This design comes from an exercise in tuning for small area and a short achievable clock period on the open sky130 flow, not from production work. The RTL was checked by simulation tests, not by an equivalence proof against the original design. The series may have gaps, and a smaller design here may also do less where the tests do not look.

$ cat design/flow/design.v
module fir_fa (
    input wire a,
    input wire b,
    input wire ci,
    output wire s,
    output wire co
);
    assign s = a ^ b ^ ci;
    assign co = (a & b) | (a & ci) | (b & ci);
endmodule
module fir_filter (
    input wire clk,
    input wire rst,
    input wire valid_in,
    input wire load,
    input wire [63:0] coeff_in,
    input wire [15:0] signal_in,
    output reg valid_out,
    output reg [31:0] signal_out
);
    reg [15:0] c0, c1, c2, c3;
    reg [15:0] x0, x1, x2, x3;
    reg [120:0] mid;
    reg loaded, loaded_mid;
    always @(posedge clk) begin
        if (load) begin
            c0 <= coeff_in[15:0];
            c1 <= coeff_in[31:16];
            c2 <= coeff_in[47:32];
            c3 <= coeff_in[63:48];
        end
    end
    always @(posedge clk or posedge rst) begin
        if (rst) begin
            loaded <= 1'b0;
            loaded_mid <= 1'b0;
        end else begin
            if (load)
                loaded <= 1'b1;
            if (valid_in)
                loaded_mid <= loaded;
        end
    end
    always @(posedge clk or posedge rst) begin
        if (rst) begin
            x0 <= 16'd0;
            x1 <= 16'd0;
            x2 <= 16'd0;
            x3 <= 16'd0;
            valid_out <= 1'b0;
        end else begin
            if (valid_in) begin
                x0 <= signal_in;
                x1 <= x0;
                x2 <= x1;
                x3 <= x2;
            end
            valid_out <= valid_in;
        end
    end
    wire [255:0] pp0, pp1, pp2, pp3;
    genvar ga, gb;
    generate
        for (ga = 0; ga < 16; ga = ga + 1) begin : g_a
            for (gb = 0; gb < 16; gb = gb + 1) begin : g_b
                assign pp0[ga*16+gb] = ~(c0[ga] & x0[gb]);
                assign pp1[ga*16+gb] = ~(c1[ga] & x1[gb]);
                assign pp2[ga*16+gb] = ~(c2[ga] & x2[gb]);
                assign pp3[ga*16+gb] = ~(c3[ga] & x3[gb]);
            end
        end
    endgenerate
    wire fs1, fc2;
    fir_fa u_fa1 (.a(pp0[0]), .b(pp1[0]), .ci(pp2[0]), .s(fs1), .co(fc2));
    wire fs3, fc4;
    fir_fa u_fa2 (.a(pp0[16]), .b(pp0[1]), .ci(pp1[16]), .s(fs3), .co(fc4));
    wire fs5, fc6;
    fir_fa u_fa3 (.a(pp1[1]), .b(pp2[16]), .ci(pp2[1]), .s(fs5), .co(fc6));
    wire fs7, fc8;
    fir_fa u_fa4 (.a(pp3[16]), .b(pp3[1]), .ci(fc2), .s(fs7), .co(fc8));
    wire hs9, hc10;
    fir_fa u_ha1 (.a(fs3), .b(fs5), .ci(1'b1), .s(hs9), .co(hc10));
    wire fs11, fc12;
    fir_fa u_fa5 (.a(pp0[17]), .b(pp0[2]), .ci(pp0[32]), .s(fs11), .co(fc12));
    wire fs13, fc14;
    fir_fa u_fa6 (.a(pp1[17]), .b(pp1[2]), .ci(pp1[32]), .s(fs13), .co(fc14));
    wire fs15, fc16;
    fir_fa u_fa7 (.a(pp2[17]), .b(pp2[2]), .ci(pp2[32]), .s(fs15), .co(fc16));
    wire fs17, fc18;
    fir_fa u_fa8 (.a(pp3[17]), .b(pp3[2]), .ci(pp3[32]), .s(fs17), .co(fc18));
    wire fs19, fc20;
    fir_fa u_fa9 (.a(fc4), .b(fc6), .ci(fs11), .s(fs19), .co(fc20));
    wire fs21, fc22;
    fir_fa u_fa10 (.a(fs13), .b(fs15), .ci(fs17), .s(fs21), .co(fc22));
    wire fs23, fc24;
    fir_fa u_fa11 (.a(hc10), .b(fc8), .ci(fs19), .s(fs23), .co(fc24));
    wire fs25, fc26;
    fir_fa u_fa12 (.a(pp0[18]), .b(pp0[33]), .ci(pp0[3]), .s(fs25), .co(fc26));
    wire fs27, fc28;
    fir_fa u_fa13 (.a(pp0[48]), .b(pp1[18]), .ci(pp1[33]), .s(fs27), .co(fc28));
    wire fs29, fc30;
    fir_fa u_fa14 (.a(pp1[3]), .b(pp1[48]), .ci(pp2[18]), .s(fs29), .co(fc30));
    wire fs31, fc32;
    fir_fa u_fa15 (.a(pp2[33]), .b(pp2[3]), .ci(pp2[48]), .s(fs31), .co(fc32));
    wire fs33, fc34;
    fir_fa u_fa16 (.a(pp3[18]), .b(pp3[33]), .ci(pp3[3]), .s(fs33), .co(fc34));
    wire fs35, fc36;
    fir_fa u_fa17 (.a(pp3[48]), .b(fc12), .ci(fc14), .s(fs35), .co(fc36));
    wire fs37, fc38;
    fir_fa u_fa18 (.a(fc16), .b(fc18), .ci(fs25), .s(fs37), .co(fc38));
    wire fs39, fc40;
    fir_fa u_fa19 (.a(fs27), .b(fs29), .ci(fs31), .s(fs39), .co(fc40));
    wire fs41, fc42;
    fir_fa u_fa20 (.a(fs33), .b(fc20), .ci(fc22), .s(fs41), .co(fc42));
    wire fs43, fc44;
    fir_fa u_fa21 (.a(fs35), .b(fs37), .ci(fs39), .s(fs43), .co(fc44));
    wire hs45, hc46;
    fir_fa u_ha2 (.a(fc24), .b(fs41), .ci(1'b1), .s(hs45), .co(hc46));
    wire fs47, fc48;
    fir_fa u_fa22 (.a(pp0[19]), .b(pp0[34]), .ci(pp0[49]), .s(fs47), .co(fc48));
    wire fs49, fc50;
    fir_fa u_fa23 (.a(pp0[4]), .b(pp0[64]), .ci(pp1[19]), .s(fs49), .co(fc50));
    wire fs51, fc52;
    fir_fa u_fa24 (.a(pp1[34]), .b(pp1[49]), .ci(pp1[4]), .s(fs51), .co(fc52));
    wire fs53, fc54;
    fir_fa u_fa25 (.a(pp1[64]), .b(pp2[19]), .ci(pp2[34]), .s(fs53), .co(fc54));
    wire fs55, fc56;
    fir_fa u_fa26 (.a(pp2[49]), .b(pp2[4]), .ci(pp2[64]), .s(fs55), .co(fc56));
    wire fs57, fc58;
    fir_fa u_fa27 (.a(pp3[19]), .b(pp3[34]), .ci(pp3[49]), .s(fs57), .co(fc58));
    wire fs59, fc60;
    fir_fa u_fa28 (.a(pp3[4]), .b(pp3[64]), .ci(fc26), .s(fs59), .co(fc60));
    wire fs61, fc62;
    fir_fa u_fa29 (.a(fc28), .b(fc30), .ci(fc32), .s(fs61), .co(fc62));
    wire fs63, fc64;
    fir_fa u_fa30 (.a(fc34), .b(fs47), .ci(fs49), .s(fs63), .co(fc64));
    wire fs65, fc66;
    fir_fa u_fa31 (.a(fs51), .b(fs53), .ci(fs55), .s(fs65), .co(fc66));
    wire fs67, fc68;
    fir_fa u_fa32 (.a(fs57), .b(fc36), .ci(fc38), .s(fs67), .co(fc68));
    wire fs69, fc70;
    fir_fa u_fa33 (.a(fc40), .b(fs59), .ci(fs61), .s(fs69), .co(fc70));
    wire fs71, fc72;
    fir_fa u_fa34 (.a(fs63), .b(fs65), .ci(fc42), .s(fs71), .co(fc72));
    wire fs73, fc74;
    fir_fa u_fa35 (.a(fc44), .b(fs67), .ci(fs69), .s(fs73), .co(fc74));
    wire hs75, hc76;
    fir_fa u_ha3 (.a(hc46), .b(fs71), .ci(1'b1), .s(hs75), .co(hc76));
    wire fs77, fc78;
    fir_fa u_fa36 (.a(pp0[20]), .b(pp0[35]), .ci(pp0[50]), .s(fs77), .co(fc78));
    wire fs79, fc80;
    fir_fa u_fa37 (.a(pp0[5]), .b(pp0[65]), .ci(pp0[80]), .s(fs79), .co(fc80));
    wire fs81, fc82;
    fir_fa u_fa38 (.a(pp1[20]), .b(pp1[35]), .ci(pp1[50]), .s(fs81), .co(fc82));
    wire fs83, fc84;
    fir_fa u_fa39 (.a(pp1[5]), .b(pp1[65]), .ci(pp1[80]), .s(fs83), .co(fc84));
    wire fs85, fc86;
    fir_fa u_fa40 (.a(pp2[20]), .b(pp2[35]), .ci(pp2[50]), .s(fs85), .co(fc86));
    wire fs87, fc88;
    fir_fa u_fa41 (.a(pp2[5]), .b(pp2[65]), .ci(pp2[80]), .s(fs87), .co(fc88));
    wire fs89, fc90;
    fir_fa u_fa42 (.a(pp3[20]), .b(pp3[35]), .ci(pp3[50]), .s(fs89), .co(fc90));
    wire fs91, fc92;
    fir_fa u_fa43 (.a(pp3[5]), .b(pp3[65]), .ci(pp3[80]), .s(fs91), .co(fc92));
    wire fs93, fc94;
    fir_fa u_fa44 (.a(fc48), .b(fc50), .ci(fc52), .s(fs93), .co(fc94));
    wire fs95, fc96;
    fir_fa u_fa45 (.a(fc54), .b(fc56), .ci(fc58), .s(fs95), .co(fc96));
    wire fs97, fc98;
    fir_fa u_fa46 (.a(fs77), .b(fs79), .ci(fs81), .s(fs97), .co(fc98));
    wire fs99, fc100;
    fir_fa u_fa47 (.a(fs83), .b(fs85), .ci(fs87), .s(fs99), .co(fc100));
    wire fs101, fc102;
    fir_fa u_fa48 (.a(fs89), .b(fs91), .ci(fc60), .s(fs101), .co(fc102));
    wire fs103, fc104;
    fir_fa u_fa49 (.a(fc62), .b(fc64), .ci(fc66), .s(fs103), .co(fc104));
    wire fs105, fc106;
    fir_fa u_fa50 (.a(fs93), .b(fs95), .ci(fs97), .s(fs105), .co(fc106));
    wire fs107, fc108;
    fir_fa u_fa51 (.a(fs99), .b(fc68), .ci(fc70), .s(fs107), .co(fc108));
    wire fs109, fc110;
    fir_fa u_fa52 (.a(fs101), .b(fs103), .ci(fs105), .s(fs109), .co(fc110));
    wire fs111, fc112;
    fir_fa u_fa53 (.a(fc72), .b(fc74), .ci(fs107), .s(fs111), .co(fc112));
    wire hs113, hc114;
    fir_fa u_ha4 (.a(fs109), .b(hc76), .ci(1'b1), .s(hs113), .co(hc114));
    wire fs115, fc116;
    fir_fa u_fa54 (.a(pp0[21]), .b(pp0[36]), .ci(pp0[51]), .s(fs115), .co(fc116));
    wire fs117, fc118;
    fir_fa u_fa55 (.a(pp0[66]), .b(pp0[6]), .ci(pp0[81]), .s(fs117), .co(fc118));
    wire fs119, fc120;
    fir_fa u_fa56 (.a(pp0[96]), .b(pp1[21]), .ci(pp1[36]), .s(fs119), .co(fc120));
    wire fs121, fc122;
    fir_fa u_fa57 (.a(pp1[51]), .b(pp1[66]), .ci(pp1[6]), .s(fs121), .co(fc122));
    wire fs123, fc124;
    fir_fa u_fa58 (.a(pp1[81]), .b(pp1[96]), .ci(pp2[21]), .s(fs123), .co(fc124));
    wire fs125, fc126;
    fir_fa u_fa59 (.a(pp2[36]), .b(pp2[51]), .ci(pp2[66]), .s(fs125), .co(fc126));
    wire fs127, fc128;
    fir_fa u_fa60 (.a(pp2[6]), .b(pp2[81]), .ci(pp2[96]), .s(fs127), .co(fc128));
    wire fs129, fc130;
    fir_fa u_fa61 (.a(pp3[21]), .b(pp3[36]), .ci(pp3[51]), .s(fs129), .co(fc130));
    wire fs131, fc132;
    fir_fa u_fa62 (.a(pp3[66]), .b(pp3[6]), .ci(pp3[81]), .s(fs131), .co(fc132));
    wire fs133, fc134;
    fir_fa u_fa63 (.a(pp3[96]), .b(fc78), .ci(fc80), .s(fs133), .co(fc134));
    wire fs135, fc136;
    fir_fa u_fa64 (.a(fc82), .b(fc84), .ci(fc86), .s(fs135), .co(fc136));
    wire fs137, fc138;
    fir_fa u_fa65 (.a(fc88), .b(fc90), .ci(fc92), .s(fs137), .co(fc138));
    wire fs139, fc140;
    fir_fa u_fa66 (.a(fs115), .b(fs117), .ci(fs119), .s(fs139), .co(fc140));
    wire fs141, fc142;
    fir_fa u_fa67 (.a(fs121), .b(fs123), .ci(fs125), .s(fs141), .co(fc142));
    wire fs143, fc144;
    fir_fa u_fa68 (.a(fs127), .b(fs129), .ci(fs131), .s(fs143), .co(fc144));
    wire fs145, fc146;
    fir_fa u_fa69 (.a(fc94), .b(fc96), .ci(fc100), .s(fs145), .co(fc146));
    wire fs147, fc148;
    fir_fa u_fa70 (.a(fc98), .b(fs133), .ci(fs135), .s(fs147), .co(fc148));
    wire fs149, fc150;
    fir_fa u_fa71 (.a(fs137), .b(fs139), .ci(fs141), .s(fs149), .co(fc150));
    wire fs151, fc152;
    fir_fa u_fa72 (.a(fs143), .b(fc102), .ci(fc104), .s(fs151), .co(fc152));
    wire fs153, fc154;
    fir_fa u_fa73 (.a(fc106), .b(fs145), .ci(fs147), .s(fs153), .co(fc154));
    wire fs155, fc156;
    fir_fa u_fa74 (.a(fs149), .b(fc108), .ci(fs151), .s(fs155), .co(fc156));
    wire fs157, fc158;
    fir_fa u_fa75 (.a(fc110), .b(fs153), .ci(fc112), .s(fs157), .co(fc158));
    wire fs159, fc160;
    fir_fa u_fa76 (.a(pp0[112]), .b(pp0[22]), .ci(pp0[37]), .s(fs159), .co(fc160));
    wire fs161, fc162;
    fir_fa u_fa77 (.a(pp0[52]), .b(pp0[67]), .ci(pp0[7]), .s(fs161), .co(fc162));
    wire fs163, fc164;
    fir_fa u_fa78 (.a(pp0[82]), .b(pp0[97]), .ci(pp1[112]), .s(fs163), .co(fc164));
    wire fs165, fc166;
    fir_fa u_fa79 (.a(pp1[22]), .b(pp1[37]), .ci(pp1[52]), .s(fs165), .co(fc166));
    wire fs167, fc168;
    fir_fa u_fa80 (.a(pp1[67]), .b(pp1[7]), .ci(pp1[82]), .s(fs167), .co(fc168));
    wire fs169, fc170;
    fir_fa u_fa81 (.a(pp1[97]), .b(pp2[112]), .ci(pp2[22]), .s(fs169), .co(fc170));
    wire fs171, fc172;
    fir_fa u_fa82 (.a(pp2[37]), .b(pp2[52]), .ci(pp2[67]), .s(fs171), .co(fc172));
    wire fs173, fc174;
    fir_fa u_fa83 (.a(pp2[7]), .b(pp2[82]), .ci(pp2[97]), .s(fs173), .co(fc174));
    wire fs175, fc176;
    fir_fa u_fa84 (.a(pp3[112]), .b(pp3[22]), .ci(pp3[37]), .s(fs175), .co(fc176));
    wire fs177, fc178;
    fir_fa u_fa85 (.a(pp3[52]), .b(pp3[67]), .ci(pp3[7]), .s(fs177), .co(fc178));
    wire fs179, fc180;
    fir_fa u_fa86 (.a(pp3[82]), .b(pp3[97]), .ci(fc116), .s(fs179), .co(fc180));
    wire fs181, fc182;
    fir_fa u_fa87 (.a(fc118), .b(fc120), .ci(fc122), .s(fs181), .co(fc182));
    wire fs183, fc184;
    fir_fa u_fa88 (.a(fc124), .b(fc126), .ci(fc128), .s(fs183), .co(fc184));
    wire fs185, fc186;
    fir_fa u_fa89 (.a(fc130), .b(fc132), .ci(fs159), .s(fs185), .co(fc186));
    wire fs187, fc188;
    fir_fa u_fa90 (.a(fs161), .b(fs163), .ci(fs165), .s(fs187), .co(fc188));
    wire fs189, fc190;
    fir_fa u_fa91 (.a(fs167), .b(fs169), .ci(fs171), .s(fs189), .co(fc190));
    wire fs191, fc192;
    fir_fa u_fa92 (.a(fs173), .b(fs175), .ci(fs177), .s(fs191), .co(fc192));
    wire fs193, fc194;
    fir_fa u_fa93 (.a(fc134), .b(fc136), .ci(fc138), .s(fs193), .co(fc194));
    wire fs195, fc196;
    fir_fa u_fa94 (.a(fc140), .b(fc142), .ci(fc144), .s(fs195), .co(fc196));
    wire fs197, fc198;
    fir_fa u_fa95 (.a(fs179), .b(fs181), .ci(fs183), .s(fs197), .co(fc198));
    wire fs199, fc200;
    fir_fa u_fa96 (.a(fs185), .b(fs187), .ci(fs189), .s(fs199), .co(fc200));
    wire fs201, fc202;
    fir_fa u_fa97 (.a(fs191), .b(fc146), .ci(fc148), .s(fs201), .co(fc202));
    wire fs203, fc204;
    fir_fa u_fa98 (.a(fs193), .b(fc150), .ci(fs195), .s(fs203), .co(fc204));
    wire fs205, fc206;
    fir_fa u_fa99 (.a(fs197), .b(fs199), .ci(fc152), .s(fs205), .co(fc206));
    wire fs207, fc208;
    fir_fa u_fa100 (.a(fc154), .b(fs201), .ci(fs203), .s(fs207), .co(fc208));
    wire fs209, fc210;
    fir_fa u_fa101 (.a(fs205), .b(fc156), .ci(fs207), .s(fs209), .co(fc210));
    wire fs211, fc212;
    fir_fa u_fa102 (.a(pp0[113]), .b(pp0[128]), .ci(pp0[23]), .s(fs211), .co(fc212));
    wire fs213, fc214;
    fir_fa u_fa103 (.a(pp0[38]), .b(pp0[53]), .ci(pp0[68]), .s(fs213), .co(fc214));
    wire fs215, fc216;
    fir_fa u_fa104 (.a(pp0[83]), .b(pp0[8]), .ci(pp0[98]), .s(fs215), .co(fc216));
    wire fs217, fc218;
    fir_fa u_fa105 (.a(pp1[113]), .b(pp1[128]), .ci(pp1[23]), .s(fs217), .co(fc218));
    wire fs219, fc220;
    fir_fa u_fa106 (.a(pp1[38]), .b(pp1[53]), .ci(pp1[68]), .s(fs219), .co(fc220));
    wire fs221, fc222;
    fir_fa u_fa107 (.a(pp1[83]), .b(pp1[8]), .ci(pp1[98]), .s(fs221), .co(fc222));
    wire fs223, fc224;
    fir_fa u_fa108 (.a(pp2[113]), .b(pp2[128]), .ci(pp2[23]), .s(fs223), .co(fc224));
    wire fs225, fc226;
    fir_fa u_fa109 (.a(pp2[38]), .b(pp2[53]), .ci(pp2[68]), .s(fs225), .co(fc226));
    wire fs227, fc228;
    fir_fa u_fa110 (.a(pp2[83]), .b(pp2[8]), .ci(pp2[98]), .s(fs227), .co(fc228));
    wire fs229, fc230;
    fir_fa u_fa111 (.a(pp3[113]), .b(pp3[128]), .ci(pp3[23]), .s(fs229), .co(fc230));
    wire fs231, fc232;
    fir_fa u_fa112 (.a(pp3[38]), .b(pp3[53]), .ci(pp3[68]), .s(fs231), .co(fc232));
    wire fs233, fc234;
    fir_fa u_fa113 (.a(pp3[83]), .b(pp3[8]), .ci(pp3[98]), .s(fs233), .co(fc234));
    wire fs235, fc236;
    fir_fa u_fa114 (.a(fc160), .b(fc162), .ci(fc164), .s(fs235), .co(fc236));
    wire fs237, fc238;
    fir_fa u_fa115 (.a(fc166), .b(fc168), .ci(fc170), .s(fs237), .co(fc238));
    wire fs239, fc240;
    fir_fa u_fa116 (.a(fc172), .b(fc174), .ci(fc176), .s(fs239), .co(fc240));
    wire fs241, fc242;
    fir_fa u_fa117 (.a(fc178), .b(fs211), .ci(fs213), .s(fs241), .co(fc242));
    wire fs243, fc244;
    fir_fa u_fa118 (.a(fs215), .b(fs217), .ci(fs219), .s(fs243), .co(fc244));
    wire fs245, fc246;
    fir_fa u_fa119 (.a(fs221), .b(fs223), .ci(fs225), .s(fs245), .co(fc246));
    wire fs247, fc248;
    fir_fa u_fa120 (.a(fs227), .b(fs229), .ci(fs231), .s(fs247), .co(fc248));
    wire fs249, fc250;
    fir_fa u_fa121 (.a(fs233), .b(fc180), .ci(fc182), .s(fs249), .co(fc250));
    wire fs251, fc252;
    fir_fa u_fa122 (.a(fc184), .b(fc186), .ci(fc188), .s(fs251), .co(fc252));
    wire fs253, fc254;
    fir_fa u_fa123 (.a(fc190), .b(fc192), .ci(fs235), .s(fs253), .co(fc254));
    wire fs255, fc256;
    fir_fa u_fa124 (.a(fs237), .b(fs239), .ci(fs241), .s(fs255), .co(fc256));
    wire fs257, fc258;
    fir_fa u_fa125 (.a(fs243), .b(fs245), .ci(fs247), .s(fs257), .co(fc258));
    wire fs259, fc260;
    fir_fa u_fa126 (.a(fc194), .b(fc196), .ci(fc198), .s(fs259), .co(fc260));
    wire fs261, fc262;
    fir_fa u_fa127 (.a(fs249), .b(fc200), .ci(fs251), .s(fs261), .co(fc262));
    wire fs263, fc264;
    fir_fa u_fa128 (.a(fs253), .b(fs255), .ci(fs257), .s(fs263), .co(fc264));
    wire fs265, fc266;
    fir_fa u_fa129 (.a(fc202), .b(fc204), .ci(fs259), .s(fs265), .co(fc266));
    wire fs267, fc268;
    fir_fa u_fa130 (.a(fs261), .b(fs263), .ci(fc206), .s(fs267), .co(fc268));
    wire fs269, fc270;
    fir_fa u_fa131 (.a(pp0[114]), .b(pp0[129]), .ci(pp0[144]), .s(fs269), .co(fc270));
    wire fs271, fc272;
    fir_fa u_fa132 (.a(pp0[24]), .b(pp0[39]), .ci(pp0[54]), .s(fs271), .co(fc272));
    wire fs273, fc274;
    fir_fa u_fa133 (.a(pp0[69]), .b(pp0[84]), .ci(pp0[99]), .s(fs273), .co(fc274));
    wire fs275, fc276;
    fir_fa u_fa134 (.a(pp0[9]), .b(pp1[114]), .ci(pp1[129]), .s(fs275), .co(fc276));
    wire fs277, fc278;
    fir_fa u_fa135 (.a(pp1[144]), .b(pp1[24]), .ci(pp1[39]), .s(fs277), .co(fc278));
    wire fs279, fc280;
    fir_fa u_fa136 (.a(pp1[54]), .b(pp1[69]), .ci(pp1[84]), .s(fs279), .co(fc280));
    wire fs281, fc282;
    fir_fa u_fa137 (.a(pp1[99]), .b(pp1[9]), .ci(pp2[114]), .s(fs281), .co(fc282));
    wire fs283, fc284;
    fir_fa u_fa138 (.a(pp2[129]), .b(pp2[144]), .ci(pp2[24]), .s(fs283), .co(fc284));
    wire fs285, fc286;
    fir_fa u_fa139 (.a(pp2[39]), .b(pp2[54]), .ci(pp2[69]), .s(fs285), .co(fc286));
    wire fs287, fc288;
    fir_fa u_fa140 (.a(pp2[84]), .b(pp2[99]), .ci(pp2[9]), .s(fs287), .co(fc288));
    wire fs289, fc290;
    fir_fa u_fa141 (.a(pp3[114]), .b(pp3[129]), .ci(pp3[144]), .s(fs289), .co(fc290));
    wire fs291, fc292;
    fir_fa u_fa142 (.a(pp3[24]), .b(pp3[39]), .ci(pp3[54]), .s(fs291), .co(fc292));
    wire fs293, fc294;
    fir_fa u_fa143 (.a(pp3[69]), .b(pp3[84]), .ci(pp3[99]), .s(fs293), .co(fc294));
    wire fs295, fc296;
    fir_fa u_fa144 (.a(pp3[9]), .b(fc212), .ci(fc214), .s(fs295), .co(fc296));
    wire fs297, fc298;
    fir_fa u_fa145 (.a(fc216), .b(fc218), .ci(fc220), .s(fs297), .co(fc298));
    wire fs299, fc300;
    fir_fa u_fa146 (.a(fc222), .b(fc224), .ci(fc226), .s(fs299), .co(fc300));
    wire fs301, fc302;
    fir_fa u_fa147 (.a(fc228), .b(fc230), .ci(fc232), .s(fs301), .co(fc302));
    wire fs303, fc304;
    fir_fa u_fa148 (.a(fc234), .b(fs269), .ci(fs271), .s(fs303), .co(fc304));
    wire fs305, fc306;
    fir_fa u_fa149 (.a(fs273), .b(fs275), .ci(fs277), .s(fs305), .co(fc306));
    wire fs307, fc308;
    fir_fa u_fa150 (.a(fs279), .b(fs281), .ci(fs283), .s(fs307), .co(fc308));
    wire fs309, fc310;
    fir_fa u_fa151 (.a(fs285), .b(fs287), .ci(fs289), .s(fs309), .co(fc310));
    wire fs311, fc312;
    fir_fa u_fa152 (.a(fs291), .b(fs293), .ci(fc236), .s(fs311), .co(fc312));
    wire fs313, fc314;
    fir_fa u_fa153 (.a(fc238), .b(fc240), .ci(fc242), .s(fs313), .co(fc314));
    wire fs315, fc316;
    fir_fa u_fa154 (.a(fc244), .b(fc246), .ci(fc248), .s(fs315), .co(fc316));
    wire fs317, fc318;
    fir_fa u_fa155 (.a(fs295), .b(fs297), .ci(fs299), .s(fs317), .co(fc318));
    wire fs319, fc320;
    fir_fa u_fa156 (.a(fs301), .b(fs303), .ci(fs305), .s(fs319), .co(fc320));
    wire fs321, fc322;
    fir_fa u_fa157 (.a(fs307), .b(fs309), .ci(fc250), .s(fs321), .co(fc322));
    wire fs323, fc324;
    fir_fa u_fa158 (.a(fc252), .b(fc254), .ci(fs311), .s(fs323), .co(fc324));
    wire fs325, fc326;
    fir_fa u_fa159 (.a(fc256), .b(fc258), .ci(fs313), .s(fs325), .co(fc326));
    wire fs327, fc328;
    fir_fa u_fa160 (.a(fs315), .b(fs317), .ci(fs319), .s(fs327), .co(fc328));
    wire fs329, fc330;
    fir_fa u_fa161 (.a(fc260), .b(fs321), .ci(fc262), .s(fs329), .co(fc330));
    wire fs331, fc332;
    fir_fa u_fa162 (.a(fs323), .b(fc264), .ci(fs325), .s(fs331), .co(fc332));
    wire fs333, fc334;
    fir_fa u_fa163 (.a(fs327), .b(fc266), .ci(fs329), .s(fs333), .co(fc334));
    wire fs335, fc336;
    fir_fa u_fa164 (.a(pp0[100]), .b(pp0[10]), .ci(pp0[115]), .s(fs335), .co(fc336));
    wire fs337, fc338;
    fir_fa u_fa165 (.a(pp0[130]), .b(pp0[145]), .ci(pp0[160]), .s(fs337), .co(fc338));
    wire fs339, fc340;
    fir_fa u_fa166 (.a(pp0[25]), .b(pp0[40]), .ci(pp0[55]), .s(fs339), .co(fc340));
    wire fs341, fc342;
    fir_fa u_fa167 (.a(pp0[70]), .b(pp0[85]), .ci(pp1[100]), .s(fs341), .co(fc342));
    wire fs343, fc344;
    fir_fa u_fa168 (.a(pp1[10]), .b(pp1[115]), .ci(pp1[130]), .s(fs343), .co(fc344));
    wire fs345, fc346;
    fir_fa u_fa169 (.a(pp1[145]), .b(pp1[160]), .ci(pp1[25]), .s(fs345), .co(fc346));
    wire fs347, fc348;
    fir_fa u_fa170 (.a(pp1[40]), .b(pp1[55]), .ci(pp1[70]), .s(fs347), .co(fc348));
    wire fs349, fc350;
    fir_fa u_fa171 (.a(pp1[85]), .b(pp2[100]), .ci(pp2[10]), .s(fs349), .co(fc350));
    wire fs351, fc352;
    fir_fa u_fa172 (.a(pp2[115]), .b(pp2[130]), .ci(pp2[145]), .s(fs351), .co(fc352));
    wire fs353, fc354;
    fir_fa u_fa173 (.a(pp2[160]), .b(pp2[25]), .ci(pp2[40]), .s(fs353), .co(fc354));
    wire fs355, fc356;
    fir_fa u_fa174 (.a(pp2[55]), .b(pp2[70]), .ci(pp2[85]), .s(fs355), .co(fc356));
    wire fs357, fc358;
    fir_fa u_fa175 (.a(pp3[100]), .b(pp3[10]), .ci(pp3[115]), .s(fs357), .co(fc358));
    wire fs359, fc360;
    fir_fa u_fa176 (.a(pp3[130]), .b(pp3[145]), .ci(pp3[160]), .s(fs359), .co(fc360));
    wire fs361, fc362;
    fir_fa u_fa177 (.a(pp3[25]), .b(pp3[40]), .ci(pp3[55]), .s(fs361), .co(fc362));
    wire fs363, fc364;
    fir_fa u_fa178 (.a(pp3[70]), .b(pp3[85]), .ci(fc270), .s(fs363), .co(fc364));
    wire fs365, fc366;
    fir_fa u_fa179 (.a(fc272), .b(fc274), .ci(fc276), .s(fs365), .co(fc366));
    wire fs367, fc368;
    fir_fa u_fa180 (.a(fc278), .b(fc280), .ci(fc282), .s(fs367), .co(fc368));
    wire fs369, fc370;
    fir_fa u_fa181 (.a(fc284), .b(fc286), .ci(fc288), .s(fs369), .co(fc370));
    wire fs371, fc372;
    fir_fa u_fa182 (.a(fc290), .b(fc292), .ci(fc294), .s(fs371), .co(fc372));
    wire fs373, fc374;
    fir_fa u_fa183 (.a(fs335), .b(fs337), .ci(fs339), .s(fs373), .co(fc374));
    wire fs375, fc376;
    fir_fa u_fa184 (.a(fs341), .b(fs343), .ci(fs345), .s(fs375), .co(fc376));
    wire fs377, fc378;
    fir_fa u_fa185 (.a(fs347), .b(fs349), .ci(fs351), .s(fs377), .co(fc378));
    wire fs379, fc380;
    fir_fa u_fa186 (.a(fs353), .b(fs355), .ci(fs357), .s(fs379), .co(fc380));
    wire fs381, fc382;
    fir_fa u_fa187 (.a(fs359), .b(fs361), .ci(fc296), .s(fs381), .co(fc382));
    wire fs383, fc384;
    fir_fa u_fa188 (.a(fc298), .b(fc300), .ci(fc302), .s(fs383), .co(fc384));
    wire fs385, fc386;
    fir_fa u_fa189 (.a(fc304), .b(fc306), .ci(fc308), .s(fs385), .co(fc386));
    wire fs387, fc388;
    fir_fa u_fa190 (.a(fc310), .b(fs363), .ci(fs365), .s(fs387), .co(fc388));
    wire fs389, fc390;
    fir_fa u_fa191 (.a(fs367), .b(fs369), .ci(fs371), .s(fs389), .co(fc390));
    wire fs391, fc392;
    fir_fa u_fa192 (.a(fs373), .b(fs375), .ci(fs377), .s(fs391), .co(fc392));
    wire fs393, fc394;
    fir_fa u_fa193 (.a(fs379), .b(fc312), .ci(fc314), .s(fs393), .co(fc394));
    wire fs395, fc396;
    fir_fa u_fa194 (.a(fc316), .b(fc318), .ci(fs381), .s(fs395), .co(fc396));
    wire fs397, fc398;
    fir_fa u_fa195 (.a(fs383), .b(fc320), .ci(fs385), .s(fs397), .co(fc398));
    wire fs399, fc400;
    fir_fa u_fa196 (.a(fs387), .b(fs389), .ci(fs391), .s(fs399), .co(fc400));
    wire fs401, fc402;
    fir_fa u_fa197 (.a(fc322), .b(fc324), .ci(fc326), .s(fs401), .co(fc402));
    wire fs403, fc404;
    fir_fa u_fa198 (.a(fs393), .b(fs395), .ci(fc328), .s(fs403), .co(fc404));
    wire fs405, fc406;
    fir_fa u_fa199 (.a(fs397), .b(fs399), .ci(fc330), .s(fs405), .co(fc406));
    wire fs407, fc408;
    fir_fa u_fa200 (.a(fc332), .b(fs401), .ci(fs403), .s(fs407), .co(fc408));
    wire fs409, fc410;
    fir_fa u_fa201 (.a(pp0[101]), .b(pp0[116]), .ci(pp0[11]), .s(fs409), .co(fc410));
    wire fs411, fc412;
    fir_fa u_fa202 (.a(pp0[131]), .b(pp0[146]), .ci(pp0[161]), .s(fs411), .co(fc412));
    wire fs413, fc414;
    fir_fa u_fa203 (.a(pp0[176]), .b(pp0[26]), .ci(pp0[41]), .s(fs413), .co(fc414));
    wire fs415, fc416;
    fir_fa u_fa204 (.a(pp0[56]), .b(pp0[71]), .ci(pp0[86]), .s(fs415), .co(fc416));
    wire fs417, fc418;
    fir_fa u_fa205 (.a(pp1[101]), .b(pp1[116]), .ci(pp1[11]), .s(fs417), .co(fc418));
    wire fs419, fc420;
    fir_fa u_fa206 (.a(pp1[131]), .b(pp1[146]), .ci(pp1[161]), .s(fs419), .co(fc420));
    wire fs421, fc422;
    fir_fa u_fa207 (.a(pp1[176]), .b(pp1[26]), .ci(pp1[41]), .s(fs421), .co(fc422));
    wire fs423, fc424;
    fir_fa u_fa208 (.a(pp1[56]), .b(pp1[71]), .ci(pp1[86]), .s(fs423), .co(fc424));
    wire fs425, fc426;
    fir_fa u_fa209 (.a(pp2[101]), .b(pp2[116]), .ci(pp2[11]), .s(fs425), .co(fc426));
    wire fs427, fc428;
    fir_fa u_fa210 (.a(pp2[131]), .b(pp2[146]), .ci(pp2[161]), .s(fs427), .co(fc428));
    wire fs429, fc430;
    fir_fa u_fa211 (.a(pp2[176]), .b(pp2[26]), .ci(pp2[41]), .s(fs429), .co(fc430));
    wire fs431, fc432;
    fir_fa u_fa212 (.a(pp2[56]), .b(pp2[71]), .ci(pp2[86]), .s(fs431), .co(fc432));
    wire fs433, fc434;
    fir_fa u_fa213 (.a(pp3[101]), .b(pp3[116]), .ci(pp3[11]), .s(fs433), .co(fc434));
    wire fs435, fc436;
    fir_fa u_fa214 (.a(pp3[131]), .b(pp3[146]), .ci(pp3[161]), .s(fs435), .co(fc436));
    wire fs437, fc438;
    fir_fa u_fa215 (.a(pp3[176]), .b(pp3[26]), .ci(pp3[41]), .s(fs437), .co(fc438));
    wire fs439, fc440;
    fir_fa u_fa216 (.a(pp3[56]), .b(pp3[71]), .ci(pp3[86]), .s(fs439), .co(fc440));
    wire fs441, fc442;
    fir_fa u_fa217 (.a(fc336), .b(fc338), .ci(fc340), .s(fs441), .co(fc442));
    wire fs443, fc444;
    fir_fa u_fa218 (.a(fc342), .b(fc344), .ci(fc346), .s(fs443), .co(fc444));
    wire fs445, fc446;
    fir_fa u_fa219 (.a(fc348), .b(fc350), .ci(fc352), .s(fs445), .co(fc446));
    wire fs447, fc448;
    fir_fa u_fa220 (.a(fc354), .b(fc356), .ci(fc358), .s(fs447), .co(fc448));
    wire fs449, fc450;
    fir_fa u_fa221 (.a(fc360), .b(fc362), .ci(fs409), .s(fs449), .co(fc450));
    wire fs451, fc452;
    fir_fa u_fa222 (.a(fs411), .b(fs413), .ci(fs415), .s(fs451), .co(fc452));
    wire fs453, fc454;
    fir_fa u_fa223 (.a(fs417), .b(fs419), .ci(fs421), .s(fs453), .co(fc454));
    wire fs455, fc456;
    fir_fa u_fa224 (.a(fs423), .b(fs425), .ci(fs427), .s(fs455), .co(fc456));
    wire fs457, fc458;
    fir_fa u_fa225 (.a(fs429), .b(fs431), .ci(fs433), .s(fs457), .co(fc458));
    wire fs459, fc460;
    fir_fa u_fa226 (.a(fs435), .b(fs437), .ci(fs439), .s(fs459), .co(fc460));
    wire fs461, fc462;
    fir_fa u_fa227 (.a(fc364), .b(fc366), .ci(fc368), .s(fs461), .co(fc462));
    wire fs463, fc464;
    fir_fa u_fa228 (.a(fc370), .b(fc372), .ci(fc374), .s(fs463), .co(fc464));
    wire fs465, fc466;
    fir_fa u_fa229 (.a(fc376), .b(fc378), .ci(fc380), .s(fs465), .co(fc466));
    wire fs467, fc468;
    fir_fa u_fa230 (.a(fs441), .b(fs443), .ci(fs445), .s(fs467), .co(fc468));
    wire fs469, fc470;
    fir_fa u_fa231 (.a(fs447), .b(fs449), .ci(fs451), .s(fs469), .co(fc470));
    wire fs471, fc472;
    fir_fa u_fa232 (.a(fs453), .b(fs455), .ci(fs457), .s(fs471), .co(fc472));
    wire fs473, fc474;
    fir_fa u_fa233 (.a(fs459), .b(fc382), .ci(fc384), .s(fs473), .co(fc474));
    wire fs475, fc476;
    fir_fa u_fa234 (.a(fc386), .b(fc388), .ci(fc390), .s(fs475), .co(fc476));
    wire fs477, fc478;
    fir_fa u_fa235 (.a(fs461), .b(fc392), .ci(fs463), .s(fs477), .co(fc478));
    wire fs479, fc480;
    fir_fa u_fa236 (.a(fs465), .b(fs467), .ci(fs469), .s(fs479), .co(fc480));
    wire fs481, fc482;
    fir_fa u_fa237 (.a(fs471), .b(fc394), .ci(fc396), .s(fs481), .co(fc482));
    wire fs483, fc484;
    fir_fa u_fa238 (.a(fs473), .b(fc398), .ci(fs475), .s(fs483), .co(fc484));
    wire fs485, fc486;
    fir_fa u_fa239 (.a(fc400), .b(fs477), .ci(fs479), .s(fs485), .co(fc486));
    wire fs487, fc488;
    fir_fa u_fa240 (.a(fs481), .b(fc402), .ci(fc404), .s(fs487), .co(fc488));
    wire fs489, fc490;
    fir_fa u_fa241 (.a(pp0[102]), .b(pp0[117]), .ci(pp0[12]), .s(fs489), .co(fc490));
    wire fs491, fc492;
    fir_fa u_fa242 (.a(pp0[132]), .b(pp0[147]), .ci(pp0[162]), .s(fs491), .co(fc492));
    wire fs493, fc494;
    fir_fa u_fa243 (.a(pp0[177]), .b(pp0[192]), .ci(pp0[27]), .s(fs493), .co(fc494));
    wire fs495, fc496;
    fir_fa u_fa244 (.a(pp0[42]), .b(pp0[57]), .ci(pp0[72]), .s(fs495), .co(fc496));
    wire fs497, fc498;
    fir_fa u_fa245 (.a(pp0[87]), .b(pp1[102]), .ci(pp1[117]), .s(fs497), .co(fc498));
    wire fs499, fc500;
    fir_fa u_fa246 (.a(pp1[12]), .b(pp1[132]), .ci(pp1[147]), .s(fs499), .co(fc500));
    wire fs501, fc502;
    fir_fa u_fa247 (.a(pp1[162]), .b(pp1[177]), .ci(pp1[192]), .s(fs501), .co(fc502));
    wire fs503, fc504;
    fir_fa u_fa248 (.a(pp1[27]), .b(pp1[42]), .ci(pp1[57]), .s(fs503), .co(fc504));
    wire fs505, fc506;
    fir_fa u_fa249 (.a(pp1[72]), .b(pp1[87]), .ci(pp2[102]), .s(fs505), .co(fc506));
    wire fs507, fc508;
    fir_fa u_fa250 (.a(pp2[117]), .b(pp2[12]), .ci(pp2[132]), .s(fs507), .co(fc508));
    wire fs509, fc510;
    fir_fa u_fa251 (.a(pp2[147]), .b(pp2[162]), .ci(pp2[177]), .s(fs509), .co(fc510));
    wire fs511, fc512;
    fir_fa u_fa252 (.a(pp2[192]), .b(pp2[27]), .ci(pp2[42]), .s(fs511), .co(fc512));
    wire fs513, fc514;
    fir_fa u_fa253 (.a(pp2[57]), .b(pp2[72]), .ci(pp2[87]), .s(fs513), .co(fc514));
    wire fs515, fc516;
    fir_fa u_fa254 (.a(pp3[102]), .b(pp3[117]), .ci(pp3[12]), .s(fs515), .co(fc516));
    wire fs517, fc518;
    fir_fa u_fa255 (.a(pp3[132]), .b(pp3[147]), .ci(pp3[162]), .s(fs517), .co(fc518));
    wire fs519, fc520;
    fir_fa u_fa256 (.a(pp3[177]), .b(pp3[192]), .ci(pp3[27]), .s(fs519), .co(fc520));
    wire fs521, fc522;
    fir_fa u_fa257 (.a(pp3[42]), .b(pp3[57]), .ci(pp3[72]), .s(fs521), .co(fc522));
    wire fs523, fc524;
    fir_fa u_fa258 (.a(pp3[87]), .b(fc410), .ci(fc412), .s(fs523), .co(fc524));
    wire fs525, fc526;
    fir_fa u_fa259 (.a(fc414), .b(fc416), .ci(fc418), .s(fs525), .co(fc526));
    wire fs527, fc528;
    fir_fa u_fa260 (.a(fc420), .b(fc422), .ci(fc424), .s(fs527), .co(fc528));
    wire fs529, fc530;
    fir_fa u_fa261 (.a(fc426), .b(fc428), .ci(fc430), .s(fs529), .co(fc530));
    wire fs531, fc532;
    fir_fa u_fa262 (.a(fc432), .b(fc434), .ci(fc436), .s(fs531), .co(fc532));
    wire fs533, fc534;
    fir_fa u_fa263 (.a(fc438), .b(fc440), .ci(fs489), .s(fs533), .co(fc534));
    wire fs535, fc536;
    fir_fa u_fa264 (.a(fs491), .b(fs493), .ci(fs495), .s(fs535), .co(fc536));
    wire fs537, fc538;
    fir_fa u_fa265 (.a(fs497), .b(fs499), .ci(fs501), .s(fs537), .co(fc538));
    wire fs539, fc540;
    fir_fa u_fa266 (.a(fs503), .b(fs505), .ci(fs507), .s(fs539), .co(fc540));
    wire fs541, fc542;
    fir_fa u_fa267 (.a(fs509), .b(fs511), .ci(fs513), .s(fs541), .co(fc542));
    wire fs543, fc544;
    fir_fa u_fa268 (.a(fs515), .b(fs517), .ci(fs519), .s(fs543), .co(fc544));
    wire fs545, fc546;
    fir_fa u_fa269 (.a(fs521), .b(fc442), .ci(fc444), .s(fs545), .co(fc546));
    wire fs547, fc548;
    fir_fa u_fa270 (.a(fc446), .b(fc448), .ci(fc450), .s(fs547), .co(fc548));
    wire fs549, fc550;
    fir_fa u_fa271 (.a(fc452), .b(fc454), .ci(fc456), .s(fs549), .co(fc550));
    wire fs551, fc552;
    fir_fa u_fa272 (.a(fc458), .b(fc460), .ci(fs523), .s(fs551), .co(fc552));
    wire fs553, fc554;
    fir_fa u_fa273 (.a(fs525), .b(fs527), .ci(fs529), .s(fs553), .co(fc554));
    wire fs555, fc556;
    fir_fa u_fa274 (.a(fs531), .b(fs533), .ci(fs535), .s(fs555), .co(fc556));
    wire fs557, fc558;
    fir_fa u_fa275 (.a(fs537), .b(fs539), .ci(fs541), .s(fs557), .co(fc558));
    wire fs559, fc560;
    fir_fa u_fa276 (.a(fs543), .b(fc462), .ci(fc464), .s(fs559), .co(fc560));
    wire fs561, fc562;
    fir_fa u_fa277 (.a(fc466), .b(fc468), .ci(fs545), .s(fs561), .co(fc562));
    wire fs563, fc564;
    fir_fa u_fa278 (.a(fc470), .b(fc472), .ci(fs547), .s(fs563), .co(fc564));
    wire fs565, fc566;
    fir_fa u_fa279 (.a(fs549), .b(fs551), .ci(fs553), .s(fs565), .co(fc566));
    wire fs567, fc568;
    fir_fa u_fa280 (.a(fs555), .b(fs557), .ci(fc474), .s(fs567), .co(fc568));
    wire fs569, fc570;
    fir_fa u_fa281 (.a(fc476), .b(fc478), .ci(fs559), .s(fs569), .co(fc570));
    wire fs571, fc572;
    fir_fa u_fa282 (.a(fs561), .b(fc480), .ci(fs563), .s(fs571), .co(fc572));
    wire fs573, fc574;
    fir_fa u_fa283 (.a(fs565), .b(fc482), .ci(fs567), .s(fs573), .co(fc574));
    wire fs575, fc576;
    fir_fa u_fa284 (.a(fc484), .b(fs569), .ci(fc486), .s(fs575), .co(fc576));
    wire fs577, fc578;
    fir_fa u_fa285 (.a(pp0[103]), .b(pp0[118]), .ci(pp0[133]), .s(fs577), .co(fc578));
    wire fs579, fc580;
    fir_fa u_fa286 (.a(pp0[13]), .b(pp0[148]), .ci(pp0[163]), .s(fs579), .co(fc580));
    wire fs581, fc582;
    fir_fa u_fa287 (.a(pp0[178]), .b(pp0[193]), .ci(pp0[208]), .s(fs581), .co(fc582));
    wire fs583, fc584;
    fir_fa u_fa288 (.a(pp0[28]), .b(pp0[43]), .ci(pp0[58]), .s(fs583), .co(fc584));
    wire fs585, fc586;
    fir_fa u_fa289 (.a(pp0[73]), .b(pp0[88]), .ci(pp1[103]), .s(fs585), .co(fc586));
    wire fs587, fc588;
    fir_fa u_fa290 (.a(pp1[118]), .b(pp1[133]), .ci(pp1[13]), .s(fs587), .co(fc588));
    wire fs589, fc590;
    fir_fa u_fa291 (.a(pp1[148]), .b(pp1[163]), .ci(pp1[178]), .s(fs589), .co(fc590));
    wire fs591, fc592;
    fir_fa u_fa292 (.a(pp1[193]), .b(pp1[208]), .ci(pp1[28]), .s(fs591), .co(fc592));
    wire fs593, fc594;
    fir_fa u_fa293 (.a(pp1[43]), .b(pp1[58]), .ci(pp1[73]), .s(fs593), .co(fc594));
    wire fs595, fc596;
    fir_fa u_fa294 (.a(pp1[88]), .b(pp2[103]), .ci(pp2[118]), .s(fs595), .co(fc596));
    wire fs597, fc598;
    fir_fa u_fa295 (.a(pp2[133]), .b(pp2[13]), .ci(pp2[148]), .s(fs597), .co(fc598));
    wire fs599, fc600;
    fir_fa u_fa296 (.a(pp2[163]), .b(pp2[178]), .ci(pp2[193]), .s(fs599), .co(fc600));
    wire fs601, fc602;
    fir_fa u_fa297 (.a(pp2[208]), .b(pp2[28]), .ci(pp2[43]), .s(fs601), .co(fc602));
    wire fs603, fc604;
    fir_fa u_fa298 (.a(pp2[58]), .b(pp2[73]), .ci(pp2[88]), .s(fs603), .co(fc604));
    wire fs605, fc606;
    fir_fa u_fa299 (.a(pp3[103]), .b(pp3[118]), .ci(pp3[133]), .s(fs605), .co(fc606));
    wire fs607, fc608;
    fir_fa u_fa300 (.a(pp3[13]), .b(pp3[148]), .ci(pp3[163]), .s(fs607), .co(fc608));
    wire fs609, fc610;
    fir_fa u_fa301 (.a(pp3[178]), .b(pp3[193]), .ci(pp3[208]), .s(fs609), .co(fc610));
    wire fs611, fc612;
    fir_fa u_fa302 (.a(pp3[28]), .b(pp3[43]), .ci(pp3[58]), .s(fs611), .co(fc612));
    wire fs613, fc614;
    fir_fa u_fa303 (.a(pp3[73]), .b(pp3[88]), .ci(fc490), .s(fs613), .co(fc614));
    wire fs615, fc616;
    fir_fa u_fa304 (.a(fc492), .b(fc494), .ci(fc496), .s(fs615), .co(fc616));
    wire fs617, fc618;
    fir_fa u_fa305 (.a(fc498), .b(fc500), .ci(fc502), .s(fs617), .co(fc618));
    wire fs619, fc620;
    fir_fa u_fa306 (.a(fc504), .b(fc506), .ci(fc508), .s(fs619), .co(fc620));
    wire fs621, fc622;
    fir_fa u_fa307 (.a(fc510), .b(fc512), .ci(fc514), .s(fs621), .co(fc622));
    wire fs623, fc624;
    fir_fa u_fa308 (.a(fc516), .b(fc518), .ci(fc520), .s(fs623), .co(fc624));
    wire fs625, fc626;
    fir_fa u_fa309 (.a(fc522), .b(fs577), .ci(fs579), .s(fs625), .co(fc626));
    wire fs627, fc628;
    fir_fa u_fa310 (.a(fs581), .b(fs583), .ci(fs585), .s(fs627), .co(fc628));
    wire fs629, fc630;
    fir_fa u_fa311 (.a(fs587), .b(fs589), .ci(fs591), .s(fs629), .co(fc630));
    wire fs631, fc632;
    fir_fa u_fa312 (.a(fs593), .b(fs595), .ci(fs597), .s(fs631), .co(fc632));
    wire fs633, fc634;
    fir_fa u_fa313 (.a(fs599), .b(fs601), .ci(fs603), .s(fs633), .co(fc634));
    wire fs635, fc636;
    fir_fa u_fa314 (.a(fs605), .b(fs607), .ci(fs609), .s(fs635), .co(fc636));
    wire fs637, fc638;
    fir_fa u_fa315 (.a(fs611), .b(fc524), .ci(fc526), .s(fs637), .co(fc638));
    wire fs639, fc640;
    fir_fa u_fa316 (.a(fc528), .b(fc530), .ci(fc532), .s(fs639), .co(fc640));
    wire fs641, fc642;
    fir_fa u_fa317 (.a(fc534), .b(fc536), .ci(fc538), .s(fs641), .co(fc642));
    wire fs643, fc644;
    fir_fa u_fa318 (.a(fc540), .b(fc542), .ci(fc544), .s(fs643), .co(fc644));
    wire fs645, fc646;
    fir_fa u_fa319 (.a(fs613), .b(fs615), .ci(fs617), .s(fs645), .co(fc646));
    wire fs647, fc648;
    fir_fa u_fa320 (.a(fs619), .b(fs621), .ci(fs623), .s(fs647), .co(fc648));
    wire fs649, fc650;
    fir_fa u_fa321 (.a(fs625), .b(fs627), .ci(fs629), .s(fs649), .co(fc650));
    wire fs651, fc652;
    fir_fa u_fa322 (.a(fs631), .b(fs633), .ci(fs635), .s(fs651), .co(fc652));
    wire fs653, fc654;
    fir_fa u_fa323 (.a(fc546), .b(fc548), .ci(fc550), .s(fs653), .co(fc654));
    wire fs655, fc656;
    fir_fa u_fa324 (.a(fc552), .b(fc554), .ci(fs637), .s(fs655), .co(fc656));
    wire fs657, fc658;
    fir_fa u_fa325 (.a(fs639), .b(fc556), .ci(fc558), .s(fs657), .co(fc658));
    wire fs659, fc660;
    fir_fa u_fa326 (.a(fs641), .b(fs643), .ci(fs645), .s(fs659), .co(fc660));
    wire fs661, fc662;
    fir_fa u_fa327 (.a(fs647), .b(fs649), .ci(fs651), .s(fs661), .co(fc662));
    wire fs663, fc664;
    fir_fa u_fa328 (.a(fc560), .b(fc562), .ci(fc564), .s(fs663), .co(fc664));
    wire fs665, fc666;
    fir_fa u_fa329 (.a(fc566), .b(fs653), .ci(fs655), .s(fs665), .co(fc666));
    wire fs667, fc668;
    fir_fa u_fa330 (.a(fs657), .b(fs659), .ci(fs661), .s(fs667), .co(fc668));
    wire fs669, fc670;
    fir_fa u_fa331 (.a(fc568), .b(fc570), .ci(fc572), .s(fs669), .co(fc670));
    wire fs671, fc672;
    fir_fa u_fa332 (.a(fs663), .b(fs665), .ci(fs667), .s(fs671), .co(fc672));
    wire fs673, fc674;
    fir_fa u_fa333 (.a(pp0[104]), .b(pp0[119]), .ci(pp0[134]), .s(fs673), .co(fc674));
    wire fs675, fc676;
    fir_fa u_fa334 (.a(pp0[149]), .b(pp0[14]), .ci(pp0[164]), .s(fs675), .co(fc676));
    wire fs677, fc678;
    fir_fa u_fa335 (.a(pp0[179]), .b(pp0[194]), .ci(pp0[209]), .s(fs677), .co(fc678));
    wire fs679, fc680;
    fir_fa u_fa336 (.a(pp0[224]), .b(pp0[29]), .ci(pp0[44]), .s(fs679), .co(fc680));
    wire fs681, fc682;
    fir_fa u_fa337 (.a(pp0[59]), .b(pp0[74]), .ci(pp0[89]), .s(fs681), .co(fc682));
    wire fs683, fc684;
    fir_fa u_fa338 (.a(pp1[104]), .b(pp1[119]), .ci(pp1[134]), .s(fs683), .co(fc684));
    wire fs685, fc686;
    fir_fa u_fa339 (.a(pp1[149]), .b(pp1[14]), .ci(pp1[164]), .s(fs685), .co(fc686));
    wire fs687, fc688;
    fir_fa u_fa340 (.a(pp1[179]), .b(pp1[194]), .ci(pp1[209]), .s(fs687), .co(fc688));
    wire fs689, fc690;
    fir_fa u_fa341 (.a(pp1[224]), .b(pp1[29]), .ci(pp1[44]), .s(fs689), .co(fc690));
    wire fs691, fc692;
    fir_fa u_fa342 (.a(pp1[59]), .b(pp1[74]), .ci(pp1[89]), .s(fs691), .co(fc692));
    wire fs693, fc694;
    fir_fa u_fa343 (.a(pp2[104]), .b(pp2[119]), .ci(pp2[134]), .s(fs693), .co(fc694));
    wire fs695, fc696;
    fir_fa u_fa344 (.a(pp2[149]), .b(pp2[14]), .ci(pp2[164]), .s(fs695), .co(fc696));
    wire fs697, fc698;
    fir_fa u_fa345 (.a(pp2[179]), .b(pp2[194]), .ci(pp2[209]), .s(fs697), .co(fc698));
    wire fs699, fc700;
    fir_fa u_fa346 (.a(pp2[224]), .b(pp2[29]), .ci(pp2[44]), .s(fs699), .co(fc700));
    wire fs701, fc702;
    fir_fa u_fa347 (.a(pp2[59]), .b(pp2[74]), .ci(pp2[89]), .s(fs701), .co(fc702));
    wire fs703, fc704;
    fir_fa u_fa348 (.a(pp3[104]), .b(pp3[119]), .ci(pp3[134]), .s(fs703), .co(fc704));
    wire fs705, fc706;
    fir_fa u_fa349 (.a(pp3[149]), .b(pp3[14]), .ci(pp3[164]), .s(fs705), .co(fc706));
    wire fs707, fc708;
    fir_fa u_fa350 (.a(pp3[179]), .b(pp3[194]), .ci(pp3[209]), .s(fs707), .co(fc708));
    wire fs709, fc710;
    fir_fa u_fa351 (.a(pp3[224]), .b(pp3[29]), .ci(pp3[44]), .s(fs709), .co(fc710));
    wire fs711, fc712;
    fir_fa u_fa352 (.a(pp3[59]), .b(pp3[74]), .ci(pp3[89]), .s(fs711), .co(fc712));
    wire fs713, fc714;
    fir_fa u_fa353 (.a(fc578), .b(fc580), .ci(fc582), .s(fs713), .co(fc714));
    wire fs715, fc716;
    fir_fa u_fa354 (.a(fc584), .b(fc586), .ci(fc588), .s(fs715), .co(fc716));
    wire fs717, fc718;
    fir_fa u_fa355 (.a(fc590), .b(fc592), .ci(fc594), .s(fs717), .co(fc718));
    wire fs719, fc720;
    fir_fa u_fa356 (.a(fc596), .b(fc598), .ci(fc600), .s(fs719), .co(fc720));
    wire fs721, fc722;
    fir_fa u_fa357 (.a(fc602), .b(fc604), .ci(fc606), .s(fs721), .co(fc722));
    wire fs723, fc724;
    fir_fa u_fa358 (.a(fc608), .b(fc610), .ci(fc612), .s(fs723), .co(fc724));
    wire fs725, fc726;
    fir_fa u_fa359 (.a(fs673), .b(fs675), .ci(fs677), .s(fs725), .co(fc726));
    wire fs727, fc728;
    fir_fa u_fa360 (.a(fs679), .b(fs681), .ci(fs683), .s(fs727), .co(fc728));
    wire fs729, fc730;
    fir_fa u_fa361 (.a(fs685), .b(fs687), .ci(fs689), .s(fs729), .co(fc730));
    wire fs731, fc732;
    fir_fa u_fa362 (.a(fs691), .b(fs693), .ci(fs695), .s(fs731), .co(fc732));
    wire fs733, fc734;
    fir_fa u_fa363 (.a(fs697), .b(fs699), .ci(fs701), .s(fs733), .co(fc734));
    wire fs735, fc736;
    fir_fa u_fa364 (.a(fs703), .b(fs705), .ci(fs707), .s(fs735), .co(fc736));
    wire fs737, fc738;
    fir_fa u_fa365 (.a(fs709), .b(fs711), .ci(fc614), .s(fs737), .co(fc738));
    wire fs739, fc740;
    fir_fa u_fa366 (.a(fc616), .b(fc618), .ci(fc620), .s(fs739), .co(fc740));
    wire fs741, fc742;
    fir_fa u_fa367 (.a(fc622), .b(fc624), .ci(fc626), .s(fs741), .co(fc742));
    wire fs743, fc744;
    fir_fa u_fa368 (.a(fc628), .b(fc630), .ci(fc632), .s(fs743), .co(fc744));
    wire fs745, fc746;
    fir_fa u_fa369 (.a(fc634), .b(fc636), .ci(fs713), .s(fs745), .co(fc746));
    wire fs747, fc748;
    fir_fa u_fa370 (.a(fs715), .b(fs717), .ci(fs719), .s(fs747), .co(fc748));
    wire fs749, fc750;
    fir_fa u_fa371 (.a(fs721), .b(fs723), .ci(fs725), .s(fs749), .co(fc750));
    wire fs751, fc752;
    fir_fa u_fa372 (.a(fs727), .b(fs729), .ci(fs731), .s(fs751), .co(fc752));
    wire fs753, fc754;
    fir_fa u_fa373 (.a(fs733), .b(fs735), .ci(fc638), .s(fs753), .co(fc754));
    wire fs755, fc756;
    fir_fa u_fa374 (.a(fc640), .b(fc642), .ci(fc644), .s(fs755), .co(fc756));
    wire fs757, fc758;
    fir_fa u_fa375 (.a(fc646), .b(fc648), .ci(fs737), .s(fs757), .co(fc758));
    wire fs759, fc760;
    fir_fa u_fa376 (.a(fs739), .b(fc650), .ci(fc652), .s(fs759), .co(fc760));
    wire fs761, fc762;
    fir_fa u_fa377 (.a(fs741), .b(fs743), .ci(fs745), .s(fs761), .co(fc762));
    wire fs763, fc764;
    fir_fa u_fa378 (.a(fs747), .b(fs749), .ci(fs751), .s(fs763), .co(fc764));
    wire fs765, fc766;
    fir_fa u_fa379 (.a(fc654), .b(fc656), .ci(fs753), .s(fs765), .co(fc766));
    wire fs767, fc768;
    fir_fa u_fa380 (.a(fc658), .b(fc660), .ci(fs755), .s(fs767), .co(fc768));
    wire fs769, fc770;
    fir_fa u_fa381 (.a(fs757), .b(fc662), .ci(fs759), .s(fs769), .co(fc770));
    wire fs771, fc772;
    fir_fa u_fa382 (.a(fs761), .b(fs763), .ci(fc664), .s(fs771), .co(fc772));
    wire fs773, fc774;
    fir_fa u_fa383 (.a(fc666), .b(fs765), .ci(fs767), .s(fs773), .co(fc774));
    wire fs775, fc776;
    fir_fa u_fa384 (.a(pp0[105]), .b(pp0[120]), .ci(pp0[135]), .s(fs775), .co(fc776));
    wire fs777, fc778;
    fir_fa u_fa385 (.a(pp0[150]), .b(pp0[15]), .ci(pp0[165]), .s(fs777), .co(fc778));
    wire fs779, fc780;
    fir_fa u_fa386 (.a(pp0[180]), .b(pp0[195]), .ci(pp0[210]), .s(fs779), .co(fc780));
    wire fs781, fc782;
    fir_fa u_fa387 (.a(pp0[225]), .b(pp0[240]), .ci(pp0[30]), .s(fs781), .co(fc782));
    wire fs783, fc784;
    fir_fa u_fa388 (.a(pp0[45]), .b(pp0[60]), .ci(pp0[75]), .s(fs783), .co(fc784));
    wire fs785, fc786;
    fir_fa u_fa389 (.a(pp0[90]), .b(pp1[105]), .ci(pp1[120]), .s(fs785), .co(fc786));
    wire fs787, fc788;
    fir_fa u_fa390 (.a(pp1[135]), .b(pp1[150]), .ci(pp1[15]), .s(fs787), .co(fc788));
    wire fs789, fc790;
    fir_fa u_fa391 (.a(pp1[165]), .b(pp1[180]), .ci(pp1[195]), .s(fs789), .co(fc790));
    wire fs791, fc792;
    fir_fa u_fa392 (.a(pp1[210]), .b(pp1[225]), .ci(pp1[240]), .s(fs791), .co(fc792));
    wire fs793, fc794;
    fir_fa u_fa393 (.a(pp1[30]), .b(pp1[45]), .ci(pp1[60]), .s(fs793), .co(fc794));
    wire fs795, fc796;
    fir_fa u_fa394 (.a(pp1[75]), .b(pp1[90]), .ci(pp2[105]), .s(fs795), .co(fc796));
    wire fs797, fc798;
    fir_fa u_fa395 (.a(pp2[120]), .b(pp2[135]), .ci(pp2[150]), .s(fs797), .co(fc798));
    wire fs799, fc800;
    fir_fa u_fa396 (.a(pp2[15]), .b(pp2[165]), .ci(pp2[180]), .s(fs799), .co(fc800));
    wire fs801, fc802;
    fir_fa u_fa397 (.a(pp2[195]), .b(pp2[210]), .ci(pp2[225]), .s(fs801), .co(fc802));
    wire fs803, fc804;
    fir_fa u_fa398 (.a(pp2[240]), .b(pp2[30]), .ci(pp2[45]), .s(fs803), .co(fc804));
    wire fs805, fc806;
    fir_fa u_fa399 (.a(pp2[60]), .b(pp2[75]), .ci(pp2[90]), .s(fs805), .co(fc806));
    wire fs807, fc808;
    fir_fa u_fa400 (.a(pp3[105]), .b(pp3[120]), .ci(pp3[135]), .s(fs807), .co(fc808));
    wire fs809, fc810;
    fir_fa u_fa401 (.a(pp3[150]), .b(pp3[15]), .ci(pp3[165]), .s(fs809), .co(fc810));
    wire fs811, fc812;
    fir_fa u_fa402 (.a(pp3[180]), .b(pp3[195]), .ci(pp3[210]), .s(fs811), .co(fc812));
    wire fs813, fc814;
    fir_fa u_fa403 (.a(pp3[225]), .b(pp3[240]), .ci(pp3[30]), .s(fs813), .co(fc814));
    wire fs815, fc816;
    fir_fa u_fa404 (.a(pp3[45]), .b(pp3[60]), .ci(pp3[75]), .s(fs815), .co(fc816));
    wire fs817, fc818;
    fir_fa u_fa405 (.a(pp3[90]), .b(fc674), .ci(fc676), .s(fs817), .co(fc818));
    wire fs819, fc820;
    fir_fa u_fa406 (.a(fc678), .b(fc680), .ci(fc682), .s(fs819), .co(fc820));
    wire fs821, fc822;
    fir_fa u_fa407 (.a(fc684), .b(fc686), .ci(fc688), .s(fs821), .co(fc822));
    wire fs823, fc824;
    fir_fa u_fa408 (.a(fc690), .b(fc692), .ci(fc694), .s(fs823), .co(fc824));
    wire fs825, fc826;
    fir_fa u_fa409 (.a(fc696), .b(fc698), .ci(fc700), .s(fs825), .co(fc826));
    wire fs827, fc828;
    fir_fa u_fa410 (.a(fc702), .b(fc704), .ci(fc706), .s(fs827), .co(fc828));
    wire fs829, fc830;
    fir_fa u_fa411 (.a(fc708), .b(fc710), .ci(fc712), .s(fs829), .co(fc830));
    wire fs831, fc832;
    fir_fa u_fa412 (.a(fs775), .b(fs777), .ci(fs779), .s(fs831), .co(fc832));
    wire fs833, fc834;
    fir_fa u_fa413 (.a(fs781), .b(fs783), .ci(fs785), .s(fs833), .co(fc834));
    wire fs835, fc836;
    fir_fa u_fa414 (.a(fs787), .b(fs789), .ci(fs791), .s(fs835), .co(fc836));
    wire fs837, fc838;
    fir_fa u_fa415 (.a(fs793), .b(fs795), .ci(fs797), .s(fs837), .co(fc838));
    wire fs839, fc840;
    fir_fa u_fa416 (.a(fs799), .b(fs801), .ci(fs803), .s(fs839), .co(fc840));
    wire fs841, fc842;
    fir_fa u_fa417 (.a(fs805), .b(fs807), .ci(fs809), .s(fs841), .co(fc842));
    wire fs843, fc844;
    fir_fa u_fa418 (.a(fs811), .b(fs813), .ci(fs815), .s(fs843), .co(fc844));
    wire fs845, fc846;
    fir_fa u_fa419 (.a(fc714), .b(fc716), .ci(fc718), .s(fs845), .co(fc846));
    wire fs847, fc848;
    fir_fa u_fa420 (.a(fc720), .b(fc722), .ci(fc724), .s(fs847), .co(fc848));
    wire fs849, fc850;
    fir_fa u_fa421 (.a(fc726), .b(fc728), .ci(fc730), .s(fs849), .co(fc850));
    wire fs851, fc852;
    fir_fa u_fa422 (.a(fc732), .b(fc734), .ci(fc736), .s(fs851), .co(fc852));
    wire fs853, fc854;
    fir_fa u_fa423 (.a(fs817), .b(fs819), .ci(fs821), .s(fs853), .co(fc854));
    wire fs855, fc856;
    fir_fa u_fa424 (.a(fs823), .b(fs825), .ci(fs827), .s(fs855), .co(fc856));
    wire fs857, fc858;
    fir_fa u_fa425 (.a(fs829), .b(fs831), .ci(fs833), .s(fs857), .co(fc858));
    wire fs859, fc860;
    fir_fa u_fa426 (.a(fs835), .b(fs837), .ci(fs839), .s(fs859), .co(fc860));
    wire fs861, fc862;
    fir_fa u_fa427 (.a(fs841), .b(fs843), .ci(fc738), .s(fs861), .co(fc862));
    wire fs863, fc864;
    fir_fa u_fa428 (.a(fc740), .b(fc742), .ci(fc744), .s(fs863), .co(fc864));
    wire fs865, fc866;
    fir_fa u_fa429 (.a(fc746), .b(fc748), .ci(fs845), .s(fs865), .co(fc866));
    wire fs867, fc868;
    fir_fa u_fa430 (.a(fs847), .b(fc750), .ci(fc752), .s(fs867), .co(fc868));
    wire fs869, fc870;
    fir_fa u_fa431 (.a(fs849), .b(fs851), .ci(fs853), .s(fs869), .co(fc870));
    wire fs871, fc872;
    fir_fa u_fa432 (.a(fs855), .b(fs857), .ci(fs859), .s(fs871), .co(fc872));
    wire fs873, fc874;
    fir_fa u_fa433 (.a(fc754), .b(fc756), .ci(fc758), .s(fs873), .co(fc874));
    wire fs875, fc876;
    fir_fa u_fa434 (.a(fs861), .b(fc760), .ci(fc762), .s(fs875), .co(fc876));
    wire fs877, fc878;
    fir_fa u_fa435 (.a(fs863), .b(fs865), .ci(fc764), .s(fs877), .co(fc878));
    wire fs879, fc880;
    fir_fa u_fa436 (.a(fs867), .b(fs869), .ci(fs871), .s(fs879), .co(fc880));
    wire fs881, fc882;
    fir_fa u_fa437 (.a(fc766), .b(fs873), .ci(fc768), .s(fs881), .co(fc882));
    wire fs883, fc884;
    fir_fa u_fa438 (.a(fc770), .b(fs875), .ci(fs877), .s(fs883), .co(fc884));
    wire fs885, fc886;
    fir_fa u_fa439 (.a(pp0[106]), .b(pp0[121]), .ci(pp0[136]), .s(fs885), .co(fc886));
    wire fs887, fc888;
    fir_fa u_fa440 (.a(pp0[151]), .b(pp0[166]), .ci(pp0[181]), .s(fs887), .co(fc888));
    wire fs889, fc890;
    fir_fa u_fa441 (.a(pp0[196]), .b(pp0[211]), .ci(pp0[226]), .s(fs889), .co(fc890));
    wire fs891, fc892;
    fir_fa u_fa442 (.a(pp0[241]), .b(pp0[31]), .ci(pp0[46]), .s(fs891), .co(fc892));
    wire fs893, fc894;
    fir_fa u_fa443 (.a(pp0[61]), .b(pp0[76]), .ci(pp0[91]), .s(fs893), .co(fc894));
    wire fs895, fc896;
    fir_fa u_fa444 (.a(pp1[106]), .b(pp1[121]), .ci(pp1[136]), .s(fs895), .co(fc896));
    wire fs897, fc898;
    fir_fa u_fa445 (.a(pp1[151]), .b(pp1[166]), .ci(pp1[181]), .s(fs897), .co(fc898));
    wire fs899, fc900;
    fir_fa u_fa446 (.a(pp1[196]), .b(pp1[211]), .ci(pp1[226]), .s(fs899), .co(fc900));
    wire fs901, fc902;
    fir_fa u_fa447 (.a(pp1[241]), .b(pp1[31]), .ci(pp1[46]), .s(fs901), .co(fc902));
    wire fs903, fc904;
    fir_fa u_fa448 (.a(pp1[61]), .b(pp1[76]), .ci(pp1[91]), .s(fs903), .co(fc904));
    wire fs905, fc906;
    fir_fa u_fa449 (.a(pp2[106]), .b(pp2[121]), .ci(pp2[136]), .s(fs905), .co(fc906));
    wire fs907, fc908;
    fir_fa u_fa450 (.a(pp2[151]), .b(pp2[166]), .ci(pp2[181]), .s(fs907), .co(fc908));
    wire fs909, fc910;
    fir_fa u_fa451 (.a(pp2[196]), .b(pp2[211]), .ci(pp2[226]), .s(fs909), .co(fc910));
    wire fs911, fc912;
    fir_fa u_fa452 (.a(pp2[241]), .b(pp2[31]), .ci(pp2[46]), .s(fs911), .co(fc912));
    wire fs913, fc914;
    fir_fa u_fa453 (.a(pp2[61]), .b(pp2[76]), .ci(pp2[91]), .s(fs913), .co(fc914));
    wire fs915, fc916;
    fir_fa u_fa454 (.a(pp3[106]), .b(pp3[121]), .ci(pp3[136]), .s(fs915), .co(fc916));
    wire fs917, fc918;
    fir_fa u_fa455 (.a(pp3[151]), .b(pp3[166]), .ci(pp3[181]), .s(fs917), .co(fc918));
    wire fs919, fc920;
    fir_fa u_fa456 (.a(pp3[196]), .b(pp3[211]), .ci(pp3[226]), .s(fs919), .co(fc920));
    wire fs921, fc922;
    fir_fa u_fa457 (.a(pp3[241]), .b(pp3[31]), .ci(pp3[46]), .s(fs921), .co(fc922));
    wire fs923, fc924;
    fir_fa u_fa458 (.a(pp3[61]), .b(pp3[76]), .ci(pp3[91]), .s(fs923), .co(fc924));
    wire fs925, fc926;
    fir_fa u_fa459 (.a(fc776), .b(fc778), .ci(fc780), .s(fs925), .co(fc926));
    wire fs927, fc928;
    fir_fa u_fa460 (.a(fc782), .b(fc784), .ci(fc786), .s(fs927), .co(fc928));
    wire fs929, fc930;
    fir_fa u_fa461 (.a(fc788), .b(fc790), .ci(fc792), .s(fs929), .co(fc930));
    wire fs931, fc932;
    fir_fa u_fa462 (.a(fc794), .b(fc796), .ci(fc798), .s(fs931), .co(fc932));
    wire fs933, fc934;
    fir_fa u_fa463 (.a(fc800), .b(fc802), .ci(fc804), .s(fs933), .co(fc934));
    wire fs935, fc936;
    fir_fa u_fa464 (.a(fc806), .b(fc808), .ci(fc810), .s(fs935), .co(fc936));
    wire fs937, fc938;
    fir_fa u_fa465 (.a(fc812), .b(fc814), .ci(fc816), .s(fs937), .co(fc938));
    wire fs939, fc940;
    fir_fa u_fa466 (.a(fs885), .b(fs887), .ci(fs889), .s(fs939), .co(fc940));
    wire fs941, fc942;
    fir_fa u_fa467 (.a(fs891), .b(fs893), .ci(fs895), .s(fs941), .co(fc942));
    wire fs943, fc944;
    fir_fa u_fa468 (.a(fs897), .b(fs899), .ci(fs901), .s(fs943), .co(fc944));
    wire fs945, fc946;
    fir_fa u_fa469 (.a(fs903), .b(fs905), .ci(fs907), .s(fs945), .co(fc946));
    wire fs947, fc948;
    fir_fa u_fa470 (.a(fs909), .b(fs911), .ci(fs913), .s(fs947), .co(fc948));
    wire fs949, fc950;
    fir_fa u_fa471 (.a(fs915), .b(fs917), .ci(fs919), .s(fs949), .co(fc950));
    wire fs951, fc952;
    fir_fa u_fa472 (.a(fs921), .b(fs923), .ci(fc818), .s(fs951), .co(fc952));
    wire fs953, fc954;
    fir_fa u_fa473 (.a(fc820), .b(fc822), .ci(fc824), .s(fs953), .co(fc954));
    wire fs955, fc956;
    fir_fa u_fa474 (.a(fc826), .b(fc828), .ci(fc830), .s(fs955), .co(fc956));
    wire fs957, fc958;
    fir_fa u_fa475 (.a(fc832), .b(fc834), .ci(fc836), .s(fs957), .co(fc958));
    wire fs959, fc960;
    fir_fa u_fa476 (.a(fc838), .b(fc840), .ci(fc842), .s(fs959), .co(fc960));
    wire fs961, fc962;
    fir_fa u_fa477 (.a(fc844), .b(fs925), .ci(fs927), .s(fs961), .co(fc962));
    wire fs963, fc964;
    fir_fa u_fa478 (.a(fs929), .b(fs931), .ci(fs933), .s(fs963), .co(fc964));
    wire fs965, fc966;
    fir_fa u_fa479 (.a(fs935), .b(fs937), .ci(fs939), .s(fs965), .co(fc966));
    wire fs967, fc968;
    fir_fa u_fa480 (.a(fs941), .b(fs943), .ci(fs945), .s(fs967), .co(fc968));
    wire fs969, fc970;
    fir_fa u_fa481 (.a(fs947), .b(fs949), .ci(fc846), .s(fs969), .co(fc970));
    wire fs971, fc972;
    fir_fa u_fa482 (.a(fc848), .b(fc850), .ci(fc852), .s(fs971), .co(fc972));
    wire fs973, fc974;
    fir_fa u_fa483 (.a(fc854), .b(fc856), .ci(fs951), .s(fs973), .co(fc974));
    wire fs975, fc976;
    fir_fa u_fa484 (.a(fs953), .b(fs955), .ci(fc858), .s(fs975), .co(fc976));
    wire fs977, fc978;
    fir_fa u_fa485 (.a(fc860), .b(fs957), .ci(fs959), .s(fs977), .co(fc978));
    wire fs979, fc980;
    fir_fa u_fa486 (.a(fs961), .b(fs963), .ci(fs965), .s(fs979), .co(fc980));
    wire fs981, fc982;
    fir_fa u_fa487 (.a(fs967), .b(fc862), .ci(fc864), .s(fs981), .co(fc982));
    wire fs983, fc984;
    fir_fa u_fa488 (.a(fc866), .b(fs969), .ci(fc868), .s(fs983), .co(fc984));
    wire fs985, fc986;
    fir_fa u_fa489 (.a(fc870), .b(fs971), .ci(fs973), .s(fs985), .co(fc986));
    wire fs987, fc988;
    fir_fa u_fa490 (.a(fc872), .b(fs975), .ci(fs977), .s(fs987), .co(fc988));
    wire fs989, fc990;
    fir_fa u_fa491 (.a(fs979), .b(fc874), .ci(fs981), .s(fs989), .co(fc990));
    wire fs991, fc992;
    fir_fa u_fa492 (.a(fc876), .b(fc878), .ci(fs983), .s(fs991), .co(fc992));
    wire fs993, fc994;
    fir_fa u_fa493 (.a(fs985), .b(fc880), .ci(fs987), .s(fs993), .co(fc994));
    wire fs995, fc996;
    fir_fa u_fa494 (.a(pp0[107]), .b(pp0[122]), .ci(pp0[137]), .s(fs995), .co(fc996));
    wire fs997, fc998;
    fir_fa u_fa495 (.a(pp0[152]), .b(pp0[167]), .ci(pp0[182]), .s(fs997), .co(fc998));
    wire fs999, fc1000;
    fir_fa u_fa496 (.a(pp0[197]), .b(pp0[212]), .ci(pp0[227]), .s(fs999), .co(fc1000));
    wire fs1001, fc1002;
    fir_fa u_fa497 (.a(pp0[242]), .b(pp0[47]), .ci(pp0[62]), .s(fs1001), .co(fc1002));
    wire fs1003, fc1004;
    fir_fa u_fa498 (.a(pp0[77]), .b(pp0[92]), .ci(pp1[107]), .s(fs1003), .co(fc1004));
    wire fs1005, fc1006;
    fir_fa u_fa499 (.a(pp1[122]), .b(pp1[137]), .ci(pp1[152]), .s(fs1005), .co(fc1006));
    wire fs1007, fc1008;
    fir_fa u_fa500 (.a(pp1[167]), .b(pp1[182]), .ci(pp1[197]), .s(fs1007), .co(fc1008));
    wire fs1009, fc1010;
    fir_fa u_fa501 (.a(pp1[212]), .b(pp1[227]), .ci(pp1[242]), .s(fs1009), .co(fc1010));
    wire fs1011, fc1012;
    fir_fa u_fa502 (.a(pp1[47]), .b(pp1[62]), .ci(pp1[77]), .s(fs1011), .co(fc1012));
    wire fs1013, fc1014;
    fir_fa u_fa503 (.a(pp1[92]), .b(pp2[107]), .ci(pp2[122]), .s(fs1013), .co(fc1014));
    wire fs1015, fc1016;
    fir_fa u_fa504 (.a(pp2[137]), .b(pp2[152]), .ci(pp2[167]), .s(fs1015), .co(fc1016));
    wire fs1017, fc1018;
    fir_fa u_fa505 (.a(pp2[182]), .b(pp2[197]), .ci(pp2[212]), .s(fs1017), .co(fc1018));
    wire fs1019, fc1020;
    fir_fa u_fa506 (.a(pp2[227]), .b(pp2[242]), .ci(pp2[47]), .s(fs1019), .co(fc1020));
    wire fs1021, fc1022;
    fir_fa u_fa507 (.a(pp2[62]), .b(pp2[77]), .ci(pp2[92]), .s(fs1021), .co(fc1022));
    wire fs1023, fc1024;
    fir_fa u_fa508 (.a(pp3[107]), .b(pp3[122]), .ci(pp3[137]), .s(fs1023), .co(fc1024));
    wire fs1025, fc1026;
    fir_fa u_fa509 (.a(pp3[152]), .b(pp3[167]), .ci(pp3[182]), .s(fs1025), .co(fc1026));
    wire fs1027, fc1028;
    fir_fa u_fa510 (.a(pp3[197]), .b(pp3[212]), .ci(pp3[227]), .s(fs1027), .co(fc1028));
    wire fs1029, fc1030;
    fir_fa u_fa511 (.a(pp3[242]), .b(pp3[47]), .ci(pp3[62]), .s(fs1029), .co(fc1030));
    wire fs1031, fc1032;
    fir_fa u_fa512 (.a(pp3[77]), .b(pp3[92]), .ci(fc886), .s(fs1031), .co(fc1032));
    wire fs1033, fc1034;
    fir_fa u_fa513 (.a(fc888), .b(fc890), .ci(fc892), .s(fs1033), .co(fc1034));
    wire fs1035, fc1036;
    fir_fa u_fa514 (.a(fc894), .b(fc896), .ci(fc898), .s(fs1035), .co(fc1036));
    wire fs1037, fc1038;
    fir_fa u_fa515 (.a(fc900), .b(fc902), .ci(fc904), .s(fs1037), .co(fc1038));
    wire fs1039, fc1040;
    fir_fa u_fa516 (.a(fc906), .b(fc908), .ci(fc910), .s(fs1039), .co(fc1040));
    wire fs1041, fc1042;
    fir_fa u_fa517 (.a(fc912), .b(fc914), .ci(fc916), .s(fs1041), .co(fc1042));
    wire fs1043, fc1044;
    fir_fa u_fa518 (.a(fc918), .b(fc920), .ci(fc922), .s(fs1043), .co(fc1044));
    wire fs1045, fc1046;
    fir_fa u_fa519 (.a(fc924), .b(fs1001), .ci(fs1003), .s(fs1045), .co(fc1046));
    wire fs1047, fc1048;
    fir_fa u_fa520 (.a(fs1005), .b(fs1007), .ci(fs1009), .s(fs1047), .co(fc1048));
    wire fs1049, fc1050;
    fir_fa u_fa521 (.a(fs1011), .b(fs1013), .ci(fs1015), .s(fs1049), .co(fc1050));
    wire fs1051, fc1052;
    fir_fa u_fa522 (.a(fs1017), .b(fs1019), .ci(fs1021), .s(fs1051), .co(fc1052));
    wire fs1053, fc1054;
    fir_fa u_fa523 (.a(fs1023), .b(fs1025), .ci(fs1027), .s(fs1053), .co(fc1054));
    wire fs1055, fc1056;
    fir_fa u_fa524 (.a(fs1029), .b(fs995), .ci(fs997), .s(fs1055), .co(fc1056));
    wire fs1057, fc1058;
    fir_fa u_fa525 (.a(fs999), .b(fc926), .ci(fc928), .s(fs1057), .co(fc1058));
    wire fs1059, fc1060;
    fir_fa u_fa526 (.a(fc930), .b(fc932), .ci(fc934), .s(fs1059), .co(fc1060));
    wire fs1061, fc1062;
    fir_fa u_fa527 (.a(fc936), .b(fc938), .ci(fc940), .s(fs1061), .co(fc1062));
    wire fs1063, fc1064;
    fir_fa u_fa528 (.a(fc942), .b(fc944), .ci(fc946), .s(fs1063), .co(fc1064));
    wire fs1065, fc1066;
    fir_fa u_fa529 (.a(fc948), .b(fc950), .ci(fs1031), .s(fs1065), .co(fc1066));
    wire fs1067, fc1068;
    fir_fa u_fa530 (.a(fs1033), .b(fs1035), .ci(fs1037), .s(fs1067), .co(fc1068));
    wire fs1069, fc1070;
    fir_fa u_fa531 (.a(fs1039), .b(fs1041), .ci(fs1043), .s(fs1069), .co(fc1070));
    wire fs1071, fc1072;
    fir_fa u_fa532 (.a(fs1045), .b(fs1047), .ci(fs1049), .s(fs1071), .co(fc1072));
    wire fs1073, fc1074;
    fir_fa u_fa533 (.a(fs1051), .b(fs1053), .ci(fs1055), .s(fs1073), .co(fc1074));
    wire fs1075, fc1076;
    fir_fa u_fa534 (.a(fc952), .b(fc954), .ci(fc956), .s(fs1075), .co(fc1076));
    wire fs1077, fc1078;
    fir_fa u_fa535 (.a(fc958), .b(fc960), .ci(fc962), .s(fs1077), .co(fc1078));
    wire fs1079, fc1080;
    fir_fa u_fa536 (.a(fc964), .b(fs1057), .ci(fs1059), .s(fs1079), .co(fc1080));
    wire fs1081, fc1082;
    fir_fa u_fa537 (.a(fc966), .b(fc968), .ci(fs1061), .s(fs1081), .co(fc1082));
    wire fs1083, fc1084;
    fir_fa u_fa538 (.a(fs1063), .b(fs1065), .ci(fs1067), .s(fs1083), .co(fc1084));
    wire fs1085, fc1086;
    fir_fa u_fa539 (.a(fs1069), .b(fs1071), .ci(fs1073), .s(fs1085), .co(fc1086));
    wire fs1087, fc1088;
    fir_fa u_fa540 (.a(fc970), .b(fc972), .ci(fc974), .s(fs1087), .co(fc1088));
    wire fs1089, fc1090;
    fir_fa u_fa541 (.a(fs1075), .b(fc976), .ci(fc978), .s(fs1089), .co(fc1090));
    wire fs1091, fc1092;
    fir_fa u_fa542 (.a(fs1077), .b(fs1079), .ci(fc980), .s(fs1091), .co(fc1092));
    wire fs1093, fc1094;
    fir_fa u_fa543 (.a(fs1081), .b(fs1083), .ci(fs1085), .s(fs1093), .co(fc1094));
    wire fs1095, fc1096;
    fir_fa u_fa544 (.a(fc982), .b(fs1087), .ci(fc984), .s(fs1095), .co(fc1096));
    wire fs1097, fc1098;
    fir_fa u_fa545 (.a(fc986), .b(fc988), .ci(fs1089), .s(fs1097), .co(fc1098));
    wire fs1099, fc1100;
    fir_fa u_fa546 (.a(pp0[108]), .b(pp0[123]), .ci(pp0[138]), .s(fs1099), .co(fc1100));
    wire fs1101, fc1102;
    fir_fa u_fa547 (.a(pp0[153]), .b(pp0[168]), .ci(pp0[183]), .s(fs1101), .co(fc1102));
    wire fs1103, fc1104;
    fir_fa u_fa548 (.a(pp0[198]), .b(pp0[213]), .ci(pp0[228]), .s(fs1103), .co(fc1104));
    wire fs1105, fc1106;
    fir_fa u_fa549 (.a(pp0[243]), .b(pp0[63]), .ci(pp0[78]), .s(fs1105), .co(fc1106));
    wire fs1107, fc1108;
    fir_fa u_fa550 (.a(pp0[93]), .b(pp1[108]), .ci(pp1[123]), .s(fs1107), .co(fc1108));
    wire fs1109, fc1110;
    fir_fa u_fa551 (.a(pp1[138]), .b(pp1[153]), .ci(pp1[168]), .s(fs1109), .co(fc1110));
    wire fs1111, fc1112;
    fir_fa u_fa552 (.a(pp1[183]), .b(pp1[198]), .ci(pp1[213]), .s(fs1111), .co(fc1112));
    wire fs1113, fc1114;
    fir_fa u_fa553 (.a(pp1[228]), .b(pp1[243]), .ci(pp1[63]), .s(fs1113), .co(fc1114));
    wire fs1115, fc1116;
    fir_fa u_fa554 (.a(pp1[78]), .b(pp1[93]), .ci(pp2[108]), .s(fs1115), .co(fc1116));
    wire fs1117, fc1118;
    fir_fa u_fa555 (.a(pp2[123]), .b(pp2[138]), .ci(pp2[153]), .s(fs1117), .co(fc1118));
    wire fs1119, fc1120;
    fir_fa u_fa556 (.a(pp2[168]), .b(pp2[183]), .ci(pp2[198]), .s(fs1119), .co(fc1120));
    wire fs1121, fc1122;
    fir_fa u_fa557 (.a(pp2[213]), .b(pp2[228]), .ci(pp2[243]), .s(fs1121), .co(fc1122));
    wire fs1123, fc1124;
    fir_fa u_fa558 (.a(pp2[63]), .b(pp2[78]), .ci(pp2[93]), .s(fs1123), .co(fc1124));
    wire fs1125, fc1126;
    fir_fa u_fa559 (.a(pp3[108]), .b(pp3[123]), .ci(pp3[138]), .s(fs1125), .co(fc1126));
    wire fs1127, fc1128;
    fir_fa u_fa560 (.a(pp3[153]), .b(pp3[168]), .ci(pp3[183]), .s(fs1127), .co(fc1128));
    wire fs1129, fc1130;
    fir_fa u_fa561 (.a(pp3[198]), .b(pp3[213]), .ci(pp3[228]), .s(fs1129), .co(fc1130));
    wire fs1131, fc1132;
    fir_fa u_fa562 (.a(pp3[243]), .b(pp3[63]), .ci(pp3[78]), .s(fs1131), .co(fc1132));
    wire fs1133, fc1134;
    fir_fa u_fa563 (.a(pp3[93]), .b(fc1000), .ci(fc1002), .s(fs1133), .co(fc1134));
    wire fs1135, fc1136;
    fir_fa u_fa564 (.a(fc1004), .b(fc1006), .ci(fc1008), .s(fs1135), .co(fc1136));
    wire fs1137, fc1138;
    fir_fa u_fa565 (.a(fc1010), .b(fc1012), .ci(fc1014), .s(fs1137), .co(fc1138));
    wire fs1139, fc1140;
    fir_fa u_fa566 (.a(fc1016), .b(fc1018), .ci(fc1020), .s(fs1139), .co(fc1140));
    wire fs1141, fc1142;
    fir_fa u_fa567 (.a(fc1022), .b(fc1024), .ci(fc1026), .s(fs1141), .co(fc1142));
    wire fs1143, fc1144;
    fir_fa u_fa568 (.a(fc1028), .b(fc1030), .ci(fc996), .s(fs1143), .co(fc1144));
    wire fs1145, fc1146;
    fir_fa u_fa569 (.a(fc998), .b(fs1099), .ci(fs1101), .s(fs1145), .co(fc1146));
    wire fs1147, fc1148;
    fir_fa u_fa570 (.a(fs1103), .b(fs1105), .ci(fs1107), .s(fs1147), .co(fc1148));
    wire fs1149, fc1150;
    fir_fa u_fa571 (.a(fs1109), .b(fs1111), .ci(fs1113), .s(fs1149), .co(fc1150));
    wire fs1151, fc1152;
    fir_fa u_fa572 (.a(fs1115), .b(fs1117), .ci(fs1119), .s(fs1151), .co(fc1152));
    wire fs1153, fc1154;
    fir_fa u_fa573 (.a(fs1121), .b(fs1123), .ci(fs1125), .s(fs1153), .co(fc1154));
    wire fs1155, fc1156;
    fir_fa u_fa574 (.a(fs1127), .b(fs1129), .ci(fs1131), .s(fs1155), .co(fc1156));
    wire fs1157, fc1158;
    fir_fa u_fa575 (.a(fc1032), .b(fc1034), .ci(fc1036), .s(fs1157), .co(fc1158));
    wire fs1159, fc1160;
    fir_fa u_fa576 (.a(fc1038), .b(fc1040), .ci(fc1042), .s(fs1159), .co(fc1160));
    wire fs1161, fc1162;
    fir_fa u_fa577 (.a(fc1044), .b(fc1046), .ci(fc1048), .s(fs1161), .co(fc1162));
    wire fs1163, fc1164;
    fir_fa u_fa578 (.a(fc1050), .b(fc1052), .ci(fc1054), .s(fs1163), .co(fc1164));
    wire fs1165, fc1166;
    fir_fa u_fa579 (.a(fc1056), .b(fs1133), .ci(fs1135), .s(fs1165), .co(fc1166));
    wire fs1167, fc1168;
    fir_fa u_fa580 (.a(fs1137), .b(fs1139), .ci(fs1141), .s(fs1167), .co(fc1168));
    wire fs1169, fc1170;
    fir_fa u_fa581 (.a(fs1143), .b(fs1145), .ci(fs1147), .s(fs1169), .co(fc1170));
    wire fs1171, fc1172;
    fir_fa u_fa582 (.a(fs1149), .b(fs1151), .ci(fs1153), .s(fs1171), .co(fc1172));
    wire fs1173, fc1174;
    fir_fa u_fa583 (.a(fs1155), .b(fc1058), .ci(fc1060), .s(fs1173), .co(fc1174));
    wire fs1175, fc1176;
    fir_fa u_fa584 (.a(fc1062), .b(fc1064), .ci(fc1066), .s(fs1175), .co(fc1176));
    wire fs1177, fc1178;
    fir_fa u_fa585 (.a(fc1068), .b(fc1070), .ci(fs1157), .s(fs1177), .co(fc1178));
    wire fs1179, fc1180;
    fir_fa u_fa586 (.a(fs1159), .b(fc1072), .ci(fc1074), .s(fs1179), .co(fc1180));
    wire fs1181, fc1182;
    fir_fa u_fa587 (.a(fs1161), .b(fs1163), .ci(fs1165), .s(fs1181), .co(fc1182));
    wire fs1183, fc1184;
    fir_fa u_fa588 (.a(fs1167), .b(fs1169), .ci(fs1171), .s(fs1183), .co(fc1184));
    wire fs1185, fc1186;
    fir_fa u_fa589 (.a(fc1076), .b(fc1078), .ci(fc1080), .s(fs1185), .co(fc1186));
    wire fs1187, fc1188;
    fir_fa u_fa590 (.a(fs1173), .b(fc1082), .ci(fc1084), .s(fs1187), .co(fc1188));
    wire fs1189, fc1190;
    fir_fa u_fa591 (.a(fs1175), .b(fs1177), .ci(fc1086), .s(fs1189), .co(fc1190));
    wire fs1191, fc1192;
    fir_fa u_fa592 (.a(fs1179), .b(fs1181), .ci(fs1183), .s(fs1191), .co(fc1192));
    wire fs1193, fc1194;
    fir_fa u_fa593 (.a(fc1088), .b(fs1185), .ci(fc1090), .s(fs1193), .co(fc1194));
    wire fs1195, fc1196;
    fir_fa u_fa594 (.a(fc1092), .b(fs1187), .ci(fc1094), .s(fs1195), .co(fc1196));
    wire fs1197, fc1198;
    fir_fa u_fa595 (.a(pp0[109]), .b(pp0[124]), .ci(pp0[139]), .s(fs1197), .co(fc1198));
    wire fs1199, fc1200;
    fir_fa u_fa596 (.a(pp0[154]), .b(pp0[169]), .ci(pp0[184]), .s(fs1199), .co(fc1200));
    wire fs1201, fc1202;
    fir_fa u_fa597 (.a(pp0[199]), .b(pp0[214]), .ci(pp0[229]), .s(fs1201), .co(fc1202));
    wire fs1203, fc1204;
    fir_fa u_fa598 (.a(pp0[244]), .b(pp0[79]), .ci(pp0[94]), .s(fs1203), .co(fc1204));
    wire fs1205, fc1206;
    fir_fa u_fa599 (.a(pp1[109]), .b(pp1[124]), .ci(pp1[139]), .s(fs1205), .co(fc1206));
    wire fs1207, fc1208;
    fir_fa u_fa600 (.a(pp1[154]), .b(pp1[169]), .ci(pp1[184]), .s(fs1207), .co(fc1208));
    wire fs1209, fc1210;
    fir_fa u_fa601 (.a(pp1[199]), .b(pp1[214]), .ci(pp1[229]), .s(fs1209), .co(fc1210));
    wire fs1211, fc1212;
    fir_fa u_fa602 (.a(pp1[244]), .b(pp1[79]), .ci(pp1[94]), .s(fs1211), .co(fc1212));
    wire fs1213, fc1214;
    fir_fa u_fa603 (.a(pp2[109]), .b(pp2[124]), .ci(pp2[139]), .s(fs1213), .co(fc1214));
    wire fs1215, fc1216;
    fir_fa u_fa604 (.a(pp2[154]), .b(pp2[169]), .ci(pp2[184]), .s(fs1215), .co(fc1216));
    wire fs1217, fc1218;
    fir_fa u_fa605 (.a(pp2[199]), .b(pp2[214]), .ci(pp2[229]), .s(fs1217), .co(fc1218));
    wire fs1219, fc1220;
    fir_fa u_fa606 (.a(pp2[244]), .b(pp2[79]), .ci(pp2[94]), .s(fs1219), .co(fc1220));
    wire fs1221, fc1222;
    fir_fa u_fa607 (.a(pp3[109]), .b(pp3[124]), .ci(pp3[139]), .s(fs1221), .co(fc1222));
    wire fs1223, fc1224;
    fir_fa u_fa608 (.a(pp3[154]), .b(pp3[169]), .ci(pp3[184]), .s(fs1223), .co(fc1224));
    wire fs1225, fc1226;
    fir_fa u_fa609 (.a(pp3[199]), .b(pp3[214]), .ci(pp3[229]), .s(fs1225), .co(fc1226));
    wire fs1227, fc1228;
    fir_fa u_fa610 (.a(pp3[244]), .b(pp3[79]), .ci(pp3[94]), .s(fs1227), .co(fc1228));
    wire fs1229, fc1230;
    fir_fa u_fa611 (.a(fc1100), .b(fc1102), .ci(fc1104), .s(fs1229), .co(fc1230));
    wire fs1231, fc1232;
    fir_fa u_fa612 (.a(fc1106), .b(fc1108), .ci(fc1110), .s(fs1231), .co(fc1232));
    wire fs1233, fc1234;
    fir_fa u_fa613 (.a(fc1112), .b(fc1114), .ci(fc1116), .s(fs1233), .co(fc1234));
    wire fs1235, fc1236;
    fir_fa u_fa614 (.a(fc1118), .b(fc1120), .ci(fc1122), .s(fs1235), .co(fc1236));
    wire fs1237, fc1238;
    fir_fa u_fa615 (.a(fc1124), .b(fc1126), .ci(fc1128), .s(fs1237), .co(fc1238));
    wire fs1239, fc1240;
    fir_fa u_fa616 (.a(fc1130), .b(fc1132), .ci(fs1197), .s(fs1239), .co(fc1240));
    wire fs1241, fc1242;
    fir_fa u_fa617 (.a(fs1199), .b(fs1201), .ci(fs1203), .s(fs1241), .co(fc1242));
    wire fs1243, fc1244;
    fir_fa u_fa618 (.a(fs1205), .b(fs1207), .ci(fs1209), .s(fs1243), .co(fc1244));
    wire fs1245, fc1246;
    fir_fa u_fa619 (.a(fs1211), .b(fs1213), .ci(fs1215), .s(fs1245), .co(fc1246));
    wire fs1247, fc1248;
    fir_fa u_fa620 (.a(fs1217), .b(fs1219), .ci(fs1221), .s(fs1247), .co(fc1248));
    wire fs1249, fc1250;
    fir_fa u_fa621 (.a(fs1223), .b(fs1225), .ci(fs1227), .s(fs1249), .co(fc1250));
    wire fs1251, fc1252;
    fir_fa u_fa622 (.a(fc1134), .b(fc1136), .ci(fc1138), .s(fs1251), .co(fc1252));
    wire fs1253, fc1254;
    fir_fa u_fa623 (.a(fc1140), .b(fc1142), .ci(fc1144), .s(fs1253), .co(fc1254));
    wire fs1255, fc1256;
    fir_fa u_fa624 (.a(fc1146), .b(fc1148), .ci(fc1150), .s(fs1255), .co(fc1256));
    wire fs1257, fc1258;
    fir_fa u_fa625 (.a(fc1152), .b(fc1154), .ci(fc1156), .s(fs1257), .co(fc1258));
    wire fs1259, fc1260;
    fir_fa u_fa626 (.a(fs1229), .b(fs1231), .ci(fs1233), .s(fs1259), .co(fc1260));
    wire fs1261, fc1262;
    fir_fa u_fa627 (.a(fs1235), .b(fs1237), .ci(fs1239), .s(fs1261), .co(fc1262));
    wire fs1263, fc1264;
    fir_fa u_fa628 (.a(fs1241), .b(fs1243), .ci(fs1245), .s(fs1263), .co(fc1264));
    wire fs1265, fc1266;
    fir_fa u_fa629 (.a(fs1247), .b(fs1249), .ci(fc1158), .s(fs1265), .co(fc1266));
    wire fs1267, fc1268;
    fir_fa u_fa630 (.a(fc1160), .b(fc1162), .ci(fc1164), .s(fs1267), .co(fc1268));
    wire fs1269, fc1270;
    fir_fa u_fa631 (.a(fc1166), .b(fc1168), .ci(fs1251), .s(fs1269), .co(fc1270));
    wire fs1271, fc1272;
    fir_fa u_fa632 (.a(fs1253), .b(fc1170), .ci(fc1172), .s(fs1271), .co(fc1272));
    wire fs1273, fc1274;
    fir_fa u_fa633 (.a(fs1255), .b(fs1257), .ci(fs1259), .s(fs1273), .co(fc1274));
    wire fs1275, fc1276;
    fir_fa u_fa634 (.a(fs1261), .b(fs1263), .ci(fc1174), .s(fs1275), .co(fc1276));
    wire fs1277, fc1278;
    fir_fa u_fa635 (.a(fc1176), .b(fc1178), .ci(fs1265), .s(fs1277), .co(fc1278));
    wire fs1279, fc1280;
    fir_fa u_fa636 (.a(fc1180), .b(fc1182), .ci(fs1267), .s(fs1279), .co(fc1280));
    wire fs1281, fc1282;
    fir_fa u_fa637 (.a(fs1269), .b(fc1184), .ci(fs1271), .s(fs1281), .co(fc1282));
    wire fs1283, fc1284;
    fir_fa u_fa638 (.a(fs1273), .b(fc1186), .ci(fs1275), .s(fs1283), .co(fc1284));
    wire fs1285, fc1286;
    fir_fa u_fa639 (.a(fc1188), .b(fs1277), .ci(fc1190), .s(fs1285), .co(fc1286));
    wire fs1287, fc1288;
    fir_fa u_fa640 (.a(fs1279), .b(fc1192), .ci(fs1281), .s(fs1287), .co(fc1288));
    wire fs1289, fc1290;
    fir_fa u_fa641 (.a(pp0[110]), .b(pp0[125]), .ci(pp0[140]), .s(fs1289), .co(fc1290));
    wire fs1291, fc1292;
    fir_fa u_fa642 (.a(pp0[155]), .b(pp0[170]), .ci(pp0[185]), .s(fs1291), .co(fc1292));
    wire fs1293, fc1294;
    fir_fa u_fa643 (.a(pp0[200]), .b(pp0[215]), .ci(pp0[230]), .s(fs1293), .co(fc1294));
    wire fs1295, fc1296;
    fir_fa u_fa644 (.a(pp0[245]), .b(pp0[95]), .ci(pp1[110]), .s(fs1295), .co(fc1296));
    wire fs1297, fc1298;
    fir_fa u_fa645 (.a(pp1[125]), .b(pp1[140]), .ci(pp1[155]), .s(fs1297), .co(fc1298));
    wire fs1299, fc1300;
    fir_fa u_fa646 (.a(pp1[170]), .b(pp1[185]), .ci(pp1[200]), .s(fs1299), .co(fc1300));
    wire fs1301, fc1302;
    fir_fa u_fa647 (.a(pp1[215]), .b(pp1[230]), .ci(pp1[245]), .s(fs1301), .co(fc1302));
    wire fs1303, fc1304;
    fir_fa u_fa648 (.a(pp1[95]), .b(pp2[110]), .ci(pp2[125]), .s(fs1303), .co(fc1304));
    wire fs1305, fc1306;
    fir_fa u_fa649 (.a(pp2[140]), .b(pp2[155]), .ci(pp2[170]), .s(fs1305), .co(fc1306));
    wire fs1307, fc1308;
    fir_fa u_fa650 (.a(pp2[185]), .b(pp2[200]), .ci(pp2[215]), .s(fs1307), .co(fc1308));
    wire fs1309, fc1310;
    fir_fa u_fa651 (.a(pp2[230]), .b(pp2[245]), .ci(pp2[95]), .s(fs1309), .co(fc1310));
    wire fs1311, fc1312;
    fir_fa u_fa652 (.a(pp3[110]), .b(pp3[125]), .ci(pp3[140]), .s(fs1311), .co(fc1312));
    wire fs1313, fc1314;
    fir_fa u_fa653 (.a(pp3[155]), .b(pp3[170]), .ci(pp3[185]), .s(fs1313), .co(fc1314));
    wire fs1315, fc1316;
    fir_fa u_fa654 (.a(pp3[200]), .b(pp3[215]), .ci(pp3[230]), .s(fs1315), .co(fc1316));
    wire fs1317, fc1318;
    fir_fa u_fa655 (.a(pp3[245]), .b(pp3[95]), .ci(fc1198), .s(fs1317), .co(fc1318));
    wire fs1319, fc1320;
    fir_fa u_fa656 (.a(fc1200), .b(fc1202), .ci(fc1204), .s(fs1319), .co(fc1320));
    wire fs1321, fc1322;
    fir_fa u_fa657 (.a(fc1206), .b(fc1208), .ci(fc1210), .s(fs1321), .co(fc1322));
    wire fs1323, fc1324;
    fir_fa u_fa658 (.a(fc1212), .b(fc1214), .ci(fc1216), .s(fs1323), .co(fc1324));
    wire fs1325, fc1326;
    fir_fa u_fa659 (.a(fc1218), .b(fc1220), .ci(fc1222), .s(fs1325), .co(fc1326));
    wire fs1327, fc1328;
    fir_fa u_fa660 (.a(fc1224), .b(fc1226), .ci(fc1228), .s(fs1327), .co(fc1328));
    wire fs1329, fc1330;
    fir_fa u_fa661 (.a(fs1289), .b(fs1291), .ci(fs1293), .s(fs1329), .co(fc1330));
    wire fs1331, fc1332;
    fir_fa u_fa662 (.a(fs1295), .b(fs1297), .ci(fs1299), .s(fs1331), .co(fc1332));
    wire fs1333, fc1334;
    fir_fa u_fa663 (.a(fs1301), .b(fs1303), .ci(fs1305), .s(fs1333), .co(fc1334));
    wire fs1335, fc1336;
    fir_fa u_fa664 (.a(fs1307), .b(fs1309), .ci(fs1311), .s(fs1335), .co(fc1336));
    wire fs1337, fc1338;
    fir_fa u_fa665 (.a(fs1313), .b(fs1315), .ci(fc1230), .s(fs1337), .co(fc1338));
    wire fs1339, fc1340;
    fir_fa u_fa666 (.a(fc1232), .b(fc1234), .ci(fc1236), .s(fs1339), .co(fc1340));
    wire fs1341, fc1342;
    fir_fa u_fa667 (.a(fc1238), .b(fc1240), .ci(fc1242), .s(fs1341), .co(fc1342));
    wire fs1343, fc1344;
    fir_fa u_fa668 (.a(fc1244), .b(fc1246), .ci(fc1248), .s(fs1343), .co(fc1344));
    wire fs1345, fc1346;
    fir_fa u_fa669 (.a(fc1250), .b(fs1317), .ci(fs1319), .s(fs1345), .co(fc1346));
    wire fs1347, fc1348;
    fir_fa u_fa670 (.a(fs1321), .b(fs1323), .ci(fs1325), .s(fs1347), .co(fc1348));
    wire fs1349, fc1350;
    fir_fa u_fa671 (.a(fs1327), .b(fs1329), .ci(fs1331), .s(fs1349), .co(fc1350));
    wire fs1351, fc1352;
    fir_fa u_fa672 (.a(fs1333), .b(fs1335), .ci(fc1252), .s(fs1351), .co(fc1352));
    wire fs1353, fc1354;
    fir_fa u_fa673 (.a(fc1254), .b(fc1256), .ci(fc1258), .s(fs1353), .co(fc1354));
    wire fs1355, fc1356;
    fir_fa u_fa674 (.a(fc1260), .b(fs1337), .ci(fs1339), .s(fs1355), .co(fc1356));
    wire fs1357, fc1358;
    fir_fa u_fa675 (.a(fc1262), .b(fc1264), .ci(fs1341), .s(fs1357), .co(fc1358));
    wire fs1359, fc1360;
    fir_fa u_fa676 (.a(fs1343), .b(fs1345), .ci(fs1347), .s(fs1359), .co(fc1360));
    wire fs1361, fc1362;
    fir_fa u_fa677 (.a(fs1349), .b(fc1266), .ci(fc1268), .s(fs1361), .co(fc1362));
    wire fs1363, fc1364;
    fir_fa u_fa678 (.a(fc1270), .b(fs1351), .ci(fc1272), .s(fs1363), .co(fc1364));
    wire fs1365, fc1366;
    fir_fa u_fa679 (.a(fc1274), .b(fs1353), .ci(fs1355), .s(fs1365), .co(fc1366));
    wire fs1367, fc1368;
    fir_fa u_fa680 (.a(fs1357), .b(fs1359), .ci(fc1276), .s(fs1367), .co(fc1368));
    wire fs1369, fc1370;
    fir_fa u_fa681 (.a(fc1278), .b(fs1361), .ci(fc1280), .s(fs1369), .co(fc1370));
    wire fs1371, fc1372;
    fir_fa u_fa682 (.a(fc1282), .b(fs1363), .ci(fs1365), .s(fs1371), .co(fc1372));
    wire fs1373, fc1374;
    fir_fa u_fa683 (.a(pp0[111]), .b(pp0[126]), .ci(pp0[141]), .s(fs1373), .co(fc1374));
    wire fs1375, fc1376;
    fir_fa u_fa684 (.a(pp0[156]), .b(pp0[171]), .ci(pp0[186]), .s(fs1375), .co(fc1376));
    wire fs1377, fc1378;
    fir_fa u_fa685 (.a(pp0[201]), .b(pp0[216]), .ci(pp0[231]), .s(fs1377), .co(fc1378));
    wire fs1379, fc1380;
    fir_fa u_fa686 (.a(pp0[246]), .b(pp1[111]), .ci(pp1[126]), .s(fs1379), .co(fc1380));
    wire fs1381, fc1382;
    fir_fa u_fa687 (.a(pp1[141]), .b(pp1[156]), .ci(pp1[171]), .s(fs1381), .co(fc1382));
    wire fs1383, fc1384;
    fir_fa u_fa688 (.a(pp1[186]), .b(pp1[201]), .ci(pp1[216]), .s(fs1383), .co(fc1384));
    wire fs1385, fc1386;
    fir_fa u_fa689 (.a(pp1[231]), .b(pp1[246]), .ci(pp2[111]), .s(fs1385), .co(fc1386));
    wire fs1387, fc1388;
    fir_fa u_fa690 (.a(pp2[126]), .b(pp2[141]), .ci(pp2[156]), .s(fs1387), .co(fc1388));
    wire fs1389, fc1390;
    fir_fa u_fa691 (.a(pp2[171]), .b(pp2[186]), .ci(pp2[201]), .s(fs1389), .co(fc1390));
    wire fs1391, fc1392;
    fir_fa u_fa692 (.a(pp2[216]), .b(pp2[231]), .ci(pp2[246]), .s(fs1391), .co(fc1392));
    wire fs1393, fc1394;
    fir_fa u_fa693 (.a(pp3[111]), .b(pp3[126]), .ci(pp3[141]), .s(fs1393), .co(fc1394));
    wire fs1395, fc1396;
    fir_fa u_fa694 (.a(pp3[156]), .b(pp3[171]), .ci(pp3[186]), .s(fs1395), .co(fc1396));
    wire fs1397, fc1398;
    fir_fa u_fa695 (.a(pp3[201]), .b(pp3[216]), .ci(pp3[231]), .s(fs1397), .co(fc1398));
    wire fs1399, fc1400;
    fir_fa u_fa696 (.a(pp3[246]), .b(fc1290), .ci(fc1292), .s(fs1399), .co(fc1400));
    wire fs1401, fc1402;
    fir_fa u_fa697 (.a(fc1294), .b(fc1296), .ci(fc1298), .s(fs1401), .co(fc1402));
    wire fs1403, fc1404;
    fir_fa u_fa698 (.a(fc1300), .b(fc1302), .ci(fc1304), .s(fs1403), .co(fc1404));
    wire fs1405, fc1406;
    fir_fa u_fa699 (.a(fc1306), .b(fc1308), .ci(fc1310), .s(fs1405), .co(fc1406));
    wire fs1407, fc1408;
    fir_fa u_fa700 (.a(fc1312), .b(fc1314), .ci(fc1316), .s(fs1407), .co(fc1408));
    wire fs1409, fc1410;
    fir_fa u_fa701 (.a(fs1373), .b(fs1375), .ci(fs1377), .s(fs1409), .co(fc1410));
    wire fs1411, fc1412;
    fir_fa u_fa702 (.a(fs1379), .b(fs1381), .ci(fs1383), .s(fs1411), .co(fc1412));
    wire fs1413, fc1414;
    fir_fa u_fa703 (.a(fs1385), .b(fs1387), .ci(fs1389), .s(fs1413), .co(fc1414));
    wire fs1415, fc1416;
    fir_fa u_fa704 (.a(fs1391), .b(fs1393), .ci(fs1395), .s(fs1415), .co(fc1416));
    wire fs1417, fc1418;
    fir_fa u_fa705 (.a(fs1397), .b(fc1318), .ci(fc1320), .s(fs1417), .co(fc1418));
    wire fs1419, fc1420;
    fir_fa u_fa706 (.a(fc1322), .b(fc1324), .ci(fc1326), .s(fs1419), .co(fc1420));
    wire fs1421, fc1422;
    fir_fa u_fa707 (.a(fc1328), .b(fc1330), .ci(fc1332), .s(fs1421), .co(fc1422));
    wire fs1423, fc1424;
    fir_fa u_fa708 (.a(fc1334), .b(fc1336), .ci(fs1399), .s(fs1423), .co(fc1424));
    wire fs1425, fc1426;
    fir_fa u_fa709 (.a(fs1401), .b(fs1403), .ci(fs1405), .s(fs1425), .co(fc1426));
    wire fs1427, fc1428;
    fir_fa u_fa710 (.a(fs1407), .b(fs1409), .ci(fs1411), .s(fs1427), .co(fc1428));
    wire fs1429, fc1430;
    fir_fa u_fa711 (.a(fs1413), .b(fs1415), .ci(fc1338), .s(fs1429), .co(fc1430));
    wire fs1431, fc1432;
    fir_fa u_fa712 (.a(fc1340), .b(fc1342), .ci(fc1344), .s(fs1431), .co(fc1432));
    wire fs1433, fc1434;
    fir_fa u_fa713 (.a(fc1346), .b(fc1348), .ci(fs1417), .s(fs1433), .co(fc1434));
    wire fs1435, fc1436;
    fir_fa u_fa714 (.a(fs1419), .b(fc1350), .ci(fs1421), .s(fs1435), .co(fc1436));
    wire fs1437, fc1438;
    fir_fa u_fa715 (.a(fs1423), .b(fs1425), .ci(fs1427), .s(fs1437), .co(fc1438));
    wire fs1439, fc1440;
    fir_fa u_fa716 (.a(fc1352), .b(fc1354), .ci(fc1356), .s(fs1439), .co(fc1440));
    wire fs1441, fc1442;
    fir_fa u_fa717 (.a(fs1429), .b(fc1358), .ci(fc1360), .s(fs1441), .co(fc1442));
    wire fs1443, fc1444;
    fir_fa u_fa718 (.a(fs1431), .b(fs1433), .ci(fs1435), .s(fs1443), .co(fc1444));
    wire fs1445, fc1446;
    fir_fa u_fa719 (.a(fs1437), .b(fc1362), .ci(fs1439), .s(fs1445), .co(fc1446));
    wire fs1447, fc1448;
    fir_fa u_fa720 (.a(fc1364), .b(fc1366), .ci(fs1441), .s(fs1447), .co(fc1448));
    wire fs1449, fc1450;
    fir_fa u_fa721 (.a(pp0[127]), .b(pp0[142]), .ci(pp0[157]), .s(fs1449), .co(fc1450));
    wire fs1451, fc1452;
    fir_fa u_fa722 (.a(pp0[172]), .b(pp0[187]), .ci(pp0[202]), .s(fs1451), .co(fc1452));
    wire fs1453, fc1454;
    fir_fa u_fa723 (.a(pp0[217]), .b(pp0[232]), .ci(pp0[247]), .s(fs1453), .co(fc1454));
    wire fs1455, fc1456;
    fir_fa u_fa724 (.a(pp1[127]), .b(pp1[142]), .ci(pp1[157]), .s(fs1455), .co(fc1456));
    wire fs1457, fc1458;
    fir_fa u_fa725 (.a(pp1[172]), .b(pp1[187]), .ci(pp1[202]), .s(fs1457), .co(fc1458));
    wire fs1459, fc1460;
    fir_fa u_fa726 (.a(pp1[217]), .b(pp1[232]), .ci(pp1[247]), .s(fs1459), .co(fc1460));
    wire fs1461, fc1462;
    fir_fa u_fa727 (.a(pp2[127]), .b(pp2[142]), .ci(pp2[157]), .s(fs1461), .co(fc1462));
    wire fs1463, fc1464;
    fir_fa u_fa728 (.a(pp2[172]), .b(pp2[187]), .ci(pp2[202]), .s(fs1463), .co(fc1464));
    wire fs1465, fc1466;
    fir_fa u_fa729 (.a(pp2[217]), .b(pp2[232]), .ci(pp2[247]), .s(fs1465), .co(fc1466));
    wire fs1467, fc1468;
    fir_fa u_fa730 (.a(pp3[127]), .b(pp3[142]), .ci(pp3[157]), .s(fs1467), .co(fc1468));
    wire fs1469, fc1470;
    fir_fa u_fa731 (.a(pp3[172]), .b(pp3[187]), .ci(pp3[202]), .s(fs1469), .co(fc1470));
    wire fs1471, fc1472;
    fir_fa u_fa732 (.a(pp3[217]), .b(pp3[232]), .ci(pp3[247]), .s(fs1471), .co(fc1472));
    wire fs1473, fc1474;
    fir_fa u_fa733 (.a(fc1374), .b(fc1376), .ci(fc1378), .s(fs1473), .co(fc1474));
    wire fs1475, fc1476;
    fir_fa u_fa734 (.a(fc1380), .b(fc1382), .ci(fc1384), .s(fs1475), .co(fc1476));
    wire fs1477, fc1478;
    fir_fa u_fa735 (.a(fc1386), .b(fc1388), .ci(fc1390), .s(fs1477), .co(fc1478));
    wire fs1479, fc1480;
    fir_fa u_fa736 (.a(fc1392), .b(fc1394), .ci(fc1396), .s(fs1479), .co(fc1480));
    wire fs1481, fc1482;
    fir_fa u_fa737 (.a(fc1398), .b(fs1449), .ci(fs1451), .s(fs1481), .co(fc1482));
    wire fs1483, fc1484;
    fir_fa u_fa738 (.a(fs1453), .b(fs1455), .ci(fs1457), .s(fs1483), .co(fc1484));
    wire fs1485, fc1486;
    fir_fa u_fa739 (.a(fs1459), .b(fs1461), .ci(fs1463), .s(fs1485), .co(fc1486));
    wire fs1487, fc1488;
    fir_fa u_fa740 (.a(fs1465), .b(fs1467), .ci(fs1469), .s(fs1487), .co(fc1488));
    wire fs1489, fc1490;
    fir_fa u_fa741 (.a(fs1471), .b(fc1400), .ci(fc1402), .s(fs1489), .co(fc1490));
    wire fs1491, fc1492;
    fir_fa u_fa742 (.a(fc1404), .b(fc1406), .ci(fc1408), .s(fs1491), .co(fc1492));
    wire fs1493, fc1494;
    fir_fa u_fa743 (.a(fc1410), .b(fc1412), .ci(fc1414), .s(fs1493), .co(fc1494));
    wire fs1495, fc1496;
    fir_fa u_fa744 (.a(fc1416), .b(fs1473), .ci(fs1475), .s(fs1495), .co(fc1496));
    wire fs1497, fc1498;
    fir_fa u_fa745 (.a(fs1477), .b(fs1479), .ci(fs1481), .s(fs1497), .co(fc1498));
    wire fs1499, fc1500;
    fir_fa u_fa746 (.a(fs1483), .b(fs1485), .ci(fs1487), .s(fs1499), .co(fc1500));
    wire fs1501, fc1502;
    fir_fa u_fa747 (.a(fc1418), .b(fc1420), .ci(fc1422), .s(fs1501), .co(fc1502));
    wire fs1503, fc1504;
    fir_fa u_fa748 (.a(fc1424), .b(fc1426), .ci(fs1489), .s(fs1503), .co(fc1504));
    wire fs1505, fc1506;
    fir_fa u_fa749 (.a(fs1491), .b(fc1428), .ci(fs1493), .s(fs1505), .co(fc1506));
    wire fs1507, fc1508;
    fir_fa u_fa750 (.a(fs1495), .b(fs1497), .ci(fs1499), .s(fs1507), .co(fc1508));
    wire fs1509, fc1510;
    fir_fa u_fa751 (.a(fc1430), .b(fc1432), .ci(fc1434), .s(fs1509), .co(fc1510));
    wire fs1511, fc1512;
    fir_fa u_fa752 (.a(fc1436), .b(fs1501), .ci(fs1503), .s(fs1511), .co(fc1512));
    wire fs1513, fc1514;
    fir_fa u_fa753 (.a(fc1438), .b(fs1505), .ci(fs1507), .s(fs1513), .co(fc1514));
    wire fs1515, fc1516;
    fir_fa u_fa754 (.a(fc1440), .b(fs1509), .ci(fc1442), .s(fs1515), .co(fc1516));
    wire fs1517, fc1518;
    fir_fa u_fa755 (.a(fc1444), .b(fs1511), .ci(fs1513), .s(fs1517), .co(fc1518));
    wire fs1519, fc1520;
    fir_fa u_fa756 (.a(pp0[143]), .b(pp0[158]), .ci(pp0[173]), .s(fs1519), .co(fc1520));
    wire fs1521, fc1522;
    fir_fa u_fa757 (.a(pp0[188]), .b(pp0[203]), .ci(pp0[218]), .s(fs1521), .co(fc1522));
    wire fs1523, fc1524;
    fir_fa u_fa758 (.a(pp0[233]), .b(pp0[248]), .ci(pp1[143]), .s(fs1523), .co(fc1524));
    wire fs1525, fc1526;
    fir_fa u_fa759 (.a(pp1[158]), .b(pp1[173]), .ci(pp1[188]), .s(fs1525), .co(fc1526));
    wire fs1527, fc1528;
    fir_fa u_fa760 (.a(pp1[203]), .b(pp1[218]), .ci(pp1[233]), .s(fs1527), .co(fc1528));
    wire fs1529, fc1530;
    fir_fa u_fa761 (.a(pp1[248]), .b(pp2[143]), .ci(pp2[158]), .s(fs1529), .co(fc1530));
    wire fs1531, fc1532;
    fir_fa u_fa762 (.a(pp2[173]), .b(pp2[188]), .ci(pp2[203]), .s(fs1531), .co(fc1532));
    wire fs1533, fc1534;
    fir_fa u_fa763 (.a(pp2[218]), .b(pp2[233]), .ci(pp2[248]), .s(fs1533), .co(fc1534));
    wire fs1535, fc1536;
    fir_fa u_fa764 (.a(pp3[143]), .b(pp3[158]), .ci(pp3[173]), .s(fs1535), .co(fc1536));
    wire fs1537, fc1538;
    fir_fa u_fa765 (.a(pp3[188]), .b(pp3[203]), .ci(pp3[218]), .s(fs1537), .co(fc1538));
    wire fs1539, fc1540;
    fir_fa u_fa766 (.a(pp3[233]), .b(pp3[248]), .ci(fc1450), .s(fs1539), .co(fc1540));
    wire fs1541, fc1542;
    fir_fa u_fa767 (.a(fc1452), .b(fc1454), .ci(fc1456), .s(fs1541), .co(fc1542));
    wire fs1543, fc1544;
    fir_fa u_fa768 (.a(fc1458), .b(fc1460), .ci(fc1462), .s(fs1543), .co(fc1544));
    wire fs1545, fc1546;
    fir_fa u_fa769 (.a(fc1464), .b(fc1466), .ci(fc1468), .s(fs1545), .co(fc1546));
    wire fs1547, fc1548;
    fir_fa u_fa770 (.a(fc1470), .b(fc1472), .ci(fs1519), .s(fs1547), .co(fc1548));
    wire fs1549, fc1550;
    fir_fa u_fa771 (.a(fs1521), .b(fs1523), .ci(fs1525), .s(fs1549), .co(fc1550));
    wire fs1551, fc1552;
    fir_fa u_fa772 (.a(fs1527), .b(fs1529), .ci(fs1531), .s(fs1551), .co(fc1552));
    wire fs1553, fc1554;
    fir_fa u_fa773 (.a(fs1533), .b(fs1535), .ci(fs1537), .s(fs1553), .co(fc1554));
    wire fs1555, fc1556;
    fir_fa u_fa774 (.a(fc1474), .b(fc1476), .ci(fc1478), .s(fs1555), .co(fc1556));
    wire fs1557, fc1558;
    fir_fa u_fa775 (.a(fc1480), .b(fc1482), .ci(fc1484), .s(fs1557), .co(fc1558));
    wire fs1559, fc1560;
    fir_fa u_fa776 (.a(fc1486), .b(fc1488), .ci(fs1539), .s(fs1559), .co(fc1560));
    wire fs1561, fc1562;
    fir_fa u_fa777 (.a(fs1541), .b(fs1543), .ci(fs1545), .s(fs1561), .co(fc1562));
    wire fs1563, fc1564;
    fir_fa u_fa778 (.a(fs1547), .b(fs1549), .ci(fs1551), .s(fs1563), .co(fc1564));
    wire fs1565, fc1566;
    fir_fa u_fa779 (.a(fs1553), .b(fc1490), .ci(fc1492), .s(fs1565), .co(fc1566));
    wire fs1567, fc1568;
    fir_fa u_fa780 (.a(fc1494), .b(fc1496), .ci(fs1555), .s(fs1567), .co(fc1568));
    wire fs1569, fc1570;
    fir_fa u_fa781 (.a(fc1498), .b(fc1500), .ci(fs1557), .s(fs1569), .co(fc1570));
    wire fs1571, fc1572;
    fir_fa u_fa782 (.a(fs1559), .b(fs1561), .ci(fs1563), .s(fs1571), .co(fc1572));
    wire fs1573, fc1574;
    fir_fa u_fa783 (.a(fc1502), .b(fc1504), .ci(fs1565), .s(fs1573), .co(fc1574));
    wire fs1575, fc1576;
    fir_fa u_fa784 (.a(fc1506), .b(fs1567), .ci(fc1508), .s(fs1575), .co(fc1576));
    wire fs1577, fc1578;
    fir_fa u_fa785 (.a(fs1569), .b(fs1571), .ci(fc1510), .s(fs1577), .co(fc1578));
    wire fs1579, fc1580;
    fir_fa u_fa786 (.a(fc1512), .b(fs1573), .ci(fc1514), .s(fs1579), .co(fc1580));
    wire fs1581, fc1582;
    fir_fa u_fa787 (.a(pp0[159]), .b(pp0[174]), .ci(pp0[189]), .s(fs1581), .co(fc1582));
    wire fs1583, fc1584;
    fir_fa u_fa788 (.a(pp0[204]), .b(pp0[219]), .ci(pp0[234]), .s(fs1583), .co(fc1584));
    wire fs1585, fc1586;
    fir_fa u_fa789 (.a(pp0[249]), .b(pp1[159]), .ci(pp1[174]), .s(fs1585), .co(fc1586));
    wire fs1587, fc1588;
    fir_fa u_fa790 (.a(pp1[189]), .b(pp1[204]), .ci(pp1[219]), .s(fs1587), .co(fc1588));
    wire fs1589, fc1590;
    fir_fa u_fa791 (.a(pp1[234]), .b(pp1[249]), .ci(pp2[159]), .s(fs1589), .co(fc1590));
    wire fs1591, fc1592;
    fir_fa u_fa792 (.a(pp2[174]), .b(pp2[189]), .ci(pp2[204]), .s(fs1591), .co(fc1592));
    wire fs1593, fc1594;
    fir_fa u_fa793 (.a(pp2[219]), .b(pp2[234]), .ci(pp2[249]), .s(fs1593), .co(fc1594));
    wire fs1595, fc1596;
    fir_fa u_fa794 (.a(pp3[159]), .b(pp3[174]), .ci(pp3[189]), .s(fs1595), .co(fc1596));
    wire fs1597, fc1598;
    fir_fa u_fa795 (.a(pp3[204]), .b(pp3[219]), .ci(pp3[234]), .s(fs1597), .co(fc1598));
    wire fs1599, fc1600;
    fir_fa u_fa796 (.a(pp3[249]), .b(fc1520), .ci(fc1522), .s(fs1599), .co(fc1600));
    wire fs1601, fc1602;
    fir_fa u_fa797 (.a(fc1524), .b(fc1526), .ci(fc1528), .s(fs1601), .co(fc1602));
    wire fs1603, fc1604;
    fir_fa u_fa798 (.a(fc1530), .b(fc1532), .ci(fc1534), .s(fs1603), .co(fc1604));
    wire fs1605, fc1606;
    fir_fa u_fa799 (.a(fc1536), .b(fc1538), .ci(fs1581), .s(fs1605), .co(fc1606));
    wire fs1607, fc1608;
    fir_fa u_fa800 (.a(fs1583), .b(fs1585), .ci(fs1587), .s(fs1607), .co(fc1608));
    wire fs1609, fc1610;
    fir_fa u_fa801 (.a(fs1589), .b(fs1591), .ci(fs1593), .s(fs1609), .co(fc1610));
    wire fs1611, fc1612;
    fir_fa u_fa802 (.a(fs1595), .b(fs1597), .ci(fc1540), .s(fs1611), .co(fc1612));
    wire fs1613, fc1614;
    fir_fa u_fa803 (.a(fc1542), .b(fc1544), .ci(fc1546), .s(fs1613), .co(fc1614));
    wire fs1615, fc1616;
    fir_fa u_fa804 (.a(fc1548), .b(fc1550), .ci(fc1552), .s(fs1615), .co(fc1616));
    wire fs1617, fc1618;
    fir_fa u_fa805 (.a(fc1554), .b(fs1599), .ci(fs1601), .s(fs1617), .co(fc1618));
    wire fs1619, fc1620;
    fir_fa u_fa806 (.a(fs1603), .b(fs1605), .ci(fs1607), .s(fs1619), .co(fc1620));
    wire fs1621, fc1622;
    fir_fa u_fa807 (.a(fs1609), .b(fc1556), .ci(fc1558), .s(fs1621), .co(fc1622));
    wire fs1623, fc1624;
    fir_fa u_fa808 (.a(fc1560), .b(fc1562), .ci(fs1611), .s(fs1623), .co(fc1624));
    wire fs1625, fc1626;
    fir_fa u_fa809 (.a(fs1613), .b(fc1564), .ci(fs1615), .s(fs1625), .co(fc1626));
    wire fs1627, fc1628;
    fir_fa u_fa810 (.a(fs1617), .b(fs1619), .ci(fc1566), .s(fs1627), .co(fc1628));
    wire fs1629, fc1630;
    fir_fa u_fa811 (.a(fc1568), .b(fc1570), .ci(fs1621), .s(fs1629), .co(fc1630));
    wire fs1631, fc1632;
    fir_fa u_fa812 (.a(fs1623), .b(fc1572), .ci(fs1625), .s(fs1631), .co(fc1632));
    wire fs1633, fc1634;
    fir_fa u_fa813 (.a(fs1627), .b(fc1574), .ci(fc1576), .s(fs1633), .co(fc1634));
    wire fs1635, fc1636;
    fir_fa u_fa814 (.a(pp0[175]), .b(pp0[190]), .ci(pp0[205]), .s(fs1635), .co(fc1636));
    wire fs1637, fc1638;
    fir_fa u_fa815 (.a(pp0[220]), .b(pp0[235]), .ci(pp0[250]), .s(fs1637), .co(fc1638));
    wire fs1639, fc1640;
    fir_fa u_fa816 (.a(pp1[175]), .b(pp1[190]), .ci(pp1[205]), .s(fs1639), .co(fc1640));
    wire fs1641, fc1642;
    fir_fa u_fa817 (.a(pp1[220]), .b(pp1[235]), .ci(pp1[250]), .s(fs1641), .co(fc1642));
    wire fs1643, fc1644;
    fir_fa u_fa818 (.a(pp2[175]), .b(pp2[190]), .ci(pp2[205]), .s(fs1643), .co(fc1644));
    wire fs1645, fc1646;
    fir_fa u_fa819 (.a(pp2[220]), .b(pp2[235]), .ci(pp2[250]), .s(fs1645), .co(fc1646));
    wire fs1647, fc1648;
    fir_fa u_fa820 (.a(pp3[175]), .b(pp3[190]), .ci(pp3[205]), .s(fs1647), .co(fc1648));
    wire fs1649, fc1650;
    fir_fa u_fa821 (.a(pp3[220]), .b(pp3[235]), .ci(pp3[250]), .s(fs1649), .co(fc1650));
    wire fs1651, fc1652;
    fir_fa u_fa822 (.a(fc1582), .b(fc1584), .ci(fc1586), .s(fs1651), .co(fc1652));
    wire fs1653, fc1654;
    fir_fa u_fa823 (.a(fc1588), .b(fc1590), .ci(fc1592), .s(fs1653), .co(fc1654));
    wire fs1655, fc1656;
    fir_fa u_fa824 (.a(fc1594), .b(fc1596), .ci(fc1598), .s(fs1655), .co(fc1656));
    wire fs1657, fc1658;
    fir_fa u_fa825 (.a(fs1635), .b(fs1637), .ci(fs1639), .s(fs1657), .co(fc1658));
    wire fs1659, fc1660;
    fir_fa u_fa826 (.a(fs1641), .b(fs1643), .ci(fs1645), .s(fs1659), .co(fc1660));
    wire fs1661, fc1662;
    fir_fa u_fa827 (.a(fs1647), .b(fs1649), .ci(fc1600), .s(fs1661), .co(fc1662));
    wire fs1663, fc1664;
    fir_fa u_fa828 (.a(fc1602), .b(fc1604), .ci(fc1606), .s(fs1663), .co(fc1664));
    wire fs1665, fc1666;
    fir_fa u_fa829 (.a(fc1608), .b(fc1610), .ci(fs1651), .s(fs1665), .co(fc1666));
    wire fs1667, fc1668;
    fir_fa u_fa830 (.a(fs1653), .b(fs1655), .ci(fs1657), .s(fs1667), .co(fc1668));
    wire fs1669, fc1670;
    fir_fa u_fa831 (.a(fs1659), .b(fc1612), .ci(fc1614), .s(fs1669), .co(fc1670));
    wire fs1671, fc1672;
    fir_fa u_fa832 (.a(fc1616), .b(fc1618), .ci(fs1661), .s(fs1671), .co(fc1672));
    wire fs1673, fc1674;
    fir_fa u_fa833 (.a(fc1620), .b(fs1663), .ci(fs1665), .s(fs1673), .co(fc1674));
    wire fs1675, fc1676;
    fir_fa u_fa834 (.a(fs1667), .b(fc1622), .ci(fc1624), .s(fs1675), .co(fc1676));
    wire fs1677, fc1678;
    fir_fa u_fa835 (.a(fs1669), .b(fc1626), .ci(fs1671), .s(fs1677), .co(fc1678));
    wire fs1679, fc1680;
    fir_fa u_fa836 (.a(fs1673), .b(fc1628), .ci(fs1675), .s(fs1679), .co(fc1680));
    wire fs1681, fc1682;
    fir_fa u_fa837 (.a(fc1630), .b(fc1632), .ci(fs1677), .s(fs1681), .co(fc1682));
    wire fs1683, fc1684;
    fir_fa u_fa838 (.a(pp0[191]), .b(pp0[206]), .ci(pp0[221]), .s(fs1683), .co(fc1684));
    wire fs1685, fc1686;
    fir_fa u_fa839 (.a(pp0[236]), .b(pp0[251]), .ci(pp1[191]), .s(fs1685), .co(fc1686));
    wire fs1687, fc1688;
    fir_fa u_fa840 (.a(pp1[206]), .b(pp1[221]), .ci(pp1[236]), .s(fs1687), .co(fc1688));
    wire fs1689, fc1690;
    fir_fa u_fa841 (.a(pp1[251]), .b(pp2[191]), .ci(pp2[206]), .s(fs1689), .co(fc1690));
    wire fs1691, fc1692;
    fir_fa u_fa842 (.a(pp2[221]), .b(pp2[236]), .ci(pp2[251]), .s(fs1691), .co(fc1692));
    wire fs1693, fc1694;
    fir_fa u_fa843 (.a(pp3[191]), .b(pp3[206]), .ci(pp3[221]), .s(fs1693), .co(fc1694));
    wire fs1695, fc1696;
    fir_fa u_fa844 (.a(pp3[236]), .b(pp3[251]), .ci(fc1636), .s(fs1695), .co(fc1696));
    wire fs1697, fc1698;
    fir_fa u_fa845 (.a(fc1638), .b(fc1640), .ci(fc1642), .s(fs1697), .co(fc1698));
    wire fs1699, fc1700;
    fir_fa u_fa846 (.a(fc1644), .b(fc1646), .ci(fc1648), .s(fs1699), .co(fc1700));
    wire fs1701, fc1702;
    fir_fa u_fa847 (.a(fc1650), .b(fs1683), .ci(fs1685), .s(fs1701), .co(fc1702));
    wire fs1703, fc1704;
    fir_fa u_fa848 (.a(fs1687), .b(fs1689), .ci(fs1691), .s(fs1703), .co(fc1704));
    wire fs1705, fc1706;
    fir_fa u_fa849 (.a(fs1693), .b(fc1652), .ci(fc1654), .s(fs1705), .co(fc1706));
    wire fs1707, fc1708;
    fir_fa u_fa850 (.a(fc1656), .b(fc1658), .ci(fc1660), .s(fs1707), .co(fc1708));
    wire fs1709, fc1710;
    fir_fa u_fa851 (.a(fs1695), .b(fs1697), .ci(fs1699), .s(fs1709), .co(fc1710));
    wire fs1711, fc1712;
    fir_fa u_fa852 (.a(fs1701), .b(fs1703), .ci(fc1662), .s(fs1711), .co(fc1712));
    wire fs1713, fc1714;
    fir_fa u_fa853 (.a(fc1664), .b(fc1666), .ci(fs1705), .s(fs1713), .co(fc1714));
    wire fs1715, fc1716;
    fir_fa u_fa854 (.a(fc1668), .b(fs1707), .ci(fs1709), .s(fs1715), .co(fc1716));
    wire fs1717, fc1718;
    fir_fa u_fa855 (.a(fc1670), .b(fc1672), .ci(fs1711), .s(fs1717), .co(fc1718));
    wire fs1719, fc1720;
    fir_fa u_fa856 (.a(fc1674), .b(fs1713), .ci(fs1715), .s(fs1719), .co(fc1720));
    wire fs1721, fc1722;
    fir_fa u_fa857 (.a(fc1676), .b(fc1678), .ci(fs1717), .s(fs1721), .co(fc1722));
    wire fs1723, fc1724;
    fir_fa u_fa858 (.a(pp0[207]), .b(pp0[222]), .ci(pp0[237]), .s(fs1723), .co(fc1724));
    wire fs1725, fc1726;
    fir_fa u_fa859 (.a(pp0[252]), .b(pp1[207]), .ci(pp1[222]), .s(fs1725), .co(fc1726));
    wire fs1727, fc1728;
    fir_fa u_fa860 (.a(pp1[237]), .b(pp1[252]), .ci(pp2[207]), .s(fs1727), .co(fc1728));
    wire fs1729, fc1730;
    fir_fa u_fa861 (.a(pp2[222]), .b(pp2[237]), .ci(pp2[252]), .s(fs1729), .co(fc1730));
    wire fs1731, fc1732;
    fir_fa u_fa862 (.a(pp3[207]), .b(pp3[222]), .ci(pp3[237]), .s(fs1731), .co(fc1732));
    wire fs1733, fc1734;
    fir_fa u_fa863 (.a(pp3[252]), .b(fc1684), .ci(fc1686), .s(fs1733), .co(fc1734));
    wire fs1735, fc1736;
    fir_fa u_fa864 (.a(fc1688), .b(fc1690), .ci(fc1692), .s(fs1735), .co(fc1736));
    wire fs1737, fc1738;
    fir_fa u_fa865 (.a(fc1694), .b(fs1723), .ci(fs1725), .s(fs1737), .co(fc1738));
    wire fs1739, fc1740;
    fir_fa u_fa866 (.a(fs1727), .b(fs1729), .ci(fs1731), .s(fs1739), .co(fc1740));
    wire fs1741, fc1742;
    fir_fa u_fa867 (.a(fc1696), .b(fc1698), .ci(fc1700), .s(fs1741), .co(fc1742));
    wire fs1743, fc1744;
    fir_fa u_fa868 (.a(fc1702), .b(fc1704), .ci(fs1733), .s(fs1743), .co(fc1744));
    wire fs1745, fc1746;
    fir_fa u_fa869 (.a(fs1735), .b(fs1737), .ci(fs1739), .s(fs1745), .co(fc1746));
    wire fs1747, fc1748;
    fir_fa u_fa870 (.a(fc1706), .b(fc1708), .ci(fc1710), .s(fs1747), .co(fc1748));
    wire fs1749, fc1750;
    fir_fa u_fa871 (.a(fs1741), .b(fs1743), .ci(fs1745), .s(fs1749), .co(fc1750));
    wire fs1751, fc1752;
    fir_fa u_fa872 (.a(fc1712), .b(fc1714), .ci(fc1716), .s(fs1751), .co(fc1752));
    wire fs1753, fc1754;
    fir_fa u_fa873 (.a(fs1747), .b(fs1749), .ci(fc1718), .s(fs1753), .co(fc1754));
    wire fs1755, fc1756;
    fir_fa u_fa874 (.a(pp0[223]), .b(pp0[238]), .ci(pp0[253]), .s(fs1755), .co(fc1756));
    wire fs1757, fc1758;
    fir_fa u_fa875 (.a(pp1[223]), .b(pp1[238]), .ci(pp1[253]), .s(fs1757), .co(fc1758));
    wire fs1759, fc1760;
    fir_fa u_fa876 (.a(pp2[223]), .b(pp2[238]), .ci(pp2[253]), .s(fs1759), .co(fc1760));
    wire fs1761, fc1762;
    fir_fa u_fa877 (.a(pp3[223]), .b(pp3[238]), .ci(pp3[253]), .s(fs1761), .co(fc1762));
    wire fs1763, fc1764;
    fir_fa u_fa878 (.a(fc1724), .b(fc1726), .ci(fc1728), .s(fs1763), .co(fc1764));
    wire fs1765, fc1766;
    fir_fa u_fa879 (.a(fc1730), .b(fc1732), .ci(fs1755), .s(fs1765), .co(fc1766));
    wire fs1767, fc1768;
    fir_fa u_fa880 (.a(fs1757), .b(fs1759), .ci(fs1761), .s(fs1767), .co(fc1768));
    wire fs1769, fc1770;
    fir_fa u_fa881 (.a(fc1734), .b(fc1736), .ci(fc1738), .s(fs1769), .co(fc1770));
    wire fs1771, fc1772;
    fir_fa u_fa882 (.a(fc1740), .b(fs1763), .ci(fs1765), .s(fs1771), .co(fc1772));
    wire fs1773, fc1774;
    fir_fa u_fa883 (.a(fs1767), .b(fc1742), .ci(fc1744), .s(fs1773), .co(fc1774));
    wire fs1775, fc1776;
    fir_fa u_fa884 (.a(fc1746), .b(fs1769), .ci(fs1771), .s(fs1775), .co(fc1776));
    wire fs1777, fc1778;
    fir_fa u_fa885 (.a(fc1748), .b(fs1773), .ci(fc1750), .s(fs1777), .co(fc1778));
    wire fs1779, fc1780;
    fir_fa u_fa886 (.a(fs1775), .b(fc1752), .ci(fs1777), .s(fs1779), .co(fc1780));
    wire fs1781, fc1782;
    fir_fa u_fa887 (.a(pp0[239]), .b(pp0[254]), .ci(pp1[239]), .s(fs1781), .co(fc1782));
    wire fs1783, fc1784;
    fir_fa u_fa888 (.a(pp1[254]), .b(pp2[239]), .ci(pp2[254]), .s(fs1783), .co(fc1784));
    wire fs1785, fc1786;
    fir_fa u_fa889 (.a(pp3[239]), .b(pp3[254]), .ci(fc1756), .s(fs1785), .co(fc1786));
    wire fs1787, fc1788;
    fir_fa u_fa890 (.a(fc1758), .b(fc1760), .ci(fc1762), .s(fs1787), .co(fc1788));
    wire fs1789, fc1790;
    fir_fa u_fa891 (.a(fs1781), .b(fs1783), .ci(fc1764), .s(fs1789), .co(fc1790));
    wire fs1791, fc1792;
    fir_fa u_fa892 (.a(fc1766), .b(fc1768), .ci(fs1785), .s(fs1791), .co(fc1792));
    wire fs1793, fc1794;
    fir_fa u_fa893 (.a(fs1787), .b(fc1770), .ci(fs1789), .s(fs1793), .co(fc1794));
    wire fs1795, fc1796;
    fir_fa u_fa894 (.a(fc1772), .b(fs1791), .ci(fc1774), .s(fs1795), .co(fc1796));
    wire fs1797, fc1798;
    fir_fa u_fa895 (.a(fs1793), .b(fc1776), .ci(fs1795), .s(fs1797), .co(fc1798));
    wire fs1799, fc1800;
    fir_fa u_fa896 (.a(pp0[255]), .b(pp1[255]), .ci(pp2[255]), .s(fs1799), .co(fc1800));
    wire fs1801, fc1802;
    fir_fa u_fa897 (.a(pp3[255]), .b(fc1782), .ci(fc1784), .s(fs1801), .co(fc1802));
    wire fs1803, fc1804;
    fir_fa u_fa898 (.a(fs1799), .b(fc1786), .ci(fc1788), .s(fs1803), .co(fc1804));
    wire fs1805, fc1806;
    fir_fa u_fa899 (.a(fs1801), .b(fc1790), .ci(fc1792), .s(fs1805), .co(fc1806));
    wire fs1807, fc1808;
    fir_fa u_fa900 (.a(fs1803), .b(fc1794), .ci(fs1805), .s(fs1807), .co(fc1808));
    wire fs1809, fc1810;
    fir_fa u_fa901 (.a(fc1800), .b(fc1802), .ci(fc1804), .s(fs1809), .co(fc1810));
    wire hs1811, hc1812;
    fir_fa u_ha5 (.a(fc1806), .b(fs1809), .ci(1'b1), .s(hs1811), .co(hc1812));
    wire fs1813, fc1814;
    fir_fa u_fa902 (.a(mid[12]), .b(mid[13]), .ci(mid[14]), .s(fs1813), .co(fc1814));
    wire hs1815, hc1816;
    fir_fa u_ha6 (.a(mid[15]), .b(mid[16]), .ci(1'b1), .s(hs1815), .co(hc1816));
    wire fs1817, fc1818;
    fir_fa u_fa903 (.a(mid[17]), .b(mid[18]), .ci(mid[19]), .s(fs1817), .co(fc1818));
    wire hs1819, hc1820;
    fir_fa u_ha7 (.a(mid[20]), .b(hc1816), .ci(1'b1), .s(hs1819), .co(hc1820));
    wire fs1821, fc1822;
    fir_fa u_fa904 (.a(mid[21]), .b(mid[22]), .ci(mid[23]), .s(fs1821), .co(fc1822));
    wire hs1823, hc1824;
    fir_fa u_ha8 (.a(fc1818), .b(fs1821), .ci(1'b1), .s(hs1823), .co(hc1824));
    wire fs1825, fc1826;
    fir_fa u_fa905 (.a(mid[24]), .b(mid[25]), .ci(mid[26]), .s(fs1825), .co(fc1826));
    wire hs1827, hc1828;
    fir_fa u_ha9 (.a(fc1822), .b(fs1825), .ci(1'b1), .s(hs1827), .co(hc1828));
    wire fs1829, fc1830;
    fir_fa u_fa906 (.a(mid[27]), .b(mid[28]), .ci(mid[29]), .s(fs1829), .co(fc1830));
    wire fs1831, fc1832;
    fir_fa u_fa907 (.a(mid[30]), .b(mid[31]), .ci(fc1826), .s(fs1831), .co(fc1832));
    wire hs1833, hc1834;
    fir_fa u_ha10 (.a(fs1829), .b(hc1828), .ci(1'b1), .s(hs1833), .co(hc1834));
    wire fs1835, fc1836;
    fir_fa u_fa908 (.a(mid[32]), .b(mid[33]), .ci(mid[34]), .s(fs1835), .co(fc1836));
    wire fs1837, fc1838;
    fir_fa u_fa909 (.a(mid[35]), .b(fc1830), .ci(fs1835), .s(fs1837), .co(fc1838));
    wire hs1839, hc1840;
    fir_fa u_ha11 (.a(fc1832), .b(fs1837), .ci(1'b1), .s(hs1839), .co(hc1840));
    wire fs1841, fc1842;
    fir_fa u_fa910 (.a(mid[36]), .b(mid[37]), .ci(mid[38]), .s(fs1841), .co(fc1842));
    wire fs1843, fc1844;
    fir_fa u_fa911 (.a(mid[39]), .b(fc1836), .ci(fs1841), .s(fs1843), .co(fc1844));
    wire hs1845, hc1846;
    fir_fa u_ha12 (.a(fc1838), .b(fs1843), .ci(1'b1), .s(hs1845), .co(hc1846));
    wire fs1847, fc1848;
    fir_fa u_fa912 (.a(mid[40]), .b(mid[41]), .ci(mid[42]), .s(fs1847), .co(fc1848));
    wire fs1849, fc1850;
    fir_fa u_fa913 (.a(mid[43]), .b(mid[44]), .ci(mid[45]), .s(fs1849), .co(fc1850));
    wire fs1851, fc1852;
    fir_fa u_fa914 (.a(fc1842), .b(fs1847), .ci(fs1849), .s(fs1851), .co(fc1852));
    wire hs1853, hc1854;
    fir_fa u_ha13 (.a(fc1844), .b(fs1851), .ci(1'b1), .s(hs1853), .co(hc1854));
    wire fs1855, fc1856;
    fir_fa u_fa915 (.a(mid[46]), .b(mid[47]), .ci(mid[48]), .s(fs1855), .co(fc1856));
    wire fs1857, fc1858;
    fir_fa u_fa916 (.a(mid[49]), .b(mid[50]), .ci(fc1848), .s(fs1857), .co(fc1858));
    wire fs1859, fc1860;
    fir_fa u_fa917 (.a(fc1850), .b(fs1855), .ci(fc1852), .s(fs1859), .co(fc1860));
    wire hs1861, hc1862;
    fir_fa u_ha14 (.a(fs1857), .b(hc1854), .ci(1'b1), .s(hs1861), .co(hc1862));
    wire fs1863, fc1864;
    fir_fa u_fa918 (.a(mid[51]), .b(mid[52]), .ci(mid[53]), .s(fs1863), .co(fc1864));
    wire fs1865, fc1866;
    fir_fa u_fa919 (.a(mid[54]), .b(mid[55]), .ci(fc1856), .s(fs1865), .co(fc1866));
    wire fs1867, fc1868;
    fir_fa u_fa920 (.a(fs1863), .b(fc1858), .ci(fs1865), .s(fs1867), .co(fc1868));
    wire hs1869, hc1870;
    fir_fa u_ha15 (.a(fc1860), .b(fs1867), .ci(1'b1), .s(hs1869), .co(hc1870));
    wire fs1871, fc1872;
    fir_fa u_fa921 (.a(mid[56]), .b(mid[57]), .ci(mid[58]), .s(fs1871), .co(fc1872));
    wire fs1873, fc1874;
    fir_fa u_fa922 (.a(mid[59]), .b(mid[60]), .ci(mid[61]), .s(fs1873), .co(fc1874));
    wire fs1875, fc1876;
    fir_fa u_fa923 (.a(mid[62]), .b(fc1864), .ci(fs1871), .s(fs1875), .co(fc1876));
    wire fs1877, fc1878;
    fir_fa u_fa924 (.a(fs1873), .b(fc1866), .ci(fs1875), .s(fs1877), .co(fc1878));
    wire hs1879, hc1880;
    fir_fa u_ha16 (.a(fc1868), .b(fs1877), .ci(1'b1), .s(hs1879), .co(hc1880));
    wire fs1881, fc1882;
    fir_fa u_fa925 (.a(mid[63]), .b(mid[64]), .ci(mid[65]), .s(fs1881), .co(fc1882));
    wire fs1883, fc1884;
    fir_fa u_fa926 (.a(mid[66]), .b(mid[67]), .ci(mid[68]), .s(fs1883), .co(fc1884));
    wire fs1885, fc1886;
    fir_fa u_fa927 (.a(fc1872), .b(fc1874), .ci(fs1881), .s(fs1885), .co(fc1886));
    wire fs1887, fc1888;
    fir_fa u_fa928 (.a(fs1883), .b(fc1876), .ci(fs1885), .s(fs1887), .co(fc1888));
    wire hs1889, hc1890;
    fir_fa u_ha17 (.a(fc1878), .b(fs1887), .ci(1'b1), .s(hs1889), .co(hc1890));
    wire fs1891, fc1892;
    fir_fa u_fa929 (.a(mid[69]), .b(mid[70]), .ci(mid[71]), .s(fs1891), .co(fc1892));
    wire fs1893, fc1894;
    fir_fa u_fa930 (.a(mid[72]), .b(mid[73]), .ci(fc1882), .s(fs1893), .co(fc1894));
    wire fs1895, fc1896;
    fir_fa u_fa931 (.a(fc1884), .b(fs1891), .ci(fc1886), .s(fs1895), .co(fc1896));
    wire fs1897, fc1898;
    fir_fa u_fa932 (.a(fs1893), .b(fc1888), .ci(fs1895), .s(fs1897), .co(fc1898));
    wire fs1899, fc1900;
    fir_fa u_fa933 (.a(mid[74]), .b(mid[75]), .ci(mid[76]), .s(fs1899), .co(fc1900));
    wire fs1901, fc1902;
    fir_fa u_fa934 (.a(mid[77]), .b(mid[78]), .ci(mid[79]), .s(fs1901), .co(fc1902));
    wire fs1903, fc1904;
    fir_fa u_fa935 (.a(fc1892), .b(fs1899), .ci(fs1901), .s(fs1903), .co(fc1904));
    wire fs1905, fc1906;
    fir_fa u_fa936 (.a(fc1894), .b(fs1903), .ci(fc1896), .s(fs1905), .co(fc1906));
    wire fs1907, fc1908;
    fir_fa u_fa937 (.a(mid[80]), .b(mid[81]), .ci(mid[82]), .s(fs1907), .co(fc1908));
    wire fs1909, fc1910;
    fir_fa u_fa938 (.a(mid[83]), .b(mid[84]), .ci(mid[85]), .s(fs1909), .co(fc1910));
    wire fs1911, fc1912;
    fir_fa u_fa939 (.a(fc1900), .b(fc1902), .ci(fs1907), .s(fs1911), .co(fc1912));
    wire fs1913, fc1914;
    fir_fa u_fa940 (.a(fs1909), .b(fc1904), .ci(fs1911), .s(fs1913), .co(fc1914));
    wire fs1915, fc1916;
    fir_fa u_fa941 (.a(mid[86]), .b(mid[87]), .ci(mid[88]), .s(fs1915), .co(fc1916));
    wire fs1917, fc1918;
    fir_fa u_fa942 (.a(mid[89]), .b(fc1908), .ci(fc1910), .s(fs1917), .co(fc1918));
    wire fs1919, fc1920;
    fir_fa u_fa943 (.a(fs1915), .b(fc1912), .ci(fs1917), .s(fs1919), .co(fc1920));
    wire fs1921, fc1922;
    fir_fa u_fa944 (.a(mid[90]), .b(mid[91]), .ci(mid[92]), .s(fs1921), .co(fc1922));
    wire fs1923, fc1924;
    fir_fa u_fa945 (.a(mid[93]), .b(mid[94]), .ci(fc1916), .s(fs1923), .co(fc1924));
    wire fs1925, fc1926;
    fir_fa u_fa946 (.a(fs1921), .b(fc1918), .ci(fs1923), .s(fs1925), .co(fc1926));
    wire fs1927, fc1928;
    fir_fa u_fa947 (.a(mid[95]), .b(mid[96]), .ci(mid[97]), .s(fs1927), .co(fc1928));
    wire fs1929, fc1930;
    fir_fa u_fa948 (.a(mid[98]), .b(mid[99]), .ci(fc1922), .s(fs1929), .co(fc1930));
    wire fs1931, fc1932;
    fir_fa u_fa949 (.a(fs1927), .b(fc1924), .ci(fs1929), .s(fs1931), .co(fc1932));
    wire fs1933, fc1934;
    fir_fa u_fa950 (.a(mid[100]), .b(mid[101]), .ci(mid[102]), .s(fs1933), .co(fc1934));
    wire fs1935, fc1936;
    fir_fa u_fa951 (.a(fc1928), .b(fs1933), .ci(fc1930), .s(fs1935), .co(fc1936));
    wire fs1937, fc1938;
    fir_fa u_fa952 (.a(mid[103]), .b(mid[104]), .ci(mid[105]), .s(fs1937), .co(fc1938));
    wire fs1939, fc1940;
    fir_fa u_fa953 (.a(mid[106]), .b(fc1934), .ci(fs1937), .s(fs1939), .co(fc1940));
    wire fs1941, fc1942;
    fir_fa u_fa954 (.a(mid[107]), .b(mid[108]), .ci(mid[109]), .s(fs1941), .co(fc1942));
    wire fs1943, fc1944;
    fir_fa u_fa955 (.a(mid[110]), .b(fc1938), .ci(fs1941), .s(fs1943), .co(fc1944));
    wire fs1945, fc1946;
    fir_fa u_fa956 (.a(mid[111]), .b(mid[112]), .ci(fc1942), .s(fs1945), .co(fc1946));
    wire fs1947, fc1948;
    fir_fa u_fa957 (.a(mid[113]), .b(mid[114]), .ci(mid[115]), .s(fs1947), .co(fc1948));
    wire fs1949, fc1950;
    fir_fa u_fa958 (.a(mid[116]), .b(mid[117]), .ci(mid[118]), .s(fs1949), .co(fc1950));
    wire hs1951, hc1952;
    fir_fa u_ha18 (.a(mid[119]), .b(mid[120]), .ci(1'b1), .s(hs1951), .co(hc1952));
    wire [120:0] mid_d = {fc1808, hs1811, fc1798, fs1807, fc1796, fc1780, fs1797, fc1778, fs1779, fc1754, fs1753, fc1722, fs1751, fc1720, fs1721, fc1682, fc1680, fs1719, fs1681, fc1634, fs1679, fc1580, fs1633, fc1578, fs1631, fs1629, fs1579, fc1518, fc1516, fs1577, fs1575, fs1517, fs1515, fc1448, fc1446, fs1447, fc1372, fs1445, fc1370, fc1368, fs1443, fc1288, fs1371, fs1369, fc1286, fs1367, fc1284, fs1287, fc1196, fs1285, fc1194, fs1283, fs1195, fs1193, fc1098, fc1096, fs1191, fs1189, fc994, fs1097, fs1095, fc992, fc990, fs1093, fs1091, fs993, fc884, fs991, fs989, fc882, fs883, fs881, fc774, fc772, fs879, fc672, fs773, fs771, fc670, fs769, fc668, fs671, fc576, fs669, fc574, fs575, fc488, fs573, fs571, fc408, fs487, fc406, fs485, fs483, fs407, fs405, fc334, fs333, fc268, fs331, fc210, fs267, fs265, fc208, fs209, fc158, fs157, hc114, fs155, hs113, fs111, hs75, fs73, hs45, fs43, fs23, fs21, fs7, hs9, fs1, pp3[0]};
    wire [31:0] row_a = {hs1951, fc1948, fs1947, fc1944, fc1940, fs1939, fc1932, fc1926, fc1920, fc1914, fs1913, fc1898, hc1890, hc1880, hc1870, hc1862, fs1859, hc1846, hc1840, hc1834, fs1831, hc1824, hc1820, fs1817, hs1815, fs1813, mid[10], mid[8], mid[6], mid[4], mid[2], mid[0]};
    wire [31:0] row_b = {fc1950, fs1949, fc1946, fs1945, fs1943, fc1936, fs1935, fs1931, fs1925, fs1919, fc1906, fs1905, fs1897, hs1889, hs1879, hs1869, hs1861, hs1853, hs1845, hs1839, hs1833, hs1827, hs1823, hs1819, fc1814, 1'b1, mid[11], mid[9], mid[7], mid[5], mid[3], mid[1]};
    wire [32:0] sum_n = {row_a, 1'b1} + {row_b, 1'b1};
    always @(posedge clk) begin
        if (valid_in)
            mid <= mid_d;
    end
    always @(posedge clk) begin
        signal_out <= loaded_mid ? ~sum_n[32:1] : 32'd0;
    end
endmodule
$ cat design/flow/run.sh
#!/bin/bash
# synth_recipe.tcl (not shown) runs the flow's synth.tcl, then flattens the netlist and writes it again
# the make line also repeats each setting of config.mk as NAME=value (left out here)
make -C /OpenROAD-flow-scripts/flow DESIGN_CONFIG=/design/flow/config.mk WORK_HOME=/design/flow/orfs CLKGATE_MAP_FILE= SYNTH_SCRIPT=/design/flow/synth_recipe.tcl finish
$ cat design/flow/config.mk
export PLATFORM = sky130hd
export DESIGN_NAME = fir_filter
export DESIGN_NICKNAME = fir_filter
export VERILOG_FILES = /design/flow/design.v
export SDC_FILE = /design/flow/constraint.sdc
export NUM_CORES = 4
export LEC_CHECK = 0
export CAP_MARGIN = 20
export CORE_MARGIN = 2
export CORE_UTILIZATION = 40
export SLEW_MARGIN = 20
export SYNTH_HIERARCHICAL = 1
$ cat design/flow/constraint.sdc
create_clock -name core_clock -period 6.5 [get_ports {clk}]
set_input_delay 1.3000 -clock core_clock [delete_from_list [all_inputs] [get_ports {clk}]]
set_output_delay 1.3000 -clock core_clock [all_outputs]
set_load 0.01 [all_outputs]
### Layout detail, run 1

Region (130, 130) to (170, 170) um. Cells in grey, sequential cells in the stronger grey; small squares are vias.
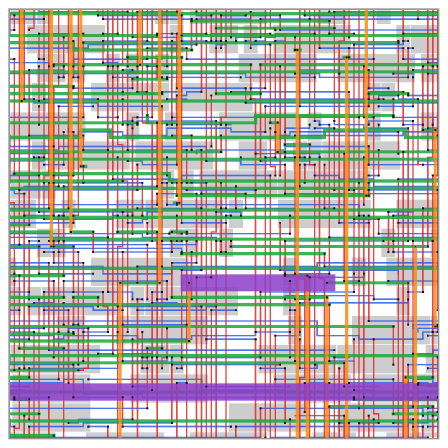
| layer | colour |
|---|---|
| M4 | orange |
| M3 | green |
| M2 | red |
| M1 | blue |
| M5 | purple |
cells with their middle in the window: 89
most frequent: nand2_1 (55), fa_1 (31), buf_4 (2)
sequential cells in the window: 0

### Local utilization, run 1

Bar = 100 um. The die is cut into 30 by 30 equal tiles; white is low, dark blue is high, 0 to 100% covered.
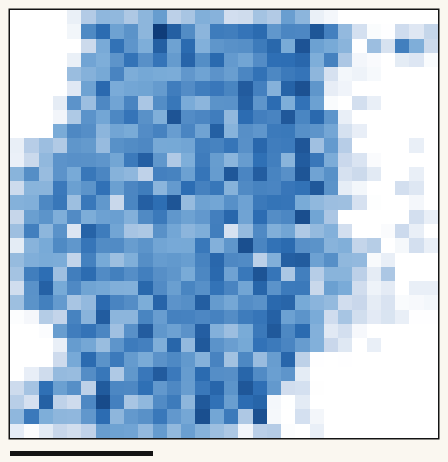
fullest tile: 95%
nearly empty tiles: 21%
emptiest ninth of the die: lower right
core area: 0.0868 mm2
Initial Utilization: 0.404
Util after Layout: 0.438

### Register map, names as in the netlist, run 1

Other sequential cells in the stronger grey, the rest of the logic in the fainter grey.
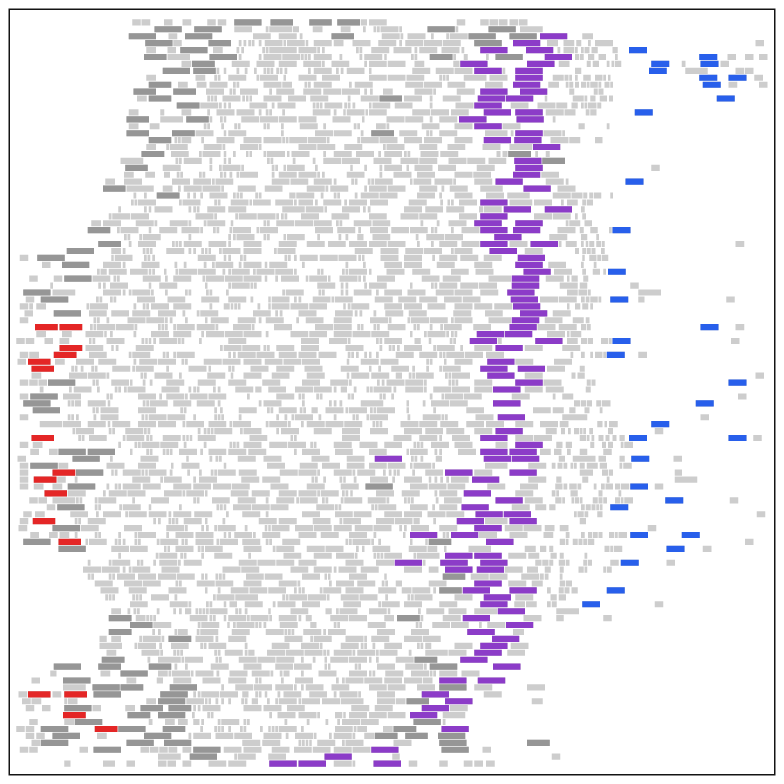
| signal | colour | flops |
|---|---|---|
| x0 | red | 16 |
| mid | purple | 121 |
| signal_out | blue | 32 |
not coloured: 115
Seq. cell area: 0.00787 mm2
sequential share of cell area: 0.207

==> results_dict.tcl, run 1 <==
set metrics [dict create \
    outcome "finished clean" \
    synth-seq-area-share 0.225 \
    drc 0 \
    synth-async-reset-ratio 0.236 \
    cp_slowest_cell "dfrtp_1" \
    final_cells 4026 \
    path_depth 7 \
    clock_sinks 284 \
    crit_buf_inv 0 \
    max-clock-path-buffers 3 \
    antenna_found_initial 5 \
    synth_area_leaders "fa_1 56%, edfxtp_1 16%, nand2_1 11%, dfrtp_1 4.8%, clkbuf_1 2.7%" \
    setup_viol_count_final 0 \
    timing.fmax_mhz 208 \
    path_clk_slew_ns 0.06 \
    yosys_warnings 7 \
    multi_input_area_mm2 0.0262 \
    r2r_slack_ns 1.69 \
    tap_cells 1155 \
    hp-start "loaded" \
    ant_nets 0 \
    synth.most_common_cell "nand2_1" \
    use_met1 0.376 \
    fin_area_mm2 0.0380 \
    final_cell_mix "1,061 x nand2_1, 977 x fa_1, 185 x edfxtp_1" \
    diodes 1 \
    critPathArrivalTime_ns 5.13 \
    synth_top_area_cell "fa_1" \
    reg2regPathDepth 7 \
    largest_cell_class "multi-input gates" \
    critical_path.top_delay_family "adder cells" \
    hold_buffers 0 \
    met1_length_mm 46.6 \
    cp-endpoint "mid[39]" \
    setup.worst_path.end_class "flop" \
    syn-cell-area_mm2 0.0350 \
    syn2layout_area_growth_pct 8.55 \
    overflow 0 \
]
--- run 2 (diff from run 1) ---
--- a/design/flow/config.mk
+++ b/design/flow/config.mk
@@ -10,2 +10,3 @@
 export CORE_UTILIZATION = 40
+export SETUP_SLACK_MARGIN = 2.5
 export SLEW_MARGIN = 20
### Clock nets, run 2

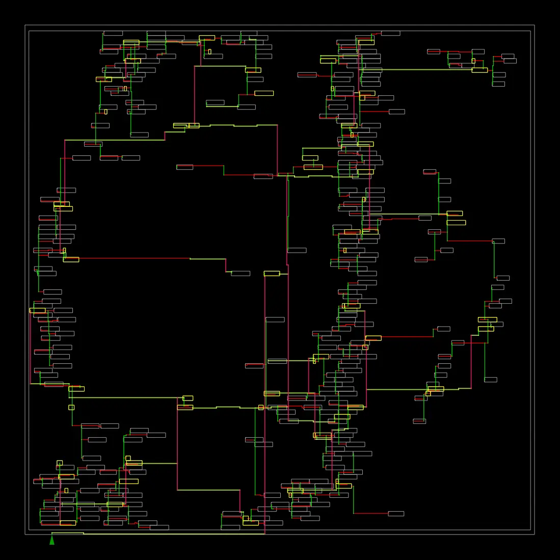
clock buffers: 47
cts bufs inserted: 38
clock latency (worst-skew pair): 0.61 ns
clock sinks: 284
Seq cells: 284

### Local utilization, run 2

Bar = 100 um. The die is cut into 30 by 30 equal tiles; white is low, dark blue is high, 0 to 100% covered.
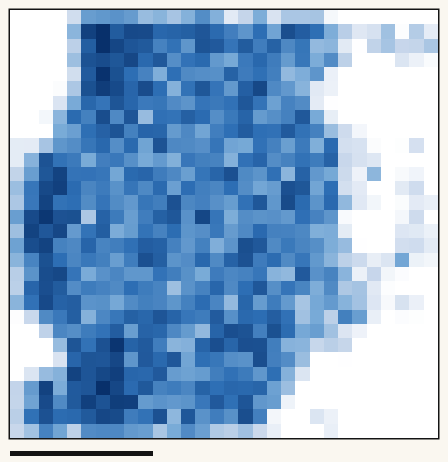
emptiest ninth of the die: lower right
tiles over 75% full: 22%
mean over tiles: 47%
nearly empty tiles: 21%
fullest tile: 100%
Util after Layout: 0.508

==> run 2 against run 1 <==
Cell count rose by 9.5%. Critical path type unchanged. Non-clock buffer count up 376. Maximum frequency is 14% higher. Critical endpoint is now mid[55]. Hold slack got worse by 0.0081 ns. Highest routed layer unchanged. Routed wire length rose by 11%. First-iteration DRC count grew 25%. Setup slack improved by 0.58 ns. Via count rose by 10%.
==> results_dict.tcl, run 2 <==
set metrics [dict create \
    final_cell_mix "1,047 x nand2_1, 754 x fa_1, 223 x fa_2" \
    overflow 0 \
    setup_viol_count_final 0 \
    cp_slowest_cell "fa_2" \
    start_kind "flop" \
    antenna_found_initial 1 \
    cp-endpoint "mid[55]" \
    crit_top_cell "fa_2" \
    multi_input_area_mm2 0.0271 \
    synth_top_area_frac 0.558 \
    tap_cells 1155 \
    fin_area_mm2 0.0441 \
    synth_common_cells "1,061 x nand2_1, 977 x fa_1, 252 x clkbuf_1" \
    critPathArrivalTime_ns 4.56 \
    setup.worst_path.end_class "flop" \
    post_cts_buffers 311 \
    synth_area_leaders "fa_1 56%, edfxtp_1 16%, nand2_1 11%, dfrtp_1 4.8%, clkbuf_1 2.7%" \
    r2r_slack_ns 2.27 \
    final_cells 4410 \
    synth_top_area_cell "fa_1" \
    synth_fa_ha_area_frac 0.569 \
    crit_fanout 7 \
    buffer_area_frac 0.140 \
    yosys_warnings 7 \
    vias_per_cell 5.89 \
    fillers 7300 \
    seqCellArea_mm2 0.00809 \
    hp-start "loaded" \
    crit_buf_inv 1 \
    multi_input_area_share 0.614 \
    synth-seq-area-share 0.225 \
    wl_mm 135 \
    reg2regPathDepth 8 \
    max-clock-path-buffers 3 \
    met1_length_mm 47.6 \
    timing.fmax_mhz 237 \
    synth-async-reset-ratio 0.236 \
    ant_nets 0 \
    path_depth 8 \
    seq_share 0.184 \
    start_util 0.404 \
    nets 4315 \
    ys_ff_latch 284 \
    synthMuxAreaShare 0.0231 \
    path_clk_slew_ns 0.07 \
    syn-cell-area_mm2 0.0350 \
    largest_cell_class "multi-input gates" \
    critical_path.top_delay_family "adder cells" \
    diodes 2 \
    drc 0 \
    cts_tree "yes" \
    syn2layout_area_growth_pct 25.8 \
    final_common_cell "nand2_1" \
    coreArea_mm2 0.0868 \
    htreeDepth 2 \
    outcome "finished clean" \
    cts_resized 227 \
    synth.most_common_cell "nand2_1" \
    firstDrtPassIters 7 \
    hold_buffers 0 \
]
### Congestion heat map, run 2

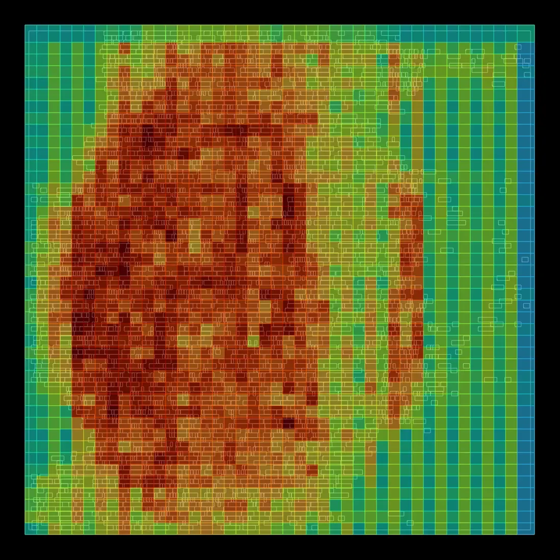
Most Used Layer, Global Route: met2
global-route usage over all layers: 0.296
grt met1 use: 0.382

### Layout detail, run 2

Region (130, 130) to (170, 170) um. Cells in grey, sequential cells in the stronger grey; small squares are vias.
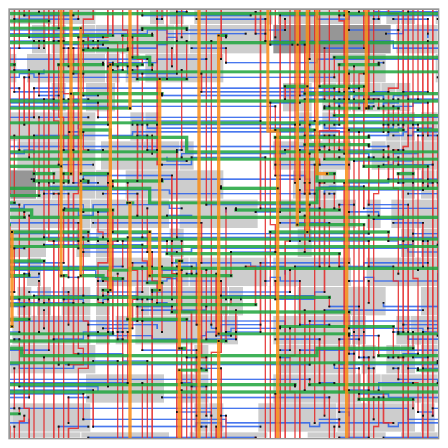
| layer | colour |
|---|---|
| M4 | orange |
| M3 | green |
| M1 | blue |
| M2 | red |
netlist names of flops here include: mid (1)
most frequent: nand2_1 (56), fa_1 (26), buf_4 (7)
sequential cells in the window: 1
cells with their middle in the window: 97

--- run 3 (diff from run 2) ---
--- a/design/flow/config.mk
+++ b/design/flow/config.mk
@@ -10,3 +10,3 @@
 export CORE_UTILIZATION = 40
-export SETUP_SLACK_MARGIN = 2.5
+export SETUP_SLACK_MARGIN = 2.0
 export SLEW_MARGIN = 20
### Layout detail, run 3

Region (130, 130) to (170, 170) um. Cells in grey, sequential cells in the stronger grey; small squares are vias.
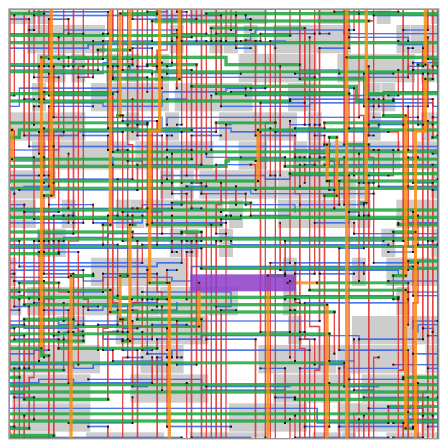
| layer | colour |
|---|---|
| M4 | orange |
| M2 | red |
| M5 | purple |
| M1 | blue |
| M3 | green |
cells with their middle in the window: 91
sequential cells in the window: 0
most frequent: nand2_1 (55), fa_1 (31), buf_4 (4)

### Metal 4, run 3

Supply wires on this layer in grey.
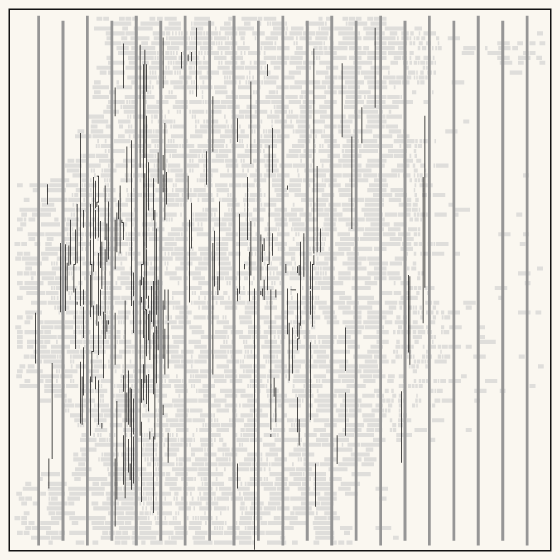
wire length on this layer: 5,490 um
main direction: vertical
routed wire length: 122 mm
via count: 24,100

==> run 3 against run 2 <==
Setup slack worse by 0.25 ns. Highest routed layer unchanged. First-iteration DRC count is 17% lower. Global-route usage is 2.0 points lower. Maximum frequency is 5.5% lower. Die area stayed put. Routed wire length is 9.2% lower.
==> results_dict.tcl, run 3 <==
set metrics [dict create \
    max_cap_viol_count 0 \
    ys_ff_latch 284 \
    start_kind "flop" \
    multi_input_area_share 0.659 \
    cp-endpoint "mid[78]" \
    critical_path.top_delay_family "adder cells" \
    firstDrtPassIters 6 \
    coreArea_mm2 0.0868 \
    synth_common_cells "1,061 x nand2_1, 977 x fa_1, 252 x clkbuf_1" \
    yosys_warnings 7 \
    post_cts_buffers 34 \
    path_depth 7 \
    synthFlopType "edfxtp_1" \
    timing.fmax_mhz 224 \
    path_cells "nand2_1 > fa_1 > fa_1 > fa_1 > fa_1 > fa_1 > fa_1" \
    final_cell_mix "1,061 x nand2_1, 976 x fa_1, 185 x edfxtp_1" \
    final_common_cell "nand2_1" \
    setup_viol_count_final 0 \
    cp_slowest_cell "edfxtp_1" \
    seqCellArea_mm2 0.00794 \
    final_cells 4140 \
    synthMuxAreaShare 0.0231 \
    critPathArrivalTime_ns 4.74 \
    synth_top_area_cell "fa_1" \
    synth-async-reset-ratio 0.236 \
    outcome "finished clean" \
    min_to "loaded" \
    cts_resized 31 \
    diodes 0 \
    synth_top_area_frac 0.558 \
    port_buffers 116 \
    die_y_um 300 \
    drtIter0Drc 2923 \
    vias_per_cell 5.81 \
    start_util 0.404 \
    multi_input_area_mm2 0.0262 \
    nets 4051 \
    seq_share 0.200 \
    synth_area_leaders "fa_1 56%, edfxtp_1 16%, nand2_1 11%, dfrtp_1 4.8%, clkbuf_1 2.7%" \
    reg2regPathDepth 7 \
    synth-seq-area-share 0.225 \
    crit_buf_inv 0 \
    busiest_layer "met2" \
    overflow 0 \
    synth.most_common_cell "nand2_1" \
    r2r_start "c3[15]" \
    htreeDepth 2 \
    worstSetupPathType "flop to flop" \
    clock_sinks 284 \
    setup.worst_path.end_class "flop" \
    seq_cells 284 \
    max-clock-path-buffers 3 \
    use_met1 0.376 \
    hp-start "loaded" \
    ant_nets 0 \
    fillers 7806 \
    largest-register "mid" \
    hold_buffers 0 \
    drc 0 \
    syn2layout_area_growth_pct 13.3 \
    final_max_slew_viol_count 0 \
    fin_crit_ns 4.47 \
    met1_length_mm 45.9 \
    top_layer "met5" \
    grtUsageTotal 0.276 \
    antenna_found_initial 4 \
    crit_fanout 11 \
    tap_cells 1155 \
    synth_top_family_by_area "adder cells" \
    crit_top_cell "fa_1" \
    clk_latency_ns 0.58 \
    path_clk_slew_ns 0.06 \
    buffer_area_frac 0.0751 \
    fin_area_mm2 0.0397 \
    startpoint "c3[15]" \
    slowest_delay_ns 0.88 \
    routabilityCongestion 0.973 \
    r2r_slack_ns 2.03 \
    cts_tree "yes" \
    synth_fa_ha_area_frac 0.569 \
    largest_cell_class "multi-input gates" \
    grt_pass1_vias 25400 \
    rsz0062_at_grt "false" \
    syn-cell-area_mm2 0.0350 \
    r2r_end "mid[78]" \
    synth_edf_count 185 \
]
### Local utilization, run 3

Bar = 100 um. The die is cut into 30 by 30 equal tiles; white is low, dark blue is high, 0 to 100% covered.
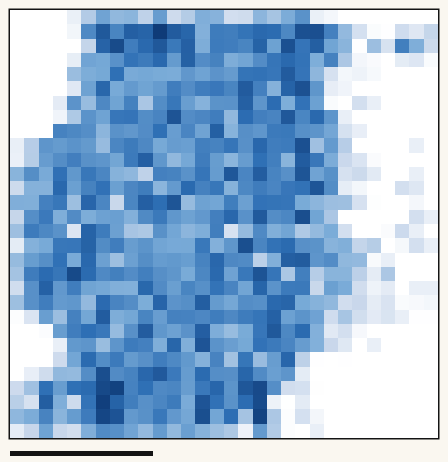
nearly empty tiles: 20%
mean over tiles: 43%
tiles over 75% full: 11%
emptiest ninth of the die: lower right
fullest tile: 95%
Util after Layout: 0.458

### Clock nets, run 3

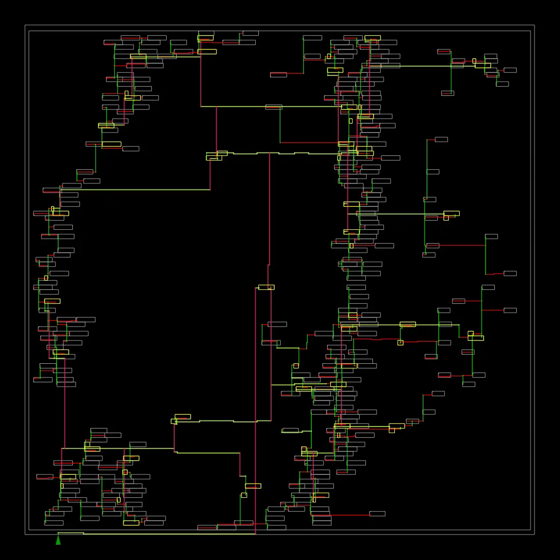
clock buffers: 40
cts bufs inserted: 35
Clock Skews: 0.0298 ns

--- run 4 (diff from run 3) ---
--- a/design/flow/config.mk
+++ b/design/flow/config.mk
@@ -7,2 +7,3 @@
 export LEC_CHECK = 0
+export ABC_CLOCK_PERIOD_IN_PS = 2000
 export CAP_MARGIN = 20
@@ -10,3 +11,3 @@
 export CORE_UTILIZATION = 40
-export SETUP_SLACK_MARGIN = 2.0
+export SETUP_SLACK_MARGIN = 1.2
 export SLEW_MARGIN = 20
### Metal 4, run 4

Supply wires on this layer in grey.
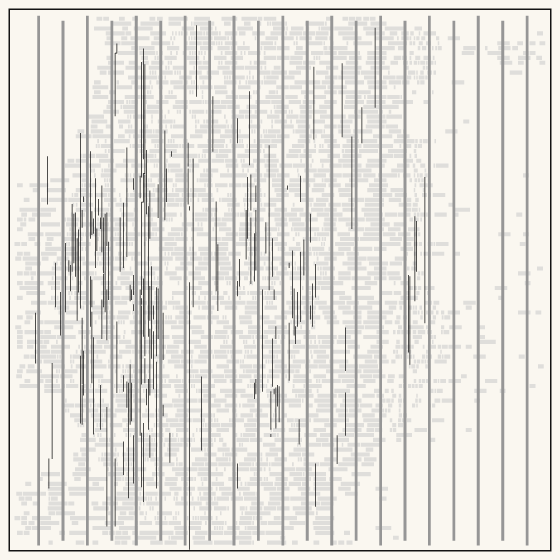
wire length on this layer: 4,800 um
nets with wire on the layer: 89
share of all routed wire: 4.0%
longest straight run: 148 um
main direction: vertical
via count: 23,600
routed wire length: 121 mm

### Clock nets, run 4

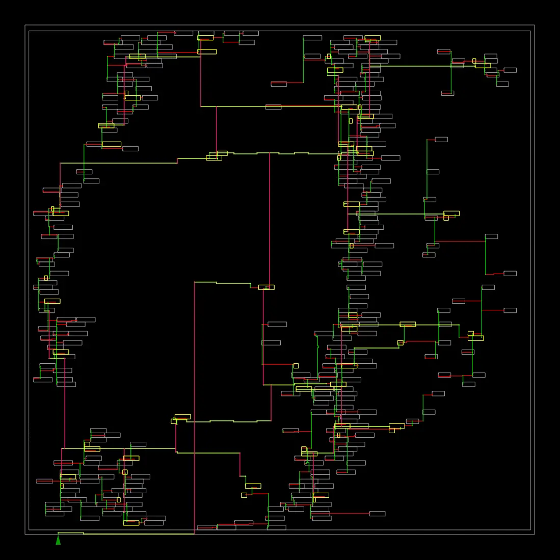
Clock Skews: 0.0305 ns
clock latency (worst-skew pair): 0.59 ns

==> run 4 against run 3 <==
Synthesized cell count unchanged. Routed wire length down 0.94%. Setup slack got worse by 0.34 ns. Still clean. Design area fell by 4.2%.
==> results_dict.tcl, run 4 <==
set metrics [dict create \
    htreeDepth 2 \
    synth-async-reset-ratio 0.236 \
    clock_sinks 284 \
    slowest_delay_ns 1.11 \
    outcome "finished clean" \
    crit_top_cell "fa_1" \
    seq_cells 284 \
    max-clock-path-buffers 3 \
    tap_cells 1155 \
    overflow 0 \
    setup.worst_path.end_class "flop" \
    top_layer "met5" \
    hold_buffers 0 \
    die_y_um 300 \
    fin_crit_ns 4.81 \
    vias_per_cell 5.85 \
    syn-cell-area_mm2 0.0350 \
    diodes 1 \
    met1_length_mm 46.6 \
    ant_nets 0 \
    synthFlopType "edfxtp_1" \
    min_to "loaded" \
    final_max_slew_viol_count 0 \
    numCtsBuffers 35 \
    synthMuxAreaShare 0.0231 \
    nets 3936 \
    setup_viol_count_final 0 \
    r2r_slack_ns 1.69 \
    synth_top_area_frac 0.558 \
    buffer_area_frac 0.0369 \
    path_clk_slew_ns 0.06 \
    syn2layout_area_growth_pct 8.55 \
    coreArea_mm2 0.0868 \
    start_kind "flop" \
    seq_share 0.207 \
    start_util 0.404 \
    cts_tree "yes" \
    max_cap_viol_count 0 \
    synth-seq-area-share 0.225 \
    drtIter0Drc 2834 \
    synth_area_leaders "fa_1 56%, edfxtp_1 16%, nand2_1 11%, dfrtp_1 4.8%, clkbuf_1 2.7%" \
    hp-start "loaded" \
    r2r_start "x0[12]" \
    path_cells "nand2_1 > fa_1 > fa_1 > fa_1 > fa_1 > fa_1 > fa_1" \
    ys_ff_latch 284 \
    fin_area_mm2 0.0380 \
    multi_input_area_mm2 0.0262 \
    grtUsageTotal 0.274 \
    synth.most_common_cell "nand2_1" \
    synth_edf_count 185 \
]
### Congestion heat map, run 4

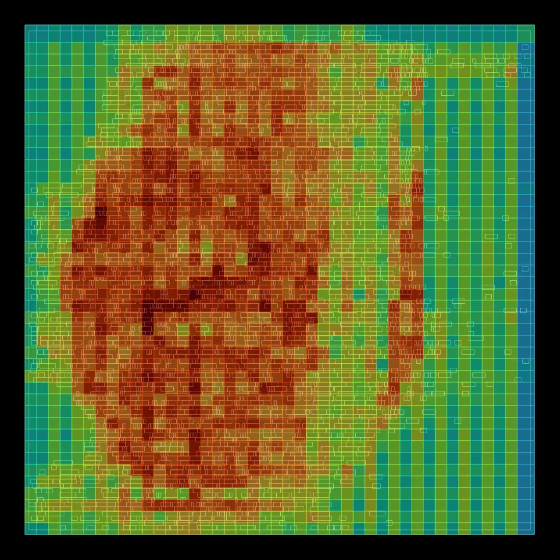
GR Util met3: 0.143
M2 GR Usage: 0.373
Util after Layout: 0.438
WL per Instance: 30.1 um
Most Used Layer, Global Route: met1

--- run 5 (diff from run 4) ---
==> design/flow/flow/run.sh (new file) <==
#!/bin/bash
# Own layout flow: the standard layout (standard.sh), with smaller port
# buffers and stronger drivers on the registers that feed the partial products.
set -euo pipefail
here=$(pwd)
export FIX_FANOUT=12
bash standard.sh finish \
  "BUFFER_PORTS_ARGS=-buffer_cell sky130_fd_sc_hd__buf_2" \
  "POST_RESIZE_TCL=$here/flow/post_resize.tcl" \
  > "$here/standard.log" 2>&1
==> design/flow/flow/post_resize.tcl (new file) <==
# Give the registers that drive the partial products (16 or more loads each)
# a stronger output: a larger flip-flop where the library has one, else a buffer.
set nfix 0
foreach inst [get_cells *] {
  set ref [get_property $inst ref_name]
  if {![string match "sky130_fd_sc_hd__*df*" $ref]} { continue }
  set q [get_pins -quiet [get_full_name $inst]/Q]
  if {[llength $q] == 0} { continue }
  set net [get_nets -of_objects $q]
  set loads [get_pins -of_objects $net -filter "direction==input"]
  if {[llength $loads] < $::env(FIX_FANOUT)} { continue }
  if {$ref eq "sky130_fd_sc_hd__dfrtp_1"} {
    replace_cell $inst sky130_fd_sc_hd__dfrtp_4
  } elseif {$ref eq "sky130_fd_sc_hd__dfxtp_1"} {
    replace_cell $inst sky130_fd_sc_hd__dfxtp_4
  } else {
    insert_buffer -buffer_cell sky130_fd_sc_hd__buf_4 -net [get_full_name $net]
  }
  incr nfix
}
puts "post_resize: strengthened $nfix register outputs"
==> design/flow/standard.sh (new file) <==
#!/bin/bash
# synth_recipe.tcl (not shown) runs the flow's synth.tcl, then flattens the netlist and writes it again
# the make line also repeats each setting of config.mk as NAME=value (left out here)
make -C /OpenROAD-flow-scripts/flow DESIGN_CONFIG=/design/flow/config.mk WORK_HOME=/design/flow/orfs CLKGATE_MAP_FILE= SYNTH_SCRIPT=/design/flow/synth_recipe.tcl "${@:-finish}"
--- a/design/flow/config.mk
+++ b/design/flow/config.mk
@@ -7,3 +7,2 @@
 export LEC_CHECK = 0
-export ABC_CLOCK_PERIOD_IN_PS = 2000
 export CAP_MARGIN = 20
@@ -11,3 +10,2 @@
 export CORE_UTILIZATION = 40
-export SETUP_SLACK_MARGIN = 1.2
 export SLEW_MARGIN = 20
removed: design/flow/run.sh
### Clock nets, run 5

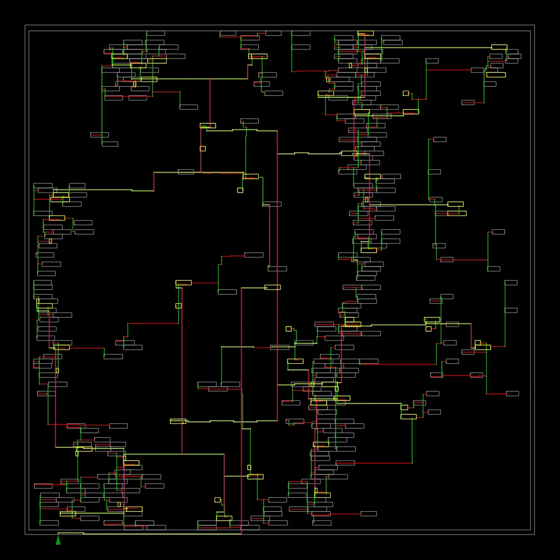
Clock Skews: 0.0354 ns

### Metal 4, run 5

Supply wires on this layer in grey.
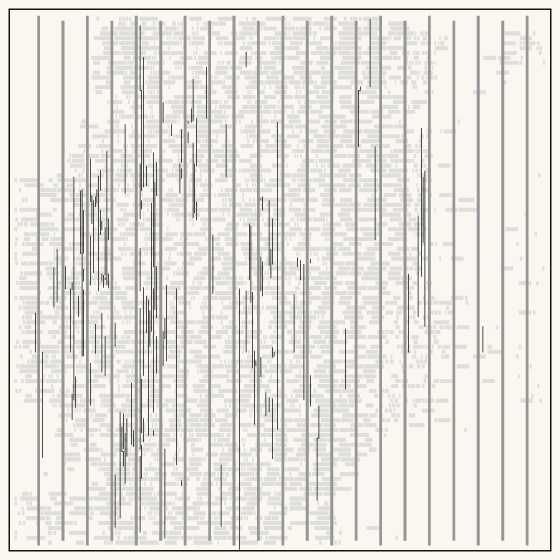
wire length on this layer: 4,110 um
share of all routed wire: 3.4%
nets with wire on the layer: 83
longest straight run: 171 um
main direction: vertical
via count: 23,800
routed wire length: 121 mm

==> run 5 against run 4 <==
Hold slack gained 0.011 ns. Critical endpoint is now mid[73]. Sequential share of layout area grew 0.41 points. Highest routed layer unchanged. Utilization grew 0.28 points. Largest cell class unchanged.
==> results_dict.tcl, run 5 <==
set metrics [dict create \
    startpoint "c3[14]" \
    top_layer "met5" \
    met1_length_mm 47.5 \
    fillers 7996 \
    final_cells 4094 \
    outcome "finished clean" \
    synth-seq-area-share 0.225 \
    synth_area_leaders "fa_1 56%, edfxtp_1 16%, nand2_1 11%, dfrtp_1 4.8%, clkbuf_1 2.7%" \
    path_clk_slew_ns 0.06 \
    start_util 0.404 \
    firstDrtPassIters 6 \
    tap_cells 1155 \
    post_cts_buffers 0 \
    cts_resized 0 \
    seq_cells 284 \
    clock_sinks 284 \
    synth-async-reset-ratio 0.236 \
    vias_per_cell 5.81 \
    final_cell_mix "1,061 x nand2_1, 977 x fa_1, 185 x edfxtp_1" \
    nNonClkBuffers 209 \
    grt.met2_usage 0.375 \
    setup_viol_count_final 0 \
    start_kind "flop" \
    synth_edf_count 185 \
    path_depth 8 \
    max-clock-path-buffers 3 \
    nets 4003 \
    synth_top_area_cell "fa_1" \
    synth_top_family_by_area "adder cells" \
    synth.most_common_cell "nand2_1" \
    largest-register "mid" \
    syn2layout_area_growth_pct 9.26 \
    crit_buf_inv 1 \
    largest_cell_class "multi-input gates" \
    drtIter0Drc 2644 \
    r2r_start "c3[14]" \
    cp_slowest_cell "edfxtp_1" \
    hold_buffers 0 \
    multi_input_area_share 0.683 \
    routabilityCongestion 0.993 \
    syn-cell-area_mm2 0.0350 \
    clkbuf_count 49 \
    rsz0062_at_grt "false" \
    netlist-cell-type-count 59 \
    port_buffers 116 \
    clockRootBuffer "clkbuf_16" \
    fin_area_mm2 0.0383 \
    grtUsageTotal 0.275 \
    ant_nets 0 \
    antenna_found_initial 1 \
    use_met1 0.380 \
    busiest_layer "met1" \
    synthMuxAreaShare 0.0231 \
    timing.fmax_mhz 219 \
    drc 0 \
    synth_top_area_frac 0.558 \
    post_drt_wl_per_cell_um 29.6 \
    cts_tree "yes" \
    ys_ff_latch 284 \
    path_cells "buf_4 > nand2_1 > fa_1 > fa_1 > fa_1 > fa_1 > fa_1 > fa_1" \
    synth_fa_ha_area_frac 0.569 \
    coreArea_mm2 0.0868 \
    final_common_cell "nand2_1" \
    die_y_um 300 \
    crit_top_cell "fa_1" \
    gr-usage-met3 0.146 \
    grt_pass1_vias 25500 \
    overflow 0 \
    r2r_slack_ns 1.93 \
    critPathArrivalTime_ns 4.87 \
    clk_latency_ns 0.59 \
    syn_avg_cell_area_um2 12.0 \
    htreeDepth 2 \
    r2r_end "mid[73]" \
    crit_fanout 11 \
    numCtsBuffers 39 \
    fin_crit_ns 4.57 \
    synth_common_cells "1,061 x nand2_1, 977 x fa_1, 252 x clkbuf_1" \
    min_to "loaded" \
]
### Local utilization, run 5

Bar = 100 um. The die is cut into 30 by 30 equal tiles; white is low, dark blue is high, 0 to 100% covered.
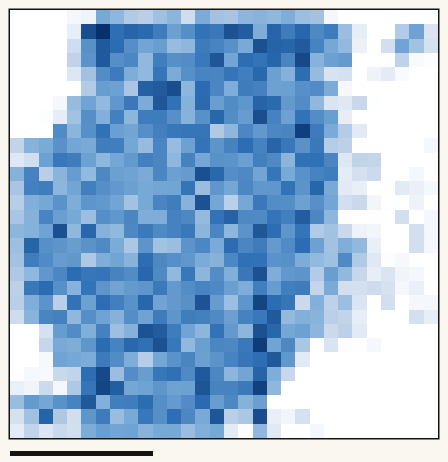
emptiest ninth of the die: lower right
tiles over 75% full: 9.2%
fullest tile: 100%
nearly empty tiles: 21%
Util after Layout: 0.441

### Register map, names as in the netlist, run 5

Other sequential cells in the stronger grey, the rest of the logic in the fainter grey.
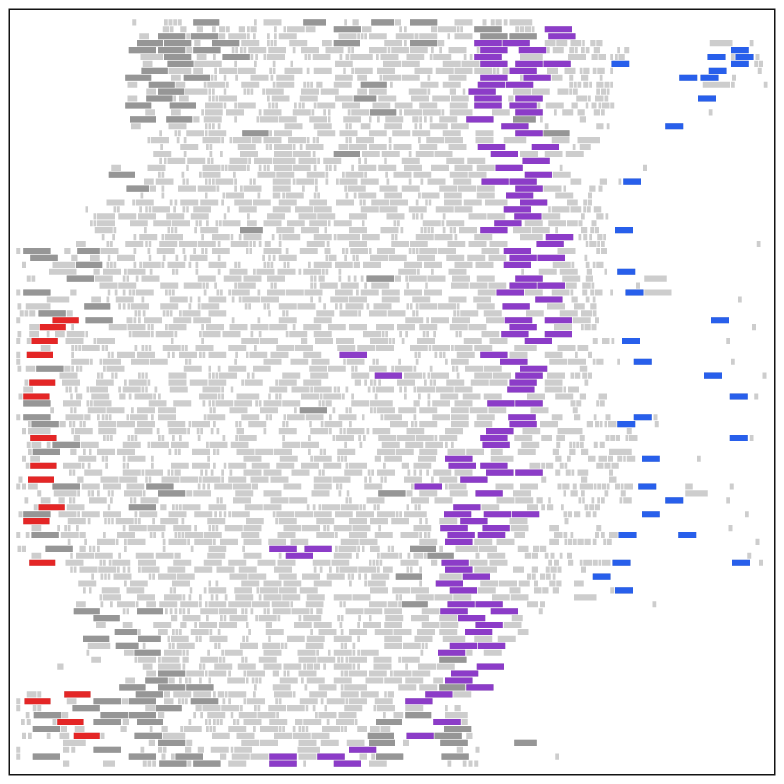
Seq. cell area: 0.00808 mm2
sequential share of cell area: 0.211

--- run 6 (diff from run 5) ---
--- a/design/flow/flow/run.sh
+++ b/design/flow/flow/run.sh
@@ -5,3 +5,3 @@
 here=$(pwd)
-export FIX_FANOUT=12
+export FIX_FANOUT=6
 bash standard.sh finish \
### Layout detail, run 6

Region (130, 130) to (170, 170) um. Cells in grey, sequential cells in the stronger grey; small squares are vias.
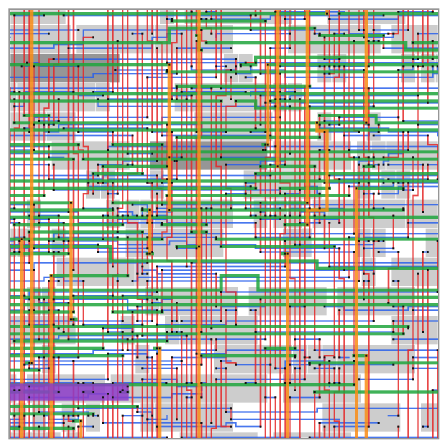
| layer | colour |
|---|---|
| M4 | orange |
| M3 | green |
| M1 | blue |
| M5 | purple |
| M2 | red |
most frequent: nand2_1 (51), fa_1 (30)
cells with their middle in the window: 86
netlist names of flops here include: mid (2)
sequential cells in the window: 2

### Metal 4, run 6

Supply wires on this layer in grey.
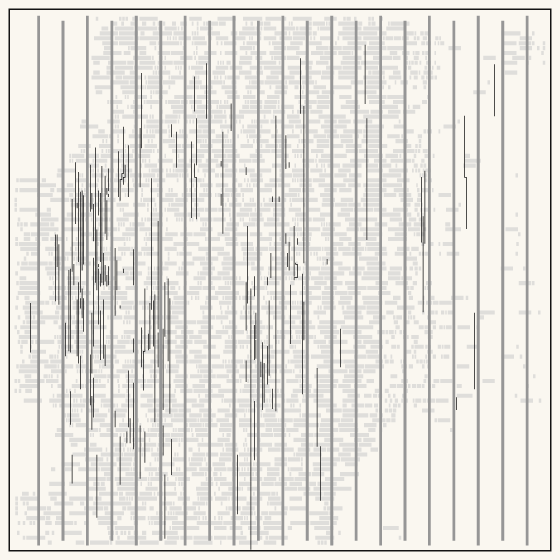
nets with wire on the layer: 92
longest straight run: 164 um
main direction: vertical
routed wire length: 121 mm
via count: 23,800

==> run 6 against run 5 <==
First-iteration DRC count rose by 11%. Sequential share of layout area is essentially flat. Synthesized cell count unchanged. Count of clock-buffer cells in the layout decreased by 5. Via count shrank 0.15%. Non-clock buffer count up 3. Hold slack lost 0.0090 ns. Synthesized area stayed put. Die area is the same. Register-to-register slack improved by 0.06 ns. Global-route usage decreased by 0.11 points. Largest cell class unchanged.
==> results_dict.tcl, run 6 <==
set metrics [dict create \
    port_buffers 116 \
    synth_common_cells "1,061 x nand2_1, 977 x fa_1, 252 x clkbuf_1" \
    nets 4005 \
    routabilityCongestion 0.993 \
    final_common_cell "nand2_1" \
    setup.worst_path.end_class "flop" \
    coreArea_mm2 0.0868 \
    ys_ff_latch 284 \
    diodes 0 \
    final_cells 4097 \
    setup_viol_count_final 0 \
    worstMarginPinSlew_ns 0.900 \
    syn2layout_area_growth_pct 9.48 \
    final_cell_mix "1,061 x nand2_1, 977 x fa_1, 185 x edfxtp_1" \
    synth.most_common_cell "nand2_1" \
    start_kind "flop" \
    r2r_end "signal_out[28]" \
    slowest_delay_ns 0.65 \
    crit_fanout 7 \
    max-clock-path-buffers 3 \
    path_depth 11 \
    finClkSkew_ns 0.0425 \
    numCtsBuffers 38 \
    syn-cell-area_mm2 0.0350 \
    post-place-ws_ns 1.94 \
    seqCellArea_mm2 0.00811 \
    start_util 0.404 \
    met1_length_mm 46.6 \
    rsz0062_at_grt "false" \
    tap_cells 1155 \
    critPathArrivalTime_ns 5.00 \
    reg2regPathDepth 11 \
    nNonClkBuffers 212 \
    yosys_warnings 7 \
    busiest_layer "met1" \
    overflow 0 \
    synth_top_family_by_area "adder cells" \
    die_y_um 300 \
    r2r_slack_ns 1.99 \
    hold_buffers 0 \
    seq_share 0.211 \
    synth_edf_count 185 \
    cts_resized 0 \
    r2r_start "mid[56]" \
    yosys.area_share.simple 0.126 \
    synthFlopType "edfxtp_1" \
    cp_slowest_cell "a2111oi_0" \
    ant_nets 0 \
    synth-async-reset-ratio 0.236 \
    clock_sinks 284 \
    critical_path.top_delay_family "adder cells" \
    drc 0 \
    firstDrtPassIters 5 \
    min_to "loaded" \
    synth-seq-area-share 0.225 \
    final_max_slew_viol_count 0 \
    multi_input_area_share 0.682 \
    dp_hpwl_mm 92.7 \
    crit_buf_inv 0 \
    fin_area_mm2 0.0384 \
    worstSetupPathType "flop to flop" \
    cts_tree "yes" \
    grt_pass1_vias 25500 \
    largest-register "mid" \
    crit_top_cell "fa_1" \
    clk_latency_ns 0.60 \
    cp-endpoint "signal_out[28]" \
    seq_cells 284 \
    outcome "finished clean" \
    path_cells "fa_1 > fa_1 > fa_1 > fa_1 > ha_1 > a21oi_1 > o21bai_1 > a2111oi_0 > o31ai_1 > a21oi_1 > mux2i_1" \
    max_cap_viol_count 0 \
    synth_fa_ha_area_frac 0.569 \
    fin_crit_ns 4.51 \
    top_layer "met5" \
    startpoint "mid[56]" \
    timing.fmax_mhz 222 \
    synthMuxAreaShare 0.0231 \
    synth_top_area_frac 0.558 \
    multi_input_area_mm2 0.0262 \
    hp-start "loaded" \
    path_clk_slew_ns 0.06 \
    fillers 8008 \
    drtIter0Drc 2934 \
    vias_per_cell 5.80 \
    largest_cell_class "multi-input gates" \
    htreeDepth 2 \
    antenna_found_initial 2 \
    syn_avg_cell_area_um2 12.0 \
    synth_top_area_cell "fa_1" \
    synth_area_leaders "fa_1 56%, edfxtp_1 16%, nand2_1 11%, dfrtp_1 4.8%, clkbuf_1 2.7%" \
    post_cts_buffers 0 \
    clkbuf_count 44 \
    buffer_area_frac 0.0351 \
    final-clk-cell-share 0.0334 \
    netlist-cell-type-count 59 \
    clockRootBuffer "clkbuf_16" \
]
### Local utilization, run 6

Bar = 100 um. The die is cut into 30 by 30 equal tiles; white is low, dark blue is high, 0 to 100% covered.
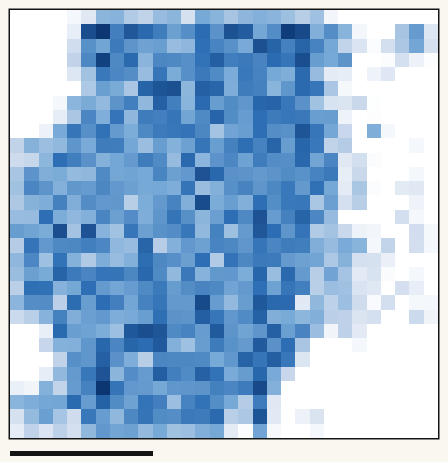
fullest tile: 98%
emptiest ninth of the die: lower right
tiles over 75% full: 9.3%
Util after Layout: 0.442

### Congestion heat map, run 6

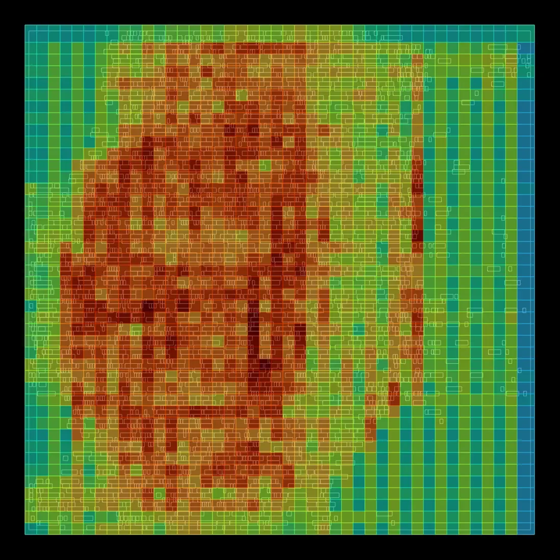
grt met1 use: 0.377
M2 GR Usage: 0.375
WL per Instance: 29.5 um
GR Util met3: 0.147
global-route usage over all layers: 0.274

--- run 7 (diff from run 6) ---
--- a/design/flow/flow/run.sh
+++ b/design/flow/flow/run.sh
@@ -6,2 +6,3 @@
 export FIX_FANOUT=6
+export FIX_MARGIN=3.0
 bash standard.sh finish \
--- a/design/flow/flow/post_resize.tcl
+++ b/design/flow/flow/post_resize.tcl
@@ -21 +21,5 @@
 puts "post_resize: strengthened $nfix register outputs"
+if {[info exists ::env(FIX_MARGIN)]} {
+  estimate_parasitics -placement
+  repair_timing -setup -setup_margin $::env(FIX_MARGIN) -sequence "sizeup,swap" -skip_buffering -match_cell_footprint -verbose
+}
### Local utilization, run 7

Bar = 100 um. The die is cut into 30 by 30 equal tiles; white is low, dark blue is high, 0 to 100% covered.
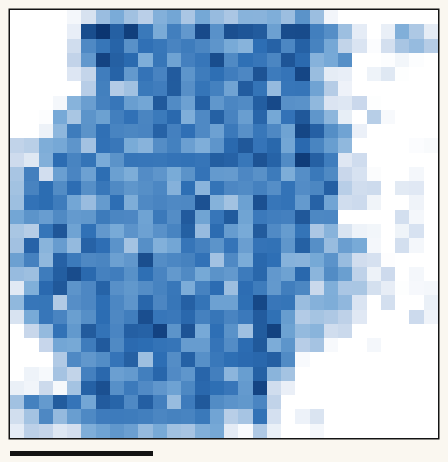
emptiest ninth of the die: lower right
nearly empty tiles: 21%
mean over tiles: 44%
fullest tile: 98%
tiles over 75% full: 13%
Util after Layout: 0.470

### Layout detail, run 7

Region (130, 130) to (170, 170) um. Cells in grey, sequential cells in the stronger grey; small squares are vias.
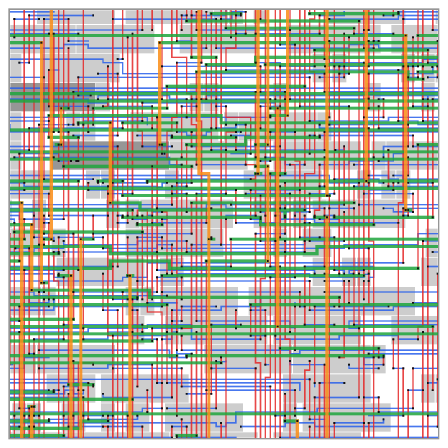
| layer | colour |
|---|---|
| M4 | orange |
| M3 | green |
| M2 | red |
| M1 | blue |
cells with their middle in the window: 84
sequential cells in the window: 2
netlist names of flops here include: mid (2)
most frequent: nand2_1 (47), fa_1 (17), fa_2 (11)

==> run 7 against run 6 <==
Global-route usage rose by 0.40 points. Synthesized area unchanged. Synthesized cell count is the same. Setup slack gained 0.32 ns. Routed wire length increased by 1.6%.
==> results_dict.tcl, run 7 <==
set metrics [dict create \
    outcome "finished clean" \
    antenna_found_initial 2 \
    seq_cells 284 \
    ant_nets 0 \
    hold_buffers 0 \
    cts_tree "yes" \
    syn2layout_area_growth_pct 16.3 \
    nNonClkBuffers 212 \
    seqCellArea_mm2 0.00811 \
    fin_area_mm2 0.0407 \
    start_util 0.404 \
    synth-seq-area-share 0.225 \
    finClkSkew_ns 0.0351 \
    final_max_slew_viol_count 0 \
    clockRootBuffer "clkbuf_16" \
    synth_edf_count 185 \
    clkbuf_count 45 \
    path_clk_slew_ns 0.06 \
    syn_avg_cell_area_um2 12.0 \
    final-clk-cell-share 0.0294 \
    synth_area_leaders "fa_1 56%, edfxtp_1 16%, nand2_1 11%, dfrtp_1 4.8%, clkbuf_1 2.7%" \
    port_buffers 116 \
    ys_ff_latch 284 \
    largest-register "mid" \
    min_to "loaded" \
    synth_top_area_cell "fa_1" \
    syn-cell-area_mm2 0.0350 \
    startpoint "mid[61]" \
    r2r_end "signal_out[31]" \
    gr-usage-met3 0.138 \
    coreArea_mm2 0.0868 \
    crit_fanout 7 \
    post-place-ws_ns 2.29 \
    critPathArrivalTime_ns 4.68 \
    rsz0062_at_grt "false" \
    synthMuxAreaShare 0.0231 \
    buffer_area_frac 0.0396 \
    numCtsBuffers 39 \
    htreeDepth 2 \
    seq_share 0.199 \
    firstDrtPassIters 6 \
    crit_top_cell "fa_1" \
    grt_pass1_vias 25600 \
    post_cts_buffers 0 \
    drc 0 \
    path_cells "fa_1 > fa_1 > fa_1 > fa_1 > ha_4 > and2_4 > a2111oi_4 > o31ai_2 > a2111o_1 > o311a_1 > a31oi_1" \
    synth_fa_ha_area_frac 0.569 \
    setup.worst_path.end_class "flop" \
    slowest_delay_ns 0.53 \
    worstSetupPathType "flop to flop" \
    worstMarginPinSlew_ns 0.850 \
    hp-start "loaded" \
]
### Congestion heat map, run 7

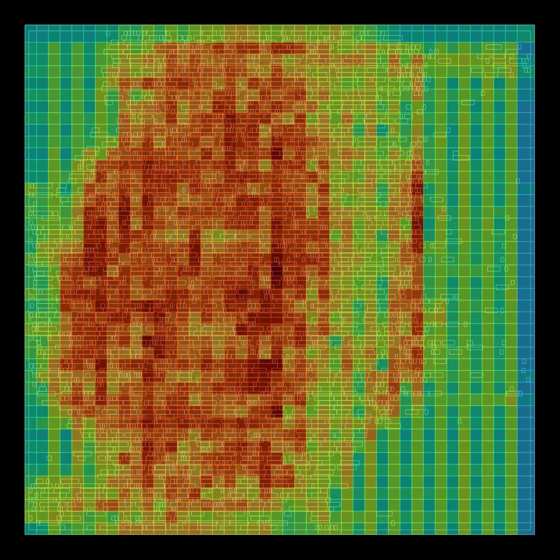
M2 GR Usage: 0.389
WL per Instance: 29.9 um
Most Used Layer, Global Route: met2
grt met1 use: 0.386
global-route usage over all layers: 0.278

### Metal 4, run 7

Supply wires on this layer in grey.
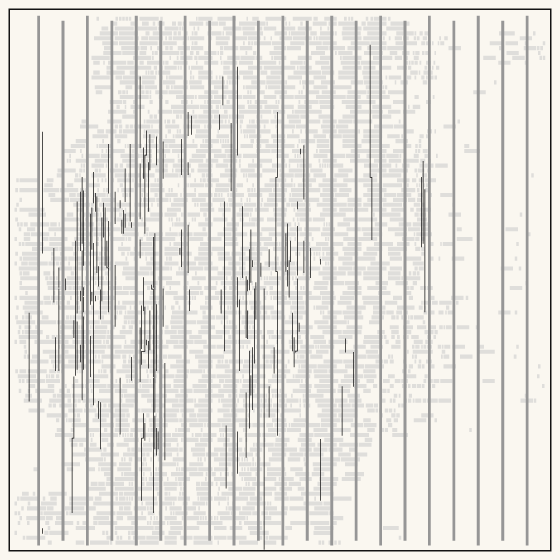
longest straight run: 145 um
share of all routed wire: 3.3%
via count: 23,900
routed wire length: 123 mm

--- run 8 (diff from run 7) ---
--- a/design/flow/config.mk
+++ b/design/flow/config.mk
@@ -10,2 +10,3 @@
 export CORE_UTILIZATION = 40
+export CTS_BUF_LIST = sky130_fd_sc_hd__clkbuf_4 sky130_fd_sc_hd__clkbuf_8
 export SLEW_MARGIN = 20
### Metal 4, run 8

Supply wires on this layer in grey.
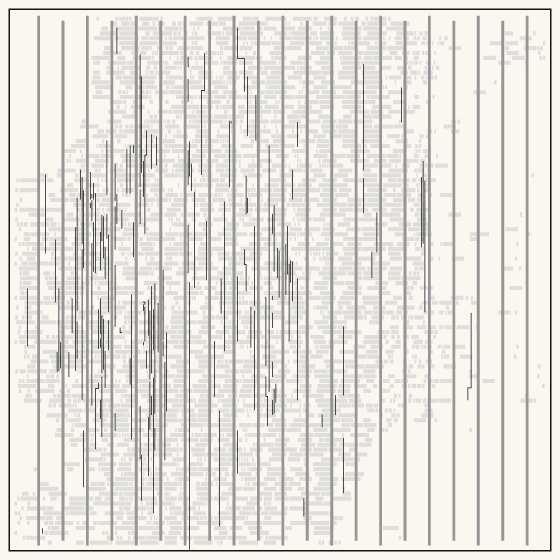
wire length on this layer: 4,330 um
longest straight run: 148 um
nets with wire on the layer: 88
main direction: vertical
share of all routed wire: 3.5%
via count: 24,000
routed wire length: 123 mm

### Local utilization, run 8

Bar = 100 um. The die is cut into 30 by 30 equal tiles; white is low, dark blue is high, 0 to 100% covered.
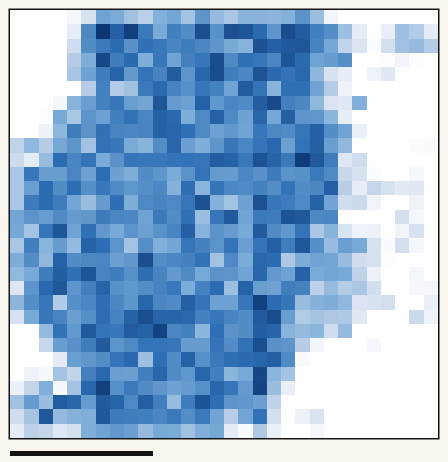
emptiest ninth of the die: lower right
mean over tiles: 44%
nearly empty tiles: 21%
tiles over 75% full: 14%
fullest tile: 97%
Util after Layout: 0.471

==> run 8 against run 7 <==
Flip-flop and latch count is the same. Routed wire length up 0.57%. Via count grew 0.16%. Register-to-register slack got worse by 0.07 ns. Die area unchanged. Critical path depth shrank 4. Synthesized cell count unchanged. Non-clock buffer count unchanged. Hold slack worse by 0.0013 ns. Design area grew 0.24%.
==> results_dict.tcl, run 8 <==
set metrics [dict create \
    cts_resized 0 \
    overflow 0 \
    clock_sinks 284 \
    synth-async-reset-ratio 0.236 \
    path_cells "nand2_2 > fa_1 > fa_2 > fa_2 > fa_2 > fa_2 > fa_2" \
    met1_length_mm 48.2 \
    diodes 1 \
    timing.fmax_mhz 235 \
    synth_top_family_by_area "adder cells" \
    dp_hpwl_mm 94.3 \
    max-clock-path-buffers 3 \
    tap_cells 1155 \
    seq_share 0.199 \
    synth_edf_count 185 \
    antenna_found_initial 2 \
    firstDrtPassIters 5 \
    top_layer "met5" \
    final-clk-cell-share 0.0316 \
    path_clk_slew_ns 0.06 \
    synth_top_area_frac 0.558 \
    die_y_um 300 \
    largest-register "mid" \
    routabilityCongestion 0.993 \
    synth_area_leaders "fa_1 56%, edfxtp_1 16%, nand2_1 11%, dfrtp_1 4.8%, clkbuf_1 2.7%" \
    critical_path.top_delay_family "adder cells" \
    synth.most_common_cell "nand2_1" \
    reg2regPathDepth 7 \
    busiest_layer "met2" \
    ioPinCount 117 \
    final_common_cell "nand2_1" \
    fillers 7660 \
    post-place-ws_ns 2.29 \
    clockRootBuffer "clkbuf_8" \
    outcome "finished clean" \
    final_cell_mix "804 x nand2_1, 526 x fa_2, 451 x fa_1" \
    post_drt_wl_per_cell_um 29.8 \
    netlist-cell-type-count 59 \
    grtUsageTotal 0.279 \
    r2r_slack_ns 2.24 \
    synth_common_cells "1,061 x nand2_1, 977 x fa_1, 252 x clkbuf_1" \
    clk_latency_ns 0.73 \
    synthMuxAreaShare 0.0231 \
    startpoint "x1[13]" \
    nets 4024 \
    setup.worst_path.end_class "flop" \
    final_cells 4137 \
    gr-usage-met3 0.141 \
    use_met1 0.384 \
    buffer_area_frac 0.0395 \
    start_kind "flop" \
    largest_cell_class "multi-input gates" \
    multi_input_area_mm2 0.0284 \
    rsz0062_at_grt "false" \
    worstMarginPinSlew_ns 0.883 \
    fin_crit_ns 4.26 \
    grt_pass1_vias 25900 \
    hp-start "loaded" \
    drc 0 \
    seqCellArea_mm2 0.00811 \
    htreeDepth 2 \
    synth_top_area_cell "fa_1" \
    multi_input_area_share 0.694 \
    syn2layout_area_growth_pct 16.6 \
    critPathArrivalTime_ns 4.69 \
    setup_viol_count_final 0 \
    slowest_delay_ns 0.66 \
    worstSetupPathType "flop to flop" \
    cp-endpoint "mid[39]" \
    post_cts_buffers 0 \
    crit_top_cell "fa_2" \
    synthFlopType "edfxtp_1" \
    yosys_warnings 7 \
    drtIter0Drc 3100 \
    min_to "loaded" \
    crit_fanout 18 \
    grt.met2_usage 0.391 \
    nNonClkBuffers 212 \
    seq_cells 284 \
    path_depth 7 \
    r2r_start "x1[13]" \
    ys_ff_latch 284 \
    syn_avg_cell_area_um2 12.0 \
    crit_buf_inv 0 \
    cp_slowest_cell "dfrtp_4" \
    max_cap_viol_count 0 \
    ant_nets 0 \
    vias_per_cell 5.79 \
    coreArea_mm2 0.0868 \
    hold_buffers 0 \
    cts_tree "yes" \
    synth_fa_ha_area_frac 0.569 \
]
### Layout detail, run 8

Region (130, 130) to (170, 170) um. Cells in grey, sequential cells in the stronger grey; small squares are vias.
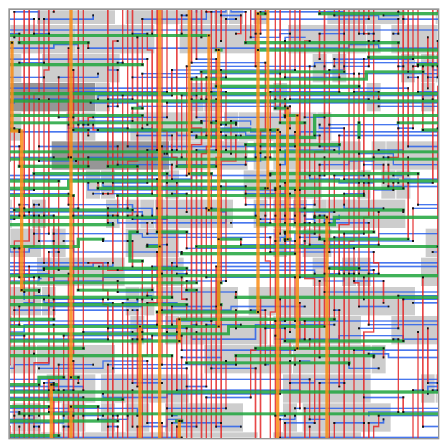

### Clock nets, run 8

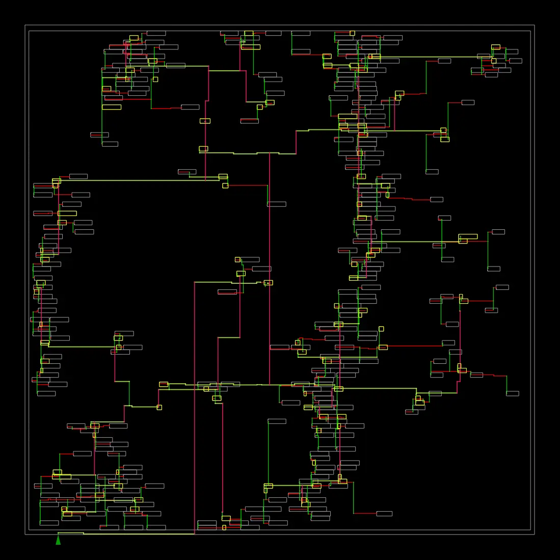
Clock Skews: 0.0627 ns
clock buffers: 69
cts bufs inserted: 57

--- run 9 (diff from run 8) ---
--- a/design/flow/flow/run.sh
+++ b/design/flow/flow/run.sh
@@ -6,3 +6,3 @@
 export FIX_FANOUT=6
-export FIX_MARGIN=3.0
+export FIX_MARGIN=2.6
 bash standard.sh finish \
--- a/design/flow/config.mk
+++ b/design/flow/config.mk
@@ -10,3 +10,2 @@
 export CORE_UTILIZATION = 40
-export CTS_BUF_LIST = sky130_fd_sc_hd__clkbuf_4 sky130_fd_sc_hd__clkbuf_8
 export SLEW_MARGIN = 20
### Register map, names as in the netlist, run 9

Other sequential cells in the stronger grey, the rest of the logic in the fainter grey.
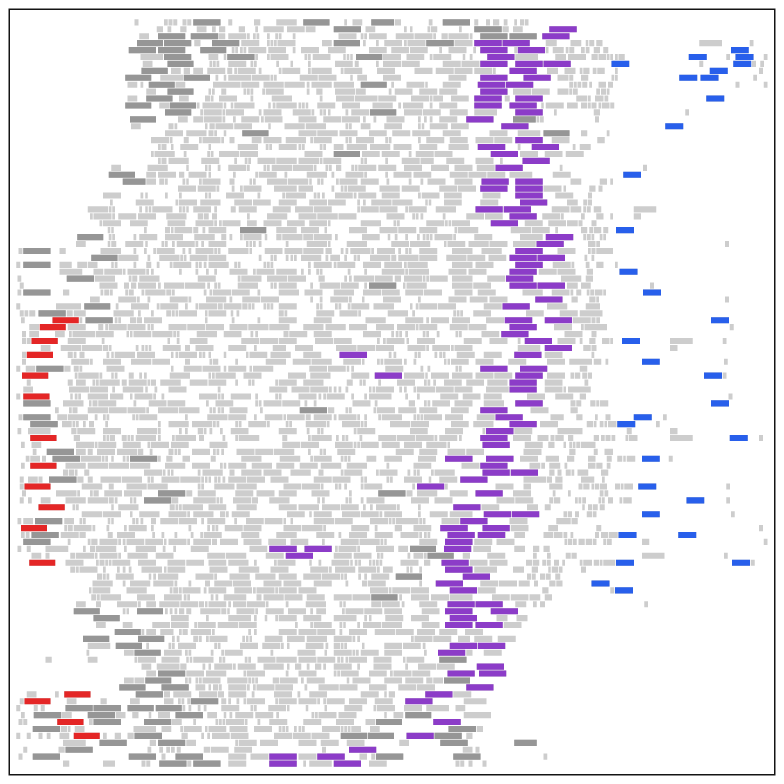
| signal | colour | flops |
|---|---|---|
| mid | purple | 121 |
| signal_out | blue | 32 |
| x0 | red | 16 |
not coloured: 115
Seq. cell area: 0.00811 mm2
sequential share of cell area: 0.205
Util after Layout: 0.455

### Layout detail, run 9

Region (130, 130) to (170, 170) um. Cells in grey, sequential cells in the stronger grey; small squares are vias.
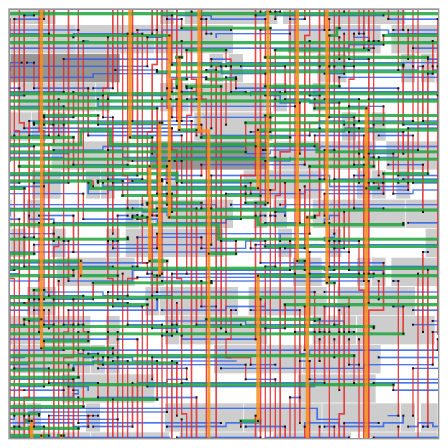
| layer | colour |
|---|---|
| M2 | red |
| M1 | blue |
| M4 | orange |
| M3 | green |
most frequent: nand2_1 (52), fa_1 (26), fa_2 (4)
netlist names of flops here include: mid (2)
cells with their middle in the window: 87
sequential cells in the window: 2

==> run 9 against run 8 <==
Routed wire length fell by 1.3%. Still clean on timing, DRC and antenna. Flip-flop and latch count did not move. First-iteration DRC count rose by 0.84%. Sequential share of layout area rose by 0.70 points. Via count fell by 0.32%. Synthesized area did not move. Hold slack improved by 0.013 ns. Largest cell class unchanged. Die area did not move. Design area fell by 3.4%.
==> results_dict.tcl, run 9 <==
set metrics [dict create \
    min_to "loaded" \
    use_met1 0.384 \
    setup.worst_path.end_class "flop" \
    finClkSkew_ns 0.0423 \
    grtUsageTotal 0.276 \
    fin_crit_ns 4.22 \
    die_y_um 300 \
    post_drt_wl_per_cell_um 29.7 \
    buffer_area_frac 0.0387 \
    final-clk-cell-share 0.0324 \
    start_kind "flop" \
    slowest_delay_ns 0.56 \
    worstMarginPinSlew_ns 0.879 \
    reg2regPathDepth 11 \
    routabilityCongestion 0.993 \
    ys_ff_latch 284 \
    post_cts_buffers 0 \
    firstDrtPassIters 6 \
    final_common_cell "nand2_1" \
    fillers 7845 \
    max-clock-path-buffers 3 \
    cts_resized 0 \
    grt_pass1_vias 25500 \
    path_depth 11 \
    ant_nets 0 \
    overflow 0 \
    clock_sinks 284 \
    r2r_slack_ns 2.28 \
    r2r_start "mid[56]" \
    cp-endpoint "signal_out[31]" \
    fin_area_mm2 0.0395 \
    drtIter0Drc 3126 \
    synth.most_common_cell "nand2_1" \
    synth_area_leaders "fa_1 56%, edfxtp_1 16%, nand2_1 11%, dfrtp_1 4.8%, clkbuf_1 2.7%" \
    syn2layout_area_growth_pct 12.6 \
    critPathArrivalTime_ns 4.70 \
    grt.met2_usage 0.380 \
    setup_viol_count_final 0 \
    rsz0062_at_grt "false" \
    crit_top_cell "fa_1" \
    port_buffers 116 \
    path_cells "fa_1 > fa_1 > fa_1 > fa_1 > ha_4 > and2_4 > a2111oi_4 > o31ai_2 > a2111o_1 > o311a_1 > a31oi_1" \
    vias_per_cell 5.83 \
    netlist-cell-type-count 59 \
    top_layer "met5" \
    antenna_found_initial 1 \
    outcome "finished clean" \
    synth_fa_ha_area_frac 0.569 \
    final_cells 4099 \
    coreArea_mm2 0.0868 \
    crit_fanout 7 \
    synth_top_family_by_area "adder cells" \
    synth_common_cells "1,061 x nand2_1, 977 x fa_1, 252 x clkbuf_1" \
    synthFlopType "edfxtp_1" \
    gr-usage-met3 0.143 \
    timing.fmax_mhz 237 \
    seq_cells 284 \
    syn_avg_cell_area_um2 12.0 \
    wl_mm 122 \
    crit_buf_inv 0 \
    synth_top_area_cell "fa_1" \
    hold_buffers 0 \
    critical_path.top_delay_family "adder cells" \
    yosys.area_share.simple 0.126 \
    synth_edf_count 185 \
    via_count 23900 \
    start_util 0.404 \
    nets 4006 \
    met1_length_mm 47.3 \
    diodes 0 \
    htreeDepth 2 \
    dp_hpwl_mm 93.1 \
    worstSetupPathType "flop to flop" \
]
### Local utilization, run 9

Bar = 100 um. The die is cut into 30 by 30 equal tiles; white is low, dark blue is high, 0 to 100% covered.
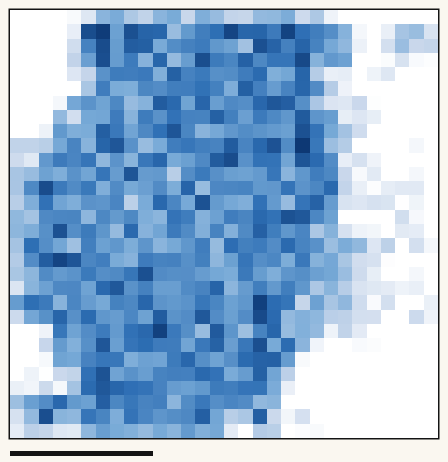

### Clock nets, run 9

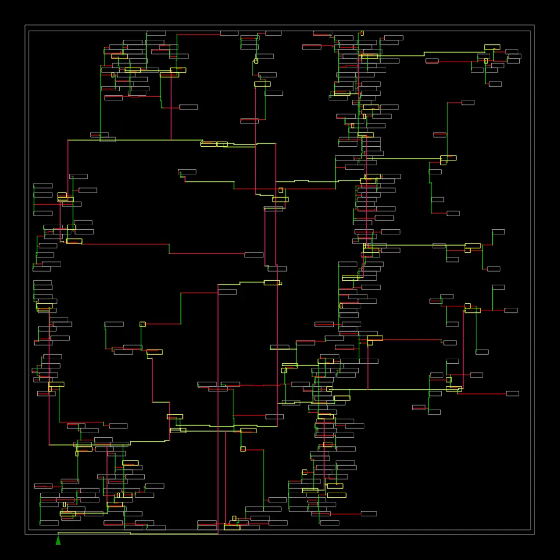
clock buffers: 52
clock latency (worst-skew pair): 0.61 ns
cts bufs inserted: 39

--- run 10 (diff from run 9) ---
--- a/design/flow/flow/run.sh
+++ b/design/flow/flow/run.sh
@@ -6,3 +6,3 @@
 export FIX_FANOUT=6
-export FIX_MARGIN=2.6
+export FIX_MARGIN=2.0
 bash standard.sh finish \
### Clock nets, run 10

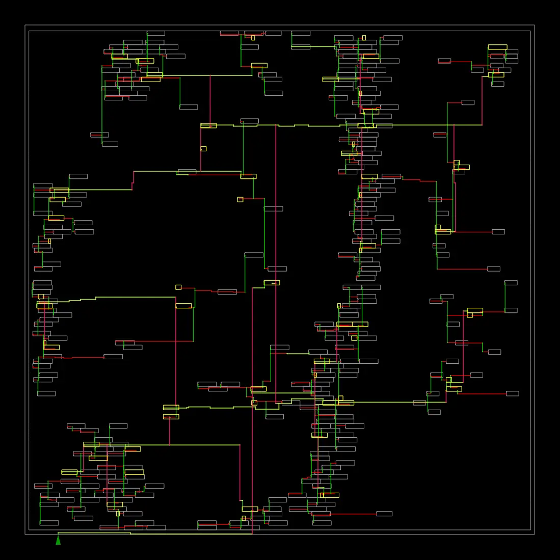
cts bufs inserted: 38
Clock Skews: 0.0425 ns

==> run 10 against run 9 <==
Still clean. Non-clock buffer count did not move. Register-to-register slack worse by 0.29 ns. Clock skew barely moved. Die area stayed put. Count of clock-buffer cells in the layout is 8 lower. Critical path type unchanged. Synthesized area unchanged. Synthesized cell count unchanged. Routed wire length is 0.82% lower. Via count fell by 0.51%.
==> results_dict.tcl, run 10 <==
set metrics [dict create \
    timing.fmax_mhz 222 \
    top_layer "met5" \
    overflow 0 \
    outcome "finished clean" \
    grt_pass1_vias 25500 \
    grtUsageTotal 0.274 \
    clock_sinks 284 \
    multi_input_area_share 0.682 \
    crit_buf_inv 0 \
    seq_cells 284 \
    post_cts_buffers 0 \
    netlist-cell-type-count 59 \
    met1_length_mm 46.6 \
    buffer_area_frac 0.0351 \
    synth_fa_ha_area_frac 0.569 \
    post_drt_wl_per_cell_um 29.5 \
    seqCellArea_mm2 0.00811 \
    fin_area_mm2 0.0384 \
    coreArea_mm2 0.0868 \
    synthFlopType "edfxtp_1" \
    use_met1 0.377 \
    r2r_slack_ns 1.99 \
    setup_viol_count_final 0 \
    cts_resized 0 \
    cp-endpoint "signal_out[28]" \
    fin_crit_ns 4.51 \
    min_to "loaded" \
    fillers 8008 \
    firstDrtPassIters 5 \
    hp-start "loaded" \
    yosys.area_share.simple 0.126 \
    path_clk_slew_ns 0.06 \
    via_count 23800 \
    post-place-ws_ns 1.94 \
    max_cap_viol_count 0 \
    max-clock-path-buffers 3 \
    port_buffers 116 \
    antenna_found_initial 2 \
    critical_path.top_delay_family "adder cells" \
    worstMarginPinSlew_ns 0.900 \
    syn-cell-area_mm2 0.0350 \
    r2r_start "mid[56]" \
    r2r_end "signal_out[28]" \
    htreeDepth 2 \
    start_kind "flop" \
    clockRootBuffer "clkbuf_16" \
    crit_fanout 7 \
    cts_tree "yes" \
    synth_top_area_frac 0.558 \
    synth_top_area_cell "fa_1" \
    ant_nets 0 \
    tap_cells 1155 \
    rsz0062_at_grt "false" \
    busiest_layer "met1" \
    synth_area_leaders "fa_1 56%, edfxtp_1 16%, nand2_1 11%, dfrtp_1 4.8%, clkbuf_1 2.7%" \
    vias_per_cell 5.80 \
    drc 0 \
]
### Register map, names as in the netlist, run 10

Other sequential cells in the stronger grey, the rest of the logic in the fainter grey.
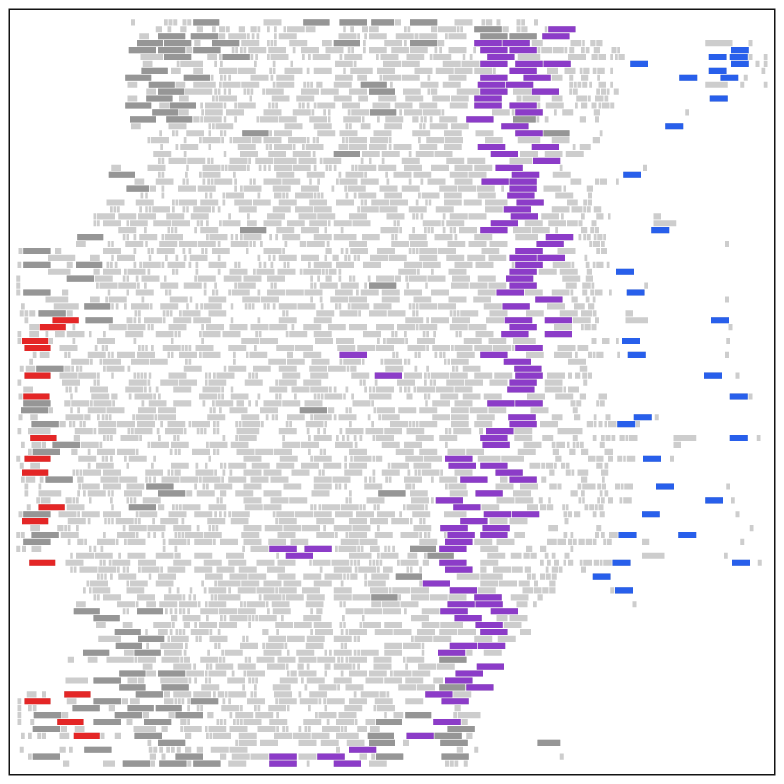
| signal | colour | flops |
|---|---|---|
| mid | purple | 121 |
| signal_out | blue | 32 |
| x0 | red | 16 |
not coloured: 115
Util after Layout: 0.442
sequential share of cell area: 0.211

--- run 11 (diff from run 10) ---
--- a/design/flow/flow/run.sh
+++ b/design/flow/flow/run.sh
@@ -6,3 +6,3 @@
 export FIX_FANOUT=6
-export FIX_MARGIN=2.0
+export FIX_MARGIN=2.3
 bash standard.sh finish \
--- a/design/flow/config.mk
+++ b/design/flow/config.mk
@@ -9,3 +9,4 @@
 export CORE_MARGIN = 2
-export CORE_UTILIZATION = 40
+export CORE_UTILIZATION = 55
+export PLACE_DENSITY = 0.72
 export SLEW_MARGIN = 20
### Layout detail, run 11

Region (108, 108) to (148, 148) um. Cells in grey, sequential cells in the stronger grey; small squares are vias.
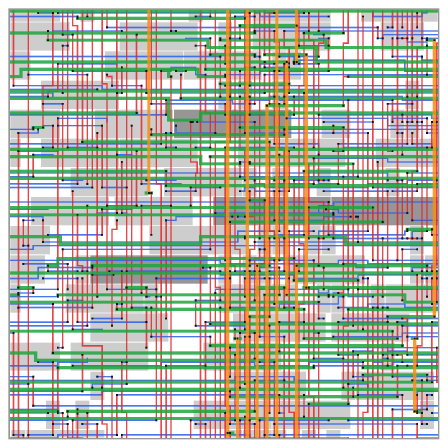
| layer | colour |
|---|---|
| M4 | orange |
| M3 | green |
| M2 | red |
| M1 | blue |
cells with their middle in the window: 76
sequential cells in the window: 4
netlist names of flops here include: mid (4)
most frequent: nand2_1 (38), fa_1 (31), edfxtp_1 (4)

### Metal 4, run 11

Supply wires on this layer in grey.
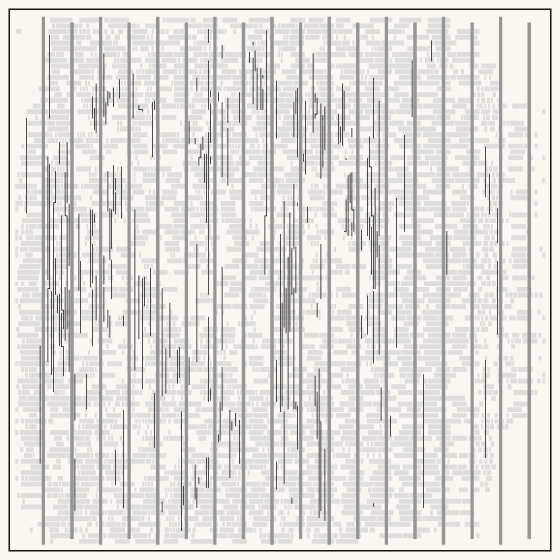
wire length on this layer: 4,760 um
nets with wire on the layer: 121
longest straight run: 89.8 um
share of all routed wire: 3.8%
main direction: vertical
via count: 24,700
routed wire length: 127 mm

==> run 11 against run 10 <==
Still clean on timing, DRC and antenna. Synthesized cell count is the same. Via count grew 4.1%. Critical path depth shrank 3. Hold slack is essentially flat. Maximum frequency grew 3.5%.
==> results_dict.tcl, run 11 <==
set metrics [dict create \
    multi_input_area_mm2 0.0262 \
    diodes 0 \
    post-place-ws_ns 2.17 \
    path_cells "buf_4 > nand2_1 > fa_1 > fa_1 > fa_1 > fa_1 > fa_1 > fa_1" \
    largest-register "mid" \
    timing.fmax_mhz 229 \
    final_max_slew_viol_count 0 \
    netlist-cell-type-count 59 \
    ioPinCount 117 \
    crit_buf_inv 1 \
    fin_area_mm2 0.0379 \
    min_to "loaded" \
    synth_top_area_frac 0.558 \
    ant_nets 0 \
    drc 0 \
    r2r_slack_ns 2.14 \
    synth_top_family_by_area "adder cells" \
    multi_input_area_share 0.691 \
    grt_pass1_vias 26600 \
    synthMuxAreaShare 0.0231 \
    synth_fa_ha_area_frac 0.569 \
    nets 4005 \
    synth_top_area_cell "fa_1" \
    cts_tree "yes" \
    buffer_area_frac 0.0350 \
    reg2regPathDepth 8 \
    hp-start "loaded" \
    cp_slowest_cell "fa_1" \
    worstSetupPathType "flop to flop" \
    clkbuf_count 42 \
    fillers 5160 \
    synth_edf_count 185 \
    critical_path.top_delay_family "adder cells" \
    fin_crit_ns 4.36 \
    synth_common_cells "1,061 x nand2_1, 977 x fa_1, 252 x clkbuf_1" \
    gr-usage-met3 0.250 \
    outcome "finished clean" \
    rsz0062_at_grt "false" \
    yosys.area_share.simple 0.126 \
    path_depth 8 \
    numCtsBuffers 37 \
    cp-endpoint "mid[68]" \
    startpoint "x2[7]" \
    slowest_delay_ns 0.59 \
    start_kind "flop" \
    final-clk-cell-share 0.0315 \
    coreArea_mm2 0.0631 \
    dp_hpwl_mm 96.1 \
    overflow 0 \
    syn-cell-area_mm2 0.0350 \
    clock_sinks 284 \
    cts_resized 0 \
    tap_cells 846 \
    synthFlopType "edfxtp_1" \
    antenna_found_initial 2 \
    setup_viol_count_final 0 \
    final_cells 3788 \
    nNonClkBuffers 213 \
    top_layer "met5" \
    ys_ff_latch 284 \
    crit_top_cell "fa_1" \
]
### Congestion heat map, run 11

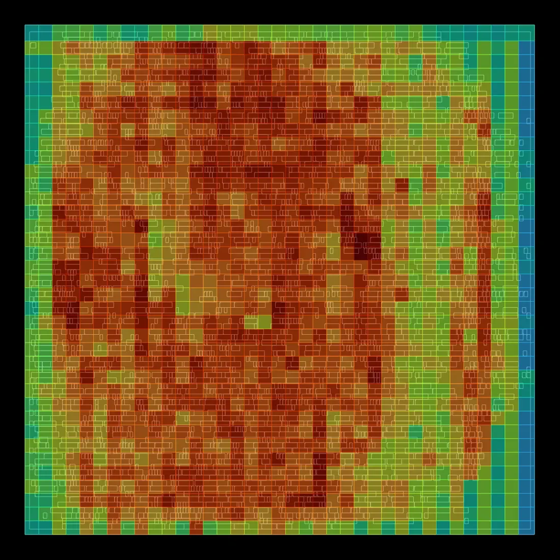
grt met1 use: 0.517
WL per Instance: 33.5 um
global-route usage over all layers: 0.395
M2 GR Usage: 0.553
Util after Layout: 0.601

### Register map, names as in the netlist, run 11

Other sequential cells in the stronger grey, the rest of the logic in the fainter grey.
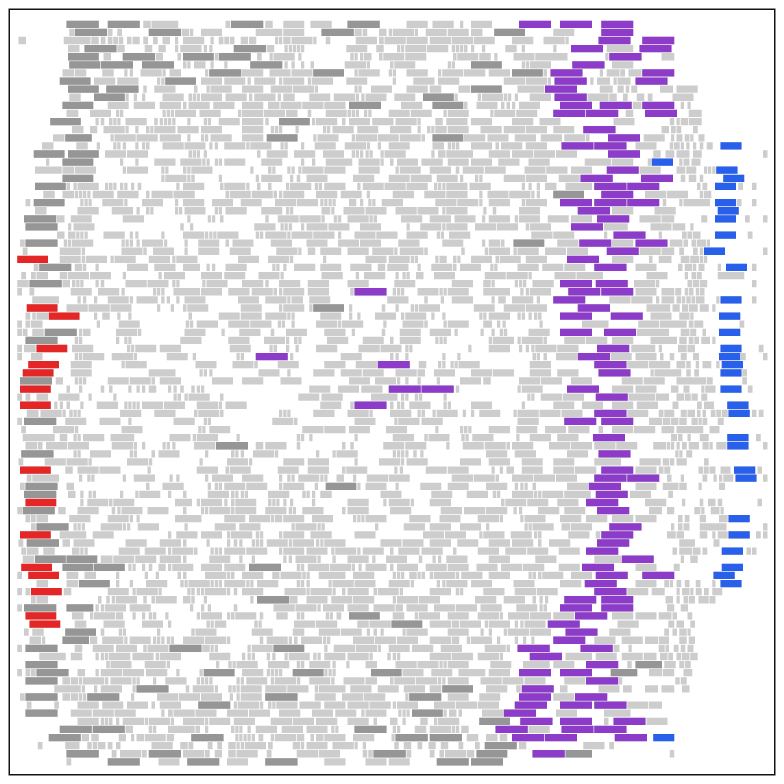
| signal | colour | flops |
|---|---|---|
| x0 | red | 16 |
| signal_out | blue | 32 |
| mid | purple | 121 |
not coloured: 115
Seq. cell area: 0.00810 mm2
sequential share of cell area: 0.214

--- run 12 (diff from run 11) ---
--- a/design/flow/flow/run.sh
+++ b/design/flow/flow/run.sh
@@ -10,2 +10,3 @@
   "POST_RESIZE_TCL=$here/flow/post_resize.tcl" \
+  "SETUP_SLACK_MARGIN=2.3" "SETUP_MOVE_SEQUENCE=sizeup,swap" \
   > "$here/standard.log" 2>&1
--- a/design/flow/config.mk
+++ b/design/flow/config.mk
@@ -9,4 +9,3 @@
 export CORE_MARGIN = 2
-export CORE_UTILIZATION = 55
-export PLACE_DENSITY = 0.72
+export CORE_UTILIZATION = 40
 export SLEW_MARGIN = 20
### Congestion heat map, run 12

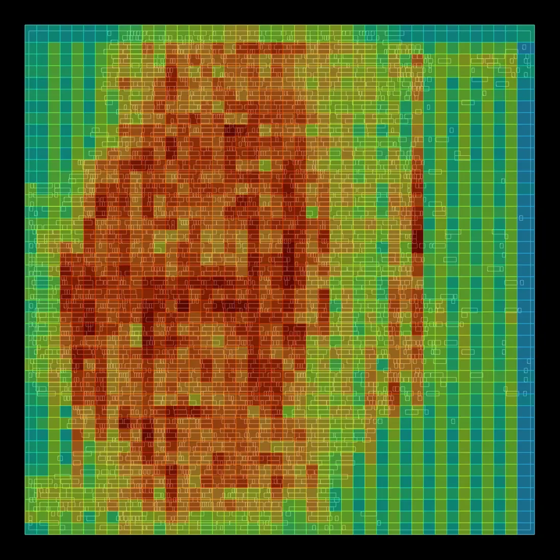
WL per Instance: 29.6 um
global-route usage over all layers: 0.274
grt met1 use: 0.380
GR Util met3: 0.139
Util after Layout: 0.445

### Metal 4, run 12

Supply wires on this layer in grey.
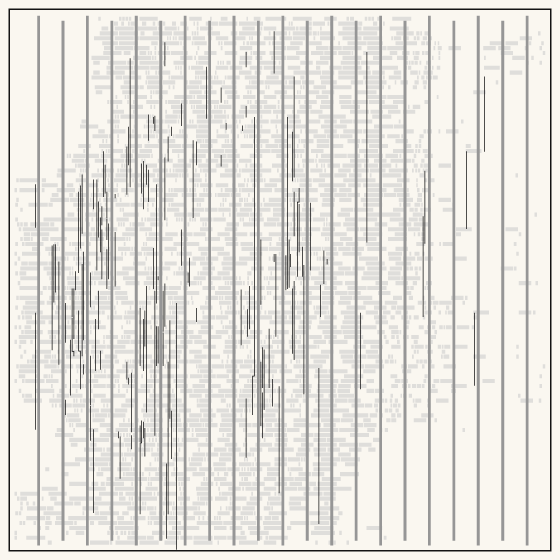
nets with wire on the layer: 84
main direction: vertical
wire length on this layer: 4,150 um
longest straight run: 144 um
via count: 23,800
routed wire length: 121 mm

==> run 12 against run 11 <==
Still clean on timing, DRC and antenna. Synthesized area unchanged. Highest routed layer unchanged. Clock skew is 0.013 ns lower.
==> results_dict.tcl, run 12 <==
set metrics [dict create \
    outcome "finished clean" \
    clock_sinks 284 \
    path_clk_slew_ns 0.06 \
    synth.most_common_cell "nand2_1" \
    synth_common_cells "1,061 x nand2_1, 977 x fa_1, 252 x clkbuf_1" \
    cts_resized 1 \
    grt_pass1_vias 25500 \
    final_max_slew_viol_count 0 \
    cp-endpoint "mid[68]" \
    final-clk-cell-share 0.0325 \
    synthMuxAreaShare 0.0231 \
    path_cells "nand2_1 > fa_1 > fa_1 > fa_1 > fa_1 > fa_1 > fa_1" \
    routabilityCongestion 0.993 \
    cp_slowest_cell "fa_1" \
    yosys.area_share.simple 0.126 \
    fillers 7988 \
    vias_per_cell 5.80 \
    setup_viol_count_final 0 \
    port_buffers 116 \
    synth-seq-area-share 0.225 \
    buffer_area_frac 0.0368 \
    overflow 0 \
    cts_tree "yes" \
    synth_top_family_by_area "adder cells" \
    timing.final.crit_share 0.643 \
    antenna_found_initial 1 \
    critPathArrivalTime_ns 4.48 \
    largest_cell_class "multi-input gates" \
    max_cap_viol_count 0 \
    synth_area_leaders "fa_1 56%, edfxtp_1 16%, nand2_1 11%, dfrtp_1 4.8%, clkbuf_1 2.7%" \
    nets 4005 \
    max-clock-path-buffers 3 \
    r2r_slack_ns 2.32 \
    reg2regPathDepth 7 \
    min_to "loaded" \
    firstDrtPassIters 6 \
    diodes 0 \
    clockRootBuffer "clkbuf_16" \
    crit_fanout 18 \
    htreeDepth 2 \
    numCtsBuffers 38 \
    timing.fmax_mhz 239 \
    die_y_um 300 \
    start_util 0.404 \
    start_kind "flop" \
    synth_top_area_frac 0.558 \
    dp_hpwl_mm 93.1 \
    yosys_warnings 7 \
    slowest_delay_ns 0.78 \
    fin_area_mm2 0.0386 \
    ant_nets 0 \
    synth-async-reset-ratio 0.236 \
    finClkSkew_ns 0.0335 \
    r2r_start "x0[13]" \
    critical_path.top_delay_family "adder cells" \
    synthFlopType "edfxtp_1" \
    setup.worst_path.end_class "flop" \
    grt.met2_usage 0.380 \
    multi_input_area_mm2 0.0264 \
    ioPinCount 117 \
    post-place-ws_ns 2.29 \
    final_cells 4095 \
    synth_fa_ha_area_frac 0.569 \
    top_layer "met5" \
    drc 0 \
    hold_buffers 0 \
    syn_avg_cell_area_um2 12.0 \
    hp-start "loaded" \
    final_cell_mix "1,058 x nand2_1, 945 x fa_1, 185 x edfxtp_1" \
    ys_ff_latch 284 \
    syn2layout_area_growth_pct 10.2 \
    met1_length_mm 46.9 \
    startpoint "x0[13]" \
    post_cts_buffers 0 \
    crit_top_cell "fa_1" \
    clk_latency_ns 0.59 \
    clkbuf_count 46 \
    fin_crit_ns 4.18 \
    synth_top_area_cell "fa_1" \
    seq_cells 284 \
    largest-register "mid" \
    crit_buf_inv 0 \
    busiest_layer "met2" \
    worstMarginPinSlew_ns 0.872 \
]
### Local utilization, run 12

Bar = 100 um. The die is cut into 30 by 30 equal tiles; white is low, dark blue is high, 0 to 100% covered.
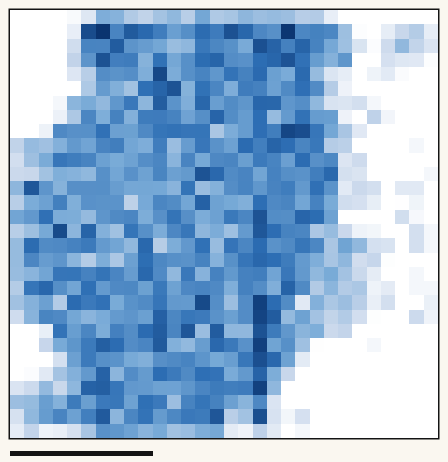

### Register map, names as in the netlist, run 12

Other sequential cells in the stronger grey, the rest of the logic in the fainter grey.
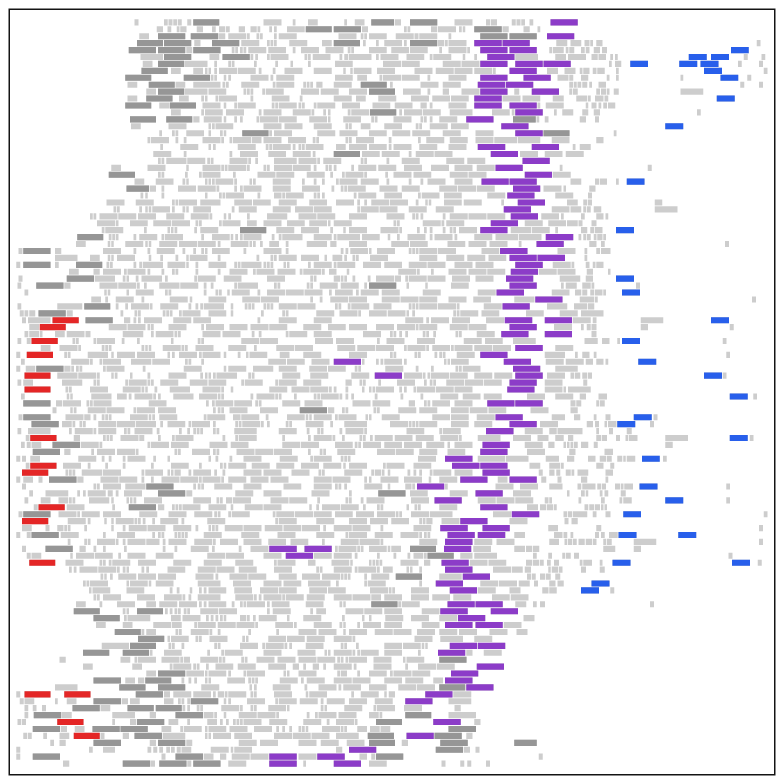
| signal | colour | flops |
|---|---|---|
| signal_out | blue | 32 |
| x0 | red | 16 |
| mid | purple | 121 |
not coloured: 115
Seq. cell area: 0.00811 mm2
sequential share of cell area: 0.210

--- run 13 (diff from run 12) ---
--- a/design/flow/flow/run.sh
+++ b/design/flow/flow/run.sh
@@ -10,3 +10,3 @@
   "POST_RESIZE_TCL=$here/flow/post_resize.tcl" \
-  "SETUP_SLACK_MARGIN=2.3" "SETUP_MOVE_SEQUENCE=sizeup,swap" \
+  "SETUP_SLACK_MARGIN=2.6" "SETUP_MOVE_SEQUENCE=sizeup,swap" \
   > "$here/standard.log" 2>&1
### Clock nets, run 13

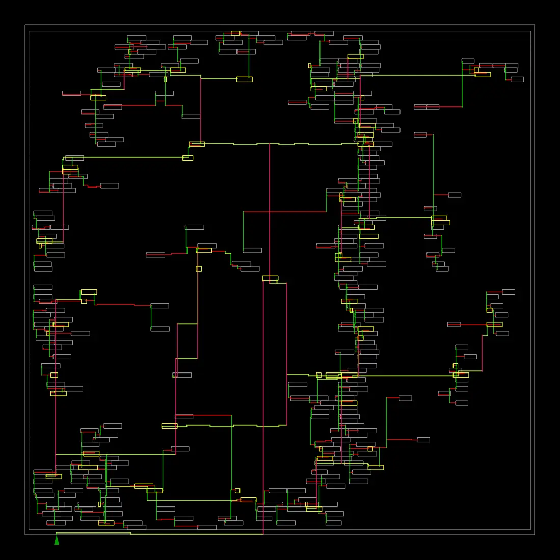
clock latency (worst-skew pair): 0.62 ns
Clock Skews: 0.0558 ns
clock buffers: 46

### Local utilization, run 13

Bar = 100 um. The die is cut into 30 by 30 equal tiles; white is low, dark blue is high, 0 to 100% covered.
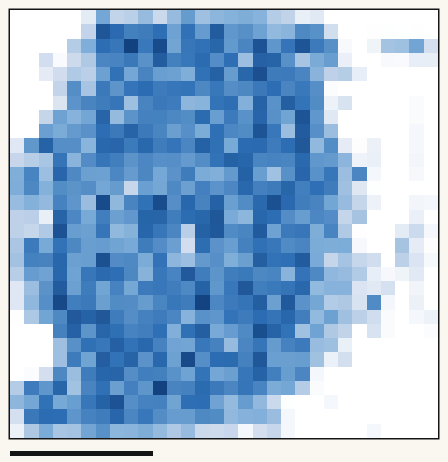
Util after Layout: 0.470

==> run 13 against run 12 <==
Still clean. Via count fell by 0.72%. Synthesized cell count did not move. Synthesized area did not move. Die area did not move. Hold slack got worse by 0.016 ns. Cell count barely moved. First-iteration DRC count rose by 1.1%. Register-to-register slack got worse by 0.03 ns.
==> results_dict.tcl, run 13 <==
set metrics [dict create \
    syn-cell-area_mm2 0.0350 \
    synth_area_leaders "fa_1 56%, edfxtp_1 16%, nand2_1 11%, dfrtp_1 4.8%, clkbuf_1 2.7%" \
    synth_common_cells "1,061 x nand2_1, 977 x fa_1, 252 x clkbuf_1" \
    grtUsageTotal 0.278 \
    worstMarginPinSlew_ns 1.07 \
    grt_pass1_vias 25700 \
    syn2layout_area_growth_pct 16.4 \
    path_cells "nand2_4 > fa_2 > fa_2 > fa_2 > fa_1 > fa_1 > fa_2" \
    start_util 0.404 \
    final_cell_mix "808 x nand2_1, 529 x fa_1, 448 x fa_2" \
    min_to "loaded" \
    hp-start "loaded" \
    synth-seq-area-share 0.225 \
    hold_buffers 0 \
    synth-async-reset-ratio 0.236 \
    cp_slowest_cell "dfrtp_4" \
    startpoint "x0[7]" \
    post_cts_buffers 0 \
    fin_area_mm2 0.0408 \
    setup.worst_path.end_class "flop" \
    outcome "finished clean" \
    tap_cells 1155 \
    post_drt_wl_per_cell_um 29.7 \
    cts_resized 537 \
    start_kind "flop" \
    vias_per_cell 5.77 \
    diodes 0 \
    path_depth 7 \
    dp_hpwl_mm 93.6 \
    final_common_cell "nand2_1" \
    gr-usage-met3 0.129 \
    crit_fanout 18 \
    r2r_start "x0[7]" \
    largest_cell_class "multi-input gates" \
    multi_input_area_share 0.694 \
    firstDrtPassIters 6 \
    critical_path.top_delay_family "adder cells" \
    numCtsBuffers 38 \
    syn_avg_cell_area_um2 12.0 \
    crit_top_cell "fa_2" \
    slowest_delay_ns 0.76 \
    top_layer "met5" \
    busiest_layer "met2" \
    ant_nets 0 \
    nNonClkBuffers 207 \
    worstSetupPathType "flop to flop" \
    reg2regPathDepth 7 \
    crit_buf_inv 0 \
    r2r_end "mid[39]" \
    final_max_slew_viol_count 0 \
    use_met1 0.388 \
    port_buffers 116 \
    drtIter0Drc 2731 \
]
### Register map, names as in the netlist, run 13

Other sequential cells in the stronger grey, the rest of the logic in the fainter grey.
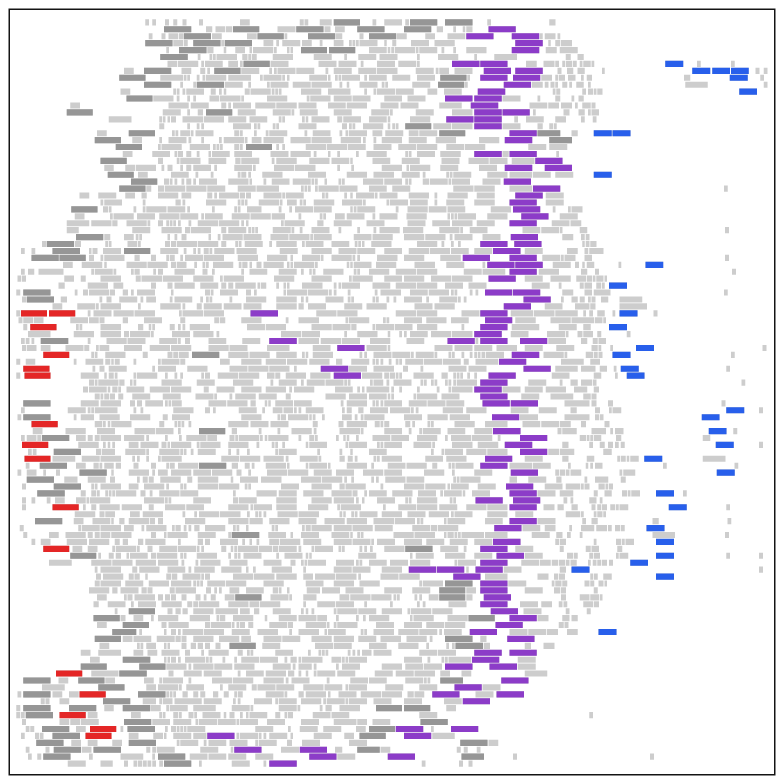
| signal | colour | flops |
|---|---|---|
| x0 | red | 16 |
| mid | purple | 121 |
| signal_out | blue | 32 |
not coloured: 115
Seq. cell area: 0.00810 mm2
sequential share of cell area: 0.199

### Metal 4, run 13

Supply wires on this layer in grey.
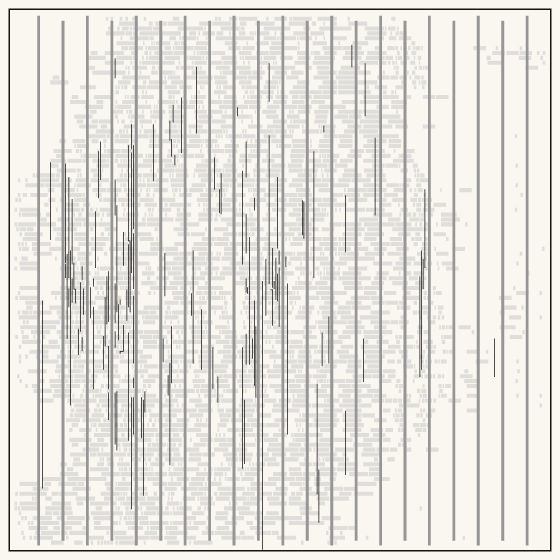
share of all routed wire: 3.0%
longest straight run: 149 um
routed wire length: 122 mm
via count: 23,600

--- run 14 (diff from run 13) ---
--- a/design/flow/flow/run.sh
+++ b/design/flow/flow/run.sh
@@ -6,3 +6,3 @@
 export FIX_FANOUT=6
-export FIX_MARGIN=2.3
+export FIX_MARGIN=2.6
 bash standard.sh finish \
### Local utilization, run 14

Bar = 100 um. The die is cut into 30 by 30 equal tiles; white is low, dark blue is high, 0 to 100% covered.
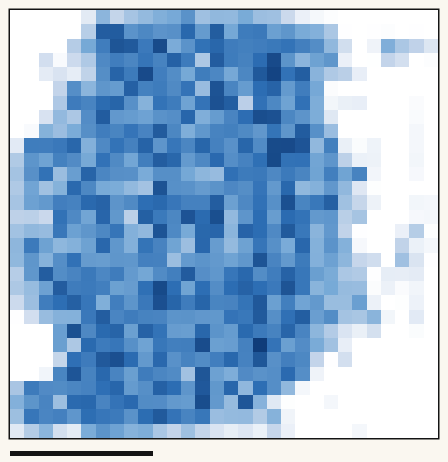
nearly empty tiles: 21%
tiles over 75% full: 14%
emptiest ninth of the die: lower right
Util after Layout: 0.472

### Register map, names as in the netlist, run 14

Other sequential cells in the stronger grey, the rest of the logic in the fainter grey.
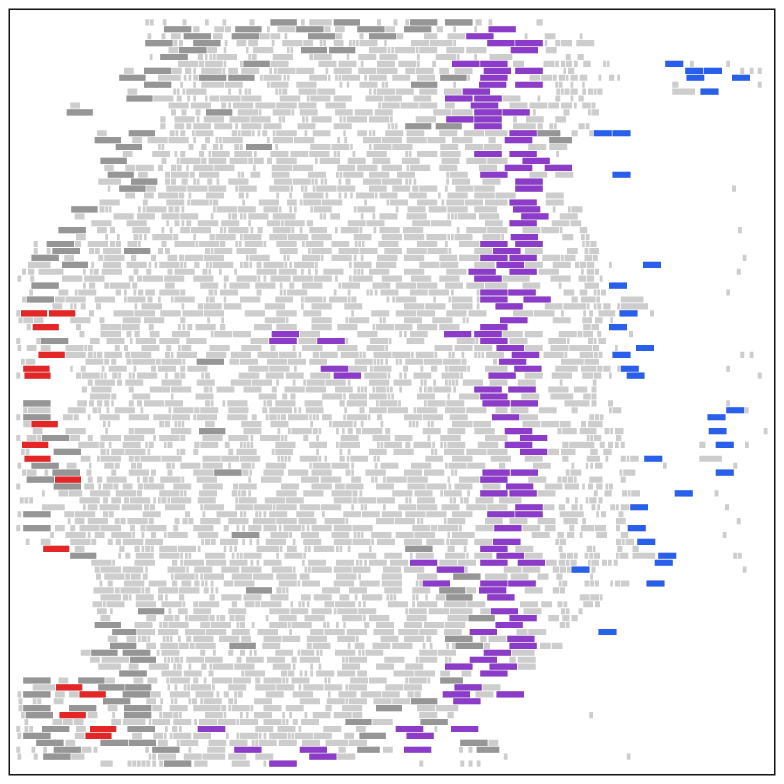
| signal | colour | flops |
|---|---|---|
| signal_out | blue | 32 |
| mid | purple | 121 |
| x0 | red | 16 |
not coloured: 115
sequential share of cell area: 0.198

==> run 14 against run 13 <==
Design area up 0.45%. Cell count hardly changed. Synthesized cell count did not move. Die area unchanged. Still clean. Via count is 0.43% higher. Flip-flop and latch count did not move. Sequential share of layout area shrank 0.089 points.
==> results_dict.tcl, run 14 <==
set metrics [dict create \
    outcome "finished clean" \
    yosys_warnings 7 \
    grt_pass1_vias 25700 \
    worstMarginPinSlew_ns 1.10 \
    crit_fanout 18 \
    multi_input_area_mm2 0.0285 \
    fin_crit_ns 4.19 \
    final_cell_mix "753 x nand2_1, 520 x fa_1, 457 x fa_2" \
    via_count 23700 \
    overflow 0 \
    vias_per_cell 5.79 \
    synthMuxAreaShare 0.0231 \
    clock_sinks 284 \
    syn2layout_area_growth_pct 16.9 \
    reg2regPathDepth 7 \
    drtIter0Drc 2709 \
    clk_latency_ns 0.59 \
    clockRootBuffer "clkbuf_16" \
    max_cap_viol_count 0 \
    synth_common_cells "1,061 x nand2_1, 977 x fa_1, 252 x clkbuf_1" \
    ioPinCount 117 \
    coreArea_mm2 0.0868 \
    top_layer "met5" \
    setup.worst_path.end_class "flop" \
    die_y_um 300 \
    seqCellArea_mm2 0.00810 \
    min_to "loaded" \
    synth.most_common_cell "nand2_1" \
    hold_buffers 0 \
    r2r_slack_ns 2.31 \
    start_kind "flop" \
    synth_top_area_cell "fa_1" \
    nNonClkBuffers 207 \
    netlist-cell-type-count 59 \
    synth_area_leaders "fa_1 56%, edfxtp_1 16%, nand2_1 11%, dfrtp_1 4.8%, clkbuf_1 2.7%" \
    path_depth 7 \
    final-clk-cell-share 0.0302 \
    synth_edf_count 185 \
    dp_cells 4023 \
    hp-start "loaded" \
    buffer_area_frac 0.0390 \
    final_max_slew_viol_count 0 \
    routabilityCongestion 0.971 \
    rsz0062_at_grt "true" \
    fin_area_mm2 0.0410 \
    htreeDepth 2 \
    synth-seq-area-share 0.225 \
    synth-async-reset-ratio 0.236 \
    antenna_found_initial 1 \
    syn-cell-area_mm2 0.0350 \
    wl_mm 122 \
    synth_top_area_frac 0.558 \
    finClkSkew_ns 0.0452 \
    critPathArrivalTime_ns 4.49 \
    diodes 0 \
    crit_top_cell "fa_2" \
    startpoint "x0[8]" \
    dp_hpwl_mm 94.3 \
    fin_ws_ns 2.31 \
    tap_cells 1155 \
    ys_ff_latch 284 \
    fillers 7726 \
    crit_buf_inv 0 \
    port_buffers 116 \
    nets 3999 \
    firstDrtPassIters 6 \
    seq_cells 284 \
    r2r_start "x0[8]" \
    drc 0 \
    synth_fa_ha_area_frac 0.569 \
    path_cells "nand2_2 > fa_2 > fa_2 > fa_2 > fa_2 > fa_1 > fa_2" \
    largest_cell_class "multi-input gates" \
    numCtsBuffers 37 \
    grtUsageTotal 0.277 \
    ant_nets 0 \
    cp-endpoint "mid[39]" \
    worstSetupPathType "flop to flop" \
    busiest_layer "met2" \
    syn_avg_cell_area_um2 12.0 \
    post-place-ws_ns 2.31 \
    layout-drive-gt1-share 0.411 \
    post_cts_buffers 0 \
    synth_top_family_by_area "adder cells" \
    post_drt_wl_per_cell_um 29.9 \
    timing.fmax_mhz 238 \
    final_cells 4090 \
    path_clk_slew_ns 0.06 \
    cts_tree "yes" \
    yosys.area_share.simple 0.126 \
    cts_resized 224 \
    multi_input_area_share 0.697 \
    cp_slowest_cell "dfrtp_4" \
    clkbuf_count 44 \
    met1_length_mm 47.0 \
]
### Layout detail, run 14

Region (130, 130) to (170, 170) um. Cells in grey, sequential cells in the stronger grey; small squares are vias.
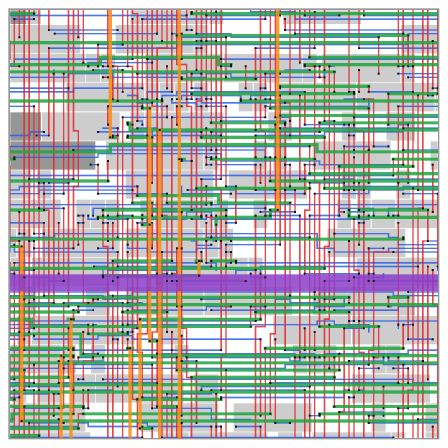
| layer | colour |
|---|---|
| M1 | blue |
| M3 | green |
| M4 | orange |
| M5 | purple |
| M2 | red |
netlist names of flops here include: mid (1)
sequential cells in the window: 1
most frequent: nand2_1 (49), fa_1 (25), fa_2 (9)
cells with their middle in the window: 95

### Congestion heat map, run 14

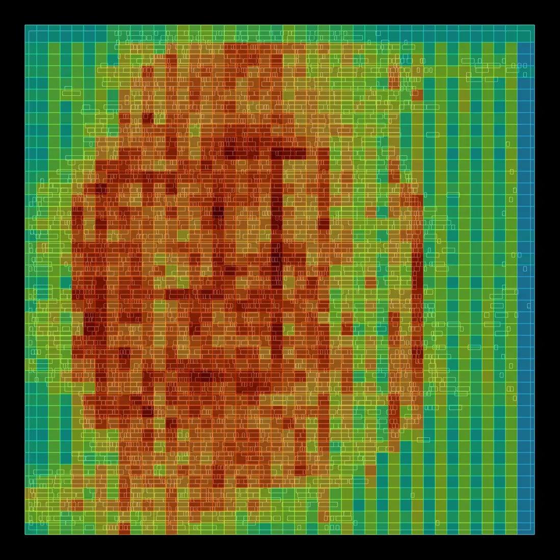
grt met1 use: 0.377
M2 GR Usage: 0.392
GR Util met3: 0.142

--- run 15 (diff from run 14) ---
--- a/design/flow/flow/run.sh
+++ b/design/flow/flow/run.sh
@@ -6,3 +6,3 @@
 export FIX_FANOUT=6
-export FIX_MARGIN=2.6
+export FIX_MARGIN=2.3
 bash standard.sh finish \
@@ -10,3 +10,2 @@
   "POST_RESIZE_TCL=$here/flow/post_resize.tcl" \
-  "SETUP_SLACK_MARGIN=2.6" "SETUP_MOVE_SEQUENCE=sizeup,swap" \
   > "$here/standard.log" 2>&1
### Local utilization, run 15

Bar = 100 um. The die is cut into 30 by 30 equal tiles; white is low, dark blue is high, 0 to 100% covered.
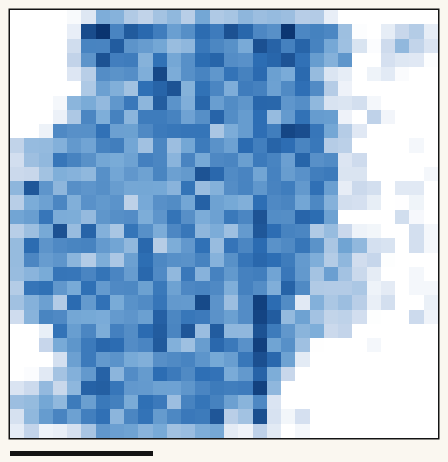
mean over tiles: 41%
nearly empty tiles: 21%
tiles over 75% full: 8.9%
fullest tile: 98%
emptiest ninth of the die: lower right
Util after Layout: 0.443

### Layout detail, run 15

Region (130, 130) to (170, 170) um. Cells in grey, sequential cells in the stronger grey; small squares are vias.
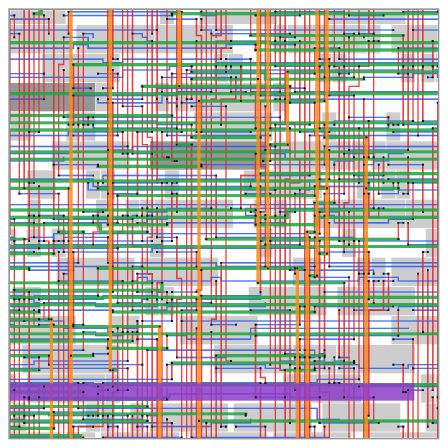
| layer | colour |
|---|---|
| M1 | blue |
| M5 | purple |
| M2 | red |
| M3 | green |
| M4 | orange |
most frequent: nand2_1 (53), fa_1 (29)
sequential cells in the window: 2
netlist names of flops here include: mid (2)
cells with their middle in the window: 87

==> run 15 against run 14 <==
Largest cell class unchanged. Hold slack better by 0.012 ns. Non-clock buffer count up 5. Highest routed layer unchanged. Via count up 0.12%. Cell count up 0.12%. Count of clock-buffer cells in the layout up 2. Routed wire length down 1.1%. Critical path depth unchanged. Maximum frequency down 1.9%. Synthesized area unchanged. Register-to-register slack worse by 0.08 ns. Still clean on timing, DRC and antenna. Setup slack worse by 0.080 ns.
==> results_dict.tcl, run 15 <==
set metrics [dict create \
    busiest_layer "met2" \
    crit_top_cell "fa_1" \
    path_depth 7 \
    ys_ff_latch 284 \
    ant_nets 0 \
    clk_latency_ns 0.59 \
    diodes 0 \
    dp_cells 4028 \
    seq_cells 284 \
    synth_common_cells "1,061 x nand2_1, 977 x fa_1, 252 x clkbuf_1" \
    layout-drive-gt1-share 0.143 \
    syn_avg_cell_area_um2 12.0 \
    ioPinCount 117 \
    largest-register "mid" \
    crit_buf_inv 0 \
    drc 0 \
    worstMarginPinSlew_ns 0.868 \
    drtIter0Drc 2613 \
    synthFlopType "edfxtp_1" \
    min_to "loaded" \
    overflow 0 \
    buffer_area_frac 0.0350 \
    start_kind "flop" \
    start_util 0.404 \
    critPathArrivalTime_ns 4.57 \
    outcome "finished clean" \
    reg2regPathDepth 7 \
    slowest_delay_ns 0.66 \
    setup_viol_count_final 0 \
    nets 4005 \
    dp_hpwl_mm 93.1 \
    final_cell_mix "1,061 x nand2_1, 974 x fa_1, 185 x edfxtp_1" \
    grt_pass1_vias 25500 \
    seqCellArea_mm2 0.00811 \
    post_cts_buffers 0 \
    firstDrtPassIters 5 \
    cts_resized 0 \
    r2r_slack_ns 2.23 \
]
### Metal 4, run 15

Supply wires on this layer in grey.
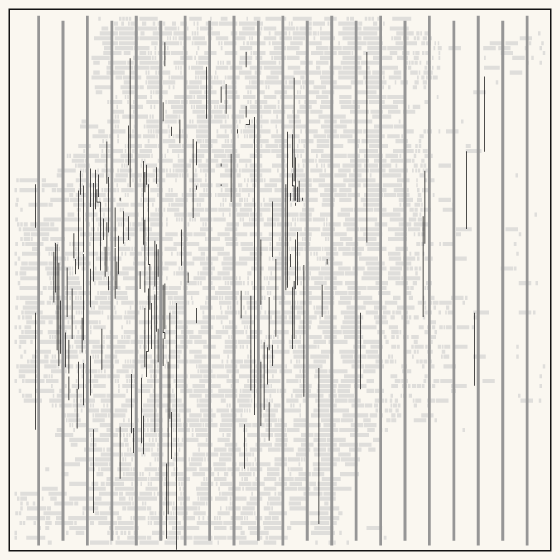
share of all routed wire: 3.3%
longest straight run: 165 um
nets with wire on the layer: 77
main direction: vertical
routed wire length: 121 mm
via count: 23,700

### Congestion heat map, run 15

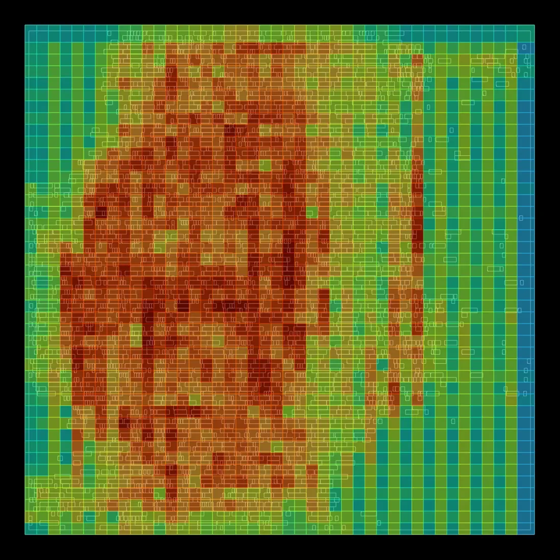
WL per Instance: 29.5 um
grt met1 use: 0.380
M2 GR Usage: 0.380
GR Util met3: 0.139

--- run 16 (diff from run 15) ---
--- a/design/flow/flow/run.sh
+++ b/design/flow/flow/run.sh
@@ -10,2 +10,3 @@
   "POST_RESIZE_TCL=$here/flow/post_resize.tcl" \
+  "SETUP_SLACK_MARGIN=2.3" "SETUP_MOVE_SEQUENCE=sizeup,swap" \
   > "$here/standard.log" 2>&1
--- a/design/flow/config.mk
+++ b/design/flow/config.mk
@@ -10,2 +10,4 @@
 export CORE_UTILIZATION = 40
+export CTS_CLUSTER_DIAMETER = 80
+export CTS_CLUSTER_SIZE = 30
 export SLEW_MARGIN = 20
### Register map, names as in the netlist, run 16

Other sequential cells in the stronger grey, the rest of the logic in the fainter grey.
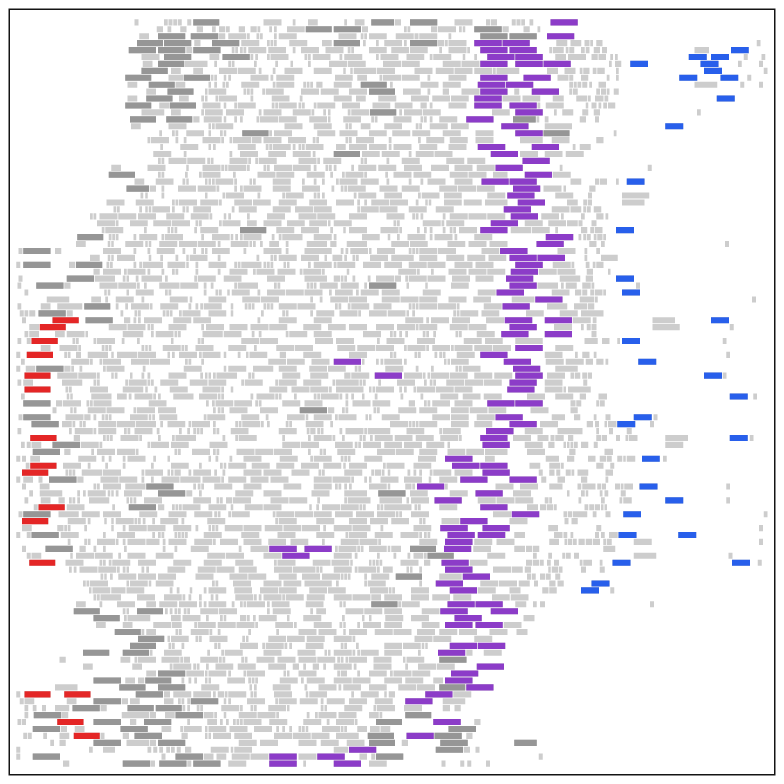
| signal | colour | flops |
|---|---|---|
| signal_out | blue | 32 |
| x0 | red | 16 |
| mid | purple | 121 |
Seq. cell area: 0.00811 mm2
Util after Layout: 0.445
sequential share of cell area: 0.210

### Layout detail, run 16

Region (130, 130) to (170, 170) um. Cells in grey, sequential cells in the stronger grey; small squares are vias.
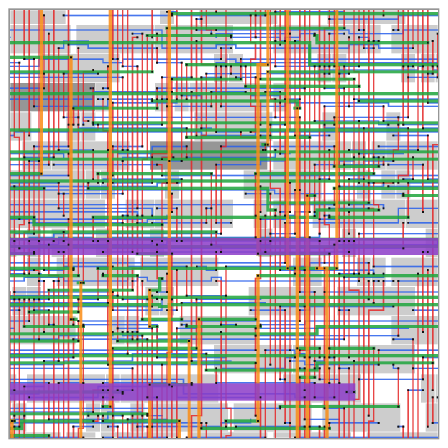
| layer | colour |
|---|---|
| M2 | red |
| M4 | orange |
| M3 | green |
| M5 | purple |
| M1 | blue |
sequential cells in the window: 2
netlist names of flops here include: mid (2)
cells with their middle in the window: 89
most frequent: nand2_1 (53), fa_1 (29)

==> run 16 against run 15 <==
Register-to-register slack improved by 0.07 ns. Cell count decreased by 0.37%. Global-route usage decreased by 0.22 points. Non-clock buffer count unchanged. Critical endpoint is now signal_out[31]. Setup slack improved by 0.073 ns. Hold slack improved by 0.0067 ns. Count of clock-buffer cells in the layout decreased by 17. First-iteration DRC count increased by 5.3%. Clock skew about the same. Largest cell class unchanged. Design area increased by 0.42%.
==> results_dict.tcl, run 16 <==
set metrics [dict create \
    drtIter0Drc 2752 \
    grt_pass1_vias 25400 \
    syn2layout_area_growth_pct 10.1 \
    multi_input_area_share 0.684 \
    gr-usage-met3 0.135 \
    layout-drive-gt1-share 0.157 \
    synth_top_family_by_area "adder cells" \
    seq_cells 284 \
    diodes 0 \
    antenna_found_initial 1 \
    cp_slowest_cell "fa_1" \
    start_util 0.404 \
    r2r_slack_ns 2.30 \
    cts_resized 2 \
    final_cells 4080 \
    crit_top_cell "fa_1" \
    final_cell_mix "1,059 x nand2_1, 944 x fa_1, 185 x edfxtp_1" \
    post_cts_buffers 0 \
    synth_common_cells "1,061 x nand2_1, 977 x fa_1, 252 x clkbuf_1" \
    rsz0062_at_grt "true" \
    synth_edf_count 185 \
    ys_ff_latch 284 \
    largest-register "mid" \
    grt.met2_usage 0.376 \
    dp_hpwl_mm 93.1 \
    largest_cell_class "multi-input gates" \
    synth_top_area_cell "fa_1" \
    multi_input_area_mm2 0.0264 \
    synthFlopType "edfxtp_1" \
    post-place-ws_ns 2.29 \
    worstMarginPinSlew_ns 0.878 \
    ioPinCount 117 \
    setup_viol_count_final 0 \
    grtUsageTotal 0.272 \
    final_max_slew_viol_count 0 \
    start_kind "flop" \
    synth-async-reset-ratio 0.236 \
    r2r_end "signal_out[31]" \
    cp-endpoint "signal_out[31]" \
    dp_cells 4028 \
    clockRootBuffer "clkbuf_16" \
    min_to "loaded" \
    startpoint "mid[56]" \
    crit_buf_inv 0 \
    fillers 7975 \
    yosys.area_share.simple 0.126 \
    fin_area_mm2 0.0386 \
    worstSetupPathType "flop to flop" \
    syn_avg_cell_area_um2 12.0 \
    drc 0 \
    timing.final.crit_share 0.646 \
    met1_length_mm 46.9 \
    final_common_cell "nand2_1" \
    use_met1 0.381 \
    reg2regPathDepth 11 \
    routabilityCongestion 0.993 \
    outcome "finished clean" \
    critical_path.top_delay_family "adder cells" \
    clkbuf_count 29 \
    syn-cell-area_mm2 0.0350 \
    max-clock-path-buffers 3 \
]
### Local utilization, run 16

Bar = 100 um. The die is cut into 30 by 30 equal tiles; white is low, dark blue is high, 0 to 100% covered.
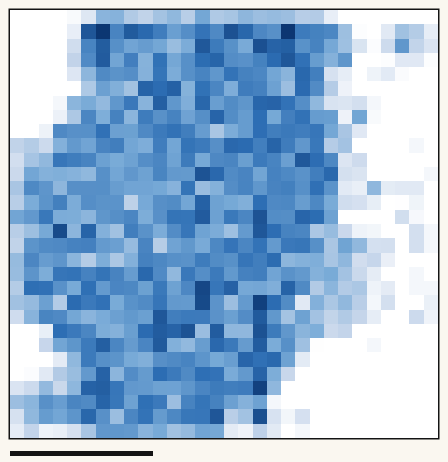

### Metal 4, run 16

Supply wires on this layer in grey.
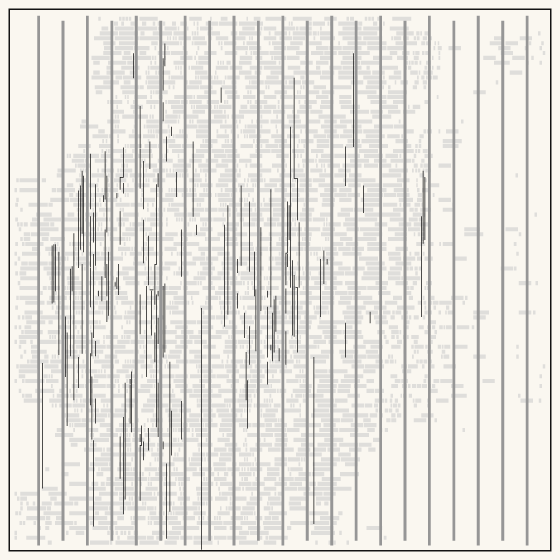
routed wire length: 121 mm
via count: 23,700

## what the ideal ports hide
How much do the figures lean on ideal ports? The routed layouts below were timed once more, with nothing changed but the port constraints. Step 1 assumes that a clkbuf_16 drives the clock port and a buf_2 every other input. Step 2 moves the port delays by t, midway between the first and last clock arrival at a register: inputs arrive t later, outputs are due t later. That takes back most of the time a late clock gives input paths. a / b / c = ideal / step 1 / step 2; a / b = the first two.
run	t, ns	slack for setup (ns)	worst setup path after step 2
run 1	0.641	1.688 / 1.688 / 1.688	register to register
run 2	0.659	2.273 / 2.273 / 2.273	register to register
run 3	0.631	2.026 / 2.026 / 2.026	register to register
run 4	0.641	1.688 / 1.688 / 1.688	register to register
run 5	0.641	1.933 / 1.933 / 1.933	register to register
run 6	0.643	1.991 / 1.991 / 1.991	register to register
run 7	0.645	2.311 / 2.311 / 2.311	register to register
run 8	0.764	2.243 / 2.243 / 2.243	register to register
run 9	0.650	2.280 / 2.280 / 2.280	register to register
run 10	0.643	1.991 / 1.991 / 1.991	register to register
run 11	0.636	2.142 / 2.142 / 2.142	register to register
run 12	0.635	2.323 / 2.323 / 2.323	register to register
run 13	0.657	2.293 / 2.293 / 2.293	register to register
run 14	0.636	2.307 / 2.307 / 2.307	register to register
run 15	0.635	2.227 / 2.227 / 2.227	register to register
run 16	0.686	2.300 / 2.300 / 2.300	register to register
After both steps setup and hold are still met in every run listed.
